From an optimization exercise on the open Yosys and OpenROAD flow, aimed at small area; shortcuts taken in it are not production practice.
The RTL was checked by simulation tests, not by an equivalence proof against the original design.
Some runs may be left out. An edit can pass the tests and still lose a function that they never use.

--- flow/design.v ---
typedef struct packed {
    logic          valid          ;
    logic          pending        ;
    logic          flushed        ;
    logic          valid_dest     ;
    logic [ 5 : 0] lreg           ;
    logic [ 5 : 0] preg           ;
    logic [ 5 : 0] ppreg          ;
    logic [ 4 : 0] microoperation ;
    logic          valid_exception;  
    logic [ 3 : 0] cause          ;  
    logic          is_store       ;
    logic [31 : 0] address        ;
} rob_entry;
typedef struct packed {
    logic         valid_request_1 ;
    logic         valid_dest_1    ;
    logic [5 : 0] lreg_1         ;
    logic [5 : 0] preg_1         ;
    logic [5 : 0] ppreg_1        ;
    logic [4 : 0] microoperation_1;
    logic         valid_request_2 ;
    logic         valid_dest_2    ;
    logic [5 : 0] lreg_2          ;
    logic [5 : 0] preg_2          ;
    logic [5 : 0] ppreg_2         ;
    logic [4 : 0] microoperation_2;
    } new_entries;
typedef struct packed {
    logic          valid_commit;
    logic          valid_write ;
    logic          flushed     ;
    logic [ 5 : 0] ldst        ;
    logic [ 5 : 0] pdst        ;
    logic [ 5 : 0] ppdst       ;
    logic [31 : 0] data        ;
    logic [ 2 : 0] ticket      ;
} writeback_toARF;
typedef struct packed {
    logic          valid          ;
    logic [ 5 : 0] destination    ;
    logic [ 2 : 0] ticket         ;
    logic [31 : 0] data           ;
    logic          valid_exception;
    logic [ 3 : 0] cause          ;
} ex_update;
typedef struct packed {
    logic         is_full  ;
    logic         two_empty;
    logic [2 : 0] ticket   ;
} to_issue;
typedef struct packed {
    logic [31 : 0] pc               ;
    logic [ 5 : 0] source1          ;
    logic          source1_pc       ;
    logic [ 5 : 0] source2          ;
    logic          source2_immediate;
    logic [31 : 0] immediate        ;
    logic [ 5 : 0] source3          ;
    logic [ 5 : 0] destination      ;
    logic [ 1 : 0] functional_unit  ;
    logic [ 4 : 0] microoperation   ;
    logic [ 2 : 0] rm               ;
    logic          is_branch        ;
    logic          is_valid         ;
} decoded_instr;
typedef struct packed {
    logic [31 : 0] pc               ;
    logic [ 5 : 0] source1          ;
    logic          source1_pc       ;
    logic [ 5 : 0] source2          ;
    logic          source2_immediate;
    logic [31 : 0] immediate        ;
    logic [ 5 : 0] source3          ;
    logic [ 5 : 0] destination      ;
    logic [ 1 : 0] functional_unit  ;
    logic [ 4 : 0] microoperation   ;
    logic [ 3 : 0] ticket           ;
    logic [ 2 : 0] rm               ;
    logic [ 1 : 0] rat_id           ;
    logic          is_valid         ;
} renamed_instr;
typedef struct packed {
    logic         pending;
    logic [1 : 0] fu     ;
    logic [2 : 0] ticket ;
    logic         in_rob ;
}scoreboard_entry;
typedef struct packed {
    logic busy;
}fu_entry;
typedef struct packed {
    logic          valid          ;
    logic [31 : 0] pc             ;
    logic [ 5 : 0] destination    ;
    logic [31 : 0] data1          ;
    logic [31 : 0] data2          ;
    logic [31 : 0] immediate      ;
    logic [ 1 : 0] functional_unit;
    logic [ 4 : 0] microoperation ;
    logic [ 2 : 0] rm             ;
    logic [ 1 : 0] rat_id         ;
    logic [ 2 : 0] ticket         ;
    }to_execution;
typedef struct packed {
    logic          valid_jump  ;
    logic          jump_taken  ;
    logic          is_comp     ;
    logic [ 1 : 0] rat_id      ;
    logic [31 : 0] orig_pc     ;
    logic [31 : 0] jump_address;
    logic [ 2 : 0] ticket      ;
} predictor_update;
module div_unit (
    input  logic        clk   ,
    input  logic        rst_n ,
    input  logic        start ,
    input  logic [ 4:0] op    ,
    input  logic [31:0] a     ,
    input  logic [31:0] b     ,
    input  logic [31:0] dx_q  ,    
    output logic        act   ,
    output logic [31:0] dx_new,    
    output logic        done  ,
    output logic        busy  ,
    input  logic [31:0] amag  ,    
    output logic        an    ,    
    output logic [31:0] rsel  ,    
    output logic        neg_q      
);
    logic [ 3:0] cnt;
    logic [31:0] rem_q, quo_q;
    logic        cin_q, sel_rem;
    assign done   = act & (cnt == 4'd0);
    assign dx_new = bn ? b : ~b;
    assign busy = act & (cnt != 4'd0);
    logic        sgn, bn;
    assign sgn     = ~op[0];
    assign an      = sgn & a[31];
    assign bn      = sgn & b[31];
    assign rsel    = sel_rem ? rem_q : quo_q;
    logic       dsmall;
    logic [1:0] dlow, r1, r2;
    logic       q1, q0;
    assign dsmall = bn ? ((&b[31:2]) & (b[1:0] != 2'd0)) : (b[31:2] == 30'd0);
    assign dlow  = bn ? (2'd0 - b[1:0]) : b[1:0];
    always_comb begin
        q1 = amag[31] & dsmall & (dlow == 2'd1);
        r1 = {1'b0, amag[31] & ~q1};
        r2 = {r1[0], amag[30]};
        q0 = dsmall & (dlow <= r2);
        if (q0) r2 = r2 - dlow;
    end
    logic [32:0] d1, d2;
    logic        c1, c2;
    add_bk33 step1 (
        .a    ({rem_q, quo_q[31]}),
        .b    ({1'b1, dx_q}),
        .cin  (cin_q),
        .s    (d1   ),
        .cout (c1   )
    );
    add_bk33 step2 (
        .a    ({r1s, q1s[31]}),
        .b    ({1'b1, dx_q}),
        .cin  (cin_q),
        .s    (d2   ),
        .cout (c2   )
    );
    logic [31:0] r1s, q1s, r2s, q2s;
    always_comb begin
        r1s = d1[32] ? {rem_q[30:0], quo_q[31]} : d1[31:0];
        q1s = {quo_q[30:0], ~d1[32]};
        r2s = d2[32] ? {r1s[30:0], q1s[31]} : d2[31:0];
        q2s = {q1s[30:0], ~d2[32]};
    end
    always_ff @(posedge clk or negedge rst_n) begin
        if (!rst_n) begin
            act <= 1'b0;
            cnt <= 4'd0;
        end else if (start) begin
            act <= 1'b1;
            cnt <= 4'd15;
        end else if (act) begin
            act <= (cnt != 4'd0);
            cnt <= cnt - 4'd1;
        end
    end
    always_ff @(posedge clk) begin
        if (act) begin
            rem_q   <= r2s;
            quo_q   <= q2s;
        end else begin
            rem_q   <= {30'd0, r2};
            quo_q   <= {amag[29:0], q1, q0};
            cin_q   <= ~bn;
            sel_rem <= op[3];
            neg_q   <= op[3] ? an : (an ^ bn);
        end
    end
endmodule
module add_bk33 (input logic [32:0] a, input logic [32:0] b, input logic cin,
    output logic [32:0] s, output logic cout);
    logic [32:0] p, g;
    assign p = a ^ b;
    assign g = a & b;
    logic gg0;
    assign gg0 = g[0] | (p[0] & cin);
    logic gg1;
    assign gg1 = g[2] | (p[2] & g[1]);
    logic pp1;
    assign pp1 = p[2] & p[1];
    logic gg2;
    assign gg2 = g[4] | (p[4] & g[3]);
    logic pp2;
    assign pp2 = p[4] & p[3];
    logic gg3;
    assign gg3 = g[6] | (p[6] & g[5]);
    logic pp3;
    assign pp3 = p[6] & p[5];
    logic gg4;
    assign gg4 = g[8] | (p[8] & g[7]);
    logic pp4;
    assign pp4 = p[8] & p[7];
    logic gg5;
    assign gg5 = g[10] | (p[10] & g[9]);
    logic pp5;
    assign pp5 = p[10] & p[9];
    logic gg6;
    assign gg6 = g[12] | (p[12] & g[11]);
    logic pp6;
    assign pp6 = p[12] & p[11];
    logic gg7;
    assign gg7 = g[14] | (p[14] & g[13]);
    logic pp7;
    assign pp7 = p[14] & p[13];
    logic gg8;
    assign gg8 = g[16] | (p[16] & g[15]);
    logic pp8;
    assign pp8 = p[16] & p[15];
    logic gg9;
    assign gg9 = g[18] | (p[18] & g[17]);
    logic pp9;
    assign pp9 = p[18] & p[17];
    logic gg10;
    assign gg10 = g[20] | (p[20] & g[19]);
    logic pp10;
    assign pp10 = p[20] & p[19];
    logic gg11;
    assign gg11 = g[22] | (p[22] & g[21]);
    logic pp11;
    assign pp11 = p[22] & p[21];
    logic gg12;
    assign gg12 = g[24] | (p[24] & g[23]);
    logic pp12;
    assign pp12 = p[24] & p[23];
    logic gg13;
    assign gg13 = g[26] | (p[26] & g[25]);
    logic pp13;
    assign pp13 = p[26] & p[25];
    logic gg14;
    assign gg14 = g[28] | (p[28] & g[27]);
    logic pp14;
    assign pp14 = p[28] & p[27];
    logic gg15;
    assign gg15 = g[30] | (p[30] & g[29]);
    logic pp15;
    assign pp15 = p[30] & p[29];
    logic gg16;
    assign gg16 = g[32] | (p[32] & g[31]);
    logic pp16;
    assign pp16 = p[32] & p[31];
    logic gg17;
    assign gg17 = gg1 | (pp1 & gg0);
    logic gg18;
    assign gg18 = gg3 | (pp3 & gg2);
    logic pp18;
    assign pp18 = pp3 & pp2;
    logic gg19;
    assign gg19 = gg5 | (pp5 & gg4);
    logic pp19;
    assign pp19 = pp5 & pp4;
    logic gg20;
    assign gg20 = gg7 | (pp7 & gg6);
    logic pp20;
    assign pp20 = pp7 & pp6;
    logic gg21;
    assign gg21 = gg9 | (pp9 & gg8);
    logic pp21;
    assign pp21 = pp9 & pp8;
    logic gg22;
    assign gg22 = gg11 | (pp11 & gg10);
    logic pp22;
    assign pp22 = pp11 & pp10;
    logic gg23;
    assign gg23 = gg13 | (pp13 & gg12);
    logic pp23;
    assign pp23 = pp13 & pp12;
    logic gg24;
    assign gg24 = gg15 | (pp15 & gg14);
    logic pp24;
    assign pp24 = pp15 & pp14;
    logic gg25;
    assign gg25 = gg18 | (pp18 & gg17);
    logic gg26;
    assign gg26 = gg20 | (pp20 & gg19);
    logic pp26;
    assign pp26 = pp20 & pp19;
    logic gg27;
    assign gg27 = gg22 | (pp22 & gg21);
    logic pp27;
    assign pp27 = pp22 & pp21;
    logic gg28;
    assign gg28 = gg24 | (pp24 & gg23);
    logic pp28;
    assign pp28 = pp24 & pp23;
    logic gg29;
    assign gg29 = gg26 | (pp26 & gg25);
    logic gg30;
    assign gg30 = gg28 | (pp28 & gg27);
    logic pp30;
    assign pp30 = pp28 & pp27;
    logic gg31;
    assign gg31 = gg30 | (pp30 & gg29);
    logic gg32;
    assign gg32 = gg27 | (pp27 & gg29);
    logic gg33;
    assign gg33 = gg19 | (pp19 & gg25);
    logic gg34;
    assign gg34 = gg21 | (pp21 & gg29);
    logic gg35;
    assign gg35 = gg23 | (pp23 & gg32);
    logic gg36;
    assign gg36 = gg2 | (pp2 & gg17);
    logic gg37;
    assign gg37 = gg4 | (pp4 & gg25);
    logic gg38;
    assign gg38 = gg6 | (pp6 & gg33);
    logic gg39;
    assign gg39 = gg8 | (pp8 & gg29);
    logic gg40;
    assign gg40 = gg10 | (pp10 & gg34);
    logic gg41;
    assign gg41 = gg12 | (pp12 & gg32);
    logic gg42;
    assign gg42 = gg14 | (pp14 & gg35);
    logic gg43;
    assign gg43 = gg16 | (pp16 & gg31);
    logic gg44;
    assign gg44 = g[1] | (p[1] & gg0);
    logic gg45;
    assign gg45 = g[3] | (p[3] & gg17);
    logic gg46;
    assign gg46 = g[5] | (p[5] & gg36);
    logic gg47;
    assign gg47 = g[7] | (p[7] & gg25);
    logic gg48;
    assign gg48 = g[9] | (p[9] & gg37);
    logic gg49;
    assign gg49 = g[11] | (p[11] & gg33);
    logic gg50;
    assign gg50 = g[13] | (p[13] & gg38);
    logic gg51;
    assign gg51 = g[15] | (p[15] & gg29);
    logic gg52;
    assign gg52 = g[17] | (p[17] & gg39);
    logic gg53;
    assign gg53 = g[19] | (p[19] & gg34);
    logic gg54;
    assign gg54 = g[21] | (p[21] & gg40);
    logic gg55;
    assign gg55 = g[23] | (p[23] & gg32);
    logic gg56;
    assign gg56 = g[25] | (p[25] & gg41);
    logic gg57;
    assign gg57 = g[27] | (p[27] & gg35);
    logic gg58;
    assign gg58 = g[29] | (p[29] & gg42);
    logic gg59;
    assign gg59 = g[31] | (p[31] & gg31);
    assign s[0] = p[0] ^ cin;
    assign s[1] = p[1] ^ gg0;
    assign s[2] = p[2] ^ gg44;
    assign s[3] = p[3] ^ gg17;
    assign s[4] = p[4] ^ gg45;
    assign s[5] = p[5] ^ gg36;
    assign s[6] = p[6] ^ gg46;
    assign s[7] = p[7] ^ gg25;
    assign s[8] = p[8] ^ gg47;
    assign s[9] = p[9] ^ gg37;
    assign s[10] = p[10] ^ gg48;
    assign s[11] = p[11] ^ gg33;
    assign s[12] = p[12] ^ gg49;
    assign s[13] = p[13] ^ gg38;
    assign s[14] = p[14] ^ gg50;
    assign s[15] = p[15] ^ gg29;
    assign s[16] = p[16] ^ gg51;
    assign s[17] = p[17] ^ gg39;
    assign s[18] = p[18] ^ gg52;
    assign s[19] = p[19] ^ gg34;
    assign s[20] = p[20] ^ gg53;
    assign s[21] = p[21] ^ gg40;
    assign s[22] = p[22] ^ gg54;
    assign s[23] = p[23] ^ gg32;
    assign s[24] = p[24] ^ gg55;
    assign s[25] = p[25] ^ gg41;
    assign s[26] = p[26] ^ gg56;
    assign s[27] = p[27] ^ gg35;
    assign s[28] = p[28] ^ gg57;
    assign s[29] = p[29] ^ gg42;
    assign s[30] = p[30] ^ gg58;
    assign s[31] = p[31] ^ gg31;
    assign s[32] = p[32] ^ gg59;
    assign cout = gg43;
endmodule
module mul_unit (
    input  logic [ 4:0] op ,
    input  logic [31:0] a  ,
    input  logic [31:0] b  ,
    output logic [31:0] res
);
    logic        sa, sb;
    logic [63:0] s, c, p;
    assign sa  = op[0];
    assign sb  = op[0] & op[1];
    booth32t booth32t (
        .a  ({sa & a[31], a}),
        .b  (b),
        .bt (~sb & b[31]),
        .s (s),
        .c (c)
    );
    logic pco;
    add_bk64 cpa (
        .a    (s   ),
        .b    (c   ),
        .cin  (1'b0),
        .s    (p   ),
        .cout (pco )
    );
    assign res = (op[2:0] == 3'b010) ? p[31:0] : p[63:32];
endmodule
module booth32t (input logic [32:0] a, input logic [31:0] b, input logic bt,
    output logic [63:0] s, output logic [63:0] c);
    logic one0, two0, neg0;
    assign one0 = b[0] ^ 1'b0;
    assign two0 = (b[1] & ~b[0] & ~1'b0) | (~b[1] & b[0] & 1'b0);
    assign neg0 = b[1];
    logic [33:0] pp0;
    assign pp0[0] = ((a[0] & one0) | (1'b0 & two0)) ^ neg0;
    assign pp0[1] = ((a[1] & one0) | (a[0] & two0)) ^ neg0;
    assign pp0[2] = ((a[2] & one0) | (a[1] & two0)) ^ neg0;
    assign pp0[3] = ((a[3] & one0) | (a[2] & two0)) ^ neg0;
    assign pp0[4] = ((a[4] & one0) | (a[3] & two0)) ^ neg0;
    assign pp0[5] = ((a[5] & one0) | (a[4] & two0)) ^ neg0;
    assign pp0[6] = ((a[6] & one0) | (a[5] & two0)) ^ neg0;
    assign pp0[7] = ((a[7] & one0) | (a[6] & two0)) ^ neg0;
    assign pp0[8] = ((a[8] & one0) | (a[7] & two0)) ^ neg0;
    assign pp0[9] = ((a[9] & one0) | (a[8] & two0)) ^ neg0;
    assign pp0[10] = ((a[10] & one0) | (a[9] & two0)) ^ neg0;
    assign pp0[11] = ((a[11] & one0) | (a[10] & two0)) ^ neg0;
    assign pp0[12] = ((a[12] & one0) | (a[11] & two0)) ^ neg0;
    assign pp0[13] = ((a[13] & one0) | (a[12] & two0)) ^ neg0;
    assign pp0[14] = ((a[14] & one0) | (a[13] & two0)) ^ neg0;
    assign pp0[15] = ((a[15] & one0) | (a[14] & two0)) ^ neg0;
    assign pp0[16] = ((a[16] & one0) | (a[15] & two0)) ^ neg0;
    assign pp0[17] = ((a[17] & one0) | (a[16] & two0)) ^ neg0;
    assign pp0[18] = ((a[18] & one0) | (a[17] & two0)) ^ neg0;
    assign pp0[19] = ((a[19] & one0) | (a[18] & two0)) ^ neg0;
    assign pp0[20] = ((a[20] & one0) | (a[19] & two0)) ^ neg0;
    assign pp0[21] = ((a[21] & one0) | (a[20] & two0)) ^ neg0;
    assign pp0[22] = ((a[22] & one0) | (a[21] & two0)) ^ neg0;
    assign pp0[23] = ((a[23] & one0) | (a[22] & two0)) ^ neg0;
    assign pp0[24] = ((a[24] & one0) | (a[23] & two0)) ^ neg0;
    assign pp0[25] = ((a[25] & one0) | (a[24] & two0)) ^ neg0;
    assign pp0[26] = ((a[26] & one0) | (a[25] & two0)) ^ neg0;
    assign pp0[27] = ((a[27] & one0) | (a[26] & two0)) ^ neg0;
    assign pp0[28] = ((a[28] & one0) | (a[27] & two0)) ^ neg0;
    assign pp0[29] = ((a[29] & one0) | (a[28] & two0)) ^ neg0;
    assign pp0[30] = ((a[30] & one0) | (a[29] & two0)) ^ neg0;
    assign pp0[31] = ((a[31] & one0) | (a[30] & two0)) ^ neg0;
    assign pp0[32] = ((a[32] & one0) | (a[31] & two0)) ^ neg0;
    assign pp0[33] = ((a[32] & one0) | (a[32] & two0)) ^ neg0;
    logic one1, two1, neg1;
    assign one1 = b[2] ^ b[1];
    assign two1 = (b[3] & ~b[2] & ~b[1]) | (~b[3] & b[2] & b[1]);
    assign neg1 = b[3];
    logic [33:0] pp1;
    assign pp1[0] = ((a[0] & one1) | (1'b0 & two1)) ^ neg1;
    assign pp1[1] = ((a[1] & one1) | (a[0] & two1)) ^ neg1;
    assign pp1[2] = ((a[2] & one1) | (a[1] & two1)) ^ neg1;
    assign pp1[3] = ((a[3] & one1) | (a[2] & two1)) ^ neg1;
    assign pp1[4] = ((a[4] & one1) | (a[3] & two1)) ^ neg1;
    assign pp1[5] = ((a[5] & one1) | (a[4] & two1)) ^ neg1;
    assign pp1[6] = ((a[6] & one1) | (a[5] & two1)) ^ neg1;
    assign pp1[7] = ((a[7] & one1) | (a[6] & two1)) ^ neg1;
    assign pp1[8] = ((a[8] & one1) | (a[7] & two1)) ^ neg1;
    assign pp1[9] = ((a[9] & one1) | (a[8] & two1)) ^ neg1;
    assign pp1[10] = ((a[10] & one1) | (a[9] & two1)) ^ neg1;
    assign pp1[11] = ((a[11] & one1) | (a[10] & two1)) ^ neg1;
    assign pp1[12] = ((a[12] & one1) | (a[11] & two1)) ^ neg1;
    assign pp1[13] = ((a[13] & one1) | (a[12] & two1)) ^ neg1;
    assign pp1[14] = ((a[14] & one1) | (a[13] & two1)) ^ neg1;
    assign pp1[15] = ((a[15] & one1) | (a[14] & two1)) ^ neg1;
    assign pp1[16] = ((a[16] & one1) | (a[15] & two1)) ^ neg1;
    assign pp1[17] = ((a[17] & one1) | (a[16] & two1)) ^ neg1;
    assign pp1[18] = ((a[18] & one1) | (a[17] & two1)) ^ neg1;
    assign pp1[19] = ((a[19] & one1) | (a[18] & two1)) ^ neg1;
    assign pp1[20] = ((a[20] & one1) | (a[19] & two1)) ^ neg1;
    assign pp1[21] = ((a[21] & one1) | (a[20] & two1)) ^ neg1;
    assign pp1[22] = ((a[22] & one1) | (a[21] & two1)) ^ neg1;
    assign pp1[23] = ((a[23] & one1) | (a[22] & two1)) ^ neg1;
    assign pp1[24] = ((a[24] & one1) | (a[23] & two1)) ^ neg1;
    assign pp1[25] = ((a[25] & one1) | (a[24] & two1)) ^ neg1;
    assign pp1[26] = ((a[26] & one1) | (a[25] & two1)) ^ neg1;
    assign pp1[27] = ((a[27] & one1) | (a[26] & two1)) ^ neg1;
    assign pp1[28] = ((a[28] & one1) | (a[27] & two1)) ^ neg1;
    assign pp1[29] = ((a[29] & one1) | (a[28] & two1)) ^ neg1;
    assign pp1[30] = ((a[30] & one1) | (a[29] & two1)) ^ neg1;
    assign pp1[31] = ((a[31] & one1) | (a[30] & two1)) ^ neg1;
    assign pp1[32] = ((a[32] & one1) | (a[31] & two1)) ^ neg1;
    assign pp1[33] = ((a[32] & one1) | (a[32] & two1)) ^ neg1;
    logic one2, two2, neg2;
    assign one2 = b[4] ^ b[3];
    assign two2 = (b[5] & ~b[4] & ~b[3]) | (~b[5] & b[4] & b[3]);
    assign neg2 = b[5];
    logic [33:0] pp2;
    assign pp2[0] = ((a[0] & one2) | (1'b0 & two2)) ^ neg2;
    assign pp2[1] = ((a[1] & one2) | (a[0] & two2)) ^ neg2;
    assign pp2[2] = ((a[2] & one2) | (a[1] & two2)) ^ neg2;
    assign pp2[3] = ((a[3] & one2) | (a[2] & two2)) ^ neg2;
    assign pp2[4] = ((a[4] & one2) | (a[3] & two2)) ^ neg2;
    assign pp2[5] = ((a[5] & one2) | (a[4] & two2)) ^ neg2;
    assign pp2[6] = ((a[6] & one2) | (a[5] & two2)) ^ neg2;
    assign pp2[7] = ((a[7] & one2) | (a[6] & two2)) ^ neg2;
    assign pp2[8] = ((a[8] & one2) | (a[7] & two2)) ^ neg2;
    assign pp2[9] = ((a[9] & one2) | (a[8] & two2)) ^ neg2;
    assign pp2[10] = ((a[10] & one2) | (a[9] & two2)) ^ neg2;
    assign pp2[11] = ((a[11] & one2) | (a[10] & two2)) ^ neg2;
    assign pp2[12] = ((a[12] & one2) | (a[11] & two2)) ^ neg2;
    assign pp2[13] = ((a[13] & one2) | (a[12] & two2)) ^ neg2;
    assign pp2[14] = ((a[14] & one2) | (a[13] & two2)) ^ neg2;
    assign pp2[15] = ((a[15] & one2) | (a[14] & two2)) ^ neg2;
    assign pp2[16] = ((a[16] & one2) | (a[15] & two2)) ^ neg2;
    assign pp2[17] = ((a[17] & one2) | (a[16] & two2)) ^ neg2;
    assign pp2[18] = ((a[18] & one2) | (a[17] & two2)) ^ neg2;
    assign pp2[19] = ((a[19] & one2) | (a[18] & two2)) ^ neg2;
    assign pp2[20] = ((a[20] & one2) | (a[19] & two2)) ^ neg2;
    assign pp2[21] = ((a[21] & one2) | (a[20] & two2)) ^ neg2;
    assign pp2[22] = ((a[22] & one2) | (a[21] & two2)) ^ neg2;
    assign pp2[23] = ((a[23] & one2) | (a[22] & two2)) ^ neg2;
    assign pp2[24] = ((a[24] & one2) | (a[23] & two2)) ^ neg2;
    assign pp2[25] = ((a[25] & one2) | (a[24] & two2)) ^ neg2;
    assign pp2[26] = ((a[26] & one2) | (a[25] & two2)) ^ neg2;
    assign pp2[27] = ((a[27] & one2) | (a[26] & two2)) ^ neg2;
    assign pp2[28] = ((a[28] & one2) | (a[27] & two2)) ^ neg2;
    assign pp2[29] = ((a[29] & one2) | (a[28] & two2)) ^ neg2;
    assign pp2[30] = ((a[30] & one2) | (a[29] & two2)) ^ neg2;
    assign pp2[31] = ((a[31] & one2) | (a[30] & two2)) ^ neg2;
    assign pp2[32] = ((a[32] & one2) | (a[31] & two2)) ^ neg2;
    assign pp2[33] = ((a[32] & one2) | (a[32] & two2)) ^ neg2;
    logic one3, two3, neg3;
    assign one3 = b[6] ^ b[5];
    assign two3 = (b[7] & ~b[6] & ~b[5]) | (~b[7] & b[6] & b[5]);
    assign neg3 = b[7];
    logic [33:0] pp3;
    assign pp3[0] = ((a[0] & one3) | (1'b0 & two3)) ^ neg3;
    assign pp3[1] = ((a[1] & one3) | (a[0] & two3)) ^ neg3;
    assign pp3[2] = ((a[2] & one3) | (a[1] & two3)) ^ neg3;
    assign pp3[3] = ((a[3] & one3) | (a[2] & two3)) ^ neg3;
    assign pp3[4] = ((a[4] & one3) | (a[3] & two3)) ^ neg3;
    assign pp3[5] = ((a[5] & one3) | (a[4] & two3)) ^ neg3;
    assign pp3[6] = ((a[6] & one3) | (a[5] & two3)) ^ neg3;
    assign pp3[7] = ((a[7] & one3) | (a[6] & two3)) ^ neg3;
    assign pp3[8] = ((a[8] & one3) | (a[7] & two3)) ^ neg3;
    assign pp3[9] = ((a[9] & one3) | (a[8] & two3)) ^ neg3;
    assign pp3[10] = ((a[10] & one3) | (a[9] & two3)) ^ neg3;
    assign pp3[11] = ((a[11] & one3) | (a[10] & two3)) ^ neg3;
    assign pp3[12] = ((a[12] & one3) | (a[11] & two3)) ^ neg3;
    assign pp3[13] = ((a[13] & one3) | (a[12] & two3)) ^ neg3;
    assign pp3[14] = ((a[14] & one3) | (a[13] & two3)) ^ neg3;
    assign pp3[15] = ((a[15] & one3) | (a[14] & two3)) ^ neg3;
    assign pp3[16] = ((a[16] & one3) | (a[15] & two3)) ^ neg3;
    assign pp3[17] = ((a[17] & one3) | (a[16] & two3)) ^ neg3;
    assign pp3[18] = ((a[18] & one3) | (a[17] & two3)) ^ neg3;
    assign pp3[19] = ((a[19] & one3) | (a[18] & two3)) ^ neg3;
    assign pp3[20] = ((a[20] & one3) | (a[19] & two3)) ^ neg3;
    assign pp3[21] = ((a[21] & one3) | (a[20] & two3)) ^ neg3;
    assign pp3[22] = ((a[22] & one3) | (a[21] & two3)) ^ neg3;
    assign pp3[23] = ((a[23] & one3) | (a[22] & two3)) ^ neg3;
    assign pp3[24] = ((a[24] & one3) | (a[23] & two3)) ^ neg3;
    assign pp3[25] = ((a[25] & one3) | (a[24] & two3)) ^ neg3;
    assign pp3[26] = ((a[26] & one3) | (a[25] & two3)) ^ neg3;
    assign pp3[27] = ((a[27] & one3) | (a[26] & two3)) ^ neg3;
    assign pp3[28] = ((a[28] & one3) | (a[27] & two3)) ^ neg3;
    assign pp3[29] = ((a[29] & one3) | (a[28] & two3)) ^ neg3;
    assign pp3[30] = ((a[30] & one3) | (a[29] & two3)) ^ neg3;
    assign pp3[31] = ((a[31] & one3) | (a[30] & two3)) ^ neg3;
    assign pp3[32] = ((a[32] & one3) | (a[31] & two3)) ^ neg3;
    assign pp3[33] = ((a[32] & one3) | (a[32] & two3)) ^ neg3;
    logic one4, two4, neg4;
    assign one4 = b[8] ^ b[7];
    assign two4 = (b[9] & ~b[8] & ~b[7]) | (~b[9] & b[8] & b[7]);
    assign neg4 = b[9];
    logic [33:0] pp4;
    assign pp4[0] = ((a[0] & one4) | (1'b0 & two4)) ^ neg4;
    assign pp4[1] = ((a[1] & one4) | (a[0] & two4)) ^ neg4;
    assign pp4[2] = ((a[2] & one4) | (a[1] & two4)) ^ neg4;
    assign pp4[3] = ((a[3] & one4) | (a[2] & two4)) ^ neg4;
    assign pp4[4] = ((a[4] & one4) | (a[3] & two4)) ^ neg4;
    assign pp4[5] = ((a[5] & one4) | (a[4] & two4)) ^ neg4;
    assign pp4[6] = ((a[6] & one4) | (a[5] & two4)) ^ neg4;
    assign pp4[7] = ((a[7] & one4) | (a[6] & two4)) ^ neg4;
    assign pp4[8] = ((a[8] & one4) | (a[7] & two4)) ^ neg4;
    assign pp4[9] = ((a[9] & one4) | (a[8] & two4)) ^ neg4;
    assign pp4[10] = ((a[10] & one4) | (a[9] & two4)) ^ neg4;
    assign pp4[11] = ((a[11] & one4) | (a[10] & two4)) ^ neg4;
    assign pp4[12] = ((a[12] & one4) | (a[11] & two4)) ^ neg4;
    assign pp4[13] = ((a[13] & one4) | (a[12] & two4)) ^ neg4;
    assign pp4[14] = ((a[14] & one4) | (a[13] & two4)) ^ neg4;
    assign pp4[15] = ((a[15] & one4) | (a[14] & two4)) ^ neg4;
    assign pp4[16] = ((a[16] & one4) | (a[15] & two4)) ^ neg4;
    assign pp4[17] = ((a[17] & one4) | (a[16] & two4)) ^ neg4;
    assign pp4[18] = ((a[18] & one4) | (a[17] & two4)) ^ neg4;
    assign pp4[19] = ((a[19] & one4) | (a[18] & two4)) ^ neg4;
    assign pp4[20] = ((a[20] & one4) | (a[19] & two4)) ^ neg4;
    assign pp4[21] = ((a[21] & one4) | (a[20] & two4)) ^ neg4;
    assign pp4[22] = ((a[22] & one4) | (a[21] & two4)) ^ neg4;
    assign pp4[23] = ((a[23] & one4) | (a[22] & two4)) ^ neg4;
    assign pp4[24] = ((a[24] & one4) | (a[23] & two4)) ^ neg4;
    assign pp4[25] = ((a[25] & one4) | (a[24] & two4)) ^ neg4;
    assign pp4[26] = ((a[26] & one4) | (a[25] & two4)) ^ neg4;
    assign pp4[27] = ((a[27] & one4) | (a[26] & two4)) ^ neg4;
    assign pp4[28] = ((a[28] & one4) | (a[27] & two4)) ^ neg4;
    assign pp4[29] = ((a[29] & one4) | (a[28] & two4)) ^ neg4;
    assign pp4[30] = ((a[30] & one4) | (a[29] & two4)) ^ neg4;
    assign pp4[31] = ((a[31] & one4) | (a[30] & two4)) ^ neg4;
    assign pp4[32] = ((a[32] & one4) | (a[31] & two4)) ^ neg4;
    assign pp4[33] = ((a[32] & one4) | (a[32] & two4)) ^ neg4;
    logic one5, two5, neg5;
    assign one5 = b[10] ^ b[9];
    assign two5 = (b[11] & ~b[10] & ~b[9]) | (~b[11] & b[10] & b[9]);
    assign neg5 = b[11];
    logic [33:0] pp5;
    assign pp5[0] = ((a[0] & one5) | (1'b0 & two5)) ^ neg5;
    assign pp5[1] = ((a[1] & one5) | (a[0] & two5)) ^ neg5;
    assign pp5[2] = ((a[2] & one5) | (a[1] & two5)) ^ neg5;
    assign pp5[3] = ((a[3] & one5) | (a[2] & two5)) ^ neg5;
    assign pp5[4] = ((a[4] & one5) | (a[3] & two5)) ^ neg5;
    assign pp5[5] = ((a[5] & one5) | (a[4] & two5)) ^ neg5;
    assign pp5[6] = ((a[6] & one5) | (a[5] & two5)) ^ neg5;
    assign pp5[7] = ((a[7] & one5) | (a[6] & two5)) ^ neg5;
    assign pp5[8] = ((a[8] & one5) | (a[7] & two5)) ^ neg5;
    assign pp5[9] = ((a[9] & one5) | (a[8] & two5)) ^ neg5;
    assign pp5[10] = ((a[10] & one5) | (a[9] & two5)) ^ neg5;
    assign pp5[11] = ((a[11] & one5) | (a[10] & two5)) ^ neg5;
    assign pp5[12] = ((a[12] & one5) | (a[11] & two5)) ^ neg5;
    assign pp5[13] = ((a[13] & one5) | (a[12] & two5)) ^ neg5;
    assign pp5[14] = ((a[14] & one5) | (a[13] & two5)) ^ neg5;
    assign pp5[15] = ((a[15] & one5) | (a[14] & two5)) ^ neg5;
    assign pp5[16] = ((a[16] & one5) | (a[15] & two5)) ^ neg5;
    assign pp5[17] = ((a[17] & one5) | (a[16] & two5)) ^ neg5;
    assign pp5[18] = ((a[18] & one5) | (a[17] & two5)) ^ neg5;
    assign pp5[19] = ((a[19] & one5) | (a[18] & two5)) ^ neg5;
    assign pp5[20] = ((a[20] & one5) | (a[19] & two5)) ^ neg5;
    assign pp5[21] = ((a[21] & one5) | (a[20] & two5)) ^ neg5;
    assign pp5[22] = ((a[22] & one5) | (a[21] & two5)) ^ neg5;
    assign pp5[23] = ((a[23] & one5) | (a[22] & two5)) ^ neg5;
    assign pp5[24] = ((a[24] & one5) | (a[23] & two5)) ^ neg5;
    assign pp5[25] = ((a[25] & one5) | (a[24] & two5)) ^ neg5;
    assign pp5[26] = ((a[26] & one5) | (a[25] & two5)) ^ neg5;
    assign pp5[27] = ((a[27] & one5) | (a[26] & two5)) ^ neg5;
    assign pp5[28] = ((a[28] & one5) | (a[27] & two5)) ^ neg5;
    assign pp5[29] = ((a[29] & one5) | (a[28] & two5)) ^ neg5;
    assign pp5[30] = ((a[30] & one5) | (a[29] & two5)) ^ neg5;
    assign pp5[31] = ((a[31] & one5) | (a[30] & two5)) ^ neg5;
    assign pp5[32] = ((a[32] & one5) | (a[31] & two5)) ^ neg5;
    assign pp5[33] = ((a[32] & one5) | (a[32] & two5)) ^ neg5;
    logic one6, two6, neg6;
    assign one6 = b[12] ^ b[11];
    assign two6 = (b[13] & ~b[12] & ~b[11]) | (~b[13] & b[12] & b[11]);
    assign neg6 = b[13];
    logic [33:0] pp6;
    assign pp6[0] = ((a[0] & one6) | (1'b0 & two6)) ^ neg6;
    assign pp6[1] = ((a[1] & one6) | (a[0] & two6)) ^ neg6;
    assign pp6[2] = ((a[2] & one6) | (a[1] & two6)) ^ neg6;
    assign pp6[3] = ((a[3] & one6) | (a[2] & two6)) ^ neg6;
    assign pp6[4] = ((a[4] & one6) | (a[3] & two6)) ^ neg6;
    assign pp6[5] = ((a[5] & one6) | (a[4] & two6)) ^ neg6;
    assign pp6[6] = ((a[6] & one6) | (a[5] & two6)) ^ neg6;
    assign pp6[7] = ((a[7] & one6) | (a[6] & two6)) ^ neg6;
    assign pp6[8] = ((a[8] & one6) | (a[7] & two6)) ^ neg6;
    assign pp6[9] = ((a[9] & one6) | (a[8] & two6)) ^ neg6;
    assign pp6[10] = ((a[10] & one6) | (a[9] & two6)) ^ neg6;
    assign pp6[11] = ((a[11] & one6) | (a[10] & two6)) ^ neg6;
    assign pp6[12] = ((a[12] & one6) | (a[11] & two6)) ^ neg6;
    assign pp6[13] = ((a[13] & one6) | (a[12] & two6)) ^ neg6;
    assign pp6[14] = ((a[14] & one6) | (a[13] & two6)) ^ neg6;
    assign pp6[15] = ((a[15] & one6) | (a[14] & two6)) ^ neg6;
    assign pp6[16] = ((a[16] & one6) | (a[15] & two6)) ^ neg6;
    assign pp6[17] = ((a[17] & one6) | (a[16] & two6)) ^ neg6;
    assign pp6[18] = ((a[18] & one6) | (a[17] & two6)) ^ neg6;
    assign pp6[19] = ((a[19] & one6) | (a[18] & two6)) ^ neg6;
    assign pp6[20] = ((a[20] & one6) | (a[19] & two6)) ^ neg6;
    assign pp6[21] = ((a[21] & one6) | (a[20] & two6)) ^ neg6;
    assign pp6[22] = ((a[22] & one6) | (a[21] & two6)) ^ neg6;
    assign pp6[23] = ((a[23] & one6) | (a[22] & two6)) ^ neg6;
    assign pp6[24] = ((a[24] & one6) | (a[23] & two6)) ^ neg6;
    assign pp6[25] = ((a[25] & one6) | (a[24] & two6)) ^ neg6;
    assign pp6[26] = ((a[26] & one6) | (a[25] & two6)) ^ neg6;
    assign pp6[27] = ((a[27] & one6) | (a[26] & two6)) ^ neg6;
    assign pp6[28] = ((a[28] & one6) | (a[27] & two6)) ^ neg6;
    assign pp6[29] = ((a[29] & one6) | (a[28] & two6)) ^ neg6;
    assign pp6[30] = ((a[30] & one6) | (a[29] & two6)) ^ neg6;
    assign pp6[31] = ((a[31] & one6) | (a[30] & two6)) ^ neg6;
    assign pp6[32] = ((a[32] & one6) | (a[31] & two6)) ^ neg6;
    assign pp6[33] = ((a[32] & one6) | (a[32] & two6)) ^ neg6;
    logic one7, two7, neg7;
    assign one7 = b[14] ^ b[13];
    assign two7 = (b[15] & ~b[14] & ~b[13]) | (~b[15] & b[14] & b[13]);
    assign neg7 = b[15];
    logic [33:0] pp7;
    assign pp7[0] = ((a[0] & one7) | (1'b0 & two7)) ^ neg7;
    assign pp7[1] = ((a[1] & one7) | (a[0] & two7)) ^ neg7;
    assign pp7[2] = ((a[2] & one7) | (a[1] & two7)) ^ neg7;
    assign pp7[3] = ((a[3] & one7) | (a[2] & two7)) ^ neg7;
    assign pp7[4] = ((a[4] & one7) | (a[3] & two7)) ^ neg7;
    assign pp7[5] = ((a[5] & one7) | (a[4] & two7)) ^ neg7;
    assign pp7[6] = ((a[6] & one7) | (a[5] & two7)) ^ neg7;
    assign pp7[7] = ((a[7] & one7) | (a[6] & two7)) ^ neg7;
    assign pp7[8] = ((a[8] & one7) | (a[7] & two7)) ^ neg7;
    assign pp7[9] = ((a[9] & one7) | (a[8] & two7)) ^ neg7;
    assign pp7[10] = ((a[10] & one7) | (a[9] & two7)) ^ neg7;
    assign pp7[11] = ((a[11] & one7) | (a[10] & two7)) ^ neg7;
    assign pp7[12] = ((a[12] & one7) | (a[11] & two7)) ^ neg7;
    assign pp7[13] = ((a[13] & one7) | (a[12] & two7)) ^ neg7;
    assign pp7[14] = ((a[14] & one7) | (a[13] & two7)) ^ neg7;
    assign pp7[15] = ((a[15] & one7) | (a[14] & two7)) ^ neg7;
    assign pp7[16] = ((a[16] & one7) | (a[15] & two7)) ^ neg7;
    assign pp7[17] = ((a[17] & one7) | (a[16] & two7)) ^ neg7;
    assign pp7[18] = ((a[18] & one7) | (a[17] & two7)) ^ neg7;
    assign pp7[19] = ((a[19] & one7) | (a[18] & two7)) ^ neg7;
    assign pp7[20] = ((a[20] & one7) | (a[19] & two7)) ^ neg7;
    assign pp7[21] = ((a[21] & one7) | (a[20] & two7)) ^ neg7;
    assign pp7[22] = ((a[22] & one7) | (a[21] & two7)) ^ neg7;
    assign pp7[23] = ((a[23] & one7) | (a[22] & two7)) ^ neg7;
    assign pp7[24] = ((a[24] & one7) | (a[23] & two7)) ^ neg7;
    assign pp7[25] = ((a[25] & one7) | (a[24] & two7)) ^ neg7;
    assign pp7[26] = ((a[26] & one7) | (a[25] & two7)) ^ neg7;
    assign pp7[27] = ((a[27] & one7) | (a[26] & two7)) ^ neg7;
    assign pp7[28] = ((a[28] & one7) | (a[27] & two7)) ^ neg7;
    assign pp7[29] = ((a[29] & one7) | (a[28] & two7)) ^ neg7;
    assign pp7[30] = ((a[30] & one7) | (a[29] & two7)) ^ neg7;
    assign pp7[31] = ((a[31] & one7) | (a[30] & two7)) ^ neg7;
    assign pp7[32] = ((a[32] & one7) | (a[31] & two7)) ^ neg7;
    assign pp7[33] = ((a[32] & one7) | (a[32] & two7)) ^ neg7;
    logic one8, two8, neg8;
    assign one8 = b[16] ^ b[15];
    assign two8 = (b[17] & ~b[16] & ~b[15]) | (~b[17] & b[16] & b[15]);
    assign neg8 = b[17];
    logic [33:0] pp8;
    assign pp8[0] = ((a[0] & one8) | (1'b0 & two8)) ^ neg8;
    assign pp8[1] = ((a[1] & one8) | (a[0] & two8)) ^ neg8;
    assign pp8[2] = ((a[2] & one8) | (a[1] & two8)) ^ neg8;
    assign pp8[3] = ((a[3] & one8) | (a[2] & two8)) ^ neg8;
    assign pp8[4] = ((a[4] & one8) | (a[3] & two8)) ^ neg8;
    assign pp8[5] = ((a[5] & one8) | (a[4] & two8)) ^ neg8;
    assign pp8[6] = ((a[6] & one8) | (a[5] & two8)) ^ neg8;
    assign pp8[7] = ((a[7] & one8) | (a[6] & two8)) ^ neg8;
    assign pp8[8] = ((a[8] & one8) | (a[7] & two8)) ^ neg8;
    assign pp8[9] = ((a[9] & one8) | (a[8] & two8)) ^ neg8;
    assign pp8[10] = ((a[10] & one8) | (a[9] & two8)) ^ neg8;
    assign pp8[11] = ((a[11] & one8) | (a[10] & two8)) ^ neg8;
    assign pp8[12] = ((a[12] & one8) | (a[11] & two8)) ^ neg8;
    assign pp8[13] = ((a[13] & one8) | (a[12] & two8)) ^ neg8;
    assign pp8[14] = ((a[14] & one8) | (a[13] & two8)) ^ neg8;
    assign pp8[15] = ((a[15] & one8) | (a[14] & two8)) ^ neg8;
    assign pp8[16] = ((a[16] & one8) | (a[15] & two8)) ^ neg8;
    assign pp8[17] = ((a[17] & one8) | (a[16] & two8)) ^ neg8;
    assign pp8[18] = ((a[18] & one8) | (a[17] & two8)) ^ neg8;
    assign pp8[19] = ((a[19] & one8) | (a[18] & two8)) ^ neg8;
    assign pp8[20] = ((a[20] & one8) | (a[19] & two8)) ^ neg8;
    assign pp8[21] = ((a[21] & one8) | (a[20] & two8)) ^ neg8;
    assign pp8[22] = ((a[22] & one8) | (a[21] & two8)) ^ neg8;
    assign pp8[23] = ((a[23] & one8) | (a[22] & two8)) ^ neg8;
    assign pp8[24] = ((a[24] & one8) | (a[23] & two8)) ^ neg8;
    assign pp8[25] = ((a[25] & one8) | (a[24] & two8)) ^ neg8;
    assign pp8[26] = ((a[26] & one8) | (a[25] & two8)) ^ neg8;
    assign pp8[27] = ((a[27] & one8) | (a[26] & two8)) ^ neg8;
    assign pp8[28] = ((a[28] & one8) | (a[27] & two8)) ^ neg8;
    assign pp8[29] = ((a[29] & one8) | (a[28] & two8)) ^ neg8;
    assign pp8[30] = ((a[30] & one8) | (a[29] & two8)) ^ neg8;
    assign pp8[31] = ((a[31] & one8) | (a[30] & two8)) ^ neg8;
    assign pp8[32] = ((a[32] & one8) | (a[31] & two8)) ^ neg8;
    assign pp8[33] = ((a[32] & one8) | (a[32] & two8)) ^ neg8;
    logic one9, two9, neg9;
    assign one9 = b[18] ^ b[17];
    assign two9 = (b[19] & ~b[18] & ~b[17]) | (~b[19] & b[18] & b[17]);
    assign neg9 = b[19];
    logic [33:0] pp9;
    assign pp9[0] = ((a[0] & one9) | (1'b0 & two9)) ^ neg9;
    assign pp9[1] = ((a[1] & one9) | (a[0] & two9)) ^ neg9;
    assign pp9[2] = ((a[2] & one9) | (a[1] & two9)) ^ neg9;
    assign pp9[3] = ((a[3] & one9) | (a[2] & two9)) ^ neg9;
    assign pp9[4] = ((a[4] & one9) | (a[3] & two9)) ^ neg9;
    assign pp9[5] = ((a[5] & one9) | (a[4] & two9)) ^ neg9;
    assign pp9[6] = ((a[6] & one9) | (a[5] & two9)) ^ neg9;
    assign pp9[7] = ((a[7] & one9) | (a[6] & two9)) ^ neg9;
    assign pp9[8] = ((a[8] & one9) | (a[7] & two9)) ^ neg9;
    assign pp9[9] = ((a[9] & one9) | (a[8] & two9)) ^ neg9;
    assign pp9[10] = ((a[10] & one9) | (a[9] & two9)) ^ neg9;
    assign pp9[11] = ((a[11] & one9) | (a[10] & two9)) ^ neg9;
    assign pp9[12] = ((a[12] & one9) | (a[11] & two9)) ^ neg9;
    assign pp9[13] = ((a[13] & one9) | (a[12] & two9)) ^ neg9;
    assign pp9[14] = ((a[14] & one9) | (a[13] & two9)) ^ neg9;
    assign pp9[15] = ((a[15] & one9) | (a[14] & two9)) ^ neg9;
    assign pp9[16] = ((a[16] & one9) | (a[15] & two9)) ^ neg9;
    assign pp9[17] = ((a[17] & one9) | (a[16] & two9)) ^ neg9;
    assign pp9[18] = ((a[18] & one9) | (a[17] & two9)) ^ neg9;
    assign pp9[19] = ((a[19] & one9) | (a[18] & two9)) ^ neg9;
    assign pp9[20] = ((a[20] & one9) | (a[19] & two9)) ^ neg9;
    assign pp9[21] = ((a[21] & one9) | (a[20] & two9)) ^ neg9;
    assign pp9[22] = ((a[22] & one9) | (a[21] & two9)) ^ neg9;
    assign pp9[23] = ((a[23] & one9) | (a[22] & two9)) ^ neg9;
    assign pp9[24] = ((a[24] & one9) | (a[23] & two9)) ^ neg9;
    assign pp9[25] = ((a[25] & one9) | (a[24] & two9)) ^ neg9;
    assign pp9[26] = ((a[26] & one9) | (a[25] & two9)) ^ neg9;
    assign pp9[27] = ((a[27] & one9) | (a[26] & two9)) ^ neg9;
    assign pp9[28] = ((a[28] & one9) | (a[27] & two9)) ^ neg9;
    assign pp9[29] = ((a[29] & one9) | (a[28] & two9)) ^ neg9;
    assign pp9[30] = ((a[30] & one9) | (a[29] & two9)) ^ neg9;
    assign pp9[31] = ((a[31] & one9) | (a[30] & two9)) ^ neg9;
    assign pp9[32] = ((a[32] & one9) | (a[31] & two9)) ^ neg9;
    assign pp9[33] = ((a[32] & one9) | (a[32] & two9)) ^ neg9;
    logic one10, two10, neg10;
    assign one10 = b[20] ^ b[19];
    assign two10 = (b[21] & ~b[20] & ~b[19]) | (~b[21] & b[20] & b[19]);
    assign neg10 = b[21];
    logic [33:0] pp10;
    assign pp10[0] = ((a[0] & one10) | (1'b0 & two10)) ^ neg10;
    assign pp10[1] = ((a[1] & one10) | (a[0] & two10)) ^ neg10;
    assign pp10[2] = ((a[2] & one10) | (a[1] & two10)) ^ neg10;
    assign pp10[3] = ((a[3] & one10) | (a[2] & two10)) ^ neg10;
    assign pp10[4] = ((a[4] & one10) | (a[3] & two10)) ^ neg10;
    assign pp10[5] = ((a[5] & one10) | (a[4] & two10)) ^ neg10;
    assign pp10[6] = ((a[6] & one10) | (a[5] & two10)) ^ neg10;
    assign pp10[7] = ((a[7] & one10) | (a[6] & two10)) ^ neg10;
    assign pp10[8] = ((a[8] & one10) | (a[7] & two10)) ^ neg10;
    assign pp10[9] = ((a[9] & one10) | (a[8] & two10)) ^ neg10;
    assign pp10[10] = ((a[10] & one10) | (a[9] & two10)) ^ neg10;
    assign pp10[11] = ((a[11] & one10) | (a[10] & two10)) ^ neg10;
    assign pp10[12] = ((a[12] & one10) | (a[11] & two10)) ^ neg10;
    assign pp10[13] = ((a[13] & one10) | (a[12] & two10)) ^ neg10;
    assign pp10[14] = ((a[14] & one10) | (a[13] & two10)) ^ neg10;
    assign pp10[15] = ((a[15] & one10) | (a[14] & two10)) ^ neg10;
    assign pp10[16] = ((a[16] & one10) | (a[15] & two10)) ^ neg10;
    assign pp10[17] = ((a[17] & one10) | (a[16] & two10)) ^ neg10;
    assign pp10[18] = ((a[18] & one10) | (a[17] & two10)) ^ neg10;
    assign pp10[19] = ((a[19] & one10) | (a[18] & two10)) ^ neg10;
    assign pp10[20] = ((a[20] & one10) | (a[19] & two10)) ^ neg10;
    assign pp10[21] = ((a[21] & one10) | (a[20] & two10)) ^ neg10;
    assign pp10[22] = ((a[22] & one10) | (a[21] & two10)) ^ neg10;
    assign pp10[23] = ((a[23] & one10) | (a[22] & two10)) ^ neg10;
    assign pp10[24] = ((a[24] & one10) | (a[23] & two10)) ^ neg10;
    assign pp10[25] = ((a[25] & one10) | (a[24] & two10)) ^ neg10;
    assign pp10[26] = ((a[26] & one10) | (a[25] & two10)) ^ neg10;
    assign pp10[27] = ((a[27] & one10) | (a[26] & two10)) ^ neg10;
    assign pp10[28] = ((a[28] & one10) | (a[27] & two10)) ^ neg10;
    assign pp10[29] = ((a[29] & one10) | (a[28] & two10)) ^ neg10;
    assign pp10[30] = ((a[30] & one10) | (a[29] & two10)) ^ neg10;
    assign pp10[31] = ((a[31] & one10) | (a[30] & two10)) ^ neg10;
    assign pp10[32] = ((a[32] & one10) | (a[31] & two10)) ^ neg10;
    assign pp10[33] = ((a[32] & one10) | (a[32] & two10)) ^ neg10;
    logic one11, two11, neg11;
    assign one11 = b[22] ^ b[21];
    assign two11 = (b[23] & ~b[22] & ~b[21]) | (~b[23] & b[22] & b[21]);
    assign neg11 = b[23];
    logic [33:0] pp11;
    assign pp11[0] = ((a[0] & one11) | (1'b0 & two11)) ^ neg11;
    assign pp11[1] = ((a[1] & one11) | (a[0] & two11)) ^ neg11;
    assign pp11[2] = ((a[2] & one11) | (a[1] & two11)) ^ neg11;
    assign pp11[3] = ((a[3] & one11) | (a[2] & two11)) ^ neg11;
    assign pp11[4] = ((a[4] & one11) | (a[3] & two11)) ^ neg11;
    assign pp11[5] = ((a[5] & one11) | (a[4] & two11)) ^ neg11;
    assign pp11[6] = ((a[6] & one11) | (a[5] & two11)) ^ neg11;
    assign pp11[7] = ((a[7] & one11) | (a[6] & two11)) ^ neg11;
    assign pp11[8] = ((a[8] & one11) | (a[7] & two11)) ^ neg11;
    assign pp11[9] = ((a[9] & one11) | (a[8] & two11)) ^ neg11;
    assign pp11[10] = ((a[10] & one11) | (a[9] & two11)) ^ neg11;
    assign pp11[11] = ((a[11] & one11) | (a[10] & two11)) ^ neg11;
    assign pp11[12] = ((a[12] & one11) | (a[11] & two11)) ^ neg11;
    assign pp11[13] = ((a[13] & one11) | (a[12] & two11)) ^ neg11;
    assign pp11[14] = ((a[14] & one11) | (a[13] & two11)) ^ neg11;
    assign pp11[15] = ((a[15] & one11) | (a[14] & two11)) ^ neg11;
    assign pp11[16] = ((a[16] & one11) | (a[15] & two11)) ^ neg11;
    assign pp11[17] = ((a[17] & one11) | (a[16] & two11)) ^ neg11;
    assign pp11[18] = ((a[18] & one11) | (a[17] & two11)) ^ neg11;
    assign pp11[19] = ((a[19] & one11) | (a[18] & two11)) ^ neg11;
    assign pp11[20] = ((a[20] & one11) | (a[19] & two11)) ^ neg11;
    assign pp11[21] = ((a[21] & one11) | (a[20] & two11)) ^ neg11;
    assign pp11[22] = ((a[22] & one11) | (a[21] & two11)) ^ neg11;
    assign pp11[23] = ((a[23] & one11) | (a[22] & two11)) ^ neg11;
    assign pp11[24] = ((a[24] & one11) | (a[23] & two11)) ^ neg11;
    assign pp11[25] = ((a[25] & one11) | (a[24] & two11)) ^ neg11;
    assign pp11[26] = ((a[26] & one11) | (a[25] & two11)) ^ neg11;
    assign pp11[27] = ((a[27] & one11) | (a[26] & two11)) ^ neg11;
    assign pp11[28] = ((a[28] & one11) | (a[27] & two11)) ^ neg11;
    assign pp11[29] = ((a[29] & one11) | (a[28] & two11)) ^ neg11;
    assign pp11[30] = ((a[30] & one11) | (a[29] & two11)) ^ neg11;
    assign pp11[31] = ((a[31] & one11) | (a[30] & two11)) ^ neg11;
    assign pp11[32] = ((a[32] & one11) | (a[31] & two11)) ^ neg11;
    assign pp11[33] = ((a[32] & one11) | (a[32] & two11)) ^ neg11;
    logic one12, two12, neg12;
    assign one12 = b[24] ^ b[23];
    assign two12 = (b[25] & ~b[24] & ~b[23]) | (~b[25] & b[24] & b[23]);
    assign neg12 = b[25];
    logic [33:0] pp12;
    assign pp12[0] = ((a[0] & one12) | (1'b0 & two12)) ^ neg12;
    assign pp12[1] = ((a[1] & one12) | (a[0] & two12)) ^ neg12;
    assign pp12[2] = ((a[2] & one12) | (a[1] & two12)) ^ neg12;
    assign pp12[3] = ((a[3] & one12) | (a[2] & two12)) ^ neg12;
    assign pp12[4] = ((a[4] & one12) | (a[3] & two12)) ^ neg12;
    assign pp12[5] = ((a[5] & one12) | (a[4] & two12)) ^ neg12;
    assign pp12[6] = ((a[6] & one12) | (a[5] & two12)) ^ neg12;
    assign pp12[7] = ((a[7] & one12) | (a[6] & two12)) ^ neg12;
    assign pp12[8] = ((a[8] & one12) | (a[7] & two12)) ^ neg12;
    assign pp12[9] = ((a[9] & one12) | (a[8] & two12)) ^ neg12;
    assign pp12[10] = ((a[10] & one12) | (a[9] & two12)) ^ neg12;
    assign pp12[11] = ((a[11] & one12) | (a[10] & two12)) ^ neg12;
    assign pp12[12] = ((a[12] & one12) | (a[11] & two12)) ^ neg12;
    assign pp12[13] = ((a[13] & one12) | (a[12] & two12)) ^ neg12;
    assign pp12[14] = ((a[14] & one12) | (a[13] & two12)) ^ neg12;
    assign pp12[15] = ((a[15] & one12) | (a[14] & two12)) ^ neg12;
    assign pp12[16] = ((a[16] & one12) | (a[15] & two12)) ^ neg12;
    assign pp12[17] = ((a[17] & one12) | (a[16] & two12)) ^ neg12;
    assign pp12[18] = ((a[18] & one12) | (a[17] & two12)) ^ neg12;
    assign pp12[19] = ((a[19] & one12) | (a[18] & two12)) ^ neg12;
    assign pp12[20] = ((a[20] & one12) | (a[19] & two12)) ^ neg12;
    assign pp12[21] = ((a[21] & one12) | (a[20] & two12)) ^ neg12;
    assign pp12[22] = ((a[22] & one12) | (a[21] & two12)) ^ neg12;
    assign pp12[23] = ((a[23] & one12) | (a[22] & two12)) ^ neg12;
    assign pp12[24] = ((a[24] & one12) | (a[23] & two12)) ^ neg12;
    assign pp12[25] = ((a[25] & one12) | (a[24] & two12)) ^ neg12;
    assign pp12[26] = ((a[26] & one12) | (a[25] & two12)) ^ neg12;
    assign pp12[27] = ((a[27] & one12) | (a[26] & two12)) ^ neg12;
    assign pp12[28] = ((a[28] & one12) | (a[27] & two12)) ^ neg12;
    assign pp12[29] = ((a[29] & one12) | (a[28] & two12)) ^ neg12;
    assign pp12[30] = ((a[30] & one12) | (a[29] & two12)) ^ neg12;
    assign pp12[31] = ((a[31] & one12) | (a[30] & two12)) ^ neg12;
    assign pp12[32] = ((a[32] & one12) | (a[31] & two12)) ^ neg12;
    assign pp12[33] = ((a[32] & one12) | (a[32] & two12)) ^ neg12;
    logic one13, two13, neg13;
    assign one13 = b[26] ^ b[25];
    assign two13 = (b[27] & ~b[26] & ~b[25]) | (~b[27] & b[26] & b[25]);
    assign neg13 = b[27];
    logic [33:0] pp13;
    assign pp13[0] = ((a[0] & one13) | (1'b0 & two13)) ^ neg13;
    assign pp13[1] = ((a[1] & one13) | (a[0] & two13)) ^ neg13;
    assign pp13[2] = ((a[2] & one13) | (a[1] & two13)) ^ neg13;
    assign pp13[3] = ((a[3] & one13) | (a[2] & two13)) ^ neg13;
    assign pp13[4] = ((a[4] & one13) | (a[3] & two13)) ^ neg13;
    assign pp13[5] = ((a[5] & one13) | (a[4] & two13)) ^ neg13;
    assign pp13[6] = ((a[6] & one13) | (a[5] & two13)) ^ neg13;
    assign pp13[7] = ((a[7] & one13) | (a[6] & two13)) ^ neg13;
    assign pp13[8] = ((a[8] & one13) | (a[7] & two13)) ^ neg13;
    assign pp13[9] = ((a[9] & one13) | (a[8] & two13)) ^ neg13;
    assign pp13[10] = ((a[10] & one13) | (a[9] & two13)) ^ neg13;
    assign pp13[11] = ((a[11] & one13) | (a[10] & two13)) ^ neg13;
    assign pp13[12] = ((a[12] & one13) | (a[11] & two13)) ^ neg13;
    assign pp13[13] = ((a[13] & one13) | (a[12] & two13)) ^ neg13;
    assign pp13[14] = ((a[14] & one13) | (a[13] & two13)) ^ neg13;
    assign pp13[15] = ((a[15] & one13) | (a[14] & two13)) ^ neg13;
    assign pp13[16] = ((a[16] & one13) | (a[15] & two13)) ^ neg13;
    assign pp13[17] = ((a[17] & one13) | (a[16] & two13)) ^ neg13;
    assign pp13[18] = ((a[18] & one13) | (a[17] & two13)) ^ neg13;
    assign pp13[19] = ((a[19] & one13) | (a[18] & two13)) ^ neg13;
    assign pp13[20] = ((a[20] & one13) | (a[19] & two13)) ^ neg13;
    assign pp13[21] = ((a[21] & one13) | (a[20] & two13)) ^ neg13;
    assign pp13[22] = ((a[22] & one13) | (a[21] & two13)) ^ neg13;
    assign pp13[23] = ((a[23] & one13) | (a[22] & two13)) ^ neg13;
    assign pp13[24] = ((a[24] & one13) | (a[23] & two13)) ^ neg13;
    assign pp13[25] = ((a[25] & one13) | (a[24] & two13)) ^ neg13;
    assign pp13[26] = ((a[26] & one13) | (a[25] & two13)) ^ neg13;
    assign pp13[27] = ((a[27] & one13) | (a[26] & two13)) ^ neg13;
    assign pp13[28] = ((a[28] & one13) | (a[27] & two13)) ^ neg13;
    assign pp13[29] = ((a[29] & one13) | (a[28] & two13)) ^ neg13;
    assign pp13[30] = ((a[30] & one13) | (a[29] & two13)) ^ neg13;
    assign pp13[31] = ((a[31] & one13) | (a[30] & two13)) ^ neg13;
    assign pp13[32] = ((a[32] & one13) | (a[31] & two13)) ^ neg13;
    assign pp13[33] = ((a[32] & one13) | (a[32] & two13)) ^ neg13;
    logic one14, two14, neg14;
    assign one14 = b[28] ^ b[27];
    assign two14 = (b[29] & ~b[28] & ~b[27]) | (~b[29] & b[28] & b[27]);
    assign neg14 = b[29];
    logic [33:0] pp14;
    assign pp14[0] = ((a[0] & one14) | (1'b0 & two14)) ^ neg14;
    assign pp14[1] = ((a[1] & one14) | (a[0] & two14)) ^ neg14;
    assign pp14[2] = ((a[2] & one14) | (a[1] & two14)) ^ neg14;
    assign pp14[3] = ((a[3] & one14) | (a[2] & two14)) ^ neg14;
    assign pp14[4] = ((a[4] & one14) | (a[3] & two14)) ^ neg14;
    assign pp14[5] = ((a[5] & one14) | (a[4] & two14)) ^ neg14;
    assign pp14[6] = ((a[6] & one14) | (a[5] & two14)) ^ neg14;
    assign pp14[7] = ((a[7] & one14) | (a[6] & two14)) ^ neg14;
    assign pp14[8] = ((a[8] & one14) | (a[7] & two14)) ^ neg14;
    assign pp14[9] = ((a[9] & one14) | (a[8] & two14)) ^ neg14;
    assign pp14[10] = ((a[10] & one14) | (a[9] & two14)) ^ neg14;
    assign pp14[11] = ((a[11] & one14) | (a[10] & two14)) ^ neg14;
    assign pp14[12] = ((a[12] & one14) | (a[11] & two14)) ^ neg14;
    assign pp14[13] = ((a[13] & one14) | (a[12] & two14)) ^ neg14;
    assign pp14[14] = ((a[14] & one14) | (a[13] & two14)) ^ neg14;
    assign pp14[15] = ((a[15] & one14) | (a[14] & two14)) ^ neg14;
    assign pp14[16] = ((a[16] & one14) | (a[15] & two14)) ^ neg14;
    assign pp14[17] = ((a[17] & one14) | (a[16] & two14)) ^ neg14;
    assign pp14[18] = ((a[18] & one14) | (a[17] & two14)) ^ neg14;
    assign pp14[19] = ((a[19] & one14) | (a[18] & two14)) ^ neg14;
    assign pp14[20] = ((a[20] & one14) | (a[19] & two14)) ^ neg14;
    assign pp14[21] = ((a[21] & one14) | (a[20] & two14)) ^ neg14;
    assign pp14[22] = ((a[22] & one14) | (a[21] & two14)) ^ neg14;
    assign pp14[23] = ((a[23] & one14) | (a[22] & two14)) ^ neg14;
    assign pp14[24] = ((a[24] & one14) | (a[23] & two14)) ^ neg14;
    assign pp14[25] = ((a[25] & one14) | (a[24] & two14)) ^ neg14;
    assign pp14[26] = ((a[26] & one14) | (a[25] & two14)) ^ neg14;
    assign pp14[27] = ((a[27] & one14) | (a[26] & two14)) ^ neg14;
    assign pp14[28] = ((a[28] & one14) | (a[27] & two14)) ^ neg14;
    assign pp14[29] = ((a[29] & one14) | (a[28] & two14)) ^ neg14;
    assign pp14[30] = ((a[30] & one14) | (a[29] & two14)) ^ neg14;
    assign pp14[31] = ((a[31] & one14) | (a[30] & two14)) ^ neg14;
    assign pp14[32] = ((a[32] & one14) | (a[31] & two14)) ^ neg14;
    assign pp14[33] = ((a[32] & one14) | (a[32] & two14)) ^ neg14;
    logic one15, two15, neg15;
    assign one15 = b[30] ^ b[29];
    assign two15 = (b[31] & ~b[30] & ~b[29]) | (~b[31] & b[30] & b[29]);
    assign neg15 = b[31];
    logic [33:0] pp15;
    assign pp15[0] = ((a[0] & one15) | (1'b0 & two15)) ^ neg15;
    assign pp15[1] = ((a[1] & one15) | (a[0] & two15)) ^ neg15;
    assign pp15[2] = ((a[2] & one15) | (a[1] & two15)) ^ neg15;
    assign pp15[3] = ((a[3] & one15) | (a[2] & two15)) ^ neg15;
    assign pp15[4] = ((a[4] & one15) | (a[3] & two15)) ^ neg15;
    assign pp15[5] = ((a[5] & one15) | (a[4] & two15)) ^ neg15;
    assign pp15[6] = ((a[6] & one15) | (a[5] & two15)) ^ neg15;
    assign pp15[7] = ((a[7] & one15) | (a[6] & two15)) ^ neg15;
    assign pp15[8] = ((a[8] & one15) | (a[7] & two15)) ^ neg15;
    assign pp15[9] = ((a[9] & one15) | (a[8] & two15)) ^ neg15;
    assign pp15[10] = ((a[10] & one15) | (a[9] & two15)) ^ neg15;
    assign pp15[11] = ((a[11] & one15) | (a[10] & two15)) ^ neg15;
    assign pp15[12] = ((a[12] & one15) | (a[11] & two15)) ^ neg15;
    assign pp15[13] = ((a[13] & one15) | (a[12] & two15)) ^ neg15;
    assign pp15[14] = ((a[14] & one15) | (a[13] & two15)) ^ neg15;
    assign pp15[15] = ((a[15] & one15) | (a[14] & two15)) ^ neg15;
    assign pp15[16] = ((a[16] & one15) | (a[15] & two15)) ^ neg15;
    assign pp15[17] = ((a[17] & one15) | (a[16] & two15)) ^ neg15;
    assign pp15[18] = ((a[18] & one15) | (a[17] & two15)) ^ neg15;
    assign pp15[19] = ((a[19] & one15) | (a[18] & two15)) ^ neg15;
    assign pp15[20] = ((a[20] & one15) | (a[19] & two15)) ^ neg15;
    assign pp15[21] = ((a[21] & one15) | (a[20] & two15)) ^ neg15;
    assign pp15[22] = ((a[22] & one15) | (a[21] & two15)) ^ neg15;
    assign pp15[23] = ((a[23] & one15) | (a[22] & two15)) ^ neg15;
    assign pp15[24] = ((a[24] & one15) | (a[23] & two15)) ^ neg15;
    assign pp15[25] = ((a[25] & one15) | (a[24] & two15)) ^ neg15;
    assign pp15[26] = ((a[26] & one15) | (a[25] & two15)) ^ neg15;
    assign pp15[27] = ((a[27] & one15) | (a[26] & two15)) ^ neg15;
    assign pp15[28] = ((a[28] & one15) | (a[27] & two15)) ^ neg15;
    assign pp15[29] = ((a[29] & one15) | (a[28] & two15)) ^ neg15;
    assign pp15[30] = ((a[30] & one15) | (a[29] & two15)) ^ neg15;
    assign pp15[31] = ((a[31] & one15) | (a[30] & two15)) ^ neg15;
    assign pp15[32] = ((a[32] & one15) | (a[31] & two15)) ^ neg15;
    assign pp15[33] = ((a[32] & one15) | (a[32] & two15)) ^ neg15;
    logic tr0; assign tr0 = a[0] & bt;
    logic tr1; assign tr1 = a[1] & bt;
    logic tr2; assign tr2 = a[2] & bt;
    logic tr3; assign tr3 = a[3] & bt;
    logic tr4; assign tr4 = a[4] & bt;
    logic tr5; assign tr5 = a[5] & bt;
    logic tr6; assign tr6 = a[6] & bt;
    logic tr7; assign tr7 = a[7] & bt;
    logic tr8; assign tr8 = a[8] & bt;
    logic tr9; assign tr9 = a[9] & bt;
    logic tr10; assign tr10 = a[10] & bt;
    logic tr11; assign tr11 = a[11] & bt;
    logic tr12; assign tr12 = a[12] & bt;
    logic tr13; assign tr13 = a[13] & bt;
    logic tr14; assign tr14 = a[14] & bt;
    logic tr15; assign tr15 = a[15] & bt;
    logic tr16; assign tr16 = a[16] & bt;
    logic tr17; assign tr17 = a[17] & bt;
    logic tr18; assign tr18 = a[18] & bt;
    logic tr19; assign tr19 = a[19] & bt;
    logic tr20; assign tr20 = a[20] & bt;
    logic tr21; assign tr21 = a[21] & bt;
    logic tr22; assign tr22 = a[22] & bt;
    logic tr23; assign tr23 = a[23] & bt;
    logic tr24; assign tr24 = a[24] & bt;
    logic tr25; assign tr25 = a[25] & bt;
    logic tr26; assign tr26 = a[26] & bt;
    logic tr27; assign tr27 = a[27] & bt;
    logic tr28; assign tr28 = a[28] & bt;
    logic tr29; assign tr29 = a[29] & bt;
    logic tr30; assign tr30 = a[30] & bt;
    logic tr31; assign tr31 = a[31] & bt;
    logic hs0, hc0;
    assign hs0 = pp0[24] ^ pp1[22];
    assign hc0 = pp0[24] & pp1[22];
    logic hs1, hc1;
    assign hs1 = pp0[25] ^ pp1[23];
    assign hc1 = pp0[25] & pp1[23];
    logic fs2, fc2;
    logic ft2;
    assign ft2 = pp0[26] ^ pp1[24];
    assign fs2 = ft2 ^ pp2[22];
    assign fc2 = (pp0[26] & pp1[24]) | (ft2 & pp2[22]);
    logic hs3, hc3;
    assign hs3 = pp3[20] ^ pp4[18];
    assign hc3 = pp3[20] & pp4[18];
    logic fs4, fc4;
    logic ft4;
    assign ft4 = pp0[27] ^ pp1[25];
    assign fs4 = ft4 ^ pp2[23];
    assign fc4 = (pp0[27] & pp1[25]) | (ft4 & pp2[23]);
    logic hs5, hc5;
    assign hs5 = pp3[21] ^ pp4[19];
    assign hc5 = pp3[21] & pp4[19];
    logic fs6, fc6;
    logic ft6;
    assign ft6 = pp0[28] ^ pp1[26];
    assign fs6 = ft6 ^ pp2[24];
    assign fc6 = (pp0[28] & pp1[26]) | (ft6 & pp2[24]);
    logic fs7, fc7;
    logic ft7;
    assign ft7 = pp3[22] ^ pp4[20];
    assign fs7 = ft7 ^ pp5[18];
    assign fc7 = (pp3[22] & pp4[20]) | (ft7 & pp5[18]);
    logic hs8, hc8;
    assign hs8 = pp6[16] ^ pp7[14];
    assign hc8 = pp6[16] & pp7[14];
    logic fs9, fc9;
    logic ft9;
    assign ft9 = pp0[29] ^ pp1[27];
    assign fs9 = ft9 ^ pp2[25];
    assign fc9 = (pp0[29] & pp1[27]) | (ft9 & pp2[25]);
    logic fs10, fc10;
    logic ft10;
    assign ft10 = pp3[23] ^ pp4[21];
    assign fs10 = ft10 ^ pp5[19];
    assign fc10 = (pp3[23] & pp4[21]) | (ft10 & pp5[19]);
    logic hs11, hc11;
    assign hs11 = pp6[17] ^ pp7[15];
    assign hc11 = pp6[17] & pp7[15];
    logic fs12, fc12;
    logic ft12;
    assign ft12 = pp0[30] ^ pp1[28];
    assign fs12 = ft12 ^ pp2[26];
    assign fc12 = (pp0[30] & pp1[28]) | (ft12 & pp2[26]);
    logic fs13, fc13;
    logic ft13;
    assign ft13 = pp3[24] ^ pp4[22];
    assign fs13 = ft13 ^ pp5[20];
    assign fc13 = (pp3[24] & pp4[22]) | (ft13 & pp5[20]);
    logic fs14, fc14;
    logic ft14;
    assign ft14 = pp6[18] ^ pp7[16];
    assign fs14 = ft14 ^ pp8[14];
    assign fc14 = (pp6[18] & pp7[16]) | (ft14 & pp8[14]);
    logic hs15, hc15;
    assign hs15 = pp9[12] ^ pp10[10];
    assign hc15 = pp9[12] & pp10[10];
    logic fs16, fc16;
    logic ft16;
    assign ft16 = pp0[31] ^ pp1[29];
    assign fs16 = ft16 ^ pp2[27];
    assign fc16 = (pp0[31] & pp1[29]) | (ft16 & pp2[27]);
    logic fs17, fc17;
    logic ft17;
    assign ft17 = pp3[25] ^ pp4[23];
    assign fs17 = ft17 ^ pp5[21];
    assign fc17 = (pp3[25] & pp4[23]) | (ft17 & pp5[21]);
    logic fs18, fc18;
    logic ft18;
    assign ft18 = pp6[19] ^ pp7[17];
    assign fs18 = ft18 ^ pp8[15];
    assign fc18 = (pp6[19] & pp7[17]) | (ft18 & pp8[15]);
    logic hs19, hc19;
    assign hs19 = pp9[13] ^ pp10[11];
    assign hc19 = pp9[13] & pp10[11];
    logic fs20, fc20;
    logic ft20;
    assign ft20 = pp0[32] ^ pp1[30];
    assign fs20 = ft20 ^ pp2[28];
    assign fc20 = (pp0[32] & pp1[30]) | (ft20 & pp2[28]);
    logic fs21, fc21;
    logic ft21;
    assign ft21 = pp3[26] ^ pp4[24];
    assign fs21 = ft21 ^ pp5[22];
    assign fc21 = (pp3[26] & pp4[24]) | (ft21 & pp5[22]);
    logic fs22, fc22;
    logic ft22;
    assign ft22 = pp6[20] ^ pp7[18];
    assign fs22 = ft22 ^ pp8[16];
    assign fc22 = (pp6[20] & pp7[18]) | (ft22 & pp8[16]);
    logic fs23, fc23;
    logic ft23;
    assign ft23 = pp9[14] ^ pp10[12];
    assign fs23 = ft23 ^ pp11[10];
    assign fc23 = (pp9[14] & pp10[12]) | (ft23 & pp11[10]);
    logic fs24, fc24;
    logic ft24;
    assign ft24 = ~pp0[33] ^ pp1[31];
    assign fs24 = ft24 ^ pp2[29];
    assign fc24 = (~pp0[33] & pp1[31]) | (ft24 & pp2[29]);
    logic fs25, fc25;
    logic ft25;
    assign ft25 = pp3[27] ^ pp4[25];
    assign fs25 = ft25 ^ pp5[23];
    assign fc25 = (pp3[27] & pp4[25]) | (ft25 & pp5[23]);
    logic fs26, fc26;
    logic ft26;
    assign ft26 = pp6[21] ^ pp7[19];
    assign fs26 = ft26 ^ pp8[17];
    assign fc26 = (pp6[21] & pp7[19]) | (ft26 & pp8[17]);
    logic fs27, fc27;
    logic ft27;
    assign ft27 = pp9[15] ^ pp10[13];
    assign fs27 = ft27 ^ pp11[11];
    assign fc27 = (pp9[15] & pp10[13]) | (ft27 & pp11[11]);
    logic hs28, hc28;
    assign hs28 = pp12[9] ^ pp13[7];
    assign hc28 = pp12[9] & pp13[7];
    logic fs29, fc29;
    logic ft29;
    assign ft29 = pp1[32] ^ pp2[30];
    assign fs29 = ft29 ^ pp3[28];
    assign fc29 = (pp1[32] & pp2[30]) | (ft29 & pp3[28]);
    logic fs30, fc30;
    logic ft30;
    assign ft30 = pp4[26] ^ pp5[24];
    assign fs30 = ft30 ^ pp6[22];
    assign fc30 = (pp4[26] & pp5[24]) | (ft30 & pp6[22]);
    logic fs31, fc31;
    logic ft31;
    assign ft31 = pp7[20] ^ pp8[18];
    assign fs31 = ft31 ^ pp9[16];
    assign fc31 = (pp7[20] & pp8[18]) | (ft31 & pp9[16]);
    logic fs32, fc32;
    logic ft32;
    assign ft32 = pp10[14] ^ pp11[12];
    assign fs32 = ft32 ^ pp12[10];
    assign fc32 = (pp10[14] & pp11[12]) | (ft32 & pp12[10]);
    logic hs33, hc33;
    assign hs33 = pp13[8] ^ pp14[6];
    assign hc33 = pp13[8] & pp14[6];
    logic fs34, fc34;
    logic ft34;
    assign ft34 = ~pp1[33] ^ pp2[31];
    assign fs34 = ft34 ^ pp3[29];
    assign fc34 = (~pp1[33] & pp2[31]) | (ft34 & pp3[29]);
    logic fs35, fc35;
    logic ft35;
    assign ft35 = pp4[27] ^ pp5[25];
    assign fs35 = ft35 ^ pp6[23];
    assign fc35 = (pp4[27] & pp5[25]) | (ft35 & pp6[23]);
    logic fs36, fc36;
    logic ft36;
    assign ft36 = pp7[21] ^ pp8[19];
    assign fs36 = ft36 ^ pp9[17];
    assign fc36 = (pp7[21] & pp8[19]) | (ft36 & pp9[17]);
    logic fs37, fc37;
    logic ft37;
    assign ft37 = pp10[15] ^ pp11[13];
    assign fs37 = ft37 ^ pp12[11];
    assign fc37 = (pp10[15] & pp11[13]) | (ft37 & pp12[11]);
    logic fs38, fc38;
    logic ft38;
    assign ft38 = pp2[32] ^ pp3[30];
    assign fs38 = ft38 ^ pp4[28];
    assign fc38 = (pp2[32] & pp3[30]) | (ft38 & pp4[28]);
    logic fs39, fc39;
    logic ft39;
    assign ft39 = pp5[26] ^ pp6[24];
    assign fs39 = ft39 ^ pp7[22];
    assign fc39 = (pp5[26] & pp6[24]) | (ft39 & pp7[22]);
    logic fs40, fc40;
    logic ft40;
    assign ft40 = pp8[20] ^ pp9[18];
    assign fs40 = ft40 ^ pp10[16];
    assign fc40 = (pp8[20] & pp9[18]) | (ft40 & pp10[16]);
    logic hs41, hc41;
    assign hs41 = pp11[14] ^ pp12[12];
    assign hc41 = pp11[14] & pp12[12];
    logic fs42, fc42;
    logic ft42;
    assign ft42 = ~pp2[33] ^ pp3[31];
    assign fs42 = ft42 ^ pp4[29];
    assign fc42 = (~pp2[33] & pp3[31]) | (ft42 & pp4[29]);
    logic fs43, fc43;
    logic ft43;
    assign ft43 = pp5[27] ^ pp6[25];
    assign fs43 = ft43 ^ pp7[23];
    assign fc43 = (pp5[27] & pp6[25]) | (ft43 & pp7[23]);
    logic fs44, fc44;
    logic ft44;
    assign ft44 = pp8[21] ^ pp9[19];
    assign fs44 = ft44 ^ pp10[17];
    assign fc44 = (pp8[21] & pp9[19]) | (ft44 & pp10[17]);
    logic fs45, fc45;
    logic ft45;
    assign ft45 = pp3[32] ^ pp4[30];
    assign fs45 = ft45 ^ pp5[28];
    assign fc45 = (pp3[32] & pp4[30]) | (ft45 & pp5[28]);
    logic fs46, fc46;
    logic ft46;
    assign ft46 = pp6[26] ^ pp7[24];
    assign fs46 = ft46 ^ pp8[22];
    assign fc46 = (pp6[26] & pp7[24]) | (ft46 & pp8[22]);
    logic hs47, hc47;
    assign hs47 = pp9[20] ^ pp10[18];
    assign hc47 = pp9[20] & pp10[18];
    logic fs48, fc48;
    logic ft48;
    assign ft48 = ~pp3[33] ^ pp4[31];
    assign fs48 = ft48 ^ pp5[29];
    assign fc48 = (~pp3[33] & pp4[31]) | (ft48 & pp5[29]);
    logic fs49, fc49;
    logic ft49;
    assign ft49 = pp6[27] ^ pp7[25];
    assign fs49 = ft49 ^ pp8[23];
    assign fc49 = (pp6[27] & pp7[25]) | (ft49 & pp8[23]);
    logic fs50, fc50;
    logic ft50;
    assign ft50 = pp4[32] ^ pp5[30];
    assign fs50 = ft50 ^ pp6[28];
    assign fc50 = (pp4[32] & pp5[30]) | (ft50 & pp6[28]);
    logic hs51, hc51;
    assign hs51 = pp7[26] ^ pp8[24];
    assign hc51 = pp7[26] & pp8[24];
    logic fs52, fc52;
    logic ft52;
    assign ft52 = ~pp4[33] ^ pp5[31];
    assign fs52 = ft52 ^ pp6[29];
    assign fc52 = (~pp4[33] & pp5[31]) | (ft52 & pp6[29]);
    logic hs53, hc53;
    assign hs53 = pp5[32] ^ pp6[30];
    assign hc53 = pp5[32] & pp6[30];
    logic hs54, hc54;
    assign hs54 = pp0[16] ^ pp1[14];
    assign hc54 = pp0[16] & pp1[14];
    logic hs55, hc55;
    assign hs55 = pp0[17] ^ pp1[15];
    assign hc55 = pp0[17] & pp1[15];
    logic fs56, fc56;
    logic ft56;
    assign ft56 = pp0[18] ^ pp1[16];
    assign fs56 = ft56 ^ pp2[14];
    assign fc56 = (pp0[18] & pp1[16]) | (ft56 & pp2[14]);
    logic hs57, hc57;
    assign hs57 = pp3[12] ^ pp4[10];
    assign hc57 = pp3[12] & pp4[10];
    logic fs58, fc58;
    logic ft58;
    assign ft58 = pp0[19] ^ pp1[17];
    assign fs58 = ft58 ^ pp2[15];
    assign fc58 = (pp0[19] & pp1[17]) | (ft58 & pp2[15]);
    logic hs59, hc59;
    assign hs59 = pp3[13] ^ pp4[11];
    assign hc59 = pp3[13] & pp4[11];
    logic fs60, fc60;
    logic ft60;
    assign ft60 = pp0[20] ^ pp1[18];
    assign fs60 = ft60 ^ pp2[16];
    assign fc60 = (pp0[20] & pp1[18]) | (ft60 & pp2[16]);
    logic fs61, fc61;
    logic ft61;
    assign ft61 = pp3[14] ^ pp4[12];
    assign fs61 = ft61 ^ pp5[10];
    assign fc61 = (pp3[14] & pp4[12]) | (ft61 & pp5[10]);
    logic hs62, hc62;
    assign hs62 = pp6[8] ^ pp7[6];
    assign hc62 = pp6[8] & pp7[6];
    logic fs63, fc63;
    logic ft63;
    assign ft63 = pp0[21] ^ pp1[19];
    assign fs63 = ft63 ^ pp2[17];
    assign fc63 = (pp0[21] & pp1[19]) | (ft63 & pp2[17]);
    logic fs64, fc64;
    logic ft64;
    assign ft64 = pp3[15] ^ pp4[13];
    assign fs64 = ft64 ^ pp5[11];
    assign fc64 = (pp3[15] & pp4[13]) | (ft64 & pp5[11]);
    logic hs65, hc65;
    assign hs65 = pp6[9] ^ pp7[7];
    assign hc65 = pp6[9] & pp7[7];
    logic fs66, fc66;
    logic ft66;
    assign ft66 = pp0[22] ^ pp1[20];
    assign fs66 = ft66 ^ pp2[18];
    assign fc66 = (pp0[22] & pp1[20]) | (ft66 & pp2[18]);
    logic fs67, fc67;
    logic ft67;
    assign ft67 = pp3[16] ^ pp4[14];
    assign fs67 = ft67 ^ pp5[12];
    assign fc67 = (pp3[16] & pp4[14]) | (ft67 & pp5[12]);
    logic fs68, fc68;
    logic ft68;
    assign ft68 = pp6[10] ^ pp7[8];
    assign fs68 = ft68 ^ pp8[6];
    assign fc68 = (pp6[10] & pp7[8]) | (ft68 & pp8[6]);
    logic hs69, hc69;
    assign hs69 = pp9[4] ^ pp10[2];
    assign hc69 = pp9[4] & pp10[2];
    logic fs70, fc70;
    logic ft70;
    assign ft70 = pp0[23] ^ pp1[21];
    assign fs70 = ft70 ^ pp2[19];
    assign fc70 = (pp0[23] & pp1[21]) | (ft70 & pp2[19]);
    logic fs71, fc71;
    logic ft71;
    assign ft71 = pp3[17] ^ pp4[15];
    assign fs71 = ft71 ^ pp5[13];
    assign fc71 = (pp3[17] & pp4[15]) | (ft71 & pp5[13]);
    logic fs72, fc72;
    logic ft72;
    assign ft72 = pp6[11] ^ pp7[9];
    assign fs72 = ft72 ^ pp8[7];
    assign fc72 = (pp6[11] & pp7[9]) | (ft72 & pp8[7]);
    logic hs73, hc73;
    assign hs73 = pp9[5] ^ pp10[3];
    assign hc73 = pp9[5] & pp10[3];
    logic fs74, fc74;
    logic ft74;
    assign ft74 = pp2[20] ^ pp3[18];
    assign fs74 = ft74 ^ pp4[16];
    assign fc74 = (pp2[20] & pp3[18]) | (ft74 & pp4[16]);
    logic fs75, fc75;
    logic ft75;
    assign ft75 = pp5[14] ^ pp6[12];
    assign fs75 = ft75 ^ pp7[10];
    assign fc75 = (pp5[14] & pp6[12]) | (ft75 & pp7[10]);
    logic fs76, fc76;
    logic ft76;
    assign ft76 = pp8[8] ^ pp9[6];
    assign fs76 = ft76 ^ pp10[4];
    assign fc76 = (pp8[8] & pp9[6]) | (ft76 & pp10[4]);
    logic fs77, fc77;
    logic ft77;
    assign ft77 = pp11[2] ^ pp12[0];
    assign fs77 = ft77 ^ neg12;
    assign fc77 = (pp11[2] & pp12[0]) | (ft77 & neg12);
    logic fs78, fc78;
    logic ft78;
    assign ft78 = pp2[21] ^ pp3[19];
    assign fs78 = ft78 ^ pp4[17];
    assign fc78 = (pp2[21] & pp3[19]) | (ft78 & pp4[17]);
    logic fs79, fc79;
    logic ft79;
    assign ft79 = pp5[15] ^ pp6[13];
    assign fs79 = ft79 ^ pp7[11];
    assign fc79 = (pp5[15] & pp6[13]) | (ft79 & pp7[11]);
    logic fs80, fc80;
    logic ft80;
    assign ft80 = pp8[9] ^ pp9[7];
    assign fs80 = ft80 ^ pp10[5];
    assign fc80 = (pp8[9] & pp9[7]) | (ft80 & pp10[5]);
    logic fs81, fc81;
    logic ft81;
    assign ft81 = pp11[3] ^ pp12[1];
    assign fs81 = ft81 ^ hc0;
    assign fc81 = (pp11[3] & pp12[1]) | (ft81 & hc0);
    logic fs82, fc82;
    logic ft82;
    assign ft82 = pp5[16] ^ pp6[14];
    assign fs82 = ft82 ^ pp7[12];
    assign fc82 = (pp5[16] & pp6[14]) | (ft82 & pp7[12]);
    logic fs83, fc83;
    logic ft83;
    assign ft83 = pp8[10] ^ pp9[8];
    assign fs83 = ft83 ^ pp10[6];
    assign fc83 = (pp8[10] & pp9[8]) | (ft83 & pp10[6]);
    logic fs84, fc84;
    logic ft84;
    assign ft84 = pp11[4] ^ pp12[2];
    assign fs84 = ft84 ^ pp13[0];
    assign fc84 = (pp11[4] & pp12[2]) | (ft84 & pp13[0]);
    logic fs85, fc85;
    logic ft85;
    assign ft85 = neg13 ^ hc1;
    assign fs85 = ft85 ^ fs2;
    assign fc85 = (neg13 & hc1) | (ft85 & fs2);
    logic fs86, fc86;
    logic ft86;
    assign ft86 = pp5[17] ^ pp6[15];
    assign fs86 = ft86 ^ pp7[13];
    assign fc86 = (pp5[17] & pp6[15]) | (ft86 & pp7[13]);
    logic fs87, fc87;
    logic ft87;
    assign ft87 = pp8[11] ^ pp9[9];
    assign fs87 = ft87 ^ pp10[7];
    assign fc87 = (pp8[11] & pp9[9]) | (ft87 & pp10[7]);
    logic fs88, fc88;
    logic ft88;
    assign ft88 = pp11[5] ^ pp12[3];
    assign fs88 = ft88 ^ pp13[1];
    assign fc88 = (pp11[5] & pp12[3]) | (ft88 & pp13[1]);
    logic fs89, fc89;
    logic ft89;
    assign ft89 = fc2 ^ hc3;
    assign fs89 = ft89 ^ fs4;
    assign fc89 = (fc2 & hc3) | (ft89 & fs4);
    logic fs90, fc90;
    logic ft90;
    assign ft90 = pp8[12] ^ pp9[10];
    assign fs90 = ft90 ^ pp10[8];
    assign fc90 = (pp8[12] & pp9[10]) | (ft90 & pp10[8]);
    logic fs91, fc91;
    logic ft91;
    assign ft91 = pp11[6] ^ pp12[4];
    assign fs91 = ft91 ^ pp13[2];
    assign fc91 = (pp11[6] & pp12[4]) | (ft91 & pp13[2]);
    logic fs92, fc92;
    logic ft92;
    assign ft92 = pp14[0] ^ neg14;
    assign fs92 = ft92 ^ fc4;
    assign fc92 = (pp14[0] & neg14) | (ft92 & fc4);
    logic fs93, fc93;
    logic ft93;
    assign ft93 = hc5 ^ fs6;
    assign fs93 = ft93 ^ fs7;
    assign fc93 = (hc5 & fs6) | (ft93 & fs7);
    logic fs94, fc94;
    logic ft94;
    assign ft94 = pp8[13] ^ pp9[11];
    assign fs94 = ft94 ^ pp10[9];
    assign fc94 = (pp8[13] & pp9[11]) | (ft94 & pp10[9]);
    logic fs95, fc95;
    logic ft95;
    assign ft95 = pp11[7] ^ pp12[5];
    assign fs95 = ft95 ^ pp13[3];
    assign fc95 = (pp11[7] & pp12[5]) | (ft95 & pp13[3]);
    logic fs96, fc96;
    logic ft96;
    assign ft96 = pp14[1] ^ fc6;
    assign fs96 = ft96 ^ fc7;
    assign fc96 = (pp14[1] & fc6) | (ft96 & fc7);
    logic fs97, fc97;
    logic ft97;
    assign ft97 = hc8 ^ fs9;
    assign fs97 = ft97 ^ fs10;
    assign fc97 = (hc8 & fs9) | (ft97 & fs10);
    logic fs98, fc98;
    logic ft98;
    assign ft98 = pp11[8] ^ pp12[6];
    assign fs98 = ft98 ^ pp13[4];
    assign fc98 = (pp11[8] & pp12[6]) | (ft98 & pp13[4]);
    logic fs99, fc99;
    logic ft99;
    assign ft99 = pp14[2] ^ pp15[0];
    assign fs99 = ft99 ^ neg15;
    assign fc99 = (pp14[2] & pp15[0]) | (ft99 & neg15);
    logic fs100, fc100;
    logic ft100;
    assign ft100 = fc9 ^ fc10;
    assign fs100 = ft100 ^ hc11;
    assign fc100 = (fc9 & fc10) | (ft100 & hc11);
    logic fs101, fc101;
    logic ft101;
    assign ft101 = fs12 ^ fs13;
    assign fs101 = ft101 ^ fs14;
    assign fc101 = (fs12 & fs13) | (ft101 & fs14);
    logic fs102, fc102;
    logic ft102;
    assign ft102 = pp11[9] ^ pp12[7];
    assign fs102 = ft102 ^ pp13[5];
    assign fc102 = (pp11[9] & pp12[7]) | (ft102 & pp13[5]);
    logic fs103, fc103;
    logic ft103;
    assign ft103 = pp14[3] ^ pp15[1];
    assign fs103 = ft103 ^ fc12;
    assign fc103 = (pp14[3] & pp15[1]) | (ft103 & fc12);
    logic fs104, fc104;
    logic ft104;
    assign ft104 = fc13 ^ fc14;
    assign fs104 = ft104 ^ hc15;
    assign fc104 = (fc13 & fc14) | (ft104 & hc15);
    logic fs105, fc105;
    logic ft105;
    assign ft105 = fs16 ^ fs17;
    assign fs105 = ft105 ^ fs18;
    assign fc105 = (fs16 & fs17) | (ft105 & fs18);
    logic fs106, fc106;
    logic ft106;
    assign ft106 = pp12[8] ^ pp13[6];
    assign fs106 = ft106 ^ pp14[4];
    assign fc106 = (pp12[8] & pp13[6]) | (ft106 & pp14[4]);
    logic fs107, fc107;
    logic ft107;
    assign ft107 = pp15[2] ^ tr0;
    assign fs107 = ft107 ^ fc16;
    assign fc107 = (pp15[2] & tr0) | (ft107 & fc16);
    logic fs108, fc108;
    logic ft108;
    assign ft108 = fc17 ^ fc18;
    assign fs108 = ft108 ^ hc19;
    assign fc108 = (fc17 & fc18) | (ft108 & hc19);
    logic fs109, fc109;
    logic ft109;
    assign ft109 = fs20 ^ fs21;
    assign fs109 = ft109 ^ fs22;
    assign fc109 = (fs20 & fs21) | (ft109 & fs22);
    logic fs110, fc110;
    logic ft110;
    assign ft110 = pp14[5] ^ pp15[3];
    assign fs110 = ft110 ^ tr1;
    assign fc110 = (pp14[5] & pp15[3]) | (ft110 & tr1);
    logic fs111, fc111;
    logic ft111;
    assign ft111 = 1'b1 ^ fc20;
    assign fs111 = ft111 ^ fc21;
    assign fc111 = (1'b1 & fc20) | (ft111 & fc21);
    logic fs112, fc112;
    logic ft112;
    assign ft112 = fc22 ^ fc23;
    assign fs112 = ft112 ^ fs24;
    assign fc112 = (fc22 & fc23) | (ft112 & fs24);
    logic fs113, fc113;
    logic ft113;
    assign ft113 = fs25 ^ fs26;
    assign fs113 = ft113 ^ fs27;
    assign fc113 = (fs25 & fs26) | (ft113 & fs27);
    logic fs114, fc114;
    logic ft114;
    assign ft114 = pp15[4] ^ tr2;
    assign fs114 = ft114 ^ 1'b1;
    assign fc114 = (pp15[4] & tr2) | (ft114 & 1'b1);
    logic fs115, fc115;
    logic ft115;
    assign ft115 = fc24 ^ fc25;
    assign fs115 = ft115 ^ fc26;
    assign fc115 = (fc24 & fc25) | (ft115 & fc26);
    logic fs116, fc116;
    logic ft116;
    assign ft116 = fc27 ^ hc28;
    assign fs116 = ft116 ^ fs29;
    assign fc116 = (fc27 & hc28) | (ft116 & fs29);
    logic fs117, fc117;
    logic ft117;
    assign ft117 = fs30 ^ fs31;
    assign fs117 = ft117 ^ fs32;
    assign fc117 = (fs30 & fs31) | (ft117 & fs32);
    logic fs118, fc118;
    logic ft118;
    assign ft118 = pp13[9] ^ pp14[7];
    assign fs118 = ft118 ^ pp15[5];
    assign fc118 = (pp13[9] & pp14[7]) | (ft118 & pp15[5]);
    logic fs119, fc119;
    logic ft119;
    assign ft119 = tr3 ^ fc29;
    assign fs119 = ft119 ^ fc30;
    assign fc119 = (tr3 & fc29) | (ft119 & fc30);
    logic fs120, fc120;
    logic ft120;
    assign ft120 = fc31 ^ fc32;
    assign fs120 = ft120 ^ hc33;
    assign fc120 = (fc31 & fc32) | (ft120 & hc33);
    logic fs121, fc121;
    logic ft121;
    assign ft121 = fs34 ^ fs35;
    assign fs121 = ft121 ^ fs36;
    assign fc121 = (fs34 & fs35) | (ft121 & fs36);
    logic fs122, fc122;
    logic ft122;
    assign ft122 = pp13[10] ^ pp14[8];
    assign fs122 = ft122 ^ pp15[6];
    assign fc122 = (pp13[10] & pp14[8]) | (ft122 & pp15[6]);
    logic fs123, fc123;
    logic ft123;
    assign ft123 = tr4 ^ 1'b1;
    assign fs123 = ft123 ^ fc34;
    assign fc123 = (tr4 & 1'b1) | (ft123 & fc34);
    logic fs124, fc124;
    logic ft124;
    assign ft124 = fc35 ^ fc36;
    assign fs124 = ft124 ^ fc37;
    assign fc124 = (fc35 & fc36) | (ft124 & fc37);
    logic fs125, fc125;
    logic ft125;
    assign ft125 = fs38 ^ fs39;
    assign fs125 = ft125 ^ fs40;
    assign fc125 = (fs38 & fs39) | (ft125 & fs40);
    logic fs126, fc126;
    logic ft126;
    assign ft126 = pp11[15] ^ pp12[13];
    assign fs126 = ft126 ^ pp13[11];
    assign fc126 = (pp11[15] & pp12[13]) | (ft126 & pp13[11]);
    logic fs127, fc127;
    logic ft127;
    assign ft127 = pp14[9] ^ pp15[7];
    assign fs127 = ft127 ^ tr5;
    assign fc127 = (pp14[9] & pp15[7]) | (ft127 & tr5);
    logic fs128, fc128;
    logic ft128;
    assign ft128 = fc38 ^ fc39;
    assign fs128 = ft128 ^ fc40;
    assign fc128 = (fc38 & fc39) | (ft128 & fc40);
    logic fs129, fc129;
    logic ft129;
    assign ft129 = hc41 ^ fs42;
    assign fs129 = ft129 ^ fs43;
    assign fc129 = (hc41 & fs42) | (ft129 & fs43);
    logic fs130, fc130;
    logic ft130;
    assign ft130 = pp11[16] ^ pp12[14];
    assign fs130 = ft130 ^ pp13[12];
    assign fc130 = (pp11[16] & pp12[14]) | (ft130 & pp13[12]);
    logic fs131, fc131;
    logic ft131;
    assign ft131 = pp14[10] ^ pp15[8];
    assign fs131 = ft131 ^ tr6;
    assign fc131 = (pp14[10] & pp15[8]) | (ft131 & tr6);
    logic fs132, fc132;
    logic ft132;
    assign ft132 = 1'b1 ^ fc42;
    assign fs132 = ft132 ^ fc43;
    assign fc132 = (1'b1 & fc42) | (ft132 & fc43);
    logic fs133, fc133;
    logic ft133;
    assign ft133 = fc44 ^ fs45;
    assign fs133 = ft133 ^ fs46;
    assign fc133 = (fc44 & fs45) | (ft133 & fs46);
    logic fs134, fc134;
    logic ft134;
    assign ft134 = pp9[21] ^ pp10[19];
    assign fs134 = ft134 ^ pp11[17];
    assign fc134 = (pp9[21] & pp10[19]) | (ft134 & pp11[17]);
    logic fs135, fc135;
    logic ft135;
    assign ft135 = pp12[15] ^ pp13[13];
    assign fs135 = ft135 ^ pp14[11];
    assign fc135 = (pp12[15] & pp13[13]) | (ft135 & pp14[11]);
    logic fs136, fc136;
    logic ft136;
    assign ft136 = pp15[9] ^ tr7;
    assign fs136 = ft136 ^ fc45;
    assign fc136 = (pp15[9] & tr7) | (ft136 & fc45);
    logic fs137, fc137;
    logic ft137;
    assign ft137 = fc46 ^ hc47;
    assign fs137 = ft137 ^ fs48;
    assign fc137 = (fc46 & hc47) | (ft137 & fs48);
    logic fs138, fc138;
    logic ft138;
    assign ft138 = pp9[22] ^ pp10[20];
    assign fs138 = ft138 ^ pp11[18];
    assign fc138 = (pp9[22] & pp10[20]) | (ft138 & pp11[18]);
    logic fs139, fc139;
    logic ft139;
    assign ft139 = pp12[16] ^ pp13[14];
    assign fs139 = ft139 ^ pp14[12];
    assign fc139 = (pp12[16] & pp13[14]) | (ft139 & pp14[12]);
    logic fs140, fc140;
    logic ft140;
    assign ft140 = pp15[10] ^ tr8;
    assign fs140 = ft140 ^ 1'b1;
    assign fc140 = (pp15[10] & tr8) | (ft140 & 1'b1);
    logic fs141, fc141;
    logic ft141;
    assign ft141 = fc48 ^ fc49;
    assign fs141 = ft141 ^ fs50;
    assign fc141 = (fc48 & fc49) | (ft141 & fs50);
    logic fs142, fc142;
    logic ft142;
    assign ft142 = pp7[27] ^ pp8[25];
    assign fs142 = ft142 ^ pp9[23];
    assign fc142 = (pp7[27] & pp8[25]) | (ft142 & pp9[23]);
    logic fs143, fc143;
    logic ft143;
    assign ft143 = pp10[21] ^ pp11[19];
    assign fs143 = ft143 ^ pp12[17];
    assign fc143 = (pp10[21] & pp11[19]) | (ft143 & pp12[17]);
    logic fs144, fc144;
    logic ft144;
    assign ft144 = pp13[15] ^ pp14[13];
    assign fs144 = ft144 ^ pp15[11];
    assign fc144 = (pp13[15] & pp14[13]) | (ft144 & pp15[11]);
    logic fs145, fc145;
    logic ft145;
    assign ft145 = tr9 ^ fc50;
    assign fs145 = ft145 ^ hc51;
    assign fc145 = (tr9 & fc50) | (ft145 & hc51);
    logic fs146, fc146;
    logic ft146;
    assign ft146 = pp7[28] ^ pp8[26];
    assign fs146 = ft146 ^ pp9[24];
    assign fc146 = (pp7[28] & pp8[26]) | (ft146 & pp9[24]);
    logic fs147, fc147;
    logic ft147;
    assign ft147 = pp10[22] ^ pp11[20];
    assign fs147 = ft147 ^ pp12[18];
    assign fc147 = (pp10[22] & pp11[20]) | (ft147 & pp12[18]);
    logic fs148, fc148;
    logic ft148;
    assign ft148 = pp13[16] ^ pp14[14];
    assign fs148 = ft148 ^ pp15[12];
    assign fc148 = (pp13[16] & pp14[14]) | (ft148 & pp15[12]);
    logic fs149, fc149;
    logic ft149;
    assign ft149 = tr10 ^ 1'b1;
    assign fs149 = ft149 ^ fc52;
    assign fc149 = (tr10 & 1'b1) | (ft149 & fc52);
    logic fs150, fc150;
    logic ft150;
    assign ft150 = ~pp5[33] ^ pp6[31];
    assign fs150 = ft150 ^ pp7[29];
    assign fc150 = (~pp5[33] & pp6[31]) | (ft150 & pp7[29]);
    logic fs151, fc151;
    logic ft151;
    assign ft151 = pp8[27] ^ pp9[25];
    assign fs151 = ft151 ^ pp10[23];
    assign fc151 = (pp8[27] & pp9[25]) | (ft151 & pp10[23]);
    logic fs152, fc152;
    logic ft152;
    assign ft152 = pp11[21] ^ pp12[19];
    assign fs152 = ft152 ^ pp13[17];
    assign fc152 = (pp11[21] & pp12[19]) | (ft152 & pp13[17]);
    logic fs153, fc153;
    logic ft153;
    assign ft153 = pp14[15] ^ pp15[13];
    assign fs153 = ft153 ^ tr11;
    assign fc153 = (pp14[15] & pp15[13]) | (ft153 & tr11);
    logic fs154, fc154;
    logic ft154;
    assign ft154 = pp6[32] ^ pp7[30];
    assign fs154 = ft154 ^ pp8[28];
    assign fc154 = (pp6[32] & pp7[30]) | (ft154 & pp8[28]);
    logic fs155, fc155;
    logic ft155;
    assign ft155 = pp9[26] ^ pp10[24];
    assign fs155 = ft155 ^ pp11[22];
    assign fc155 = (pp9[26] & pp10[24]) | (ft155 & pp11[22]);
    logic fs156, fc156;
    logic ft156;
    assign ft156 = pp12[20] ^ pp13[18];
    assign fs156 = ft156 ^ pp14[16];
    assign fc156 = (pp12[20] & pp13[18]) | (ft156 & pp14[16]);
    logic hs157, hc157;
    assign hs157 = pp15[14] ^ tr12;
    assign hc157 = pp15[14] & tr12;
    logic fs158, fc158;
    logic ft158;
    assign ft158 = ~pp6[33] ^ pp7[31];
    assign fs158 = ft158 ^ pp8[29];
    assign fc158 = (~pp6[33] & pp7[31]) | (ft158 & pp8[29]);
    logic fs159, fc159;
    logic ft159;
    assign ft159 = pp9[27] ^ pp10[25];
    assign fs159 = ft159 ^ pp11[23];
    assign fc159 = (pp9[27] & pp10[25]) | (ft159 & pp11[23]);
    logic fs160, fc160;
    logic ft160;
    assign ft160 = pp12[21] ^ pp13[19];
    assign fs160 = ft160 ^ pp14[17];
    assign fc160 = (pp12[21] & pp13[19]) | (ft160 & pp14[17]);
    logic fs161, fc161;
    logic ft161;
    assign ft161 = pp7[32] ^ pp8[30];
    assign fs161 = ft161 ^ pp9[28];
    assign fc161 = (pp7[32] & pp8[30]) | (ft161 & pp9[28]);
    logic fs162, fc162;
    logic ft162;
    assign ft162 = pp10[26] ^ pp11[24];
    assign fs162 = ft162 ^ pp12[22];
    assign fc162 = (pp10[26] & pp11[24]) | (ft162 & pp12[22]);
    logic hs163, hc163;
    assign hs163 = pp13[20] ^ pp14[18];
    assign hc163 = pp13[20] & pp14[18];
    logic fs164, fc164;
    logic ft164;
    assign ft164 = ~pp7[33] ^ pp8[31];
    assign fs164 = ft164 ^ pp9[29];
    assign fc164 = (~pp7[33] & pp8[31]) | (ft164 & pp9[29]);
    logic fs165, fc165;
    logic ft165;
    assign ft165 = pp10[27] ^ pp11[25];
    assign fs165 = ft165 ^ pp12[23];
    assign fc165 = (pp10[27] & pp11[25]) | (ft165 & pp12[23]);
    logic fs166, fc166;
    logic ft166;
    assign ft166 = pp8[32] ^ pp9[30];
    assign fs166 = ft166 ^ pp10[28];
    assign fc166 = (pp8[32] & pp9[30]) | (ft166 & pp10[28]);
    logic hs167, hc167;
    assign hs167 = pp11[26] ^ pp12[24];
    assign hc167 = pp11[26] & pp12[24];
    logic fs168, fc168;
    logic ft168;
    assign ft168 = ~pp8[33] ^ pp9[31];
    assign fs168 = ft168 ^ pp10[29];
    assign fc168 = (~pp8[33] & pp9[31]) | (ft168 & pp10[29]);
    logic hs169, hc169;
    assign hs169 = pp9[32] ^ pp10[30];
    assign hc169 = pp9[32] & pp10[30];
    logic hs170, hc170;
    assign hs170 = pp0[10] ^ pp1[8];
    assign hc170 = pp0[10] & pp1[8];
    logic hs171, hc171;
    assign hs171 = pp0[11] ^ pp1[9];
    assign hc171 = pp0[11] & pp1[9];
    logic fs172, fc172;
    logic ft172;
    assign ft172 = pp0[12] ^ pp1[10];
    assign fs172 = ft172 ^ pp2[8];
    assign fc172 = (pp0[12] & pp1[10]) | (ft172 & pp2[8]);
    logic hs173, hc173;
    assign hs173 = pp3[6] ^ pp4[4];
    assign hc173 = pp3[6] & pp4[4];
    logic fs174, fc174;
    logic ft174;
    assign ft174 = pp0[13] ^ pp1[11];
    assign fs174 = ft174 ^ pp2[9];
    assign fc174 = (pp0[13] & pp1[11]) | (ft174 & pp2[9]);
    logic hs175, hc175;
    assign hs175 = pp3[7] ^ pp4[5];
    assign hc175 = pp3[7] & pp4[5];
    logic fs176, fc176;
    logic ft176;
    assign ft176 = pp0[14] ^ pp1[12];
    assign fs176 = ft176 ^ pp2[10];
    assign fc176 = (pp0[14] & pp1[12]) | (ft176 & pp2[10]);
    logic fs177, fc177;
    logic ft177;
    assign ft177 = pp3[8] ^ pp4[6];
    assign fs177 = ft177 ^ pp5[4];
    assign fc177 = (pp3[8] & pp4[6]) | (ft177 & pp5[4]);
    logic hs178, hc178;
    assign hs178 = pp6[2] ^ pp7[0];
    assign hc178 = pp6[2] & pp7[0];
    logic fs179, fc179;
    logic ft179;
    assign ft179 = pp0[15] ^ pp1[13];
    assign fs179 = ft179 ^ pp2[11];
    assign fc179 = (pp0[15] & pp1[13]) | (ft179 & pp2[11]);
    logic fs180, fc180;
    logic ft180;
    assign ft180 = pp3[9] ^ pp4[7];
    assign fs180 = ft180 ^ pp5[5];
    assign fc180 = (pp3[9] & pp4[7]) | (ft180 & pp5[5]);
    logic hs181, hc181;
    assign hs181 = pp6[3] ^ pp7[1];
    assign hc181 = pp6[3] & pp7[1];
    logic fs182, fc182;
    logic ft182;
    assign ft182 = pp2[12] ^ pp3[10];
    assign fs182 = ft182 ^ pp4[8];
    assign fc182 = (pp2[12] & pp3[10]) | (ft182 & pp4[8]);
    logic fs183, fc183;
    logic ft183;
    assign ft183 = pp5[6] ^ pp6[4];
    assign fs183 = ft183 ^ pp7[2];
    assign fc183 = (pp5[6] & pp6[4]) | (ft183 & pp7[2]);
    logic fs184, fc184;
    logic ft184;
    assign ft184 = pp8[0] ^ neg8;
    assign fs184 = ft184 ^ hs54;
    assign fc184 = (pp8[0] & neg8) | (ft184 & hs54);
    logic fs185, fc185;
    logic ft185;
    assign ft185 = pp2[13] ^ pp3[11];
    assign fs185 = ft185 ^ pp4[9];
    assign fc185 = (pp2[13] & pp3[11]) | (ft185 & pp4[9]);
    logic fs186, fc186;
    logic ft186;
    assign ft186 = pp5[7] ^ pp6[5];
    assign fs186 = ft186 ^ pp7[3];
    assign fc186 = (pp5[7] & pp6[5]) | (ft186 & pp7[3]);
    logic fs187, fc187;
    logic ft187;
    assign ft187 = pp8[1] ^ hc54;
    assign fs187 = ft187 ^ hs55;
    assign fc187 = (pp8[1] & hc54) | (ft187 & hs55);
    logic fs188, fc188;
    logic ft188;
    assign ft188 = pp5[8] ^ pp6[6];
    assign fs188 = ft188 ^ pp7[4];
    assign fc188 = (pp5[8] & pp6[6]) | (ft188 & pp7[4]);
    logic fs189, fc189;
    logic ft189;
    assign ft189 = pp8[2] ^ pp9[0];
    assign fs189 = ft189 ^ neg9;
    assign fc189 = (pp8[2] & pp9[0]) | (ft189 & neg9);
    logic fs190, fc190;
    logic ft190;
    assign ft190 = hc55 ^ fs56;
    assign fs190 = ft190 ^ hs57;
    assign fc190 = (hc55 & fs56) | (ft190 & hs57);
    logic fs191, fc191;
    logic ft191;
    assign ft191 = pp5[9] ^ pp6[7];
    assign fs191 = ft191 ^ pp7[5];
    assign fc191 = (pp5[9] & pp6[7]) | (ft191 & pp7[5]);
    logic fs192, fc192;
    logic ft192;
    assign ft192 = pp8[3] ^ pp9[1];
    assign fs192 = ft192 ^ fc56;
    assign fc192 = (pp8[3] & pp9[1]) | (ft192 & fc56);
    logic fs193, fc193;
    logic ft193;
    assign ft193 = hc57 ^ fs58;
    assign fs193 = ft193 ^ hs59;
    assign fc193 = (hc57 & fs58) | (ft193 & hs59);
    logic fs194, fc194;
    logic ft194;
    assign ft194 = pp8[4] ^ pp9[2];
    assign fs194 = ft194 ^ pp10[0];
    assign fc194 = (pp8[4] & pp9[2]) | (ft194 & pp10[0]);
    logic fs195, fc195;
    logic ft195;
    assign ft195 = neg10 ^ fc58;
    assign fs195 = ft195 ^ hc59;
    assign fc195 = (neg10 & fc58) | (ft195 & hc59);
    logic fs196, fc196;
    logic ft196;
    assign ft196 = fs60 ^ fs61;
    assign fs196 = ft196 ^ hs62;
    assign fc196 = (fs60 & fs61) | (ft196 & hs62);
    logic fs197, fc197;
    logic ft197;
    assign ft197 = pp8[5] ^ pp9[3];
    assign fs197 = ft197 ^ pp10[1];
    assign fc197 = (pp8[5] & pp9[3]) | (ft197 & pp10[1]);
    logic fs198, fc198;
    logic ft198;
    assign ft198 = fc60 ^ fc61;
    assign fs198 = ft198 ^ hc62;
    assign fc198 = (fc60 & fc61) | (ft198 & hc62);
    logic fs199, fc199;
    logic ft199;
    assign ft199 = fs63 ^ fs64;
    assign fs199 = ft199 ^ hs65;
    assign fc199 = (fs63 & fs64) | (ft199 & hs65);
    logic fs200, fc200;
    logic ft200;
    assign ft200 = pp11[0] ^ neg11;
    assign fs200 = ft200 ^ fc63;
    assign fc200 = (pp11[0] & neg11) | (ft200 & fc63);
    logic fs201, fc201;
    logic ft201;
    assign ft201 = fc64 ^ hc65;
    assign fs201 = ft201 ^ fs66;
    assign fc201 = (fc64 & hc65) | (ft201 & fs66);
    logic fs202, fc202;
    logic ft202;
    assign ft202 = fs67 ^ fs68;
    assign fs202 = ft202 ^ hs69;
    assign fc202 = (fs67 & fs68) | (ft202 & hs69);
    logic fs203, fc203;
    logic ft203;
    assign ft203 = pp11[1] ^ fc66;
    assign fs203 = ft203 ^ fc67;
    assign fc203 = (pp11[1] & fc66) | (ft203 & fc67);
    logic fs204, fc204;
    logic ft204;
    assign ft204 = fc68 ^ hc69;
    assign fs204 = ft204 ^ fs70;
    assign fc204 = (fc68 & hc69) | (ft204 & fs70);
    logic fs205, fc205;
    logic ft205;
    assign ft205 = fs71 ^ fs72;
    assign fs205 = ft205 ^ hs73;
    assign fc205 = (fs71 & fs72) | (ft205 & hs73);
    logic fs206, fc206;
    logic ft206;
    assign ft206 = hs0 ^ fc70;
    assign fs206 = ft206 ^ fc71;
    assign fc206 = (hs0 & fc70) | (ft206 & fc71);
    logic fs207, fc207;
    logic ft207;
    assign ft207 = fc72 ^ hc73;
    assign fs207 = ft207 ^ fs74;
    assign fc207 = (fc72 & hc73) | (ft207 & fs74);
    logic fs208, fc208;
    logic ft208;
    assign ft208 = fs75 ^ fs76;
    assign fs208 = ft208 ^ fs77;
    assign fc208 = (fs75 & fs76) | (ft208 & fs77);
    logic fs209, fc209;
    logic ft209;
    assign ft209 = hs1 ^ fc74;
    assign fs209 = ft209 ^ fc75;
    assign fc209 = (hs1 & fc74) | (ft209 & fc75);
    logic fs210, fc210;
    logic ft210;
    assign ft210 = fc76 ^ fc77;
    assign fs210 = ft210 ^ fs78;
    assign fc210 = (fc76 & fc77) | (ft210 & fs78);
    logic fs211, fc211;
    logic ft211;
    assign ft211 = fs79 ^ fs80;
    assign fs211 = ft211 ^ fs81;
    assign fc211 = (fs79 & fs80) | (ft211 & fs81);
    logic fs212, fc212;
    logic ft212;
    assign ft212 = hs3 ^ fc78;
    assign fs212 = ft212 ^ fc79;
    assign fc212 = (hs3 & fc78) | (ft212 & fc79);
    logic fs213, fc213;
    logic ft213;
    assign ft213 = fc80 ^ fc81;
    assign fs213 = ft213 ^ fs82;
    assign fc213 = (fc80 & fc81) | (ft213 & fs82);
    logic fs214, fc214;
    logic ft214;
    assign ft214 = fs83 ^ fs84;
    assign fs214 = ft214 ^ fs85;
    assign fc214 = (fs83 & fs84) | (ft214 & fs85);
    logic fs215, fc215;
    logic ft215;
    assign ft215 = hs5 ^ fc82;
    assign fs215 = ft215 ^ fc83;
    assign fc215 = (hs5 & fc82) | (ft215 & fc83);
    logic fs216, fc216;
    logic ft216;
    assign ft216 = fc84 ^ fc85;
    assign fs216 = ft216 ^ fs86;
    assign fc216 = (fc84 & fc85) | (ft216 & fs86);
    logic fs217, fc217;
    logic ft217;
    assign ft217 = fs87 ^ fs88;
    assign fs217 = ft217 ^ fs89;
    assign fc217 = (fs87 & fs88) | (ft217 & fs89);
    logic fs218, fc218;
    logic ft218;
    assign ft218 = hs8 ^ fc86;
    assign fs218 = ft218 ^ fc87;
    assign fc218 = (hs8 & fc86) | (ft218 & fc87);
    logic fs219, fc219;
    logic ft219;
    assign ft219 = fc88 ^ fc89;
    assign fs219 = ft219 ^ fs90;
    assign fc219 = (fc88 & fc89) | (ft219 & fs90);
    logic fs220, fc220;
    logic ft220;
    assign ft220 = fs91 ^ fs92;
    assign fs220 = ft220 ^ fs93;
    assign fc220 = (fs91 & fs92) | (ft220 & fs93);
    logic fs221, fc221;
    logic ft221;
    assign ft221 = hs11 ^ fc90;
    assign fs221 = ft221 ^ fc91;
    assign fc221 = (hs11 & fc90) | (ft221 & fc91);
    logic fs222, fc222;
    logic ft222;
    assign ft222 = fc92 ^ fc93;
    assign fs222 = ft222 ^ fs94;
    assign fc222 = (fc92 & fc93) | (ft222 & fs94);
    logic fs223, fc223;
    logic ft223;
    assign ft223 = fs95 ^ fs96;
    assign fs223 = ft223 ^ fs97;
    assign fc223 = (fs95 & fs96) | (ft223 & fs97);
    logic fs224, fc224;
    logic ft224;
    assign ft224 = hs15 ^ fc94;
    assign fs224 = ft224 ^ fc95;
    assign fc224 = (hs15 & fc94) | (ft224 & fc95);
    logic fs225, fc225;
    logic ft225;
    assign ft225 = fc96 ^ fc97;
    assign fs225 = ft225 ^ fs98;
    assign fc225 = (fc96 & fc97) | (ft225 & fs98);
    logic fs226, fc226;
    logic ft226;
    assign ft226 = fs99 ^ fs100;
    assign fs226 = ft226 ^ fs101;
    assign fc226 = (fs99 & fs100) | (ft226 & fs101);
    logic fs227, fc227;
    logic ft227;
    assign ft227 = hs19 ^ fc98;
    assign fs227 = ft227 ^ fc99;
    assign fc227 = (hs19 & fc98) | (ft227 & fc99);
    logic fs228, fc228;
    logic ft228;
    assign ft228 = fc100 ^ fc101;
    assign fs228 = ft228 ^ fs102;
    assign fc228 = (fc100 & fc101) | (ft228 & fs102);
    logic fs229, fc229;
    logic ft229;
    assign ft229 = fs103 ^ fs104;
    assign fs229 = ft229 ^ fs105;
    assign fc229 = (fs103 & fs104) | (ft229 & fs105);
    logic fs230, fc230;
    logic ft230;
    assign ft230 = fs23 ^ fc102;
    assign fs230 = ft230 ^ fc103;
    assign fc230 = (fs23 & fc102) | (ft230 & fc103);
    logic fs231, fc231;
    logic ft231;
    assign ft231 = fc104 ^ fc105;
    assign fs231 = ft231 ^ fs106;
    assign fc231 = (fc104 & fc105) | (ft231 & fs106);
    logic fs232, fc232;
    logic ft232;
    assign ft232 = fs107 ^ fs108;
    assign fs232 = ft232 ^ fs109;
    assign fc232 = (fs107 & fs108) | (ft232 & fs109);
    logic fs233, fc233;
    logic ft233;
    assign ft233 = hs28 ^ fc106;
    assign fs233 = ft233 ^ fc107;
    assign fc233 = (hs28 & fc106) | (ft233 & fc107);
    logic fs234, fc234;
    logic ft234;
    assign ft234 = fc108 ^ fc109;
    assign fs234 = ft234 ^ fs110;
    assign fc234 = (fc108 & fc109) | (ft234 & fs110);
    logic fs235, fc235;
    logic ft235;
    assign ft235 = fs111 ^ fs112;
    assign fs235 = ft235 ^ fs113;
    assign fc235 = (fs111 & fs112) | (ft235 & fs113);
    logic fs236, fc236;
    logic ft236;
    assign ft236 = hs33 ^ fc110;
    assign fs236 = ft236 ^ fc111;
    assign fc236 = (hs33 & fc110) | (ft236 & fc111);
    logic fs237, fc237;
    logic ft237;
    assign ft237 = fc112 ^ fc113;
    assign fs237 = ft237 ^ fs114;
    assign fc237 = (fc112 & fc113) | (ft237 & fs114);
    logic fs238, fc238;
    logic ft238;
    assign ft238 = fs115 ^ fs116;
    assign fs238 = ft238 ^ fs117;
    assign fc238 = (fs115 & fs116) | (ft238 & fs117);
    logic fs239, fc239;
    logic ft239;
    assign ft239 = fs37 ^ fc114;
    assign fs239 = ft239 ^ fc115;
    assign fc239 = (fs37 & fc114) | (ft239 & fc115);
    logic fs240, fc240;
    logic ft240;
    assign ft240 = fc116 ^ fc117;
    assign fs240 = ft240 ^ fs118;
    assign fc240 = (fc116 & fc117) | (ft240 & fs118);
    logic fs241, fc241;
    logic ft241;
    assign ft241 = fs119 ^ fs120;
    assign fs241 = ft241 ^ fs121;
    assign fc241 = (fs119 & fs120) | (ft241 & fs121);
    logic fs242, fc242;
    logic ft242;
    assign ft242 = hs41 ^ fc118;
    assign fs242 = ft242 ^ fc119;
    assign fc242 = (hs41 & fc118) | (ft242 & fc119);
    logic fs243, fc243;
    logic ft243;
    assign ft243 = fc120 ^ fc121;
    assign fs243 = ft243 ^ fs122;
    assign fc243 = (fc120 & fc121) | (ft243 & fs122);
    logic fs244, fc244;
    logic ft244;
    assign ft244 = fs123 ^ fs124;
    assign fs244 = ft244 ^ fs125;
    assign fc244 = (fs123 & fs124) | (ft244 & fs125);
    logic fs245, fc245;
    logic ft245;
    assign ft245 = fs44 ^ fc122;
    assign fs245 = ft245 ^ fc123;
    assign fc245 = (fs44 & fc122) | (ft245 & fc123);
    logic fs246, fc246;
    logic ft246;
    assign ft246 = fc124 ^ fc125;
    assign fs246 = ft246 ^ fs126;
    assign fc246 = (fc124 & fc125) | (ft246 & fs126);
    logic fs247, fc247;
    logic ft247;
    assign ft247 = fs127 ^ fs128;
    assign fs247 = ft247 ^ fs129;
    assign fc247 = (fs127 & fs128) | (ft247 & fs129);
    logic fs248, fc248;
    logic ft248;
    assign ft248 = hs47 ^ fc126;
    assign fs248 = ft248 ^ fc127;
    assign fc248 = (hs47 & fc126) | (ft248 & fc127);
    logic fs249, fc249;
    logic ft249;
    assign ft249 = fc128 ^ fc129;
    assign fs249 = ft249 ^ fs130;
    assign fc249 = (fc128 & fc129) | (ft249 & fs130);
    logic fs250, fc250;
    logic ft250;
    assign ft250 = fs131 ^ fs132;
    assign fs250 = ft250 ^ fs133;
    assign fc250 = (fs131 & fs132) | (ft250 & fs133);
    logic fs251, fc251;
    logic ft251;
    assign ft251 = fs49 ^ fc130;
    assign fs251 = ft251 ^ fc131;
    assign fc251 = (fs49 & fc130) | (ft251 & fc131);
    logic fs252, fc252;
    logic ft252;
    assign ft252 = fc132 ^ fc133;
    assign fs252 = ft252 ^ fs134;
    assign fc252 = (fc132 & fc133) | (ft252 & fs134);
    logic fs253, fc253;
    logic ft253;
    assign ft253 = fs135 ^ fs136;
    assign fs253 = ft253 ^ fs137;
    assign fc253 = (fs135 & fs136) | (ft253 & fs137);
    logic fs254, fc254;
    logic ft254;
    assign ft254 = hs51 ^ fc134;
    assign fs254 = ft254 ^ fc135;
    assign fc254 = (hs51 & fc134) | (ft254 & fc135);
    logic fs255, fc255;
    logic ft255;
    assign ft255 = fc136 ^ fc137;
    assign fs255 = ft255 ^ fs138;
    assign fc255 = (fc136 & fc137) | (ft255 & fs138);
    logic fs256, fc256;
    logic ft256;
    assign ft256 = fs139 ^ fs140;
    assign fs256 = ft256 ^ fs141;
    assign fc256 = (fs139 & fs140) | (ft256 & fs141);
    logic fs257, fc257;
    logic ft257;
    assign ft257 = fs52 ^ fc138;
    assign fs257 = ft257 ^ fc139;
    assign fc257 = (fs52 & fc138) | (ft257 & fc139);
    logic fs258, fc258;
    logic ft258;
    assign ft258 = fc140 ^ fc141;
    assign fs258 = ft258 ^ fs142;
    assign fc258 = (fc140 & fc141) | (ft258 & fs142);
    logic fs259, fc259;
    logic ft259;
    assign ft259 = fs143 ^ fs144;
    assign fs259 = ft259 ^ fs145;
    assign fc259 = (fs143 & fs144) | (ft259 & fs145);
    logic fs260, fc260;
    logic ft260;
    assign ft260 = hs53 ^ fc142;
    assign fs260 = ft260 ^ fc143;
    assign fc260 = (hs53 & fc142) | (ft260 & fc143);
    logic fs261, fc261;
    logic ft261;
    assign ft261 = fc144 ^ fc145;
    assign fs261 = ft261 ^ fs146;
    assign fc261 = (fc144 & fc145) | (ft261 & fs146);
    logic fs262, fc262;
    logic ft262;
    assign ft262 = fs147 ^ fs148;
    assign fs262 = ft262 ^ fs149;
    assign fc262 = (fs147 & fs148) | (ft262 & fs149);
    logic fs263, fc263;
    logic ft263;
    assign ft263 = hc53 ^ fc146;
    assign fs263 = ft263 ^ fc147;
    assign fc263 = (hc53 & fc146) | (ft263 & fc147);
    logic fs264, fc264;
    logic ft264;
    assign ft264 = fc148 ^ fc149;
    assign fs264 = ft264 ^ fs150;
    assign fc264 = (fc148 & fc149) | (ft264 & fs150);
    logic fs265, fc265;
    logic ft265;
    assign ft265 = fs151 ^ fs152;
    assign fs265 = ft265 ^ fs153;
    assign fc265 = (fs151 & fs152) | (ft265 & fs153);
    logic fs266, fc266;
    logic ft266;
    assign ft266 = 1'b1 ^ fc150;
    assign fs266 = ft266 ^ fc151;
    assign fc266 = (1'b1 & fc150) | (ft266 & fc151);
    logic fs267, fc267;
    logic ft267;
    assign ft267 = fc152 ^ fc153;
    assign fs267 = ft267 ^ fs154;
    assign fc267 = (fc152 & fc153) | (ft267 & fs154);
    logic fs268, fc268;
    logic ft268;
    assign ft268 = fs155 ^ fs156;
    assign fs268 = ft268 ^ hs157;
    assign fc268 = (fs155 & fs156) | (ft268 & hs157);
    logic fs269, fc269;
    logic ft269;
    assign ft269 = pp15[15] ^ tr13;
    assign fs269 = ft269 ^ fc154;
    assign fc269 = (pp15[15] & tr13) | (ft269 & fc154);
    logic fs270, fc270;
    logic ft270;
    assign ft270 = fc155 ^ fc156;
    assign fs270 = ft270 ^ hc157;
    assign fc270 = (fc155 & fc156) | (ft270 & hc157);
    logic fs271, fc271;
    logic ft271;
    assign ft271 = fs158 ^ fs159;
    assign fs271 = ft271 ^ fs160;
    assign fc271 = (fs158 & fs159) | (ft271 & fs160);
    logic fs272, fc272;
    logic ft272;
    assign ft272 = pp15[16] ^ tr14;
    assign fs272 = ft272 ^ 1'b1;
    assign fc272 = (pp15[16] & tr14) | (ft272 & 1'b1);
    logic fs273, fc273;
    logic ft273;
    assign ft273 = fc158 ^ fc159;
    assign fs273 = ft273 ^ fc160;
    assign fc273 = (fc158 & fc159) | (ft273 & fc160);
    logic fs274, fc274;
    logic ft274;
    assign ft274 = fs161 ^ fs162;
    assign fs274 = ft274 ^ hs163;
    assign fc274 = (fs161 & fs162) | (ft274 & hs163);
    logic fs275, fc275;
    logic ft275;
    assign ft275 = pp13[21] ^ pp14[19];
    assign fs275 = ft275 ^ pp15[17];
    assign fc275 = (pp13[21] & pp14[19]) | (ft275 & pp15[17]);
    logic fs276, fc276;
    logic ft276;
    assign ft276 = tr15 ^ fc161;
    assign fs276 = ft276 ^ fc162;
    assign fc276 = (tr15 & fc161) | (ft276 & fc162);
    logic fs277, fc277;
    logic ft277;
    assign ft277 = hc163 ^ fs164;
    assign fs277 = ft277 ^ fs165;
    assign fc277 = (hc163 & fs164) | (ft277 & fs165);
    logic fs278, fc278;
    logic ft278;
    assign ft278 = pp13[22] ^ pp14[20];
    assign fs278 = ft278 ^ pp15[18];
    assign fc278 = (pp13[22] & pp14[20]) | (ft278 & pp15[18]);
    logic fs279, fc279;
    logic ft279;
    assign ft279 = tr16 ^ 1'b1;
    assign fs279 = ft279 ^ fc164;
    assign fc279 = (tr16 & 1'b1) | (ft279 & fc164);
    logic fs280, fc280;
    logic ft280;
    assign ft280 = fc165 ^ fs166;
    assign fs280 = ft280 ^ hs167;
    assign fc280 = (fc165 & fs166) | (ft280 & hs167);
    logic fs281, fc281;
    logic ft281;
    assign ft281 = pp11[27] ^ pp12[25];
    assign fs281 = ft281 ^ pp13[23];
    assign fc281 = (pp11[27] & pp12[25]) | (ft281 & pp13[23]);
    logic fs282, fc282;
    logic ft282;
    assign ft282 = pp14[21] ^ pp15[19];
    assign fs282 = ft282 ^ tr17;
    assign fc282 = (pp14[21] & pp15[19]) | (ft282 & tr17);
    logic fs283, fc283;
    logic ft283;
    assign ft283 = fc166 ^ hc167;
    assign fs283 = ft283 ^ fs168;
    assign fc283 = (fc166 & hc167) | (ft283 & fs168);
    logic fs284, fc284;
    logic ft284;
    assign ft284 = pp11[28] ^ pp12[26];
    assign fs284 = ft284 ^ pp13[24];
    assign fc284 = (pp11[28] & pp12[26]) | (ft284 & pp13[24]);
    logic fs285, fc285;
    logic ft285;
    assign ft285 = pp14[22] ^ pp15[20];
    assign fs285 = ft285 ^ tr18;
    assign fc285 = (pp14[22] & pp15[20]) | (ft285 & tr18);
    logic fs286, fc286;
    logic ft286;
    assign ft286 = 1'b1 ^ fc168;
    assign fs286 = ft286 ^ hs169;
    assign fc286 = (1'b1 & fc168) | (ft286 & hs169);
    logic fs287, fc287;
    logic ft287;
    assign ft287 = ~pp9[33] ^ pp10[31];
    assign fs287 = ft287 ^ pp11[29];
    assign fc287 = (~pp9[33] & pp10[31]) | (ft287 & pp11[29]);
    logic fs288, fc288;
    logic ft288;
    assign ft288 = pp12[27] ^ pp13[25];
    assign fs288 = ft288 ^ pp14[23];
    assign fc288 = (pp12[27] & pp13[25]) | (ft288 & pp14[23]);
    logic fs289, fc289;
    logic ft289;
    assign ft289 = pp15[21] ^ tr19;
    assign fs289 = ft289 ^ hc169;
    assign fc289 = (pp15[21] & tr19) | (ft289 & hc169);
    logic fs290, fc290;
    logic ft290;
    assign ft290 = pp10[32] ^ pp11[30];
    assign fs290 = ft290 ^ pp12[28];
    assign fc290 = (pp10[32] & pp11[30]) | (ft290 & pp12[28]);
    logic fs291, fc291;
    logic ft291;
    assign ft291 = pp13[26] ^ pp14[24];
    assign fs291 = ft291 ^ pp15[22];
    assign fc291 = (pp13[26] & pp14[24]) | (ft291 & pp15[22]);
    logic hs292, hc292;
    assign hs292 = tr20 ^ 1'b1;
    assign hc292 = tr20 & 1'b1;
    logic fs293, fc293;
    logic ft293;
    assign ft293 = ~pp10[33] ^ pp11[31];
    assign fs293 = ft293 ^ pp12[29];
    assign fc293 = (~pp10[33] & pp11[31]) | (ft293 & pp12[29]);
    logic fs294, fc294;
    logic ft294;
    assign ft294 = pp13[27] ^ pp14[25];
    assign fs294 = ft294 ^ pp15[23];
    assign fc294 = (pp13[27] & pp14[25]) | (ft294 & pp15[23]);
    logic fs295, fc295;
    logic ft295;
    assign ft295 = pp11[32] ^ pp12[30];
    assign fs295 = ft295 ^ pp13[28];
    assign fc295 = (pp11[32] & pp12[30]) | (ft295 & pp13[28]);
    logic hs296, hc296;
    assign hs296 = pp14[26] ^ pp15[24];
    assign hc296 = pp14[26] & pp15[24];
    logic fs297, fc297;
    logic ft297;
    assign ft297 = ~pp11[33] ^ pp12[31];
    assign fs297 = ft297 ^ pp13[29];
    assign fc297 = (~pp11[33] & pp12[31]) | (ft297 & pp13[29]);
    logic hs298, hc298;
    assign hs298 = pp12[32] ^ pp13[30];
    assign hc298 = pp12[32] & pp13[30];
    logic hs299, hc299;
    assign hs299 = pp0[6] ^ pp1[4];
    assign hc299 = pp0[6] & pp1[4];
    logic hs300, hc300;
    assign hs300 = pp0[7] ^ pp1[5];
    assign hc300 = pp0[7] & pp1[5];
    logic fs301, fc301;
    logic ft301;
    assign ft301 = pp0[8] ^ pp1[6];
    assign fs301 = ft301 ^ pp2[4];
    assign fc301 = (pp0[8] & pp1[6]) | (ft301 & pp2[4]);
    logic hs302, hc302;
    assign hs302 = pp3[2] ^ pp4[0];
    assign hc302 = pp3[2] & pp4[0];
    logic fs303, fc303;
    logic ft303;
    assign ft303 = pp0[9] ^ pp1[7];
    assign fs303 = ft303 ^ pp2[5];
    assign fc303 = (pp0[9] & pp1[7]) | (ft303 & pp2[5]);
    logic hs304, hc304;
    assign hs304 = pp3[3] ^ pp4[1];
    assign hc304 = pp3[3] & pp4[1];
    logic fs305, fc305;
    logic ft305;
    assign ft305 = pp2[6] ^ pp3[4];
    assign fs305 = ft305 ^ pp4[2];
    assign fc305 = (pp2[6] & pp3[4]) | (ft305 & pp4[2]);
    logic fs306, fc306;
    logic ft306;
    assign ft306 = pp5[0] ^ neg5;
    assign fs306 = ft306 ^ hs170;
    assign fc306 = (pp5[0] & neg5) | (ft306 & hs170);
    logic fs307, fc307;
    logic ft307;
    assign ft307 = pp2[7] ^ pp3[5];
    assign fs307 = ft307 ^ pp4[3];
    assign fc307 = (pp2[7] & pp3[5]) | (ft307 & pp4[3]);
    logic fs308, fc308;
    logic ft308;
    assign ft308 = pp5[1] ^ hc170;
    assign fs308 = ft308 ^ hs171;
    assign fc308 = (pp5[1] & hc170) | (ft308 & hs171);
    logic fs309, fc309;
    logic ft309;
    assign ft309 = pp5[2] ^ pp6[0];
    assign fs309 = ft309 ^ neg6;
    assign fc309 = (pp5[2] & pp6[0]) | (ft309 & neg6);
    logic fs310, fc310;
    logic ft310;
    assign ft310 = hc171 ^ fs172;
    assign fs310 = ft310 ^ hs173;
    assign fc310 = (hc171 & fs172) | (ft310 & hs173);
    logic fs311, fc311;
    logic ft311;
    assign ft311 = pp5[3] ^ pp6[1];
    assign fs311 = ft311 ^ fc172;
    assign fc311 = (pp5[3] & pp6[1]) | (ft311 & fc172);
    logic fs312, fc312;
    logic ft312;
    assign ft312 = hc173 ^ fs174;
    assign fs312 = ft312 ^ hs175;
    assign fc312 = (hc173 & fs174) | (ft312 & hs175);
    logic fs313, fc313;
    logic ft313;
    assign ft313 = neg7 ^ fc174;
    assign fs313 = ft313 ^ hc175;
    assign fc313 = (neg7 & fc174) | (ft313 & hc175);
    logic fs314, fc314;
    logic ft314;
    assign ft314 = fs176 ^ fs177;
    assign fs314 = ft314 ^ hs178;
    assign fc314 = (fs176 & fs177) | (ft314 & hs178);
    logic fs315, fc315;
    logic ft315;
    assign ft315 = fc176 ^ fc177;
    assign fs315 = ft315 ^ hc178;
    assign fc315 = (fc176 & fc177) | (ft315 & hc178);
    logic fs316, fc316;
    logic ft316;
    assign ft316 = fs179 ^ fs180;
    assign fs316 = ft316 ^ hs181;
    assign fc316 = (fs179 & fs180) | (ft316 & hs181);
    logic fs317, fc317;
    logic ft317;
    assign ft317 = fc179 ^ fc180;
    assign fs317 = ft317 ^ hc181;
    assign fc317 = (fc179 & fc180) | (ft317 & hc181);
    logic fs318, fc318;
    logic ft318;
    assign ft318 = fs182 ^ fs183;
    assign fs318 = ft318 ^ fs184;
    assign fc318 = (fs182 & fs183) | (ft318 & fs184);
    logic fs319, fc319;
    logic ft319;
    assign ft319 = fc182 ^ fc183;
    assign fs319 = ft319 ^ fc184;
    assign fc319 = (fc182 & fc183) | (ft319 & fc184);
    logic fs320, fc320;
    logic ft320;
    assign ft320 = fs185 ^ fs186;
    assign fs320 = ft320 ^ fs187;
    assign fc320 = (fs185 & fs186) | (ft320 & fs187);
    logic fs321, fc321;
    logic ft321;
    assign ft321 = fc185 ^ fc186;
    assign fs321 = ft321 ^ fc187;
    assign fc321 = (fc185 & fc186) | (ft321 & fc187);
    logic fs322, fc322;
    logic ft322;
    assign ft322 = fs188 ^ fs189;
    assign fs322 = ft322 ^ fs190;
    assign fc322 = (fs188 & fs189) | (ft322 & fs190);
    logic fs323, fc323;
    logic ft323;
    assign ft323 = fc188 ^ fc189;
    assign fs323 = ft323 ^ fc190;
    assign fc323 = (fc188 & fc189) | (ft323 & fc190);
    logic fs324, fc324;
    logic ft324;
    assign ft324 = fs191 ^ fs192;
    assign fs324 = ft324 ^ fs193;
    assign fc324 = (fs191 & fs192) | (ft324 & fs193);
    logic fs325, fc325;
    logic ft325;
    assign ft325 = fc191 ^ fc192;
    assign fs325 = ft325 ^ fc193;
    assign fc325 = (fc191 & fc192) | (ft325 & fc193);
    logic fs326, fc326;
    logic ft326;
    assign ft326 = fs194 ^ fs195;
    assign fs326 = ft326 ^ fs196;
    assign fc326 = (fs194 & fs195) | (ft326 & fs196);
    logic fs327, fc327;
    logic ft327;
    assign ft327 = fc194 ^ fc195;
    assign fs327 = ft327 ^ fc196;
    assign fc327 = (fc194 & fc195) | (ft327 & fc196);
    logic fs328, fc328;
    logic ft328;
    assign ft328 = fs197 ^ fs198;
    assign fs328 = ft328 ^ fs199;
    assign fc328 = (fs197 & fs198) | (ft328 & fs199);
    logic fs329, fc329;
    logic ft329;
    assign ft329 = fc197 ^ fc198;
    assign fs329 = ft329 ^ fc199;
    assign fc329 = (fc197 & fc198) | (ft329 & fc199);
    logic fs330, fc330;
    logic ft330;
    assign ft330 = fs200 ^ fs201;
    assign fs330 = ft330 ^ fs202;
    assign fc330 = (fs200 & fs201) | (ft330 & fs202);
    logic fs331, fc331;
    logic ft331;
    assign ft331 = fc200 ^ fc201;
    assign fs331 = ft331 ^ fc202;
    assign fc331 = (fc200 & fc201) | (ft331 & fc202);
    logic fs332, fc332;
    logic ft332;
    assign ft332 = fs203 ^ fs204;
    assign fs332 = ft332 ^ fs205;
    assign fc332 = (fs203 & fs204) | (ft332 & fs205);
    logic fs333, fc333;
    logic ft333;
    assign ft333 = fc203 ^ fc204;
    assign fs333 = ft333 ^ fc205;
    assign fc333 = (fc203 & fc204) | (ft333 & fc205);
    logic fs334, fc334;
    logic ft334;
    assign ft334 = fs206 ^ fs207;
    assign fs334 = ft334 ^ fs208;
    assign fc334 = (fs206 & fs207) | (ft334 & fs208);
    logic fs335, fc335;
    logic ft335;
    assign ft335 = fc206 ^ fc207;
    assign fs335 = ft335 ^ fc208;
    assign fc335 = (fc206 & fc207) | (ft335 & fc208);
    logic fs336, fc336;
    logic ft336;
    assign ft336 = fs209 ^ fs210;
    assign fs336 = ft336 ^ fs211;
    assign fc336 = (fs209 & fs210) | (ft336 & fs211);
    logic fs337, fc337;
    logic ft337;
    assign ft337 = fc209 ^ fc210;
    assign fs337 = ft337 ^ fc211;
    assign fc337 = (fc209 & fc210) | (ft337 & fc211);
    logic fs338, fc338;
    logic ft338;
    assign ft338 = fs212 ^ fs213;
    assign fs338 = ft338 ^ fs214;
    assign fc338 = (fs212 & fs213) | (ft338 & fs214);
    logic fs339, fc339;
    logic ft339;
    assign ft339 = fc212 ^ fc213;
    assign fs339 = ft339 ^ fc214;
    assign fc339 = (fc212 & fc213) | (ft339 & fc214);
    logic fs340, fc340;
    logic ft340;
    assign ft340 = fs215 ^ fs216;
    assign fs340 = ft340 ^ fs217;
    assign fc340 = (fs215 & fs216) | (ft340 & fs217);
    logic fs341, fc341;
    logic ft341;
    assign ft341 = fc215 ^ fc216;
    assign fs341 = ft341 ^ fc217;
    assign fc341 = (fc215 & fc216) | (ft341 & fc217);
    logic fs342, fc342;
    logic ft342;
    assign ft342 = fs218 ^ fs219;
    assign fs342 = ft342 ^ fs220;
    assign fc342 = (fs218 & fs219) | (ft342 & fs220);
    logic fs343, fc343;
    logic ft343;
    assign ft343 = fc218 ^ fc219;
    assign fs343 = ft343 ^ fc220;
    assign fc343 = (fc218 & fc219) | (ft343 & fc220);
    logic fs344, fc344;
    logic ft344;
    assign ft344 = fs221 ^ fs222;
    assign fs344 = ft344 ^ fs223;
    assign fc344 = (fs221 & fs222) | (ft344 & fs223);
    logic fs345, fc345;
    logic ft345;
    assign ft345 = fc221 ^ fc222;
    assign fs345 = ft345 ^ fc223;
    assign fc345 = (fc221 & fc222) | (ft345 & fc223);
    logic fs346, fc346;
    logic ft346;
    assign ft346 = fs224 ^ fs225;
    assign fs346 = ft346 ^ fs226;
    assign fc346 = (fs224 & fs225) | (ft346 & fs226);
    logic fs347, fc347;
    logic ft347;
    assign ft347 = fc224 ^ fc225;
    assign fs347 = ft347 ^ fc226;
    assign fc347 = (fc224 & fc225) | (ft347 & fc226);
    logic fs348, fc348;
    logic ft348;
    assign ft348 = fs227 ^ fs228;
    assign fs348 = ft348 ^ fs229;
    assign fc348 = (fs227 & fs228) | (ft348 & fs229);
    logic fs349, fc349;
    logic ft349;
    assign ft349 = fc227 ^ fc228;
    assign fs349 = ft349 ^ fc229;
    assign fc349 = (fc227 & fc228) | (ft349 & fc229);
    logic fs350, fc350;
    logic ft350;
    assign ft350 = fs230 ^ fs231;
    assign fs350 = ft350 ^ fs232;
    assign fc350 = (fs230 & fs231) | (ft350 & fs232);
    logic fs351, fc351;
    logic ft351;
    assign ft351 = fc230 ^ fc231;
    assign fs351 = ft351 ^ fc232;
    assign fc351 = (fc230 & fc231) | (ft351 & fc232);
    logic fs352, fc352;
    logic ft352;
    assign ft352 = fs233 ^ fs234;
    assign fs352 = ft352 ^ fs235;
    assign fc352 = (fs233 & fs234) | (ft352 & fs235);
    logic fs353, fc353;
    logic ft353;
    assign ft353 = fc233 ^ fc234;
    assign fs353 = ft353 ^ fc235;
    assign fc353 = (fc233 & fc234) | (ft353 & fc235);
    logic fs354, fc354;
    logic ft354;
    assign ft354 = fs236 ^ fs237;
    assign fs354 = ft354 ^ fs238;
    assign fc354 = (fs236 & fs237) | (ft354 & fs238);
    logic fs355, fc355;
    logic ft355;
    assign ft355 = fc236 ^ fc237;
    assign fs355 = ft355 ^ fc238;
    assign fc355 = (fc236 & fc237) | (ft355 & fc238);
    logic fs356, fc356;
    logic ft356;
    assign ft356 = fs239 ^ fs240;
    assign fs356 = ft356 ^ fs241;
    assign fc356 = (fs239 & fs240) | (ft356 & fs241);
    logic fs357, fc357;
    logic ft357;
    assign ft357 = fc239 ^ fc240;
    assign fs357 = ft357 ^ fc241;
    assign fc357 = (fc239 & fc240) | (ft357 & fc241);
    logic fs358, fc358;
    logic ft358;
    assign ft358 = fs242 ^ fs243;
    assign fs358 = ft358 ^ fs244;
    assign fc358 = (fs242 & fs243) | (ft358 & fs244);
    logic fs359, fc359;
    logic ft359;
    assign ft359 = fc242 ^ fc243;
    assign fs359 = ft359 ^ fc244;
    assign fc359 = (fc242 & fc243) | (ft359 & fc244);
    logic fs360, fc360;
    logic ft360;
    assign ft360 = fs245 ^ fs246;
    assign fs360 = ft360 ^ fs247;
    assign fc360 = (fs245 & fs246) | (ft360 & fs247);
    logic fs361, fc361;
    logic ft361;
    assign ft361 = fc245 ^ fc246;
    assign fs361 = ft361 ^ fc247;
    assign fc361 = (fc245 & fc246) | (ft361 & fc247);
    logic fs362, fc362;
    logic ft362;
    assign ft362 = fs248 ^ fs249;
    assign fs362 = ft362 ^ fs250;
    assign fc362 = (fs248 & fs249) | (ft362 & fs250);
    logic fs363, fc363;
    logic ft363;
    assign ft363 = fc248 ^ fc249;
    assign fs363 = ft363 ^ fc250;
    assign fc363 = (fc248 & fc249) | (ft363 & fc250);
    logic fs364, fc364;
    logic ft364;
    assign ft364 = fs251 ^ fs252;
    assign fs364 = ft364 ^ fs253;
    assign fc364 = (fs251 & fs252) | (ft364 & fs253);
    logic fs365, fc365;
    logic ft365;
    assign ft365 = fc251 ^ fc252;
    assign fs365 = ft365 ^ fc253;
    assign fc365 = (fc251 & fc252) | (ft365 & fc253);
    logic fs366, fc366;
    logic ft366;
    assign ft366 = fs254 ^ fs255;
    assign fs366 = ft366 ^ fs256;
    assign fc366 = (fs254 & fs255) | (ft366 & fs256);
    logic fs367, fc367;
    logic ft367;
    assign ft367 = fc254 ^ fc255;
    assign fs367 = ft367 ^ fc256;
    assign fc367 = (fc254 & fc255) | (ft367 & fc256);
    logic fs368, fc368;
    logic ft368;
    assign ft368 = fs257 ^ fs258;
    assign fs368 = ft368 ^ fs259;
    assign fc368 = (fs257 & fs258) | (ft368 & fs259);
    logic fs369, fc369;
    logic ft369;
    assign ft369 = fc257 ^ fc258;
    assign fs369 = ft369 ^ fc259;
    assign fc369 = (fc257 & fc258) | (ft369 & fc259);
    logic fs370, fc370;
    logic ft370;
    assign ft370 = fs260 ^ fs261;
    assign fs370 = ft370 ^ fs262;
    assign fc370 = (fs260 & fs261) | (ft370 & fs262);
    logic fs371, fc371;
    logic ft371;
    assign ft371 = fc260 ^ fc261;
    assign fs371 = ft371 ^ fc262;
    assign fc371 = (fc260 & fc261) | (ft371 & fc262);
    logic fs372, fc372;
    logic ft372;
    assign ft372 = fs263 ^ fs264;
    assign fs372 = ft372 ^ fs265;
    assign fc372 = (fs263 & fs264) | (ft372 & fs265);
    logic fs373, fc373;
    logic ft373;
    assign ft373 = fc263 ^ fc264;
    assign fs373 = ft373 ^ fc265;
    assign fc373 = (fc263 & fc264) | (ft373 & fc265);
    logic fs374, fc374;
    logic ft374;
    assign ft374 = fs266 ^ fs267;
    assign fs374 = ft374 ^ fs268;
    assign fc374 = (fs266 & fs267) | (ft374 & fs268);
    logic fs375, fc375;
    logic ft375;
    assign ft375 = fc266 ^ fc267;
    assign fs375 = ft375 ^ fc268;
    assign fc375 = (fc266 & fc267) | (ft375 & fc268);
    logic fs376, fc376;
    logic ft376;
    assign ft376 = fs269 ^ fs270;
    assign fs376 = ft376 ^ fs271;
    assign fc376 = (fs269 & fs270) | (ft376 & fs271);
    logic fs377, fc377;
    logic ft377;
    assign ft377 = fc269 ^ fc270;
    assign fs377 = ft377 ^ fc271;
    assign fc377 = (fc269 & fc270) | (ft377 & fc271);
    logic fs378, fc378;
    logic ft378;
    assign ft378 = fs272 ^ fs273;
    assign fs378 = ft378 ^ fs274;
    assign fc378 = (fs272 & fs273) | (ft378 & fs274);
    logic fs379, fc379;
    logic ft379;
    assign ft379 = fc272 ^ fc273;
    assign fs379 = ft379 ^ fc274;
    assign fc379 = (fc272 & fc273) | (ft379 & fc274);
    logic fs380, fc380;
    logic ft380;
    assign ft380 = fs275 ^ fs276;
    assign fs380 = ft380 ^ fs277;
    assign fc380 = (fs275 & fs276) | (ft380 & fs277);
    logic fs381, fc381;
    logic ft381;
    assign ft381 = fc275 ^ fc276;
    assign fs381 = ft381 ^ fc277;
    assign fc381 = (fc275 & fc276) | (ft381 & fc277);
    logic fs382, fc382;
    logic ft382;
    assign ft382 = fs278 ^ fs279;
    assign fs382 = ft382 ^ fs280;
    assign fc382 = (fs278 & fs279) | (ft382 & fs280);
    logic fs383, fc383;
    logic ft383;
    assign ft383 = fc278 ^ fc279;
    assign fs383 = ft383 ^ fc280;
    assign fc383 = (fc278 & fc279) | (ft383 & fc280);
    logic fs384, fc384;
    logic ft384;
    assign ft384 = fs281 ^ fs282;
    assign fs384 = ft384 ^ fs283;
    assign fc384 = (fs281 & fs282) | (ft384 & fs283);
    logic fs385, fc385;
    logic ft385;
    assign ft385 = fc281 ^ fc282;
    assign fs385 = ft385 ^ fc283;
    assign fc385 = (fc281 & fc282) | (ft385 & fc283);
    logic fs386, fc386;
    logic ft386;
    assign ft386 = fs284 ^ fs285;
    assign fs386 = ft386 ^ fs286;
    assign fc386 = (fs284 & fs285) | (ft386 & fs286);
    logic fs387, fc387;
    logic ft387;
    assign ft387 = fc284 ^ fc285;
    assign fs387 = ft387 ^ fc286;
    assign fc387 = (fc284 & fc285) | (ft387 & fc286);
    logic fs388, fc388;
    logic ft388;
    assign ft388 = fs287 ^ fs288;
    assign fs388 = ft388 ^ fs289;
    assign fc388 = (fs287 & fs288) | (ft388 & fs289);
    logic fs389, fc389;
    logic ft389;
    assign ft389 = fc287 ^ fc288;
    assign fs389 = ft389 ^ fc289;
    assign fc389 = (fc287 & fc288) | (ft389 & fc289);
    logic fs390, fc390;
    logic ft390;
    assign ft390 = fs290 ^ fs291;
    assign fs390 = ft390 ^ hs292;
    assign fc390 = (fs290 & fs291) | (ft390 & hs292);
    logic fs391, fc391;
    logic ft391;
    assign ft391 = tr21 ^ fc290;
    assign fs391 = ft391 ^ fc291;
    assign fc391 = (tr21 & fc290) | (ft391 & fc291);
    logic fs392, fc392;
    logic ft392;
    assign ft392 = hc292 ^ fs293;
    assign fs392 = ft392 ^ fs294;
    assign fc392 = (hc292 & fs293) | (ft392 & fs294);
    logic fs393, fc393;
    logic ft393;
    assign ft393 = tr22 ^ 1'b1;
    assign fs393 = ft393 ^ fc293;
    assign fc393 = (tr22 & 1'b1) | (ft393 & fc293);
    logic fs394, fc394;
    logic ft394;
    assign ft394 = fc294 ^ fs295;
    assign fs394 = ft394 ^ hs296;
    assign fc394 = (fc294 & fs295) | (ft394 & hs296);
    logic fs395, fc395;
    logic ft395;
    assign ft395 = pp14[27] ^ pp15[25];
    assign fs395 = ft395 ^ tr23;
    assign fc395 = (pp14[27] & pp15[25]) | (ft395 & tr23);
    logic fs396, fc396;
    logic ft396;
    assign ft396 = fc295 ^ hc296;
    assign fs396 = ft396 ^ fs297;
    assign fc396 = (fc295 & hc296) | (ft396 & fs297);
    logic fs397, fc397;
    logic ft397;
    assign ft397 = pp14[28] ^ pp15[26];
    assign fs397 = ft397 ^ tr24;
    assign fc397 = (pp14[28] & pp15[26]) | (ft397 & tr24);
    logic fs398, fc398;
    logic ft398;
    assign ft398 = 1'b1 ^ fc297;
    assign fs398 = ft398 ^ hs298;
    assign fc398 = (1'b1 & fc297) | (ft398 & hs298);
    logic fs399, fc399;
    logic ft399;
    assign ft399 = ~pp12[33] ^ pp13[31];
    assign fs399 = ft399 ^ pp14[29];
    assign fc399 = (~pp12[33] & pp13[31]) | (ft399 & pp14[29]);
    logic fs400, fc400;
    logic ft400;
    assign ft400 = pp15[27] ^ tr25;
    assign fs400 = ft400 ^ hc298;
    assign fc400 = (pp15[27] & tr25) | (ft400 & hc298);
    logic fs401, fc401;
    logic ft401;
    assign ft401 = pp13[32] ^ pp14[30];
    assign fs401 = ft401 ^ pp15[28];
    assign fc401 = (pp13[32] & pp14[30]) | (ft401 & pp15[28]);
    logic hs402, hc402;
    assign hs402 = tr26 ^ 1'b1;
    assign hc402 = tr26 & 1'b1;
    logic fs403, fc403;
    logic ft403;
    assign ft403 = ~pp13[33] ^ pp14[31];
    assign fs403 = ft403 ^ pp15[29];
    assign fc403 = (~pp13[33] & pp14[31]) | (ft403 & pp15[29]);
    logic hs404, hc404;
    assign hs404 = pp14[32] ^ pp15[30];
    assign hc404 = pp14[32] & pp15[30];
    logic hs405, hc405;
    assign hs405 = pp0[4] ^ pp1[2];
    assign hc405 = pp0[4] & pp1[2];
    logic hs406, hc406;
    assign hs406 = pp0[5] ^ pp1[3];
    assign hc406 = pp0[5] & pp1[3];
    logic fs407, fc407;
    logic ft407;
    assign ft407 = pp2[2] ^ pp3[0];
    assign fs407 = ft407 ^ neg3;
    assign fc407 = (pp2[2] & pp3[0]) | (ft407 & neg3);
    logic fs408, fc408;
    logic ft408;
    assign ft408 = pp2[3] ^ pp3[1];
    assign fs408 = ft408 ^ hc299;
    assign fc408 = (pp2[3] & pp3[1]) | (ft408 & hc299);
    logic fs409, fc409;
    logic ft409;
    assign ft409 = neg4 ^ hc300;
    assign fs409 = ft409 ^ fs301;
    assign fc409 = (neg4 & hc300) | (ft409 & fs301);
    logic fs410, fc410;
    logic ft410;
    assign ft410 = fc301 ^ hc302;
    assign fs410 = ft410 ^ fs303;
    assign fc410 = (fc301 & hc302) | (ft410 & fs303);
    logic fs411, fc411;
    logic ft411;
    assign ft411 = fc303 ^ hc304;
    assign fs411 = ft411 ^ fs305;
    assign fc411 = (fc303 & hc304) | (ft411 & fs305);
    logic fs412, fc412;
    logic ft412;
    assign ft412 = fc305 ^ fc306;
    assign fs412 = ft412 ^ fs307;
    assign fc412 = (fc305 & fc306) | (ft412 & fs307);
    logic fs413, fc413;
    logic ft413;
    assign ft413 = fc307 ^ fc308;
    assign fs413 = ft413 ^ fs309;
    assign fc413 = (fc307 & fc308) | (ft413 & fs309);
    logic fs414, fc414;
    logic ft414;
    assign ft414 = fc309 ^ fc310;
    assign fs414 = ft414 ^ fs311;
    assign fc414 = (fc309 & fc310) | (ft414 & fs311);
    logic fs415, fc415;
    logic ft415;
    assign ft415 = fc311 ^ fc312;
    assign fs415 = ft415 ^ fs313;
    assign fc415 = (fc311 & fc312) | (ft415 & fs313);
    logic fs416, fc416;
    logic ft416;
    assign ft416 = fc313 ^ fc314;
    assign fs416 = ft416 ^ fs315;
    assign fc416 = (fc313 & fc314) | (ft416 & fs315);
    logic fs417, fc417;
    logic ft417;
    assign ft417 = fc315 ^ fc316;
    assign fs417 = ft417 ^ fs317;
    assign fc417 = (fc315 & fc316) | (ft417 & fs317);
    logic fs418, fc418;
    logic ft418;
    assign ft418 = fc317 ^ fc318;
    assign fs418 = ft418 ^ fs319;
    assign fc418 = (fc317 & fc318) | (ft418 & fs319);
    logic fs419, fc419;
    logic ft419;
    assign ft419 = fc319 ^ fc320;
    assign fs419 = ft419 ^ fs321;
    assign fc419 = (fc319 & fc320) | (ft419 & fs321);
    logic fs420, fc420;
    logic ft420;
    assign ft420 = fc321 ^ fc322;
    assign fs420 = ft420 ^ fs323;
    assign fc420 = (fc321 & fc322) | (ft420 & fs323);
    logic fs421, fc421;
    logic ft421;
    assign ft421 = fc323 ^ fc324;
    assign fs421 = ft421 ^ fs325;
    assign fc421 = (fc323 & fc324) | (ft421 & fs325);
    logic fs422, fc422;
    logic ft422;
    assign ft422 = fc325 ^ fc326;
    assign fs422 = ft422 ^ fs327;
    assign fc422 = (fc325 & fc326) | (ft422 & fs327);
    logic fs423, fc423;
    logic ft423;
    assign ft423 = fc327 ^ fc328;
    assign fs423 = ft423 ^ fs329;
    assign fc423 = (fc327 & fc328) | (ft423 & fs329);
    logic fs424, fc424;
    logic ft424;
    assign ft424 = fc329 ^ fc330;
    assign fs424 = ft424 ^ fs331;
    assign fc424 = (fc329 & fc330) | (ft424 & fs331);
    logic fs425, fc425;
    logic ft425;
    assign ft425 = fc331 ^ fc332;
    assign fs425 = ft425 ^ fs333;
    assign fc425 = (fc331 & fc332) | (ft425 & fs333);
    logic fs426, fc426;
    logic ft426;
    assign ft426 = fc333 ^ fc334;
    assign fs426 = ft426 ^ fs335;
    assign fc426 = (fc333 & fc334) | (ft426 & fs335);
    logic fs427, fc427;
    logic ft427;
    assign ft427 = fc335 ^ fc336;
    assign fs427 = ft427 ^ fs337;
    assign fc427 = (fc335 & fc336) | (ft427 & fs337);
    logic fs428, fc428;
    logic ft428;
    assign ft428 = fc337 ^ fc338;
    assign fs428 = ft428 ^ fs339;
    assign fc428 = (fc337 & fc338) | (ft428 & fs339);
    logic fs429, fc429;
    logic ft429;
    assign ft429 = fc339 ^ fc340;
    assign fs429 = ft429 ^ fs341;
    assign fc429 = (fc339 & fc340) | (ft429 & fs341);
    logic fs430, fc430;
    logic ft430;
    assign ft430 = fc341 ^ fc342;
    assign fs430 = ft430 ^ fs343;
    assign fc430 = (fc341 & fc342) | (ft430 & fs343);
    logic fs431, fc431;
    logic ft431;
    assign ft431 = fc343 ^ fc344;
    assign fs431 = ft431 ^ fs345;
    assign fc431 = (fc343 & fc344) | (ft431 & fs345);
    logic fs432, fc432;
    logic ft432;
    assign ft432 = fc345 ^ fc346;
    assign fs432 = ft432 ^ fs347;
    assign fc432 = (fc345 & fc346) | (ft432 & fs347);
    logic fs433, fc433;
    logic ft433;
    assign ft433 = fc347 ^ fc348;
    assign fs433 = ft433 ^ fs349;
    assign fc433 = (fc347 & fc348) | (ft433 & fs349);
    logic fs434, fc434;
    logic ft434;
    assign ft434 = fc349 ^ fc350;
    assign fs434 = ft434 ^ fs351;
    assign fc434 = (fc349 & fc350) | (ft434 & fs351);
    logic fs435, fc435;
    logic ft435;
    assign ft435 = fc351 ^ fc352;
    assign fs435 = ft435 ^ fs353;
    assign fc435 = (fc351 & fc352) | (ft435 & fs353);
    logic fs436, fc436;
    logic ft436;
    assign ft436 = fc353 ^ fc354;
    assign fs436 = ft436 ^ fs355;
    assign fc436 = (fc353 & fc354) | (ft436 & fs355);
    logic fs437, fc437;
    logic ft437;
    assign ft437 = fc355 ^ fc356;
    assign fs437 = ft437 ^ fs357;
    assign fc437 = (fc355 & fc356) | (ft437 & fs357);
    logic fs438, fc438;
    logic ft438;
    assign ft438 = fc357 ^ fc358;
    assign fs438 = ft438 ^ fs359;
    assign fc438 = (fc357 & fc358) | (ft438 & fs359);
    logic fs439, fc439;
    logic ft439;
    assign ft439 = fc359 ^ fc360;
    assign fs439 = ft439 ^ fs361;
    assign fc439 = (fc359 & fc360) | (ft439 & fs361);
    logic fs440, fc440;
    logic ft440;
    assign ft440 = fc361 ^ fc362;
    assign fs440 = ft440 ^ fs363;
    assign fc440 = (fc361 & fc362) | (ft440 & fs363);
    logic fs441, fc441;
    logic ft441;
    assign ft441 = fc363 ^ fc364;
    assign fs441 = ft441 ^ fs365;
    assign fc441 = (fc363 & fc364) | (ft441 & fs365);
    logic fs442, fc442;
    logic ft442;
    assign ft442 = fc365 ^ fc366;
    assign fs442 = ft442 ^ fs367;
    assign fc442 = (fc365 & fc366) | (ft442 & fs367);
    logic fs443, fc443;
    logic ft443;
    assign ft443 = fc367 ^ fc368;
    assign fs443 = ft443 ^ fs369;
    assign fc443 = (fc367 & fc368) | (ft443 & fs369);
    logic fs444, fc444;
    logic ft444;
    assign ft444 = fc369 ^ fc370;
    assign fs444 = ft444 ^ fs371;
    assign fc444 = (fc369 & fc370) | (ft444 & fs371);
    logic fs445, fc445;
    logic ft445;
    assign ft445 = fc371 ^ fc372;
    assign fs445 = ft445 ^ fs373;
    assign fc445 = (fc371 & fc372) | (ft445 & fs373);
    logic fs446, fc446;
    logic ft446;
    assign ft446 = fc373 ^ fc374;
    assign fs446 = ft446 ^ fs375;
    assign fc446 = (fc373 & fc374) | (ft446 & fs375);
    logic fs447, fc447;
    logic ft447;
    assign ft447 = fc375 ^ fc376;
    assign fs447 = ft447 ^ fs377;
    assign fc447 = (fc375 & fc376) | (ft447 & fs377);
    logic fs448, fc448;
    logic ft448;
    assign ft448 = fc377 ^ fc378;
    assign fs448 = ft448 ^ fs379;
    assign fc448 = (fc377 & fc378) | (ft448 & fs379);
    logic fs449, fc449;
    logic ft449;
    assign ft449 = fc379 ^ fc380;
    assign fs449 = ft449 ^ fs381;
    assign fc449 = (fc379 & fc380) | (ft449 & fs381);
    logic fs450, fc450;
    logic ft450;
    assign ft450 = fc381 ^ fc382;
    assign fs450 = ft450 ^ fs383;
    assign fc450 = (fc381 & fc382) | (ft450 & fs383);
    logic fs451, fc451;
    logic ft451;
    assign ft451 = fc383 ^ fc384;
    assign fs451 = ft451 ^ fs385;
    assign fc451 = (fc383 & fc384) | (ft451 & fs385);
    logic fs452, fc452;
    logic ft452;
    assign ft452 = fc385 ^ fc386;
    assign fs452 = ft452 ^ fs387;
    assign fc452 = (fc385 & fc386) | (ft452 & fs387);
    logic fs453, fc453;
    logic ft453;
    assign ft453 = fc387 ^ fc388;
    assign fs453 = ft453 ^ fs389;
    assign fc453 = (fc387 & fc388) | (ft453 & fs389);
    logic fs454, fc454;
    logic ft454;
    assign ft454 = fc389 ^ fc390;
    assign fs454 = ft454 ^ fs391;
    assign fc454 = (fc389 & fc390) | (ft454 & fs391);
    logic fs455, fc455;
    logic ft455;
    assign ft455 = fc391 ^ fc392;
    assign fs455 = ft455 ^ fs393;
    assign fc455 = (fc391 & fc392) | (ft455 & fs393);
    logic fs456, fc456;
    logic ft456;
    assign ft456 = fc393 ^ fc394;
    assign fs456 = ft456 ^ fs395;
    assign fc456 = (fc393 & fc394) | (ft456 & fs395);
    logic fs457, fc457;
    logic ft457;
    assign ft457 = fc395 ^ fc396;
    assign fs457 = ft457 ^ fs397;
    assign fc457 = (fc395 & fc396) | (ft457 & fs397);
    logic fs458, fc458;
    logic ft458;
    assign ft458 = fc397 ^ fc398;
    assign fs458 = ft458 ^ fs399;
    assign fc458 = (fc397 & fc398) | (ft458 & fs399);
    logic fs459, fc459;
    logic ft459;
    assign ft459 = fc399 ^ fc400;
    assign fs459 = ft459 ^ fs401;
    assign fc459 = (fc399 & fc400) | (ft459 & fs401);
    logic fs460, fc460;
    logic ft460;
    assign ft460 = tr27 ^ fc401;
    assign fs460 = ft460 ^ hc402;
    assign fc460 = (tr27 & fc401) | (ft460 & hc402);
    logic fs461, fc461;
    logic ft461;
    assign ft461 = tr28 ^ 1'b1;
    assign fs461 = ft461 ^ fc403;
    assign fc461 = (tr28 & 1'b1) | (ft461 & fc403);
    logic fs462, fc462;
    logic ft462;
    assign ft462 = ~pp14[33] ^ pp15[31];
    assign fs462 = ft462 ^ tr29;
    assign fc462 = (~pp14[33] & pp15[31]) | (ft462 & tr29);
    logic hs463, hc463;
    assign hs463 = pp15[32] ^ tr30;
    assign hc463 = pp15[32] & tr30;
    logic hs464, hc464;
    assign hs464 = pp0[2] ^ pp1[0];
    assign hc464 = pp0[2] & pp1[0];
    logic hs465, hc465;
    assign hs465 = pp0[3] ^ pp1[1];
    assign hc465 = pp0[3] & pp1[1];
    logic fs466, fc466;
    logic ft466;
    assign ft466 = pp2[0] ^ neg2;
    assign fs466 = ft466 ^ hs405;
    assign fc466 = (pp2[0] & neg2) | (ft466 & hs405);
    logic fs467, fc467;
    logic ft467;
    assign ft467 = pp2[1] ^ hc405;
    assign fs467 = ft467 ^ hs406;
    assign fc467 = (pp2[1] & hc405) | (ft467 & hs406);
    logic fs468, fc468;
    logic ft468;
    assign ft468 = hs299 ^ hc406;
    assign fs468 = ft468 ^ fs407;
    assign fc468 = (hs299 & hc406) | (ft468 & fs407);
    logic fs469, fc469;
    logic ft469;
    assign ft469 = hs300 ^ fc407;
    assign fs469 = ft469 ^ fs408;
    assign fc469 = (hs300 & fc407) | (ft469 & fs408);
    logic fs470, fc470;
    logic ft470;
    assign ft470 = hs302 ^ fc408;
    assign fs470 = ft470 ^ fs409;
    assign fc470 = (hs302 & fc408) | (ft470 & fs409);
    logic fs471, fc471;
    logic ft471;
    assign ft471 = hs304 ^ fc409;
    assign fs471 = ft471 ^ fs410;
    assign fc471 = (hs304 & fc409) | (ft471 & fs410);
    logic fs472, fc472;
    logic ft472;
    assign ft472 = fs306 ^ fc410;
    assign fs472 = ft472 ^ fs411;
    assign fc472 = (fs306 & fc410) | (ft472 & fs411);
    logic fs473, fc473;
    logic ft473;
    assign ft473 = fs308 ^ fc411;
    assign fs473 = ft473 ^ fs412;
    assign fc473 = (fs308 & fc411) | (ft473 & fs412);
    logic fs474, fc474;
    logic ft474;
    assign ft474 = fs310 ^ fc412;
    assign fs474 = ft474 ^ fs413;
    assign fc474 = (fs310 & fc412) | (ft474 & fs413);
    logic fs475, fc475;
    logic ft475;
    assign ft475 = fs312 ^ fc413;
    assign fs475 = ft475 ^ fs414;
    assign fc475 = (fs312 & fc413) | (ft475 & fs414);
    logic fs476, fc476;
    logic ft476;
    assign ft476 = fs314 ^ fc414;
    assign fs476 = ft476 ^ fs415;
    assign fc476 = (fs314 & fc414) | (ft476 & fs415);
    logic fs477, fc477;
    logic ft477;
    assign ft477 = fs316 ^ fc415;
    assign fs477 = ft477 ^ fs416;
    assign fc477 = (fs316 & fc415) | (ft477 & fs416);
    logic fs478, fc478;
    logic ft478;
    assign ft478 = fs318 ^ fc416;
    assign fs478 = ft478 ^ fs417;
    assign fc478 = (fs318 & fc416) | (ft478 & fs417);
    logic fs479, fc479;
    logic ft479;
    assign ft479 = fs320 ^ fc417;
    assign fs479 = ft479 ^ fs418;
    assign fc479 = (fs320 & fc417) | (ft479 & fs418);
    logic fs480, fc480;
    logic ft480;
    assign ft480 = fs322 ^ fc418;
    assign fs480 = ft480 ^ fs419;
    assign fc480 = (fs322 & fc418) | (ft480 & fs419);
    logic fs481, fc481;
    logic ft481;
    assign ft481 = fs324 ^ fc419;
    assign fs481 = ft481 ^ fs420;
    assign fc481 = (fs324 & fc419) | (ft481 & fs420);
    logic fs482, fc482;
    logic ft482;
    assign ft482 = fs326 ^ fc420;
    assign fs482 = ft482 ^ fs421;
    assign fc482 = (fs326 & fc420) | (ft482 & fs421);
    logic fs483, fc483;
    logic ft483;
    assign ft483 = fs328 ^ fc421;
    assign fs483 = ft483 ^ fs422;
    assign fc483 = (fs328 & fc421) | (ft483 & fs422);
    logic fs484, fc484;
    logic ft484;
    assign ft484 = fs330 ^ fc422;
    assign fs484 = ft484 ^ fs423;
    assign fc484 = (fs330 & fc422) | (ft484 & fs423);
    logic fs485, fc485;
    logic ft485;
    assign ft485 = fs332 ^ fc423;
    assign fs485 = ft485 ^ fs424;
    assign fc485 = (fs332 & fc423) | (ft485 & fs424);
    logic fs486, fc486;
    logic ft486;
    assign ft486 = fs334 ^ fc424;
    assign fs486 = ft486 ^ fs425;
    assign fc486 = (fs334 & fc424) | (ft486 & fs425);
    logic fs487, fc487;
    logic ft487;
    assign ft487 = fs336 ^ fc425;
    assign fs487 = ft487 ^ fs426;
    assign fc487 = (fs336 & fc425) | (ft487 & fs426);
    logic fs488, fc488;
    logic ft488;
    assign ft488 = fs338 ^ fc426;
    assign fs488 = ft488 ^ fs427;
    assign fc488 = (fs338 & fc426) | (ft488 & fs427);
    logic fs489, fc489;
    logic ft489;
    assign ft489 = fs340 ^ fc427;
    assign fs489 = ft489 ^ fs428;
    assign fc489 = (fs340 & fc427) | (ft489 & fs428);
    logic fs490, fc490;
    logic ft490;
    assign ft490 = fs342 ^ fc428;
    assign fs490 = ft490 ^ fs429;
    assign fc490 = (fs342 & fc428) | (ft490 & fs429);
    logic fs491, fc491;
    logic ft491;
    assign ft491 = fs344 ^ fc429;
    assign fs491 = ft491 ^ fs430;
    assign fc491 = (fs344 & fc429) | (ft491 & fs430);
    logic fs492, fc492;
    logic ft492;
    assign ft492 = fs346 ^ fc430;
    assign fs492 = ft492 ^ fs431;
    assign fc492 = (fs346 & fc430) | (ft492 & fs431);
    logic fs493, fc493;
    logic ft493;
    assign ft493 = fs348 ^ fc431;
    assign fs493 = ft493 ^ fs432;
    assign fc493 = (fs348 & fc431) | (ft493 & fs432);
    logic fs494, fc494;
    logic ft494;
    assign ft494 = fs350 ^ fc432;
    assign fs494 = ft494 ^ fs433;
    assign fc494 = (fs350 & fc432) | (ft494 & fs433);
    logic fs495, fc495;
    logic ft495;
    assign ft495 = fs352 ^ fc433;
    assign fs495 = ft495 ^ fs434;
    assign fc495 = (fs352 & fc433) | (ft495 & fs434);
    logic fs496, fc496;
    logic ft496;
    assign ft496 = fs354 ^ fc434;
    assign fs496 = ft496 ^ fs435;
    assign fc496 = (fs354 & fc434) | (ft496 & fs435);
    logic fs497, fc497;
    logic ft497;
    assign ft497 = fs356 ^ fc435;
    assign fs497 = ft497 ^ fs436;
    assign fc497 = (fs356 & fc435) | (ft497 & fs436);
    logic fs498, fc498;
    logic ft498;
    assign ft498 = fs358 ^ fc436;
    assign fs498 = ft498 ^ fs437;
    assign fc498 = (fs358 & fc436) | (ft498 & fs437);
    logic fs499, fc499;
    logic ft499;
    assign ft499 = fs360 ^ fc437;
    assign fs499 = ft499 ^ fs438;
    assign fc499 = (fs360 & fc437) | (ft499 & fs438);
    logic fs500, fc500;
    logic ft500;
    assign ft500 = fs362 ^ fc438;
    assign fs500 = ft500 ^ fs439;
    assign fc500 = (fs362 & fc438) | (ft500 & fs439);
    logic fs501, fc501;
    logic ft501;
    assign ft501 = fs364 ^ fc439;
    assign fs501 = ft501 ^ fs440;
    assign fc501 = (fs364 & fc439) | (ft501 & fs440);
    logic fs502, fc502;
    logic ft502;
    assign ft502 = fs366 ^ fc440;
    assign fs502 = ft502 ^ fs441;
    assign fc502 = (fs366 & fc440) | (ft502 & fs441);
    logic fs503, fc503;
    logic ft503;
    assign ft503 = fs368 ^ fc441;
    assign fs503 = ft503 ^ fs442;
    assign fc503 = (fs368 & fc441) | (ft503 & fs442);
    logic fs504, fc504;
    logic ft504;
    assign ft504 = fs370 ^ fc442;
    assign fs504 = ft504 ^ fs443;
    assign fc504 = (fs370 & fc442) | (ft504 & fs443);
    logic fs505, fc505;
    logic ft505;
    assign ft505 = fs372 ^ fc443;
    assign fs505 = ft505 ^ fs444;
    assign fc505 = (fs372 & fc443) | (ft505 & fs444);
    logic fs506, fc506;
    logic ft506;
    assign ft506 = fs374 ^ fc444;
    assign fs506 = ft506 ^ fs445;
    assign fc506 = (fs374 & fc444) | (ft506 & fs445);
    logic fs507, fc507;
    logic ft507;
    assign ft507 = fs376 ^ fc445;
    assign fs507 = ft507 ^ fs446;
    assign fc507 = (fs376 & fc445) | (ft507 & fs446);
    logic fs508, fc508;
    logic ft508;
    assign ft508 = fs378 ^ fc446;
    assign fs508 = ft508 ^ fs447;
    assign fc508 = (fs378 & fc446) | (ft508 & fs447);
    logic fs509, fc509;
    logic ft509;
    assign ft509 = fs380 ^ fc447;
    assign fs509 = ft509 ^ fs448;
    assign fc509 = (fs380 & fc447) | (ft509 & fs448);
    logic fs510, fc510;
    logic ft510;
    assign ft510 = fs382 ^ fc448;
    assign fs510 = ft510 ^ fs449;
    assign fc510 = (fs382 & fc448) | (ft510 & fs449);
    logic fs511, fc511;
    logic ft511;
    assign ft511 = fs384 ^ fc449;
    assign fs511 = ft511 ^ fs450;
    assign fc511 = (fs384 & fc449) | (ft511 & fs450);
    logic fs512, fc512;
    logic ft512;
    assign ft512 = fs386 ^ fc450;
    assign fs512 = ft512 ^ fs451;
    assign fc512 = (fs386 & fc450) | (ft512 & fs451);
    logic fs513, fc513;
    logic ft513;
    assign ft513 = fs388 ^ fc451;
    assign fs513 = ft513 ^ fs452;
    assign fc513 = (fs388 & fc451) | (ft513 & fs452);
    logic fs514, fc514;
    logic ft514;
    assign ft514 = fs390 ^ fc452;
    assign fs514 = ft514 ^ fs453;
    assign fc514 = (fs390 & fc452) | (ft514 & fs453);
    logic fs515, fc515;
    logic ft515;
    assign ft515 = fs392 ^ fc453;
    assign fs515 = ft515 ^ fs454;
    assign fc515 = (fs392 & fc453) | (ft515 & fs454);
    logic fs516, fc516;
    logic ft516;
    assign ft516 = fs394 ^ fc454;
    assign fs516 = ft516 ^ fs455;
    assign fc516 = (fs394 & fc454) | (ft516 & fs455);
    logic fs517, fc517;
    logic ft517;
    assign ft517 = fs396 ^ fc455;
    assign fs517 = ft517 ^ fs456;
    assign fc517 = (fs396 & fc455) | (ft517 & fs456);
    logic fs518, fc518;
    logic ft518;
    assign ft518 = fs398 ^ fc456;
    assign fs518 = ft518 ^ fs457;
    assign fc518 = (fs398 & fc456) | (ft518 & fs457);
    logic fs519, fc519;
    logic ft519;
    assign ft519 = fs400 ^ fc457;
    assign fs519 = ft519 ^ fs458;
    assign fc519 = (fs400 & fc457) | (ft519 & fs458);
    logic fs520, fc520;
    logic ft520;
    assign ft520 = hs402 ^ fc458;
    assign fs520 = ft520 ^ fs459;
    assign fc520 = (hs402 & fc458) | (ft520 & fs459);
    logic fs521, fc521;
    logic ft521;
    assign ft521 = fs403 ^ fc459;
    assign fs521 = ft521 ^ fs460;
    assign fc521 = (fs403 & fc459) | (ft521 & fs460);
    logic fs522, fc522;
    logic ft522;
    assign ft522 = hs404 ^ fc460;
    assign fs522 = ft522 ^ fs461;
    assign fc522 = (hs404 & fc460) | (ft522 & fs461);
    logic fs523, fc523;
    logic ft523;
    assign ft523 = hc404 ^ fc461;
    assign fs523 = ft523 ^ fs462;
    assign fc523 = (hc404 & fc461) | (ft523 & fs462);
    logic fs524, fc524;
    logic ft524;
    assign ft524 = 1'b1 ^ fc462;
    assign fs524 = ft524 ^ hs463;
    assign fc524 = (1'b1 & fc462) | (ft524 & hs463);
    logic fs525, fc525;
    logic ft525;
    assign ft525 = ~pp15[33] ^ tr31;
    assign fs525 = ft525 ^ hc463;
    assign fc525 = (~pp15[33] & tr31) | (ft525 & hc463);
    assign s[0] = pp0[0];
    assign c[0] = neg0;
    assign s[1] = pp0[1];
    assign c[1] = 1'b0;
    assign s[2] = neg1;
    assign c[2] = hs464;
    assign s[3] = hc464;
    assign c[3] = hs465;
    assign s[4] = hc465;
    assign c[4] = fs466;
    assign s[5] = fc466;
    assign c[5] = fs467;
    assign s[6] = fc467;
    assign c[6] = fs468;
    assign s[7] = fc468;
    assign c[7] = fs469;
    assign s[8] = fc469;
    assign c[8] = fs470;
    assign s[9] = fc470;
    assign c[9] = fs471;
    assign s[10] = fc471;
    assign c[10] = fs472;
    assign s[11] = fc472;
    assign c[11] = fs473;
    assign s[12] = fc473;
    assign c[12] = fs474;
    assign s[13] = fc474;
    assign c[13] = fs475;
    assign s[14] = fc475;
    assign c[14] = fs476;
    assign s[15] = fc476;
    assign c[15] = fs477;
    assign s[16] = fc477;
    assign c[16] = fs478;
    assign s[17] = fc478;
    assign c[17] = fs479;
    assign s[18] = fc479;
    assign c[18] = fs480;
    assign s[19] = fc480;
    assign c[19] = fs481;
    assign s[20] = fc481;
    assign c[20] = fs482;
    assign s[21] = fc482;
    assign c[21] = fs483;
    assign s[22] = fc483;
    assign c[22] = fs484;
    assign s[23] = fc484;
    assign c[23] = fs485;
    assign s[24] = fc485;
    assign c[24] = fs486;
    assign s[25] = fc486;
    assign c[25] = fs487;
    assign s[26] = fc487;
    assign c[26] = fs488;
    assign s[27] = fc488;
    assign c[27] = fs489;
    assign s[28] = fc489;
    assign c[28] = fs490;
    assign s[29] = fc490;
    assign c[29] = fs491;
    assign s[30] = fc491;
    assign c[30] = fs492;
    assign s[31] = fc492;
    assign c[31] = fs493;
    assign s[32] = fc493;
    assign c[32] = fs494;
    assign s[33] = fc494;
    assign c[33] = fs495;
    assign s[34] = fc495;
    assign c[34] = fs496;
    assign s[35] = fc496;
    assign c[35] = fs497;
    assign s[36] = fc497;
    assign c[36] = fs498;
    assign s[37] = fc498;
    assign c[37] = fs499;
    assign s[38] = fc499;
    assign c[38] = fs500;
    assign s[39] = fc500;
    assign c[39] = fs501;
    assign s[40] = fc501;
    assign c[40] = fs502;
    assign s[41] = fc502;
    assign c[41] = fs503;
    assign s[42] = fc503;
    assign c[42] = fs504;
    assign s[43] = fc504;
    assign c[43] = fs505;
    assign s[44] = fc505;
    assign c[44] = fs506;
    assign s[45] = fc506;
    assign c[45] = fs507;
    assign s[46] = fc507;
    assign c[46] = fs508;
    assign s[47] = fc508;
    assign c[47] = fs509;
    assign s[48] = fc509;
    assign c[48] = fs510;
    assign s[49] = fc510;
    assign c[49] = fs511;
    assign s[50] = fc511;
    assign c[50] = fs512;
    assign s[51] = fc512;
    assign c[51] = fs513;
    assign s[52] = fc513;
    assign c[52] = fs514;
    assign s[53] = fc514;
    assign c[53] = fs515;
    assign s[54] = fc515;
    assign c[54] = fs516;
    assign s[55] = fc516;
    assign c[55] = fs517;
    assign s[56] = fc517;
    assign c[56] = fs518;
    assign s[57] = fc518;
    assign c[57] = fs519;
    assign s[58] = fc519;
    assign c[58] = fs520;
    assign s[59] = fc520;
    assign c[59] = fs521;
    assign s[60] = fc521;
    assign c[60] = fs522;
    assign s[61] = fc522;
    assign c[61] = fs523;
    assign s[62] = fc523;
    assign c[62] = fs524;
    assign s[63] = fc524;
    assign c[63] = fs525;
endmodule
module add_bk64 (input logic [63:0] a, input logic [63:0] b, input logic cin,
    output logic [63:0] s, output logic cout);
    logic [63:0] p, g;
    assign p = a ^ b;
    assign g = a & b;
    logic gg0;
    assign gg0 = g[0] | (p[0] & cin);
    logic gg1;
    assign gg1 = g[2] | (p[2] & g[1]);
    logic pp1;
    assign pp1 = p[2] & p[1];
    logic gg2;
    assign gg2 = g[4] | (p[4] & g[3]);
    logic pp2;
    assign pp2 = p[4] & p[3];
    logic gg3;
    assign gg3 = g[6] | (p[6] & g[5]);
    logic pp3;
    assign pp3 = p[6] & p[5];
    logic gg4;
    assign gg4 = g[8] | (p[8] & g[7]);
    logic pp4;
    assign pp4 = p[8] & p[7];
    logic gg5;
    assign gg5 = g[10] | (p[10] & g[9]);
    logic pp5;
    assign pp5 = p[10] & p[9];
    logic gg6;
    assign gg6 = g[12] | (p[12] & g[11]);
    logic pp6;
    assign pp6 = p[12] & p[11];
    logic gg7;
    assign gg7 = g[14] | (p[14] & g[13]);
    logic pp7;
    assign pp7 = p[14] & p[13];
    logic gg8;
    assign gg8 = g[16] | (p[16] & g[15]);
    logic pp8;
    assign pp8 = p[16] & p[15];
    logic gg9;
    assign gg9 = g[18] | (p[18] & g[17]);
    logic pp9;
    assign pp9 = p[18] & p[17];
    logic gg10;
    assign gg10 = g[20] | (p[20] & g[19]);
    logic pp10;
    assign pp10 = p[20] & p[19];
    logic gg11;
    assign gg11 = g[22] | (p[22] & g[21]);
    logic pp11;
    assign pp11 = p[22] & p[21];
    logic gg12;
    assign gg12 = g[24] | (p[24] & g[23]);
    logic pp12;
    assign pp12 = p[24] & p[23];
    logic gg13;
    assign gg13 = g[26] | (p[26] & g[25]);
    logic pp13;
    assign pp13 = p[26] & p[25];
    logic gg14;
    assign gg14 = g[28] | (p[28] & g[27]);
    logic pp14;
    assign pp14 = p[28] & p[27];
    logic gg15;
    assign gg15 = g[30] | (p[30] & g[29]);
    logic pp15;
    assign pp15 = p[30] & p[29];
    logic gg16;
    assign gg16 = g[32] | (p[32] & g[31]);
    logic pp16;
    assign pp16 = p[32] & p[31];
    logic gg17;
    assign gg17 = g[34] | (p[34] & g[33]);
    logic pp17;
    assign pp17 = p[34] & p[33];
    logic gg18;
    assign gg18 = g[36] | (p[36] & g[35]);
    logic pp18;
    assign pp18 = p[36] & p[35];
    logic gg19;
    assign gg19 = g[38] | (p[38] & g[37]);
    logic pp19;
    assign pp19 = p[38] & p[37];
    logic gg20;
    assign gg20 = g[40] | (p[40] & g[39]);
    logic pp20;
    assign pp20 = p[40] & p[39];
    logic gg21;
    assign gg21 = g[42] | (p[42] & g[41]);
    logic pp21;
    assign pp21 = p[42] & p[41];
    logic gg22;
    assign gg22 = g[44] | (p[44] & g[43]);
    logic pp22;
    assign pp22 = p[44] & p[43];
    logic gg23;
    assign gg23 = g[46] | (p[46] & g[45]);
    logic pp23;
    assign pp23 = p[46] & p[45];
    logic gg24;
    assign gg24 = g[48] | (p[48] & g[47]);
    logic pp24;
    assign pp24 = p[48] & p[47];
    logic gg25;
    assign gg25 = g[50] | (p[50] & g[49]);
    logic pp25;
    assign pp25 = p[50] & p[49];
    logic gg26;
    assign gg26 = g[52] | (p[52] & g[51]);
    logic pp26;
    assign pp26 = p[52] & p[51];
    logic gg27;
    assign gg27 = g[54] | (p[54] & g[53]);
    logic pp27;
    assign pp27 = p[54] & p[53];
    logic gg28;
    assign gg28 = g[56] | (p[56] & g[55]);
    logic pp28;
    assign pp28 = p[56] & p[55];
    logic gg29;
    assign gg29 = g[58] | (p[58] & g[57]);
    logic pp29;
    assign pp29 = p[58] & p[57];
    logic gg30;
    assign gg30 = g[60] | (p[60] & g[59]);
    logic pp30;
    assign pp30 = p[60] & p[59];
    logic gg31;
    assign gg31 = g[62] | (p[62] & g[61]);
    logic pp31;
    assign pp31 = p[62] & p[61];
    logic gg32;
    assign gg32 = gg1 | (pp1 & gg0);
    logic gg33;
    assign gg33 = gg3 | (pp3 & gg2);
    logic pp33;
    assign pp33 = pp3 & pp2;
    logic gg34;
    assign gg34 = gg5 | (pp5 & gg4);
    logic pp34;
    assign pp34 = pp5 & pp4;
    logic gg35;
    assign gg35 = gg7 | (pp7 & gg6);
    logic pp35;
    assign pp35 = pp7 & pp6;
    logic gg36;
    assign gg36 = gg9 | (pp9 & gg8);
    logic pp36;
    assign pp36 = pp9 & pp8;
    logic gg37;
    assign gg37 = gg11 | (pp11 & gg10);
    logic pp37;
    assign pp37 = pp11 & pp10;
    logic gg38;
    assign gg38 = gg13 | (pp13 & gg12);
    logic pp38;
    assign pp38 = pp13 & pp12;
    logic gg39;
    assign gg39 = gg15 | (pp15 & gg14);
    logic pp39;
    assign pp39 = pp15 & pp14;
    logic gg40;
    assign gg40 = gg17 | (pp17 & gg16);
    logic pp40;
    assign pp40 = pp17 & pp16;
    logic gg41;
    assign gg41 = gg19 | (pp19 & gg18);
    logic pp41;
    assign pp41 = pp19 & pp18;
    logic gg42;
    assign gg42 = gg21 | (pp21 & gg20);
    logic pp42;
    assign pp42 = pp21 & pp20;
    logic gg43;
    assign gg43 = gg23 | (pp23 & gg22);
    logic pp43;
    assign pp43 = pp23 & pp22;
    logic gg44;
    assign gg44 = gg25 | (pp25 & gg24);
    logic pp44;
    assign pp44 = pp25 & pp24;
    logic gg45;
    assign gg45 = gg27 | (pp27 & gg26);
    logic pp45;
    assign pp45 = pp27 & pp26;
    logic gg46;
    assign gg46 = gg29 | (pp29 & gg28);
    logic pp46;
    assign pp46 = pp29 & pp28;
    logic gg47;
    assign gg47 = gg31 | (pp31 & gg30);
    logic pp47;
    assign pp47 = pp31 & pp30;
    logic gg48;
    assign gg48 = gg33 | (pp33 & gg32);
    logic gg49;
    assign gg49 = gg35 | (pp35 & gg34);
    logic pp49;
    assign pp49 = pp35 & pp34;
    logic gg50;
    assign gg50 = gg37 | (pp37 & gg36);
    logic pp50;
    assign pp50 = pp37 & pp36;
    logic gg51;
    assign gg51 = gg39 | (pp39 & gg38);
    logic pp51;
    assign pp51 = pp39 & pp38;
    logic gg52;
    assign gg52 = gg41 | (pp41 & gg40);
    logic pp52;
    assign pp52 = pp41 & pp40;
    logic gg53;
    assign gg53 = gg43 | (pp43 & gg42);
    logic pp53;
    assign pp53 = pp43 & pp42;
    logic gg54;
    assign gg54 = gg45 | (pp45 & gg44);
    logic pp54;
    assign pp54 = pp45 & pp44;
    logic gg55;
    assign gg55 = gg47 | (pp47 & gg46);
    logic pp55;
    assign pp55 = pp47 & pp46;
    logic gg56;
    assign gg56 = gg49 | (pp49 & gg48);
    logic gg57;
    assign gg57 = gg51 | (pp51 & gg50);
    logic pp57;
    assign pp57 = pp51 & pp50;
    logic gg58;
    assign gg58 = gg53 | (pp53 & gg52);
    logic pp58;
    assign pp58 = pp53 & pp52;
    logic gg59;
    assign gg59 = gg55 | (pp55 & gg54);
    logic pp59;
    assign pp59 = pp55 & pp54;
    logic gg60;
    assign gg60 = gg57 | (pp57 & gg56);
    logic gg61;
    assign gg61 = gg59 | (pp59 & gg58);
    logic pp61;
    assign pp61 = pp59 & pp58;
    logic gg62;
    assign gg62 = gg61 | (pp61 & gg60);
    logic gg63;
    assign gg63 = gg58 | (pp58 & gg60);
    logic gg64;
    assign gg64 = gg50 | (pp50 & gg56);
    logic gg65;
    assign gg65 = gg52 | (pp52 & gg60);
    logic gg66;
    assign gg66 = gg54 | (pp54 & gg63);
    logic gg67;
    assign gg67 = gg34 | (pp34 & gg48);
    logic gg68;
    assign gg68 = gg36 | (pp36 & gg56);
    logic gg69;
    assign gg69 = gg38 | (pp38 & gg64);
    logic gg70;
    assign gg70 = gg40 | (pp40 & gg60);
    logic gg71;
    assign gg71 = gg42 | (pp42 & gg65);
    logic gg72;
    assign gg72 = gg44 | (pp44 & gg63);
    logic gg73;
    assign gg73 = gg46 | (pp46 & gg66);
    logic gg74;
    assign gg74 = gg2 | (pp2 & gg32);
    logic gg75;
    assign gg75 = gg4 | (pp4 & gg48);
    logic gg76;
    assign gg76 = gg6 | (pp6 & gg67);
    logic gg77;
    assign gg77 = gg8 | (pp8 & gg56);
    logic gg78;
    assign gg78 = gg10 | (pp10 & gg68);
    logic gg79;
    assign gg79 = gg12 | (pp12 & gg64);
    logic gg80;
    assign gg80 = gg14 | (pp14 & gg69);
    logic gg81;
    assign gg81 = gg16 | (pp16 & gg60);
    logic gg82;
    assign gg82 = gg18 | (pp18 & gg70);
    logic gg83;
    assign gg83 = gg20 | (pp20 & gg65);
    logic gg84;
    assign gg84 = gg22 | (pp22 & gg71);
    logic gg85;
    assign gg85 = gg24 | (pp24 & gg63);
    logic gg86;
    assign gg86 = gg26 | (pp26 & gg72);
    logic gg87;
    assign gg87 = gg28 | (pp28 & gg66);
    logic gg88;
    assign gg88 = gg30 | (pp30 & gg73);
    logic gg89;
    assign gg89 = g[1] | (p[1] & gg0);
    logic gg90;
    assign gg90 = g[3] | (p[3] & gg32);
    logic gg91;
    assign gg91 = g[5] | (p[5] & gg74);
    logic gg92;
    assign gg92 = g[7] | (p[7] & gg48);
    logic gg93;
    assign gg93 = g[9] | (p[9] & gg75);
    logic gg94;
    assign gg94 = g[11] | (p[11] & gg67);
    logic gg95;
    assign gg95 = g[13] | (p[13] & gg76);
    logic gg96;
    assign gg96 = g[15] | (p[15] & gg56);
    logic gg97;
    assign gg97 = g[17] | (p[17] & gg77);
    logic gg98;
    assign gg98 = g[19] | (p[19] & gg68);
    logic gg99;
    assign gg99 = g[21] | (p[21] & gg78);
    logic gg100;
    assign gg100 = g[23] | (p[23] & gg64);
    logic gg101;
    assign gg101 = g[25] | (p[25] & gg79);
    logic gg102;
    assign gg102 = g[27] | (p[27] & gg69);
    logic gg103;
    assign gg103 = g[29] | (p[29] & gg80);
    logic gg104;
    assign gg104 = g[31] | (p[31] & gg60);
    logic gg105;
    assign gg105 = g[33] | (p[33] & gg81);
    logic gg106;
    assign gg106 = g[35] | (p[35] & gg70);
    logic gg107;
    assign gg107 = g[37] | (p[37] & gg82);
    logic gg108;
    assign gg108 = g[39] | (p[39] & gg65);
    logic gg109;
    assign gg109 = g[41] | (p[41] & gg83);
    logic gg110;
    assign gg110 = g[43] | (p[43] & gg71);
    logic gg111;
    assign gg111 = g[45] | (p[45] & gg84);
    logic gg112;
    assign gg112 = g[47] | (p[47] & gg63);
    logic gg113;
    assign gg113 = g[49] | (p[49] & gg85);
    logic gg114;
    assign gg114 = g[51] | (p[51] & gg72);
    logic gg115;
    assign gg115 = g[53] | (p[53] & gg86);
    logic gg116;
    assign gg116 = g[55] | (p[55] & gg66);
    logic gg117;
    assign gg117 = g[57] | (p[57] & gg87);
    logic gg118;
    assign gg118 = g[59] | (p[59] & gg73);
    logic gg119;
    assign gg119 = g[61] | (p[61] & gg88);
    logic gg120;
    assign gg120 = g[63] | (p[63] & gg62);
    assign s[0] = p[0] ^ cin;
    assign s[1] = p[1] ^ gg0;
    assign s[2] = p[2] ^ gg89;
    assign s[3] = p[3] ^ gg32;
    assign s[4] = p[4] ^ gg90;
    assign s[5] = p[5] ^ gg74;
    assign s[6] = p[6] ^ gg91;
    assign s[7] = p[7] ^ gg48;
    assign s[8] = p[8] ^ gg92;
    assign s[9] = p[9] ^ gg75;
    assign s[10] = p[10] ^ gg93;
    assign s[11] = p[11] ^ gg67;
    assign s[12] = p[12] ^ gg94;
    assign s[13] = p[13] ^ gg76;
    assign s[14] = p[14] ^ gg95;
    assign s[15] = p[15] ^ gg56;
    assign s[16] = p[16] ^ gg96;
    assign s[17] = p[17] ^ gg77;
    assign s[18] = p[18] ^ gg97;
    assign s[19] = p[19] ^ gg68;
    assign s[20] = p[20] ^ gg98;
    assign s[21] = p[21] ^ gg78;
    assign s[22] = p[22] ^ gg99;
    assign s[23] = p[23] ^ gg64;
    assign s[24] = p[24] ^ gg100;
    assign s[25] = p[25] ^ gg79;
    assign s[26] = p[26] ^ gg101;
    assign s[27] = p[27] ^ gg69;
    assign s[28] = p[28] ^ gg102;
    assign s[29] = p[29] ^ gg80;
    assign s[30] = p[30] ^ gg103;
    assign s[31] = p[31] ^ gg60;
    assign s[32] = p[32] ^ gg104;
    assign s[33] = p[33] ^ gg81;
    assign s[34] = p[34] ^ gg105;
    assign s[35] = p[35] ^ gg70;
    assign s[36] = p[36] ^ gg106;
    assign s[37] = p[37] ^ gg82;
    assign s[38] = p[38] ^ gg107;
    assign s[39] = p[39] ^ gg65;
    assign s[40] = p[40] ^ gg108;
    assign s[41] = p[41] ^ gg83;
    assign s[42] = p[42] ^ gg109;
    assign s[43] = p[43] ^ gg71;
    assign s[44] = p[44] ^ gg110;
    assign s[45] = p[45] ^ gg84;
    assign s[46] = p[46] ^ gg111;
    assign s[47] = p[47] ^ gg63;
    assign s[48] = p[48] ^ gg112;
    assign s[49] = p[49] ^ gg85;
    assign s[50] = p[50] ^ gg113;
    assign s[51] = p[51] ^ gg72;
    assign s[52] = p[52] ^ gg114;
    assign s[53] = p[53] ^ gg86;
    assign s[54] = p[54] ^ gg115;
    assign s[55] = p[55] ^ gg66;
    assign s[56] = p[56] ^ gg116;
    assign s[57] = p[57] ^ gg87;
    assign s[58] = p[58] ^ gg117;
    assign s[59] = p[59] ^ gg73;
    assign s[60] = p[60] ^ gg118;
    assign s[61] = p[61] ^ gg88;
    assign s[62] = p[62] ^ gg119;
    assign s[63] = p[63] ^ gg62;
    assign cout = gg120;
endmodule
module add_bk32 (input logic [31:0] a, input logic [31:0] b, input logic cin,
    output logic [31:0] s, output logic cout);
    logic [31:0] p, g;
    assign p = a ^ b;
    assign g = a & b;
    logic gg0;
    assign gg0 = g[0] | (p[0] & cin);
    logic gg1;
    assign gg1 = g[2] | (p[2] & g[1]);
    logic pp1;
    assign pp1 = p[2] & p[1];
    logic gg2;
    assign gg2 = g[4] | (p[4] & g[3]);
    logic pp2;
    assign pp2 = p[4] & p[3];
    logic gg3;
    assign gg3 = g[6] | (p[6] & g[5]);
    logic pp3;
    assign pp3 = p[6] & p[5];
    logic gg4;
    assign gg4 = g[8] | (p[8] & g[7]);
    logic pp4;
    assign pp4 = p[8] & p[7];
    logic gg5;
    assign gg5 = g[10] | (p[10] & g[9]);
    logic pp5;
    assign pp5 = p[10] & p[9];
    logic gg6;
    assign gg6 = g[12] | (p[12] & g[11]);
    logic pp6;
    assign pp6 = p[12] & p[11];
    logic gg7;
    assign gg7 = g[14] | (p[14] & g[13]);
    logic pp7;
    assign pp7 = p[14] & p[13];
    logic gg8;
    assign gg8 = g[16] | (p[16] & g[15]);
    logic pp8;
    assign pp8 = p[16] & p[15];
    logic gg9;
    assign gg9 = g[18] | (p[18] & g[17]);
    logic pp9;
    assign pp9 = p[18] & p[17];
    logic gg10;
    assign gg10 = g[20] | (p[20] & g[19]);
    logic pp10;
    assign pp10 = p[20] & p[19];
    logic gg11;
    assign gg11 = g[22] | (p[22] & g[21]);
    logic pp11;
    assign pp11 = p[22] & p[21];
    logic gg12;
    assign gg12 = g[24] | (p[24] & g[23]);
    logic pp12;
    assign pp12 = p[24] & p[23];
    logic gg13;
    assign gg13 = g[26] | (p[26] & g[25]);
    logic pp13;
    assign pp13 = p[26] & p[25];
    logic gg14;
    assign gg14 = g[28] | (p[28] & g[27]);
    logic pp14;
    assign pp14 = p[28] & p[27];
    logic gg15;
    assign gg15 = g[30] | (p[30] & g[29]);
    logic pp15;
    assign pp15 = p[30] & p[29];
    logic gg16;
    assign gg16 = gg1 | (pp1 & gg0);
    logic gg17;
    assign gg17 = gg3 | (pp3 & gg2);
    logic pp17;
    assign pp17 = pp3 & pp2;
    logic gg18;
    assign gg18 = gg5 | (pp5 & gg4);
    logic pp18;
    assign pp18 = pp5 & pp4;
    logic gg19;
    assign gg19 = gg7 | (pp7 & gg6);
    logic pp19;
    assign pp19 = pp7 & pp6;
    logic gg20;
    assign gg20 = gg9 | (pp9 & gg8);
    logic pp20;
    assign pp20 = pp9 & pp8;
    logic gg21;
    assign gg21 = gg11 | (pp11 & gg10);
    logic pp21;
    assign pp21 = pp11 & pp10;
    logic gg22;
    assign gg22 = gg13 | (pp13 & gg12);
    logic pp22;
    assign pp22 = pp13 & pp12;
    logic gg23;
    assign gg23 = gg15 | (pp15 & gg14);
    logic pp23;
    assign pp23 = pp15 & pp14;
    logic gg24;
    assign gg24 = gg17 | (pp17 & gg16);
    logic gg25;
    assign gg25 = gg19 | (pp19 & gg18);
    logic pp25;
    assign pp25 = pp19 & pp18;
    logic gg26;
    assign gg26 = gg21 | (pp21 & gg20);
    logic pp26;
    assign pp26 = pp21 & pp20;
    logic gg27;
    assign gg27 = gg23 | (pp23 & gg22);
    logic pp27;
    assign pp27 = pp23 & pp22;
    logic gg28;
    assign gg28 = gg25 | (pp25 & gg24);
    logic gg29;
    assign gg29 = gg27 | (pp27 & gg26);
    logic pp29;
    assign pp29 = pp27 & pp26;
    logic gg30;
    assign gg30 = gg29 | (pp29 & gg28);
    logic gg31;
    assign gg31 = gg26 | (pp26 & gg28);
    logic gg32;
    assign gg32 = gg18 | (pp18 & gg24);
    logic gg33;
    assign gg33 = gg20 | (pp20 & gg28);
    logic gg34;
    assign gg34 = gg22 | (pp22 & gg31);
    logic gg35;
    assign gg35 = gg2 | (pp2 & gg16);
    logic gg36;
    assign gg36 = gg4 | (pp4 & gg24);
    logic gg37;
    assign gg37 = gg6 | (pp6 & gg32);
    logic gg38;
    assign gg38 = gg8 | (pp8 & gg28);
    logic gg39;
    assign gg39 = gg10 | (pp10 & gg33);
    logic gg40;
    assign gg40 = gg12 | (pp12 & gg31);
    logic gg41;
    assign gg41 = gg14 | (pp14 & gg34);
    logic gg42;
    assign gg42 = g[1] | (p[1] & gg0);
    logic gg43;
    assign gg43 = g[3] | (p[3] & gg16);
    logic gg44;
    assign gg44 = g[5] | (p[5] & gg35);
    logic gg45;
    assign gg45 = g[7] | (p[7] & gg24);
    logic gg46;
    assign gg46 = g[9] | (p[9] & gg36);
    logic gg47;
    assign gg47 = g[11] | (p[11] & gg32);
    logic gg48;
    assign gg48 = g[13] | (p[13] & gg37);
    logic gg49;
    assign gg49 = g[15] | (p[15] & gg28);
    logic gg50;
    assign gg50 = g[17] | (p[17] & gg38);
    logic gg51;
    assign gg51 = g[19] | (p[19] & gg33);
    logic gg52;
    assign gg52 = g[21] | (p[21] & gg39);
    logic gg53;
    assign gg53 = g[23] | (p[23] & gg31);
    logic gg54;
    assign gg54 = g[25] | (p[25] & gg40);
    logic gg55;
    assign gg55 = g[27] | (p[27] & gg34);
    logic gg56;
    assign gg56 = g[29] | (p[29] & gg41);
    logic gg57;
    assign gg57 = g[31] | (p[31] & gg30);
    assign s[0] = p[0] ^ cin;
    assign s[1] = p[1] ^ gg0;
    assign s[2] = p[2] ^ gg42;
    assign s[3] = p[3] ^ gg16;
    assign s[4] = p[4] ^ gg43;
    assign s[5] = p[5] ^ gg35;
    assign s[6] = p[6] ^ gg44;
    assign s[7] = p[7] ^ gg24;
    assign s[8] = p[8] ^ gg45;
    assign s[9] = p[9] ^ gg36;
    assign s[10] = p[10] ^ gg46;
    assign s[11] = p[11] ^ gg32;
    assign s[12] = p[12] ^ gg47;
    assign s[13] = p[13] ^ gg37;
    assign s[14] = p[14] ^ gg48;
    assign s[15] = p[15] ^ gg28;
    assign s[16] = p[16] ^ gg49;
    assign s[17] = p[17] ^ gg38;
    assign s[18] = p[18] ^ gg50;
    assign s[19] = p[19] ^ gg33;
    assign s[20] = p[20] ^ gg51;
    assign s[21] = p[21] ^ gg39;
    assign s[22] = p[22] ^ gg52;
    assign s[23] = p[23] ^ gg31;
    assign s[24] = p[24] ^ gg53;
    assign s[25] = p[25] ^ gg40;
    assign s[26] = p[26] ^ gg54;
    assign s[27] = p[27] ^ gg34;
    assign s[28] = p[28] ^ gg55;
    assign s[29] = p[29] ^ gg41;
    assign s[30] = p[30] ^ gg56;
    assign s[31] = p[31] ^ gg30;
    assign cout = gg57;
endmodule
module int_alu_top (
    input  logic        clk          ,
    input  logic        rst_n        ,
    input  logic        in_valid     ,
    input  logic [ 4:0] in_microop   ,
    input  logic [31:0] in_data1     ,
    input  logic [31:0] in_data2     ,
    input  logic [ 5:0] in_dest      ,
    input  logic [ 2:0] in_ticket    ,
    output logic        out_valid    ,
    output logic [ 5:0] out_dest     ,
    output logic [ 2:0] out_ticket   ,
    output logic [31:0] out_data     ,
    output logic        out_exception,
    output logic [ 3:0] out_cause    ,
    output logic        busy
);
    logic [4:0] op;
    assign op = in_microop;
    logic is_mul, is_div, d2zero, ovf, div_triv, div_start, mul_start;
    assign is_mul    = (op == 5'd2) | (op == 5'd3) | (op == 5'd4) | (op == 5'd5);
    assign is_div    = (op == 5'd6) | (op == 5'd7) | (op == 5'd8) | (op == 5'd9);
    assign d2zero    = (in_data2 == 32'd0);
    assign ovf       = (in_data1 == 32'h8000_0000) & (in_data2 == 32'hffff_ffff) & ~op[0];
    assign div_triv  = d2zero | ovf;
    assign div_start = in_valid & is_div & ~div_triv;
    assign mul_start = in_valid & is_mul;
    logic [31:0] comb, addsub, add_a, add_b, d_rsel;
    logic        asco, add_inv, d_an, d_neg;
    always_comb begin
        if (d_done) begin
            add_a   = 32'd0;
            add_b   = d_rsel;
            add_inv = d_neg;
        end else if (is_div) begin
            add_a   = 32'd0;
            add_b   = in_data1;
            add_inv = d_an;
        end else begin
            add_a   = in_data1;
            add_b   = in_data2;
            add_inv = op[0];
        end
    end
    add_bk32 alu_add (
        .a    (add_a   ),
        .b    (add_b ^ {32{add_inv}}),
        .cin  (add_inv ),
        .s    (addsub  ),
        .cout (asco    )
    );
    always_comb begin
        case (op)
            5'd0:    comb = addsub;
            5'd1:    comb = addsub;
            5'd6:    comb = d2zero ? 32'hffff_ffff : 32'h8000_0000;
            5'd7:    comb = 32'hffff_ffff;
            5'd8:    comb = d2zero ? in_data1 : 32'd0;
            5'd9:    comb = in_data1;
            5'd10:   comb = in_data1 & in_data2;
            5'd11:   comb = in_data1 | in_data2;
            5'd12:   comb = in_data1 ^ in_data2;
            default: comb = 32'd0;
        endcase
    end
    logic        d_act;
    logic [31:0] dx_new;
    logic [31:0] mres;
    mul_unit mul_unit (
        .op  (op      ),
        .a   (in_data1),
        .b   (in_data2),
        .res (mres    )
    );
    logic        mv1, mv2, mv3;
    logic [31:0] ms1, ms2, ms3;
    logic [ 8:0] mt1, mt2, mt3;
    always_ff @(posedge clk) begin
        mv1 <= mul_start;
        mv2 <= mv1;
        mv3 <= mv2;
        if (!d_act) begin
            ms1 <= is_mul ? mres : dx_new;
            mt1 <= {in_dest, in_ticket};
        end
        ms2 <= ms1;
        ms3 <= ms2;
        mt2 <= mt1;
        mt3 <= mt2;
    end
    logic        d_done, d_busy;
    div_unit div_unit (
        .clk    (clk      ),
        .rst_n  (rst_n    ),
        .start  (div_start),
        .op     (op       ),
        .a      (in_data1 ),
        .b      (in_data2 ),
        .dx_q   (ms1      ),
        .act    (d_act    ),
        .dx_new (dx_new   ),
        .done   (d_done   ),
        .busy   (d_busy   ),
        .amag   (addsub   ),
        .an     (d_an     ),
        .rsel   (d_rsel   ),
        .neg_q  (d_neg    )
    );
    assign busy      = mv2 | div_start | d_busy;
    assign out_valid = (in_valid & ~is_mul & ~(is_div & ~div_triv)) | mv3 | d_done;
    assign out_cause = 4'd2;
    always_comb begin
        if (mv3) begin
            {out_dest, out_ticket} = mt3;
            out_data               = ms3;
            out_exception          = 1'b0;
        end else if (d_done) begin
            {out_dest, out_ticket} = mt1;
            out_data               = addsub;
            out_exception          = 1'b0;
        end else begin
            {out_dest, out_ticket} = {in_dest, in_ticket};
            out_data               = comb;
            out_exception          = (op > 5'd12);
        end
    end
endmodule
--- flow/run.sh ---
#!/bin/bash
# synth_recipe.tcl (not shown) runs the flow's synth.tcl, then flattens the netlist and writes it again
# the make line also repeats each setting of config.mk as NAME=value (left out here)
make -C /OpenROAD-flow-scripts/flow DESIGN_CONFIG=/design/flow/config.mk WORK_HOME=/design/flow/orfs CLKGATE_MAP_FILE= SYNTH_SCRIPT=/design/flow/synth_recipe.tcl finish
--- flow/config.mk ---
export PLATFORM = sky130hd
export DESIGN_NAME = int_alu_top
export DESIGN_NICKNAME = int_alu_top
export VERILOG_FILES = /design/flow/design.v
export SDC_FILE = /design/flow/constraint.sdc
export NUM_CORES = 4
export LEC_CHECK = 0
export ABC_AREA = 1
export CAP_MARGIN = 0
export CORE_MARGIN = 2
export CORE_UTILIZATION = 55
export SLEW_MARGIN = 0
--- flow/constraint.sdc ---
create_clock -name core_clock -period 10.0 [get_ports {clk}]
set_input_delay 2.0000 -clock core_clock [delete_from_list [all_inputs] [get_ports {clk}]]
set_output_delay 2.0000 -clock core_clock [all_outputs]
set_load 0.01 [all_outputs]
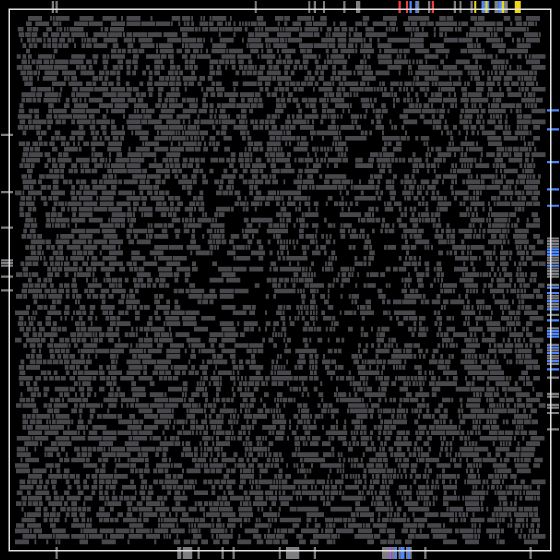
Run 1: pin map
Pins as bars across the die edge, other pins in grey.
Key: clk = purple [pins 1, direction input, edge south]; out_data = blue [pins 32, direction output, edge 21 east, 7 north, 4 south]; in_ticket = red [pins 3, direction input, edge north]; out_dest = yellow [pins 6, direction output, edge north]
All pins by edge: 51 east, 36 south, 34 north, 8 west.
Chip Height: 269 µm
I/O Buffers: 124
die width: 269 µm

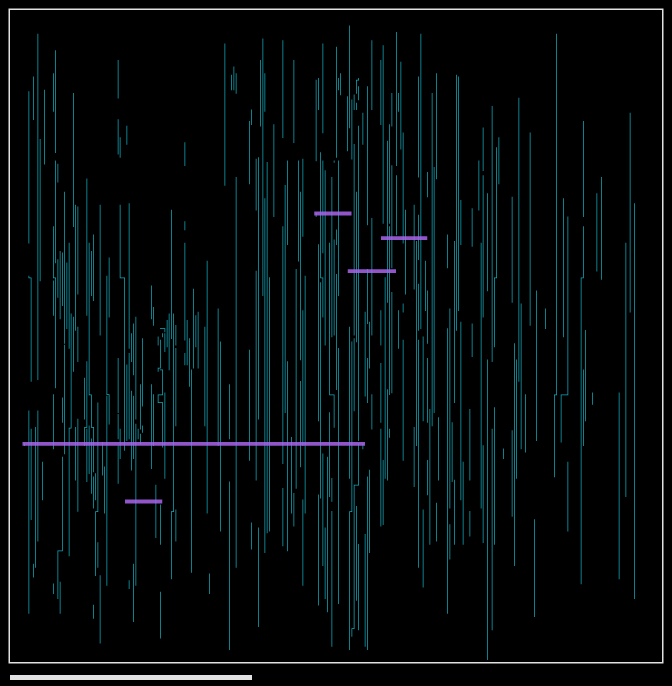
Run 1: metal layers overlaid
Scale bar: 100 µm. Two of the layers only.
Key: metal 4 = cyan [wire length 13400 µm]; metal 5 = purple [wire length 203 µm]
Global Route Usage Sum: 0.463
vias post-DR: 37100
WL per Instance: 30.1 µm
DRT Wirelength: 170 mm

==> run notes, run 1 <==
* Layout cell share with drive strength beyond 1 at 0.0942
* Max Fclk at 0.103 GHz
* Worst Tran Pin Value at 1.20 ns
* Cells after Synth at 4647
* Crit-path slowest cell: clkdlybuf4s50_1
* Reg-to-reg slack, setup at 1.18 ns
* Number of remaining DRC errors at 0
* Post-DP HPWL at 132 mm
* Syn Area/Cell at 8.33 µm²
* Final core utilization at 0.612
* Cts bufs inserted at 17
* Layout Nets at 5598
* Clock latency on the worst-skew pair at 0.48 ns
* Fin crit period at 9.72 ns
* Count leader, synth: xor2_1
* Most used cell, CP: nand2_1
* Max FO, Critical Path at 8
* Hold Vio Cnt, Final at 0
* Critical path class: in -> out
* First-pass GRT wire length at 248 mm
* DR pass1 iterations at 6
* Register-to-Register Path Depth at 38
* Final hold slack at 0.320 ns
* RR Endpoint: div_unit.rem_q[26]$_SDFF_PN0_
* Clk buf depth at 2
* Post-route clock skew at 0.0236 ns
* Synth Flop Type: dfxtp_1
* CTS root buf: clkbuf_16
* Number of synthesized register bits at 198
* Final instance area at 42800 µm²
* Slew headroom at 0.192
* RePlAce Congestion at 1.06
* Worst hold path class: reg -> reg
* Largest net degree at the start of global routing at 89
* ANT nets after route at 0
* Grt ovf at 0
* Die area at 72500 µm²
* EDFF count, synth at 44
* Initial antenna violation count at 7
* # IOs at 129
* CP peak stage delay at 0.64 ns
* Final worst-path cycle share at 0.972
* Worst hold path depth at 0
* Post-synthesis cell area at 38700 µm²
* CP Launch Type: primary input
* Leading area contributor after synthesis: fa_1
* Crit path capture: out_data[29]
* Status: finished clean
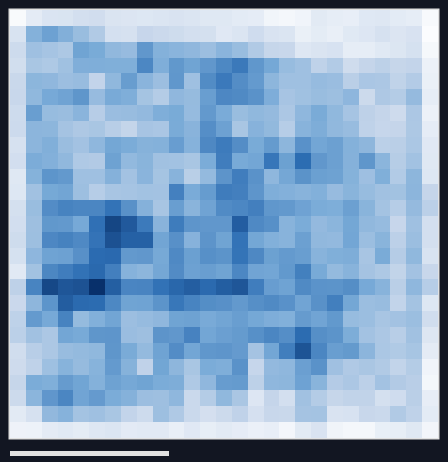
Run 1: signal metal coverage by tile
Scale bar: 100 µm. The die is cut into 27 by 27 equal tiles; white is low, dark blue is high, scaled to the fullest tile. Values are wire area over tile area, all layers added.
33% of the tiles are over half the peak. The mean over all tiles is 0.43. The emptiest ninth of the die: north-east. 0.10% of the tiles are nearly empty. The fullest tile reaches 1.0.

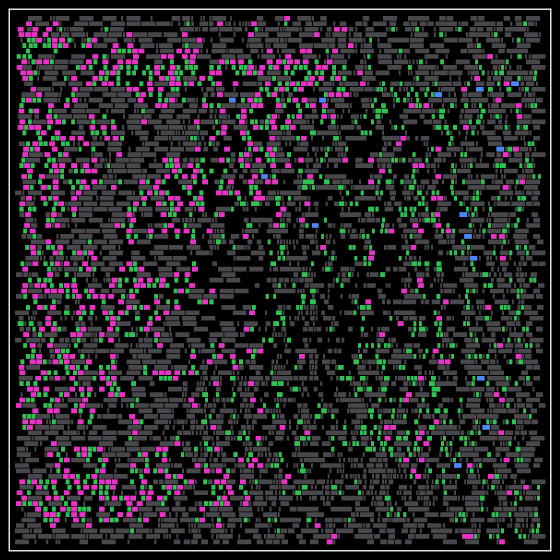
Run 1: selected gate families
Key: aoi and oai cells = green [cells 1097, most used o22ai_1, where widely spread]; mux cells = blue [cells 14, most used mux2_2]; xor and xnor cells = magenta [cells 641, most used xor2_1, where widely spread]
commonest non-fill, non-tap cell in the layout: xor2_1
Final Instance Count excl. Fillers: 5656
fraction of area in multi-input gates: 0.720

## run 1: cell families (layout without fill, tap and decap cells)
kind of cell / after synthesis / count (layout) / share of synthesized area
compound gates: 1133 / 1133 / 0.177
xor+xnor: 641 / 641 / 0.145
fa+ha+maj: 817 / 817 / 0.368
buf+inv: 958 / 1020 / 0.0939
flops: 198 / 198 / 0.114
mux: 14 / 14 / 0.00394
other cells: 2 / 7 / 0.000194
simple gates: 884 / 886 / 0.0980
## run 1: cell usage in the layout (no fill, tap or decap), types with 7 or more instances in the layout
cell	n
xor2_1	612
fa_1	535
inv_1	527
o22ai_1	513
nand2_1	458
ha_1	282
buf_4	281
o21ai_0	234
nor2_1	207
a21oi_1	180
dfxtp_1	149
clkdlybuf4s50_1	120
nand3_1	63
nor3_1	57
edfxtp_1	44
a31oi_1	40
nand4_1	35
inv_2	30
xnor2_1	27
a21o_1	18
a32oi_1	18
o31ai_1	17
clkbuf_16	17
o21ai_2	15
o2111ai_1	15
nand2_2	13
o211ai_1	12
clkinv_1	11
a211oi_1	11
buf_12	11
or2_2	10
mux2_2	10
a2111oi_0	8
nor2_4	7
nor4_1	7
nand3_2	7
a221oi_1	7
a22oi_1	7
## run 1: registers in the layout, summed over array words and instances, names as in the netlist
name and count:
mt2 9, mv3 1, div_unit.sel_rem 1, div_unit.cnt 4, div_unit.quo_q 32, mv2 1, mt3 9, div_unit.neg_q 1
mt1 9, div_unit.rem_q 32, ms1 32, div_unit.cin_q 1, div_unit.act 1, ms3 32, mv1 1, ms2 32
## run 1: through the flow
step                      TNS [ns]  std cells
after floorplan                  0       4649
after global placement           0       5612
after detailed placement         0       5612
after CTS                        0       5644
after global routing       -0.0191       5653
final                            0       5656
## run 1: per-layer routing
metal | track usage | vias up | share of wire
li1 | - | 15600 | -
met3 | 0.150 | 689 | 0.14
met4 | 0.298 | 10 | 0.079
met2 | 0.673 | 2809 | 0.41
met1 | 0.591 | 18000 | 0.37
met5 | 0.0138 | - | 0.0012
## run 1: area by class of cell
cell class / count / area, µm²
Sequential cell: 198 / 4430
Clock buffer: 17 / 425
Tap cell: 940 / 1180
Timing Repair Buffer: 417 / 3590
Antenna cell: 3 / 7.51
Multi-Input combinational cell: 3495 / 30800
Inverter: 571 / 2150
Fill cell: 6357 / 27100
Clock inverter: 15 / 190
==> run 1 -> run 2 <==
--- a/flow/config.mk
+++ b/flow/config.mk
@@ -6,7 +6,7 @@
 export NUM_CORES = 4
 export LEC_CHECK = 0
 export ABC_AREA = 1
-export CAP_MARGIN = 0
+export CAP_MARGIN = 20
 export CORE_MARGIN = 2
 export CORE_UTILIZATION = 55
-export SLEW_MARGIN = 0
+export SLEW_MARGIN = 20
==> run 2 against run 1 <==
Net effect: still clean on timing, DRC and antenna; clock-buffer cell count unchanged; utilization unchanged; global-route usage unchanged; first-iteration DRC count did not move; via count stayed put; sequential share of layout area stayed put; die area did not move; critical path depth unchanged; non-clock buffer count did not move; critical path type unchanged; largest cell class unchanged.
==> run notes, run 2 <==
* Status: finished clean
* Critical path class: in -> out
* Count leader, synth: xor2_1
* Layout cell share with drive strength beyond 1 at 0.0942 (unchanged)
* Clk buf depth at 2 (unchanged)
* Post-route clock skew at 0.0236 ns (unchanged)
* Final worst-path cycle share at 0.972 (unchanged)
* Cells after Synth at 4647 (unchanged)
* Worst Tran Pin Value at 1.20 ns (unchanged)
* Most Used Layer, Global Route: met2
* Slew headroom at 0.192 (unchanged)
* Seq. cell area at 4430 µm² (unchanged)
* Number of synthesized register bits at 198 (unchanged)
* RePlAce Congestion at 1.06 (unchanged)
* Vias post-DR at 37100 (unchanged)
* Commonest non-fill, non-tap cell in the layout: xor2_1
* Met2 track demand over resource at 0.673 (unchanged)
* Clock latency on the worst-skew pair at 0.48 ns (about the same)
* M1 GR Usage at 0.591 (unchanged)
* Fill cells at 6357 (unchanged)
* Adder-cell share of the synthesized area at 0.368 (unchanged)
* Simple-gate share of the synthesized area at 0.0980 (unchanged)
* Grt ovf at 0 (unchanged)
* M3 GR Usage at 0.150 (unchanged)
* First-pass GRT wire length at 248 mm (unchanged)
* Number of remaining DRC errors at 0 (unchanged)
* Largest net degree at the start of global routing at 89 (unchanged)
* Max FO, Critical Path at 8 (unchanged)
* Cts bufs inserted at 17 (unchanged)
* Global Route Usage Sum at 0.463 (unchanged)
* Multi-input logic area at 30800 µm² (unchanged)
* Post-synthesis compound-gate area fraction at 0.177 (unchanged)
* Max Fclk at 0.103 GHz (unchanged)
[run 2: per-stage QoR]
step                hold slack [ns]  instance area, µm²  utilization  setup WS (ns)  instances
floorplan                     0.310               38700            -           1.44       4649
global placement              0.310               42000        0.601         0.0347       5612
detailed placement            0.312               42000        0.601          0.139       5612
CTS                           0.319               42600        0.610          0.106       5644
global route                  0.320               42800        0.612        -0.0191       5653
finish                        0.320               42800        0.612          0.277       5656
[run 2: repair_timing]
action / CTS / global route
endpoints found under the setup margin: 0 / 5
buffers inserted: 0 / 7
hold buffers: 0 / 0
resized for setup: 0 / 15
[run 2: final timing paths]
kind / from / end / slack [ns] / cells after the start
setup / recovery: in_microop[2] / out_data[29] / 0.28 / 31
hold / removal: ms2[14]$_DFF_P_ / ms3[14]$_DFF_P_ / 0.32 / 0
setup reg to reg: ms1[2]$_DFFE_PN_ / div_unit.rem_q[26]$_SDFF_PN0_ / 1.18 / 38
hold reg to reg: ms2[14]$_DFF_P_ / ms3[14]$_DFF_P_ / 0.32 / 0
max in group asynchronous: rst_n / div_unit.act$_DFF_PN0_ / 8.04 / 1
min in group asynchronous: rst_n / div_unit.cnt[3]$_DFFE_PN0P_ / 1.73 / 1
[run 2: area by class of cell]
class | count | area share
flip-flops and latches | 198 | 0.104
inverters | 571 | 0.0503
well taps | 940 | 0.0275
clock inverters | 15 | 0.00445
diodes | 3 | 0.000176
clock buffers | 17 | 0.00995
repair buffers | 417 | 0.0840
multi-input cells | 3495 | 0.720
[run 2: kinds of logic (layout without fill, tap and decap cells)]
| kind of cell | after synthesis | after routing |
|---|---|---|
| AND/OR/NAND/NOR | 884 | 886 |
| other | 2 | 7 |
| adder cells (fa/ha/maj) | 817 | 817 |
| buffers and inverters | 958 | 1020 |
| flip-flops | 198 | 198 |
| XOR/XNOR | 641 | 641 |
| AO/OA/AOI/OAI | 1133 | 1133 |
| multiplexers | 14 | 14 |
[run 2: routing by layer]
metal,vias to the layer above,part of all wire
met5,-,0.0012
met4,10,0.079
met3,689,0.14
met2,2809,0.41
met1,18000,0.37
li1,15600,-
==> run 2 -> run 3 <==
==> flow/flow/run.sh (new file) <==
#!/bin/bash
# The standard layout, with the port buffers (which the standard flow also
# inserts) taken from the smallest buffer cell instead of clkdlybuf4s50_1.
set -euo pipefail
bash standard.sh BUFFER_PORTS_ARGS="-buffer_cell sky130_fd_sc_hd__buf_1" finish > layout.log 2>&1
==> flow/standard.sh (new file) <==
#!/bin/bash
# synth_recipe.tcl (not shown) runs the flow's synth.tcl, then flattens the netlist and writes it again
# the make line also repeats each setting of config.mk as NAME=value (left out here)
make -C /OpenROAD-flow-scripts/flow DESIGN_CONFIG=/design/flow/config.mk WORK_HOME=/design/flow/orfs CLKGATE_MAP_FILE= SYNTH_SCRIPT=/design/flow/synth_recipe.tcl "${@:-finish}"
removed: flow/run.sh
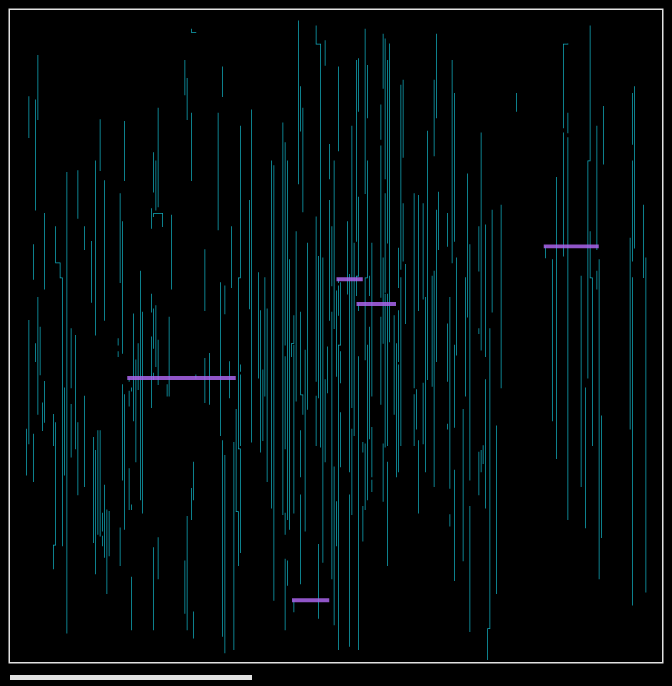
Run 3: metal layers overlaid
Scale bar: 100 µm. Two of the layers only.
Key: metal 5 = purple [wire length 102 µm]; metal 4 = cyan [wire length 12000 µm]
vias post-DR: 36600
Global Route Usage Sum: 0.460
WL per Instance: 30.2 µm

==> run 3 against run 2 <==
Net effect: still clean on timing, DRC and antenna; synthesized cell count did not move; flip-flop and latch count did not move; setup slack improved by 0.17 ns; highest routed layer unchanged.
==> run notes, run 3 <==
* Status: finished clean
* Post-CTS Setup Inserts at 0 (unchanged)
* Placed standard-cell area at 40700 µm² (-3.2%)
* Layout cell share with drive strength beyond 1 at 0.0788 (-0.0154)
* Final worst-path cycle share at 0.956 (-0.0167)
* Post-route clock skew at 0.0227 ns (-0.000898 ns)
* FFs w/ async S/R, synth at 0.0253
* Number of synthesized register bits at 198 (unchanged)
* Cells after Synth at 4647 (unchanged)
* Final core utilization at 0.591 (-0.0210)
* Hold Path Sink: ms3[21]$_DFF_P_
* Reg-to-reg slack, setup at 1.52 ns (+0.34 ns)
* Cts bufs inserted at 17 (unchanged)
* Fill cells at 6597 (+3.8%)
* Register-to-Register Path Depth at 34 (-11%)
* Number of remaining DRC errors at 0 (unchanged)
* DR pass1 iterations at 7
* Max Fclk at 0.105 GHz (+1.7%)
* Layout Nets at 5519
* Largest net degree at the start of global routing at 72 (-19%)
* Hold_buf cts at 0 (unchanged)
* First-pass GRT wire length at 246 mm (-0.57%)
* Worst Tran Pin Value at 1.24 ns (+0.0410 ns)
* Max FO, Critical Path at 27 (+19)
* Grt ovf at 0 (unchanged)
* Hold Crit Start: ms2[21]$_DFF_P_
* RePlAce Congestion at 1.04 (-1.3%)
* Clock latency on the worst-skew pair at 0.48 ns (about the same)
* RR Endpoint: div_unit.rem_q[26]$_SDFF_PN0_
* Count leader, synth: xor2_1
* Commonest non-fill, non-tap cell in the layout: xor2_1
* Critical path class: in -> out
* Slew headroom at 0.173 (-0.0189)
* Final instance area at 41300 µm² (-3.4%)
* CP peak stage delay at 0.42 ns
* Crit-path leading delay family: compound AO/OA/AOI/OAI gates
* CP required at 8.00 ns
* Post-cts sizing count at 0 (unchanged)
* Core Area at 69900 µm²
* Pre-CTS setup slack at 0.456 ns (+0.318 ns)
* Clk buf depth at 2 (unchanged)
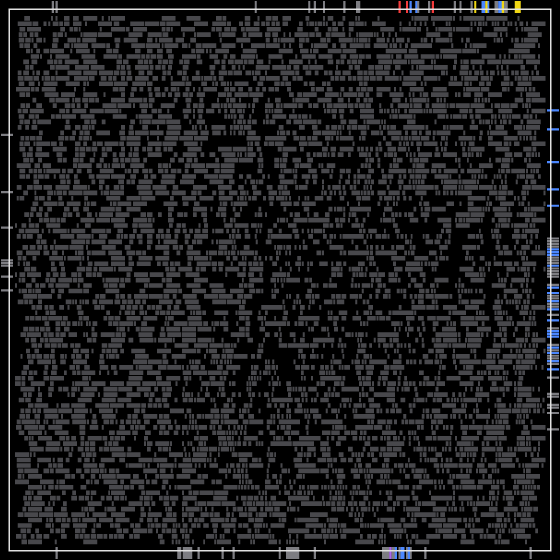
Run 3: pin map
Pins as bars across the die edge, other pins in grey.
Key: out_data = blue [pins 32, direction output, edge 21 east, 7 north, 4 south]; in_ticket = red [pins 3, direction input, edge north]; clk = purple [pins 1, direction input, edge south]; out_dest = yellow [pins 6, direction output, edge north]
All pins by edge: 51 east, 36 south, 34 north, 8 west.

run 3: routing by layer:
metal	global-route usage	up-vias	part of all wire
li1	-	15500	-
met1	0.610	17900	0.39
met2	0.660	2688	0.41
met3	0.141	579	0.13
met4	0.275	10	0.071
met5	0	-	0.00060
run 3: cell families after synthesis:
| family | Yosys count | share of synthesized area |
|---|---|---|
| adders and majority gates | 817 | 0.368 |
| DFF | 198 | 0.114 |
| and+or+nand+nor | 884 | 0.0980 |
| AOI/OAI and AO/OA | 1133 | 0.177 |
| xor gates and xnor gates | 641 | 0.145 |
| buffers and inverters | 958 | 0.0939 |
| other | 2 | 0.000194 |
| muxes | 14 | 0.00394 |
run 3: per-stage QoR:
stage / instances / hold WS (ns)
final: 5582 / 0.323
after floorplan: 4649 / 0.310
after detailed placement: 5542 / 0.312
after CTS: 5574 / 0.325
after global routing: 5574 / 0.333
after global placement: 5542 / 0.310
run 3: how the worst max path moves through the flow:
stage                  startpoint                end  slack (ns)  depth (start not counted)
global placement      in_data2[7]  ms1[12]$_DFFE_PN_        0.49                         28
global route        in_microop[2]       out_data[30]        0.05                         29
floorplan             in_data2[0]  ms1[13]$_DFFE_PN_        1.44                         27
CTS                 in_microop[1]       out_data[30]        0.63                         28
detailed placement    in_data2[7]  ms1[13]$_DFFE_PN_        0.46                         27
finish              in_microop[1]       out_data[30]        0.44                         28
run 3: layout make-up:
| type | instances | area [µm²] | share of cell area |
|---|---|---|---|
| multi-input cells | 3493 | 30800 | 0.745 |
| diodes | 8 | 20.0 | 0.000485 |
| clock inverters | 14 | 179 | 0.00433 |
| flip-flops and latches | 198 | 4430 | 0.107 |
| repair buffers | 340 | 2170 | 0.0524 |
| inverters | 571 | 2150 | 0.0520 |
| clock buffers | 18 | 429 | 0.0104 |
| well taps | 940 | 1180 | 0.0285 |
run 3: worst register-to-register path: cells and delay by family, from the launching register on:
family / cells / cell delay [ns]
AO/OA/AOI/OAI: 10 / 3.21
AND/OR/NAND/NOR: 14 / 1.88
adder cells (fa/ha/maj): 4 / 1.37
buffers and inverters: 5 / 1.19
flip-flops: 1 / 0.53
XOR/XNOR: 1 / 0.11
Run 3, signal metal coverage by tile:
Scale bar: 100 µm. The die is cut into 27 by 27 equal tiles; white is low, dark blue is high, scaled to the fullest tile. Values are wire area over tile area, all layers added.
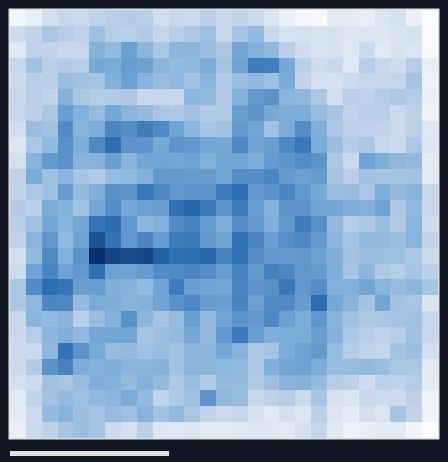

==> run 3 -> run 4 <==
==> flow/flow/run.sh (replaced) <==
#!/bin/bash
# The standard layout, except that the port buffers (which the standard
# flow inserts on every input and output) use the smallest buffer cell,
# sky130_fd_sc_hd__buf_1, instead of the one buffer_ports picks by default.
# Synthesis is the standard one, run unchanged. Each step's log is kept here;
# ORFS also keeps every tool's own log under orfs/logs/.
set -euo pipefail
bash standard.sh synth > synth.log 2>&1
bash standard.sh BUFFER_PORTS_ARGS="-buffer_cell sky130_fd_sc_hd__buf_1" finish > layout.log 2>&1
--- a/flow/config.mk
+++ b/flow/config.mk
@@ -9,4 +9,5 @@
 export CAP_MARGIN = 20
 export CORE_MARGIN = 2
 export CORE_UTILIZATION = 55
+export PLACE_DENSITY = 0.75
 export SLEW_MARGIN = 20
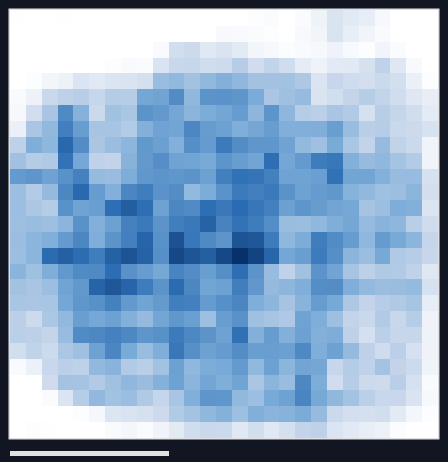
Run 4: signal metal coverage by tile
Scale bar: 100 µm. The die is cut into 27 by 27 equal tiles; white is low, dark blue is high, scaled to the fullest tile. Values are wire area over tile area, all layers added.
11% of the tiles are nearly empty. The fullest tile reaches 1.0. The densest ninth of the die: centre. 34% of the tiles are over half the peak. The mean over all tiles is 0.39.
Global Route Usage Sum: 0.414
WL per Instance: 27.3 µm

==> run 4 against run 3 <==
Net effect: flip-flop and latch count is the same; hold slack lost 0.0026 ns; still clean; highest routed layer unchanged; critical path depth unchanged.
==> run notes, run 4 <==
* Status: finished clean
* Layout cell share with drive strength beyond 1 at 0.0769 (-0.00183)
* Core Area at 69900 µm² (unchanged)
* Max FO, Critical Path at 14 (-48%)
* DR pass1 iterations at 8 (+1)
* M3 GR Usage at 0.139 (-0.00160)
* Cells after Synth at 4647 (unchanged)
* Layout Nets at 5512 (-0.13%)
* Post-Route M1 WL at 54.6 mm (-16%)
* Routed length on met2 at 64.3 mm (-7.2%)
* Final core utilization at 0.590 (-0.00116)
* Reg-to-reg slack, setup at 1.91 ns (+0.39 ns)
* Number of remaining DRC errors at 0 (unchanged)
* Final worst-path cycle share at 0.961 (+0.00497)
* Commonest non-fill, non-tap cell in the layout: xor2_1
* M1 GR Usage at 0.524 (-0.0862)
* Slew headroom at 0.221 (+0.0479)
* Max Fclk at 0.104 GHz (-0.52%)
* Cts bufs inserted at 17 (unchanged)
* Pre-CTS setup slack at 0.281 ns (-0.175 ns)
* Most Used Layer, Global Route: met2
* Grt ovf at 0 (unchanged)
* RePlAce Congestion at 1.04 (-0.19%)
* Highest routed layer: met5
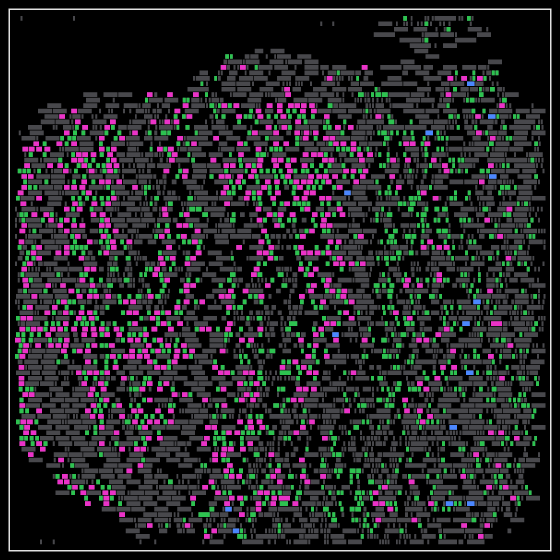
Run 4: selected gate families
Key: aoi and oai cells = green [cells 1097, most used o22ai_1, where widely spread]; mux cells = blue [cells 14, most used mux2_2]; xor and xnor cells = magenta [cells 641, most used xor2_1]
fraction of area in multi-input gates: 0.746
Final Instance Count excl. Fillers: 5569

==> run 4: cell count changes in the layout (fill, tap and decap cells not counted), moves of 2 or more <==
cell      delta
inv_6        +2
inv_1        +6
diode_2      -6
buf_4        -7
inv_2        -4
clkinv_8     -2
inv_12       -2
clkinv_2     +2
clkinv_1     -3
==> run 4: how the worst max path moves through the flow <==
stage	end	from	slack, ns
CTS	out_data[30]	in_microop[0]	0.69
floorplan	ms1[13]$_DFFE_PN_	in_data2[0]	1.44
finish	ms1[24]$_DFFE_PN_	in_data2[13]	0.39
global route	out_data[30]	in_microop[3]	0.05
detailed placement	ms1[13]$_DFFE_PN_	in_data2[7]	0.28
global placement	ms1[13]$_DFFE_PN_	in_data2[2]	0.33
==> run 4: critical path: stages <==
cell and delay [ns]:
buf_1 0.50, nand2_1 0.23, inv_1 0.14, nor2_1 0.09, inv_1 0.47, buf_4 0.26
o22ai_1 0.09, xor2_1 0.21, fa_1 0.68, fa_1 0.48, fa_1 0.41, fa_1 0.51
fa_1 0.43, fa_1 0.48, inv_1 0.04, ha_1 0.32, a21oi_1 0.27, o211ai_1 0.18
nand2_1 0.11, nand3_1 0.24, inv_1 0.14, nand2_2 0.10, nand2_1 0.09, nand2_2 0.08
fa_1 0.38, xor2_1 0.18, o21ai_0 0.48, o21ai_0 0.17
==> run 4: repair_timing <==
| action | in CTS | in global routing |
|---|---|---|
| setup endpoints to repair | 0 | 1 |
| hold buffers | 0 | 0 |
| resized for setup | 0 | 3 |
==> run 4: cells by family after synthesis <==
family                     share of synthesized area
other                                       0.000194
buffers and inverters                         0.0939
AOI/OAI and AO/OA                              0.177
muxes                                        0.00394
DFF                                            0.114
and+or+nand+nor                               0.0980
adders and majority gates                      0.368
xor gates and xnor gates                       0.145
==> run 4: area by class of cell <==
| cell class | count | area, µm² |
|---|---|---|
| Fill cell | 6347 | 28700 |
| Tap cell | 940 | 1180 |
| Timing Repair Buffer | 333 | 2110 |
| Antenna cell | 2 | 5.00 |
| Inverter | 571 | 2150 |
| Sequential cell | 198 | 4430 |
| Clock buffer | 19 | 443 |
| Multi-Input combinational cell | 3493 | 30800 |
| Clock inverter | 13 | 134 |
==> run 4 -> run 5 <==
--- a/flow/config.mk
+++ b/flow/config.mk
@@ -9,5 +9,4 @@
 export CAP_MARGIN = 20
 export CORE_MARGIN = 2
 export CORE_UTILIZATION = 55
-export PLACE_DENSITY = 0.75
 export SLEW_MARGIN = 20
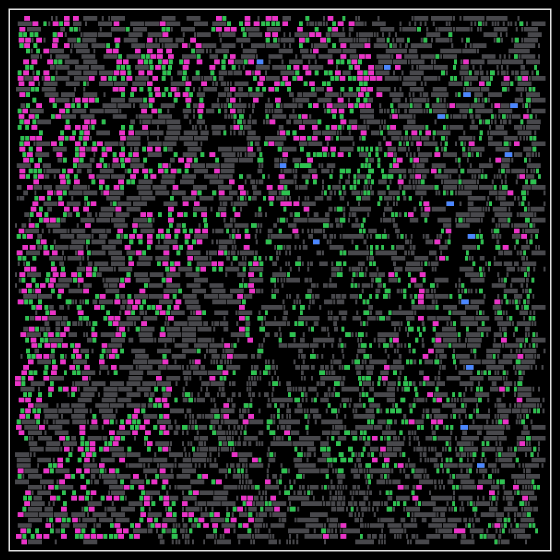
Run 5: selected gate families
Key: mux cells = blue [cells 14, most used mux2_2]; xor and xnor cells = magenta [cells 641, most used xor2_1, where widely spread]; aoi and oai cells = green [cells 1097, most used o22ai_1, where widely spread]
fraction of area in multi-input gates: 0.745
Final Instance Count excl. Fillers: 5582

==> run 5 against run 4 <==
Net effect: register-to-register slack got worse by 0.39 ns; die area unchanged; wire length increased by 11%; critical path type is now in -> out; largest cell class unchanged; still clean.
==> run notes, run 5 <==
* Non-CTS inverters at 571 (unchanged)
* Tap cells at 940 (unchanged)
* Cts bufs inserted at 17 (unchanged)
* Signal buffers at 340 (+2.1%)
* Final hold slack at 0.323 ns
* Commonest non-fill, non-tap cell in the layout: xor2_1
* Max Fclk at 0.105 GHz (+0.52%)
* Grt ovf at 0 (unchanged)
* Slew headroom at 0.173 (-0.0479)
* DR pass1 iterations at 7 (-1)
* Status: finished clean
* Seq area share at 0.107 (-0.000212)
* CLK BUF at 18 (-1)
* Global Route Usage Sum at 0.460 (+0.0465)
* Fill cells at 6597 (+3.9%)
* Largest class: multi-input gates
* Clk buf depth at 2
* Layout Nets at 5519 (+0.13%)
* Clock network area share at 0.0147 (+0.000730)
* Buffering overhead at 0.0524 (+0.00120)
* Layout cell share with drive strength beyond 1 at 0.0788 (+0.00183)
* Number of remaining DRC errors at 0 (unchanged)
* Cells after Synth at 4647 (unchanged)
* Post-cts sizing count at 0 (unchanged)
* Max FO, Critical Path at 27 (+13)
* Seq. cell area at 4430 µm² (unchanged)
* Antenna cell count at 8 (+6)
* WL per Instance at 30.2 µm (+11%)
* Final core utilization at 0.591 (+0.00116)
* Core Area at 69900 µm² (unchanged)
run 5: cell count changes in the layout (fill, tap and decap cells not counted), moves of 2 or more:
cell / change
buf_4: +7
clkinv_2: -2
inv_2: +4
inv_1: -6
clkinv_8: +2
clkinv_1: +3
inv_6: -2
inv_12: +2
diode_2: +6
run 5: stage by stage:
step           area (µm²)  worst slack, ns
5_1_grt             41300           0.0524
2_1_floorplan       38700             1.44
3_5_place_dp        40700            0.456
3_3_place_gp        40700            0.491
6_report            41300            0.444
4_1_cts             41300            0.630
run 5: final timing paths:
check | to | depth (start not counted) | slack (ns) | start
max | out_data[30] | 28 | 0.44 | in_microop[1]
min | ms3[21]$_DFF_P_ | 0 | 0.32 | ms2[21]$_DFF_P_
max reg2reg | div_unit.rem_q[26]$_SDFF_PN0_ | 34 | 1.52 | ms1[2]$_DFFE_PN_
min reg2reg | ms3[21]$_DFF_P_ | 0 | 0.32 | ms2[21]$_DFF_P_
max in group asynchronous | div_unit.act$_DFF_PN0_ | 1 | 8.40 | rst_n
min in group asynchronous | div_unit.cnt[0]$_DFFE_PN0P_ | 1 | 1.36 | rst_n
run 5: kinds of logic after synthesis:
group           after synthesis  synth area share
flops                       198             0.114
compound gates             1133             0.177
fa+ha+maj                   817             0.368
simple gates                884            0.0980
other cells                   2          0.000194
mux                          14           0.00394
buf+inv                     958            0.0939
xor+xnor                    641             0.145
run 5: critical path, cell delays in order:
cell	delay, ns
buf_1	0.28
nor2_2	0.10
nand3_2	0.13
nand2_2	0.07
nor2_4	0.42
buf_4	0.37
a21oi_1	0.09
o21ai_0	0.18
o21ai_0	0.18
xor2_1	0.19
ha_1	0.34
a21oi_1	0.20
o21ai_0	0.10
inv_1	0.09
nor2_1	0.04
nor3_1	0.29
nand2_1	0.21
nand2_1	0.12
nand3_1	0.14
a31oi_1	0.21
fa_1	0.21
xor2_1	0.35
o21ai_0	0.18
a2111oi_0	0.39
o21ai_0	0.17
nand2_1	0.13
a21oi_1	0.11
buf_1	0.19
run 5: layer usage:
metal  track usage  wire length, µm  vias to the layer above
li1              -                -                    15500
met1         0.610            65100                    17900
met2         0.660            69300                     2688
met3         0.141            22200                      579
met4         0.275            12000                       10
met5             0              102                        -
==> run 5 -> run 6 <==
--- a/flow/flow/run.sh
+++ b/flow/flow/run.sh
@@ -6,4 +6,4 @@
 # ORFS also keeps every tool's own log under orfs/logs/.
 set -euo pipefail
 bash standard.sh synth > synth.log 2>&1
-bash standard.sh BUFFER_PORTS_ARGS="-buffer_cell sky130_fd_sc_hd__buf_1" finish > layout.log 2>&1
+bash standard.sh BUFFER_PORTS_ARGS="-buffer_cell sky130_fd_sc_hd__buf_1" CTS_ARGS="-sink_clustering_enable -repair_clock_nets -dont_use_dummy_load" finish > layout.log 2>&1
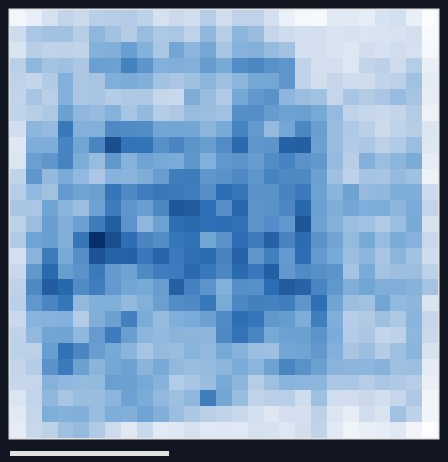
Run 6: signal metal coverage by tile
Scale bar: 100 µm. The die is cut into 27 by 27 equal tiles; white is low, dark blue is high, scaled to the fullest tile. Values are wire area over tile area, all layers added.
0.30% of the tiles are nearly empty. The fullest tile reaches 0.95. The densest ninth of the die: centre. 37% of the tiles are over half the peak.
Global Route Usage Sum: 0.459
DRT Wirelength: 168 mm
vias post-DR: 36400
WL per Instance: 30.3 µm

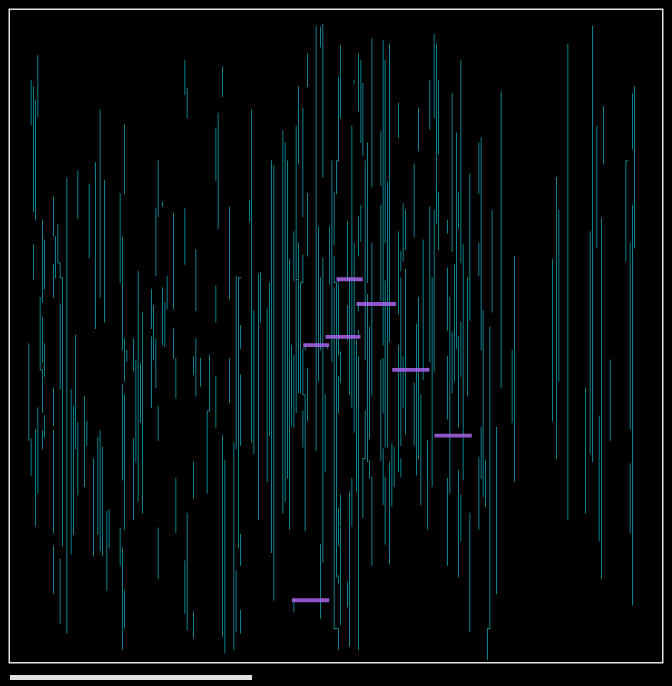
Run 6: metal layers overlaid
Scale bar: 100 µm. Two of the layers only.
Key: metal 5 = purple [wire length 87.4 µm]; metal 4 = cyan [wire length 12700 µm]

==> run 6 against run 5 <==
Net effect: first-iteration DRC count decreased by 5.5%; clock skew increased by 0.0035 ns; utilization down 0.28 points; still clean on timing, DRC and antenna; register-to-register slack about the same; area after synthesis did not move; setup slack worse by 0.0051 ns; critical path depth unchanged; sequential share of layout area increased by 0.051 points.
==> run notes, run 6 <==
* Grt ovf at 0 (unchanged)
* Most used cell, CP: o21ai_0
* Max FO, Critical Path at 27 (unchanged)
* Core Area at 69900 µm² (unchanged)
* Cells after Synth at 4647 (unchanged)
* DR pass1 iterations at 8 (+1)
* Layout cell share with drive strength beyond 1 at 0.0760 (-0.00278)
* Post-cts sizing count at 0 (unchanged)
* Status: finished clean
* Netlist cell types at 65
* Layout Nets at 5519 (unchanged)
* Slew headroom at 0.193 (+0.0200)
* Fin crit period at 9.56 ns
* Worst hold path class: reg -> reg
* Post-CTS Setup Inserts at 0
* CP peak stage delay at 0.42 ns (about the same)
* Crit-path slowest cell: nor2_4
* Ys Warns at 2
* Mux cell area share after synthesis at 0.00394 (unchanged)
* Simple-gate share of the synthesized area at 0.0980 (unchanged)
* Seq/Total Area, Yosys at 0.114
* Commonest non-fill, non-tap cell in the layout: xor2_1
* Largest family of logic cells by synthesized area: adder cells
* Cts bufs inserted at 17 (unchanged)
* Max Fclk at 0.105 GHz (about the same)
* Number of synthesized register bits at 198
* Final worst setup slack at 0.439 ns (-0.00512 ns)
* Clk buf depth at 2 (unchanged)
* H-Tree Depth at 4
* Top cells by count, synth: xor2_1 (612), inv_1 (536), fa_1 (535)
* EDFF count, synth at 44
* Post-synthesis compound-gate area fraction at 0.177 (unchanged)
* I/O Buffers at 124
* Initial cell density of the core at 0.554
* Number of remaining DRC errors at 0 (unchanged)
* Pre-CTS setup slack at 0.456 ns (unchanged)
* Synth Area in XOR/XNOR at 0.145 (unchanged)
* Adder-cell share of the synthesized area at 0.368 (unchanged)
[run 6: final timing paths]
kind / start / to / slack (ns) / depth (start not counted)
worst min-delay path: mt2[8]$_DFF_P_ / mt3[8]$_DFF_P_ / 0.32 / 0
worst max register to register: ms1[2]$_DFFE_PN_ / div_unit.rem_q[26]$_SDFF_PN0_ / 1.52 / 34
worst min register to register: mt2[8]$_DFF_P_ / mt3[8]$_DFF_P_ / 0.32 / 0
worst max-delay path: in_microop[1] / out_data[30] / 0.44 / 28
min in group asynchronous: rst_n / div_unit.cnt[0]$_DFFE_PN0P_ / 1.38 / 1
max in group asynchronous: rst_n / div_unit.act$_DFF_PN0_ / 8.38 / 1
[run 6: layout make-up]
| class | instances | area [µm²] |
|---|---|---|
| Antenna cell | 3 | 7.51 |
| Clock buffer | 17 | 425 |
| Fill cell | 6620 | 28800 |
| Inverter | 571 | 2150 |
| Multi-Input combinational cell | 3493 | 30800 |
| Sequential cell | 198 | 4430 |
| Tap cell | 940 | 1180 |
| Timing Repair Buffer | 340 | 2170 |
[run 6: through the flow]
step                cells  hold slack, ns  cell area, µm²
finish               5562           0.318           41100
global route         5559           0.324           41100
CTS                  5559           0.319           41100
detailed placement   5542           0.312           40700
global placement     5542           0.310           40700
floorplan            4649           0.310           38700
[run 6: per-layer routing]
metal,global-route usage,vias up,part of all wire
met4,0.279,14,0.076
met3,0.149,597,0.14
met5,0,-,0.00052
li1,-,15400,-
met1,0.603,17700,0.38
met2,0.658,2717,0.41
[run 6: logic make-up after synthesis]
| group | count (synthesis) |
|---|---|
| AOI/OAI and AO/OA | 1133 |
| buffers and inverters | 958 |
| and+or+nand+nor | 884 |
| adders and majority gates | 817 |
| xor gates and xnor gates | 641 |
| DFF | 198 |
| muxes | 14 |
| other | 2 |
[run 6: critical path, delay by kind of cell]
family	cells	cell delay [ns]
simple gates	10	1.65
compound gates	10	1.84
fa+ha+maj	2	0.55
buf+inv	4	0.93
xor+xnor	2	0.55
==> run 6 -> run 7 <==
--- a/flow/config.mk
+++ b/flow/config.mk
@@ -9,4 +9,5 @@
 export CAP_MARGIN = 20
 export CORE_MARGIN = 2
 export CORE_UTILIZATION = 55
+export CTS_BUF_LIST = sky130_fd_sc_hd__clkbuf_8
 export SLEW_MARGIN = 20
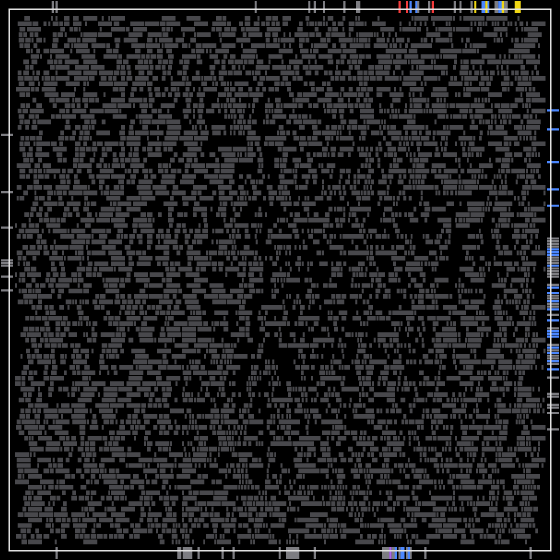
Run 7: pin map
Pins as bars across the die edge, other pins in grey.
Key: out_dest = yellow [pins 6, direction output, edge north]; clk = purple [pins 1, direction input, edge south]; out_data = blue [pins 32, direction output, edge 21 east, 7 north, 4 south]; in_ticket = red [pins 3, direction input, edge north]

==> run 7 against run 6 <==
Net effect: still clean on timing, DRC and antenna; global-route usage unchanged; clock-buffer cell count unchanged; via count unchanged; clock skew is the same; critical endpoint unchanged.
==> run notes, run 7 <==
* Post-DP HPWL at 128 mm
* Chip Height at 269 µm
* Netlist cell types at 65 (unchanged)
* Crit-path slowest cell: nor2_4
* Final worst-path cycle share at 0.956
* Top cells by count, synth: xor2_1 (612), inv_1 (536), fa_1 (535)
* Vias in the first global route at 35600
* Worst hold path class: reg -> reg
* Placed insts at 5542 (unchanged)
* Number of remaining DRC errors at 0 (unchanged)
* Setup Viol. Count Final at 0
* Seq. cell area at 4430 µm² (unchanged)
* Most used cell, CP: o21ai_0
* Ys Warns at 2 (unchanged)
* Max FO, Critical Path at 27 (unchanged)
* Slew headroom at 0.193 (unchanged)
* Fin crit period at 9.56 ns (unchanged)
* Commonest non-fill, non-tap cell in the layout: xor2_1
* Final hold slack at 0.318 ns (unchanged)
* # IOs at 129
* Post-synthesis cell area at 38700 µm²
* Fill cells at 6620 (unchanged)
* Vias post-DR at 36400 (unchanged)
* Cells after Synth at 4647 (unchanged)
* Max Fclk at 0.105 GHz (unchanged)
* Crit-path leading delay family: compound AO/OA/AOI/OAI gates
* CP Capture Type: output pin
* Post-CTS Setup Inserts at 0 (unchanged)
* CP peak stage delay at 0.42 ns (about the same)
* Worst Tran Pin Value at 1.21 ns
* Clk buf depth at 2 (unchanged)
* Post-cts sizing count at 0 (unchanged)
* Number of synthesized register bits at 198 (unchanged)
* Layout cell share with drive strength beyond 1 at 0.0760 (unchanged)
* I/O Buffers at 124 (unchanged)
* Global Route Usage Sum at 0.459 (unchanged)
* Clock sink count at 198
* Multi-input logic area at 30800 µm² (unchanged)
* CP Launch Type: primary input
* Grt ovf at 0 (unchanged)
* Clock latency on the worst-skew pair at 0.46 ns
* H-Tree Depth at 4 (unchanged)
* Status: finished clean
* Core Area at 69900 µm² (unchanged)
* Cts bufs inserted at 17 (unchanged)
* EDFF count, synth at 44 (unchanged)
* CP Buf/Inv Count at 4 (unchanged)
* Leading area contributor after synthesis: fa_1
* Top area cells in the synthesized netlist: fa_1 (28%), xor2_1 (14%), ha_1 (9.1%)
* Layout Nets at 5519 (unchanged)
* DRT Wirelength at 168 mm (unchanged)
* Setup_tns at 0 ns
* Count leader, synth: xor2_1
* WL per Instance at 30.3 µm (unchanged)
* DR pass1 iterations at 8 (unchanged)
* Seq/Total Area, Yosys at 0.114 (unchanged)
* Initial cell density of the core at 0.554 (unchanged)
* Hold Vio Cnt, Final at 0
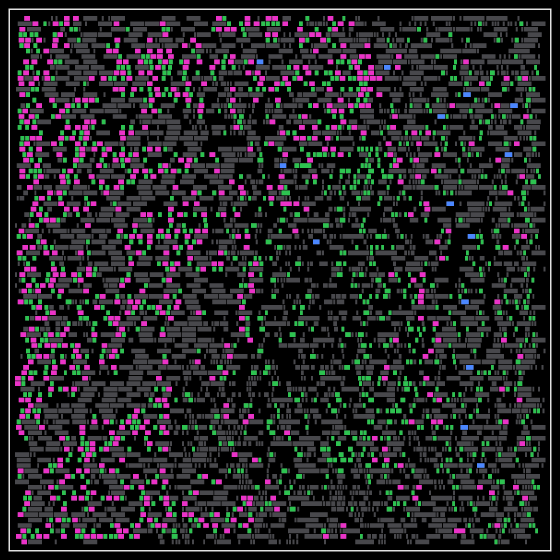
Run 7: selected gate families
Key: mux cells = blue [cells 14, most used mux2_2]; xor and xnor cells = magenta [cells 641, most used xor2_1, where widely spread]; aoi and oai cells = green [cells 1097, most used o22ai_1, where widely spread]
fraction of area in multi-input gates: 0.748
Final Instance Count excl. Fillers: 5562

[run 7: cell counts after synthesis]
Identical to the previous run, type by type.
[run 7: final cells by class]
class	instances	share of cell area
Antenna cell	3	0.000183
Inverter	571	0.0522
Multi-Input combinational cell	3493	0.748
Tap cell	940	0.0286
Clock buffer	17	0.0103
Timing Repair Buffer	340	0.0527
Sequential cell	198	0.108
[run 7: final timing paths]
path,start,to,slack (ns),depth (start not counted)
setup / recovery,in_microop[1],out_data[30],0.44,28
hold / removal,mt2[8]$_DFF_P_,mt3[8]$_DFF_P_,0.32,0
setup reg to reg,ms1[2]$_DFFE_PN_,div_unit.rem_q[26]$_SDFF_PN0_,1.52,34
hold reg to reg,mt2[8]$_DFF_P_,mt3[8]$_DFF_P_,0.32,0
max in group asynchronous,rst_n,div_unit.act$_DFF_PN0_,8.38,1
min in group asynchronous,rst_n,div_unit.cnt[0]$_DFFE_PN0P_,1.38,1
[run 7: cell families (layout without fill, tap and decap cells)]
logic type | after synthesis | in the layout | synth area share
AOI/OAI and AO/OA | 1133 | 1133 | 0.177
xor gates and xnor gates | 641 | 641 | 0.145
adders and majority gates | 817 | 817 | 0.368
buffers and inverters | 958 | 928 | 0.0939
DFF | 198 | 198 | 0.114
muxes | 14 | 14 | 0.00394
other | 2 | 7 | 0.000194
and+or+nand+nor | 884 | 884 | 0.0980
[run 7: per-layer routing]
metal  share of wire  track usage
met3            0.14        0.149
met1            0.38        0.603
met4           0.076        0.279
met5         0.00052            0
met2            0.41        0.658
[run 7: stage by stage]
stage                     utilization  worst slack, ns  cell area [µm²]
after floorplan                     -             1.44            38700
after global placement          0.582            0.491            40700
after detailed placement        0.582            0.456            40700
after CTS                       0.588            0.630            41100
after global routing            0.588           0.0486            41100
final                           0.588            0.439            41100
==> run 7 -> run 8 <==
==> flow/flow/run.sh (replaced) <==
#!/bin/bash
# The standard layout (standard synthesis, run unchanged), except:
# - the port buffers, which the standard flow inserts on every input and
#   output, use the smallest buffer cell, sky130_fd_sc_hd__buf_1, instead of
#   the one buffer_ports picks by default;
# - clock tree synthesis uses clkbuf_8 buffers and no dummy load cells.
# Each step's log is kept here; ORFS also keeps every tool's own log under
# orfs/logs/.
set -euo pipefail
bash standard.sh synth > synth.log 2>&1
bash standard.sh \
  BUFFER_PORTS_ARGS="-buffer_cell sky130_fd_sc_hd__buf_1" \
  CTS_ARGS="-sink_clustering_enable -repair_clock_nets -dont_use_dummy_load -buf_list sky130_fd_sc_hd__clkbuf_8" \
  finish > layout.log 2>&1
--- a/flow/config.mk
+++ b/flow/config.mk
@@ -9,5 +9,5 @@
 export CAP_MARGIN = 20
 export CORE_MARGIN = 2
 export CORE_UTILIZATION = 55
-export CTS_BUF_LIST = sky130_fd_sc_hd__clkbuf_8
+export PLACE_DENSITY = 0.75
 export SLEW_MARGIN = 20
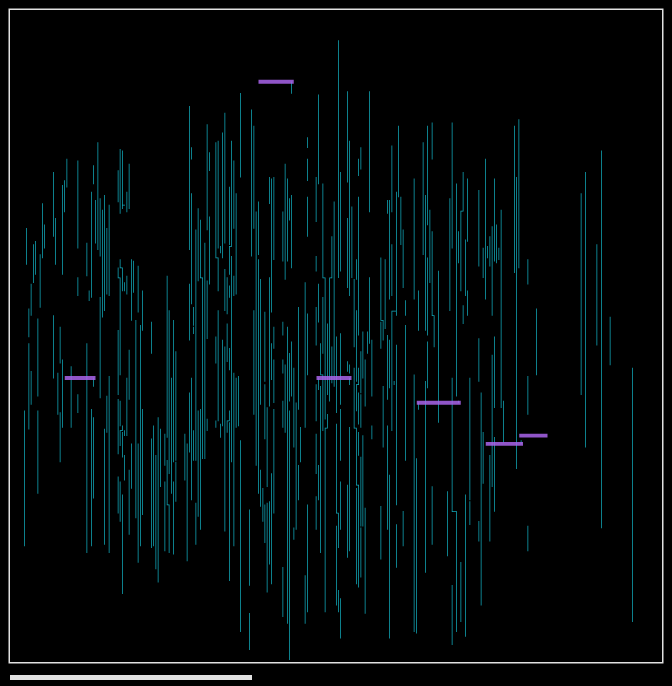
Run 8: metal layers overlaid
Scale bar: 100 µm. Two of the layers only.
Key: metal 4 = cyan [wire length 11600 µm]; metal 5 = purple [wire length 77.3 µm]
vias post-DR: 36800
DRT Wirelength: 152 mm
WL per Instance: 27.4 µm

==> run 8 against run 7 <==
Net effect: highest routed layer unchanged; hold slack got worse by 0.013 ns; largest cell class unchanged; critical path depth unchanged; flip-flop and latch count unchanged; critical path type is now in -> reg; wire length shrank 9.7%.
==> run notes, run 8 <==
* Status: finished clean
* Ys Warns at 2 (unchanged)
* CP Launch Type: primary input
* Global Route Usage Sum at 0.413 (-0.0462)
* Max FO, Critical Path at 14 (-48%)
* Clock latency on the worst-skew pair at 0.55 ns (+0.09 ns)
* Placed standard-cell area at 40600 µm² (-0.14%)
* EDFF count, synth at 44 (unchanged)
* Cts bufs inserted at 17 (unchanged)
* Vias in the first global route at 36100 (+1.5%)
* Post-synthesis cell area at 38700 µm² (unchanged)
* Hold Vio Cnt, Final at 0 (unchanged)
* Leading area contributor after synthesis: fa_1
* Top cells by count, synth: xor2_1 (612), inv_1 (536), fa_1 (535)
* Clk buf depth at 2 (unchanged)
* I/O Buffers at 124 (unchanged)
* CP peak stage delay at 0.69 ns (+0.27 ns)
* Crit-path slowest cell: fa_1
* # IOs at 129 (unchanged)
* Grt ovf at 0 (unchanged)
* Setup_tns at 0 ns (unchanged)
* Layout cell share with drive strength beyond 1 at 0.0742 (-0.00184)
* Max Fclk at 0.105 GHz (+0.38%)
* Number of remaining DRC errors at 0 (unchanged)
* Commonest non-fill, non-tap cell in the layout: xor2_1
* Final worst-path cycle share at 0.953 (-0.00358)
* Slew headroom at 0.194 (+0.000444)
* Worst Tran Pin Value at 1.21 ns (-0.00200 ns)
* Seq/Total Area, Yosys at 0.114 (unchanged)
* CP Capture Type: flop
* Final instance area at 40900 µm² (-0.55%)
* Core Area at 69900 µm² (unchanged)
* H-Tree Depth at 4 (unchanged)
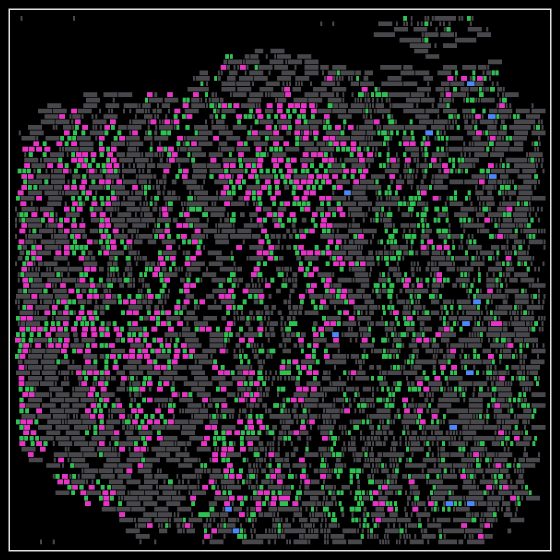
Run 8: selected gate families
Key: aoi and oai cells = green [cells 1097, most used o22ai_1, where widely spread]; mux cells = blue [cells 14, most used mux2_2]; xor and xnor cells = magenta [cells 641, most used xor2_1]
Final Instance Count excl. Fillers: 5555
fraction of area in multi-input gates: 0.753

==> run 8: path summary, 6_finish.rpt <==
kind | startpoint | to | slack, ns | cells past startpoint
worst max-delay path | in_data2[13] | ms1[24]$_DFFE_PN_ | 0.47 | 28
min in group asynchronous | rst_n | div_unit.cnt[1]$_DFFE_PN0P_ | 1.29 | 1
max in group asynchronous | rst_n | div_unit.act$_DFF_PN0_ | 8.47 | 1
worst min register to register | mt2[7]$_DFF_P_ | mt3[7]$_DFF_P_ | 0.30 | 0
worst min-delay path | mt2[7]$_DFF_P_ | mt3[7]$_DFF_P_ | 0.30 | 0
worst max register to register | ms1[2]$_DFFE_PN_ | div_unit.rem_q[22]$_SDFF_PN0_ | 1.88 | 35
==> run 8: worst max-delay path, delay by kind of cell <==
kind,cells,cell delay (ns)
xor+xnor,2,0.39
simple gates,7,0.93
buf+inv,6,1.56
fa+ha+maj,8,3.71
compound gates,5,1.17
==> run 8: per-stage QoR <==
| step | worst slack [ns] | util | hold WS, ns |
|---|---|---|---|
| final | 0.475 | 0.585 | 0.305 |
| after CTS | 0.689 | 0.584 | 0.307 |
| after floorplan | 1.44 | - | 0.310 |
| after global placement | 0.331 | 0.581 | 0.310 |
| after global routing | 0.0495 | 0.585 | 0.303 |
| after detailed placement | 0.281 | 0.581 | 0.312 |
==> run 8: kinds of logic after synthesis <==
group / share of synthesized area
compound gates: 0.177
xor+xnor: 0.145
fa+ha+maj: 0.368
buf+inv: 0.0939
flops: 0.114
mux: 0.00394
other cells: 0.000194
simple gates: 0.0980
==> run 8: layer usage <==
metal  vias up  global-route usage  part of all wire  routed length, µm
met5         -                   0           0.00051                 77
met4        12               0.252             0.076              11600
met3       790               0.143              0.15              22700
met2      2952               0.610              0.42              63700
met1     17600               0.521              0.35              54000
li1      15400                   -                 -                  -
==> run 8: area by class of cell <==
type,instances,area [µm²]
Clock buffer,17,234
Fill cell,6382,29000
Multi-Input combinational cell,3493,30800
Inverter,571,2150
Timing Repair Buffer,333,2110
Antenna cell,3,7.51
Sequential cell,198,4430
Tap cell,940,1180
Run 8, pin map:
Pins as bars across the die edge, other pins in grey.
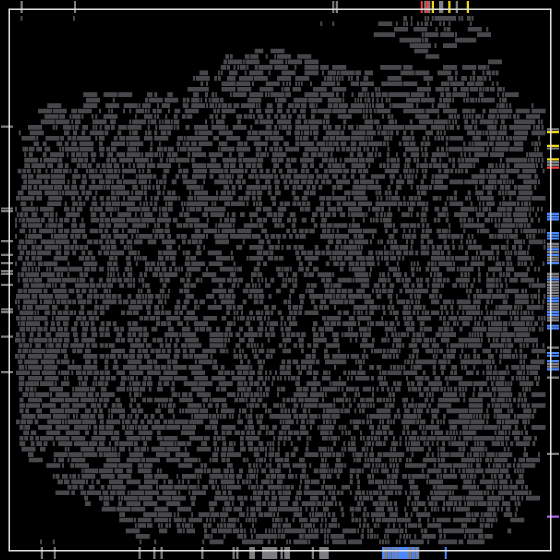

==> run 8 -> run 9 <==
--- a/flow/config.mk
+++ b/flow/config.mk
@@ -8,6 +8,6 @@
 export ABC_AREA = 1
 export CAP_MARGIN = 20
 export CORE_MARGIN = 2
-export CORE_UTILIZATION = 55
-export PLACE_DENSITY = 0.75
+export CORE_UTILIZATION = 65
+export PLACE_DENSITY = 0.8
 export SLEW_MARGIN = 20
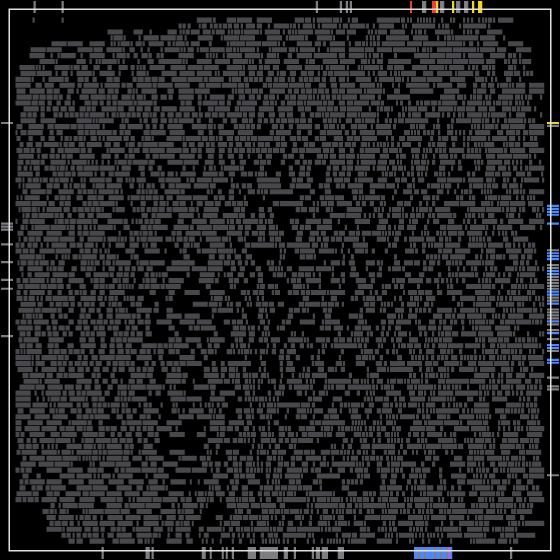
Run 9: pin map
Pins as bars across the die edge, other pins in grey.
Key: out_data = blue [pins 32, direction output, edge 19 east, 13 south]; in_ticket = red [pins 3, direction input, edge north]; out_dest = yellow [pins 6, direction output, edge 5 north, 1 east]; clk = purple [pins 1, direction input, edge south]
All pins by edge: 55 south, 43 east, 22 north, 9 west.
die width: 248 µm
Chip Height: 248 µm

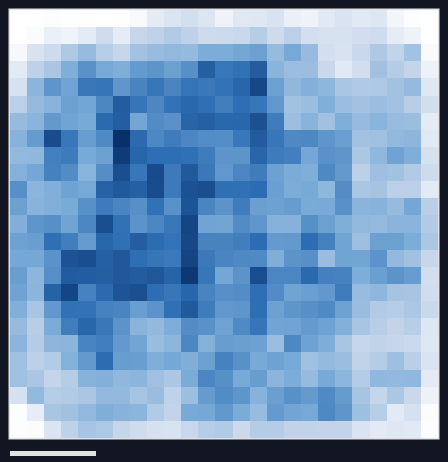
Run 9: signal metal coverage by tile
Scale bar: 50 µm. The die is cut into 25 by 25 equal tiles; white is low, dark blue is high, scaled to the fullest tile. Values are wire area over tile area, all layers added.
2.4% of the tiles are nearly empty. The emptiest ninth of the die: north-east. The mean over all tiles is 0.47. 49% of the tiles are over half the peak. The fullest tile reaches 0.98.
DRT Wirelength: 157 mm
vias post-DR: 37500
Global Route Usage Sum: 0.511
WL per Instance: 29.0 µm

==> run 9 against run 8 <==
Net effect: still clean on timing, DRC and antenna; setup slack lost 0.23 ns; flip-flop and latch count unchanged; fmax fell by 2.3%; sequential share of layout area barely moved; critical path depth increased by 2; area after synthesis unchanged; global-route usage up 9.7 points; clock-buffer cell count unchanged; die area decreased by 15%; via count is 1.8% higher.
==> run notes, run 9 <==
* Status: finished clean
* Crit-path slowest cell: xor2_1
* Grt ovf at 0 (unchanged)
* Clock latency on the worst-skew pair at 0.54 ns (about the same)
* Fill cells at 4900 (-23%)
* Layout cell share with drive strength beyond 1 at 0.0771 (+0.00293)
* Hold Path Sink: ms3[12]$_DFF_P_
* Simple-gate share of the synthesized area at 0.0980 (unchanged)
* Largest family of logic cells by synthesized area: adder cells
* Cts bufs inserted at 17 (unchanged)
* Adder-cell share of the synthesized area at 0.368 (unchanged)
* Post-synthesis cell area at 38700 µm² (unchanged)
* Worst hold path class: reg -> reg
* Ys Warns at 2 (unchanged)
* Mux cell area share after synthesis at 0.00394 (unchanged)
* CP peak stage delay at 0.47 ns (-0.22 ns)
* Seq. cell area at 4430 µm² (about the same)
* Seq/Total Area, Yosys at 0.114 (unchanged)
* Final core utilization at 0.693 (+0.108)
* Setup_tns at 0 ns (unchanged)
* Vias in the first global route at 37200 (+3.0%)
* Core Area at 58900 µm² (-16%)
* # IOs at 129 (unchanged)
* Multi-input logic area at 30800 µm² (about the same)
* Clk buf depth at 2 (unchanged)
* Hold Crit Start: ms2[12]$_DFF_P_
* Reg2reg start: ms1[2]$_DFFE_PN_
* First-pass GRT wire length at 230 mm
* I/O Buffers at 124 (unchanged)
* Final worst-path cycle share at 0.975 (+0.0227)
* Number of remaining DRC errors at 0 (unchanged)
* Reg-to-reg slack, setup at 1.75 ns (-0.13 ns)
* Slew headroom at 0.236 (+0.0418)
* Synth Area in XOR/XNOR at 0.145 (unchanged)
* Leading area contributor after synthesis: fa_1
* CP Launch Type: primary input
* EDFF count, synth at 44 (unchanged)
* Worst Tran Pin Value at 1.15 ns (-0.0626 ns)
* RR Endpoint: div_unit.rem_q[22]$_SDFF_PN0_
* Post-synthesis compound-gate area fraction at 0.177 (unchanged)
* CP Capture Type: output pin
* Hold Vio Cnt, Final at 0 (unchanged)
* Worst hold path depth at 0 (unchanged)
* Commonest non-fill, non-tap cell in the layout: xor2_1
* Max FO, Critical Path at 21 (+7)
* Max Fclk at 0.103 GHz (-2.3%)
* Top cells by count, synth: xor2_1 (612), inv_1 (536), fa_1 (535)
* Register-to-Register Path Depth at 35 (unchanged)
## run 9: cell counts after synthesis
Identical to the previous run, type by type.
## run 9: worst max path at each step
stage | to | slack, ns | cells after the start
finish | out_data[30] | 0.25 | 30
global route | out_data[30] | 0.01 | 30
CTS | out_data[30] | 0.33 | 29
detailed placement | out_data[30] | 0.37 | 29
global placement | out_data[30] | 0.35 | 29
floorplan | ms1[13]$_DFFE_PN_ | 1.44 | 27
## run 9: cells by family after synthesis
| kind of cell | after synthesis |
|---|---|
| other cells | 2 |
| compound gates | 1133 |
| mux | 14 |
| xor+xnor | 641 |
| buf+inv | 958 |
| flops | 198 |
| fa+ha+maj | 817 |
| simple gates | 884 |
## run 9: through the flow
stage	setup WS [ns]	std cells	hold WS, ns	instance area, µm²
after floorplan	1.44	4649	0.310	38700
after global placement	0.354	5387	0.310	40500
after detailed placement	0.366	5387	0.312	40500
after CTS	0.332	5404	0.305	40800
after global routing	0.0102	5405	0.309	40800
final	0.248	5410	0.304	40800
## run 9: critical path: cells and delay by family
family,cells,cell delay (ns)
fa+ha+maj,2,0.52
simple gates,11,1.50
xor+xnor,2,0.65
compound gates,11,2.43
buf+inv,4,0.65
## run 9: metal layers
layer | routed length [µm] | track usage
met1 | 53200 | 0.624
met2 | 65000 | 0.751
met3 | 23800 | 0.175
met4 | 14600 | 0.370
met5 | 7 | 0
## run 9: layout make-up
cell class                 count  share of cell area
inverter                     571              0.0527
tap                          773              0.0237
clock buffer                  17             0.00573
sequential                   198               0.109
multi-input combinational   3493               0.754
antenna                        6            0.000368
timing repair buffer         352              0.0552

## re-timing with driven ports
In the flow no input, the clock included, has a driving cell. The finished layouts below were timed again as built, in two steps. Step 1: set_driving_cell puts a clkbuf_16 on clk and a buf_2 on each other input, an assumption about the parent block. Step 2 moves the port delays by t, midway between the first and last clock arrival at a register: inputs arrive t later, outputs are due t later. That takes back most of the time a late clock gives input paths. Three values: ideal ports, drivers, drivers and shift; two values: the first two.
run | shift t [ns] | setup WS [ns] | worst setup path after step 2
run 1 | 0.520 | 0.277 / 0.241 / 0.005 | input to register
run 2 | 0.520 | 0.277 / 0.241 / 0.005 | input to register
run 3 | 0.520 | 0.444 / 0.406 / 0.141 | input to register
run 4 | 0.534 | 0.395 / 0.422 / -0.112 | input to register
run 5 | 0.520 | 0.444 / 0.406 / 0.141 | input to register
run 6 | 0.501 | 0.439 / 0.400 / 0.222 | input to register
run 7 | 0.501 | 0.439 / 0.400 / 0.222 | input to register
run 8 | 0.584 | 0.475 / 0.457 / -0.087 | input to register
run 9 | 0.577 | 0.248 / 0.224 / -0.053 | input to register
Met with ideal ports but missed after step 2: setup timing in run 4, run 8 and run 9. For run 8, which loses most, drivers alone change the setup slack by -0.018 ns; drivers and shift together by -0.562 ns.
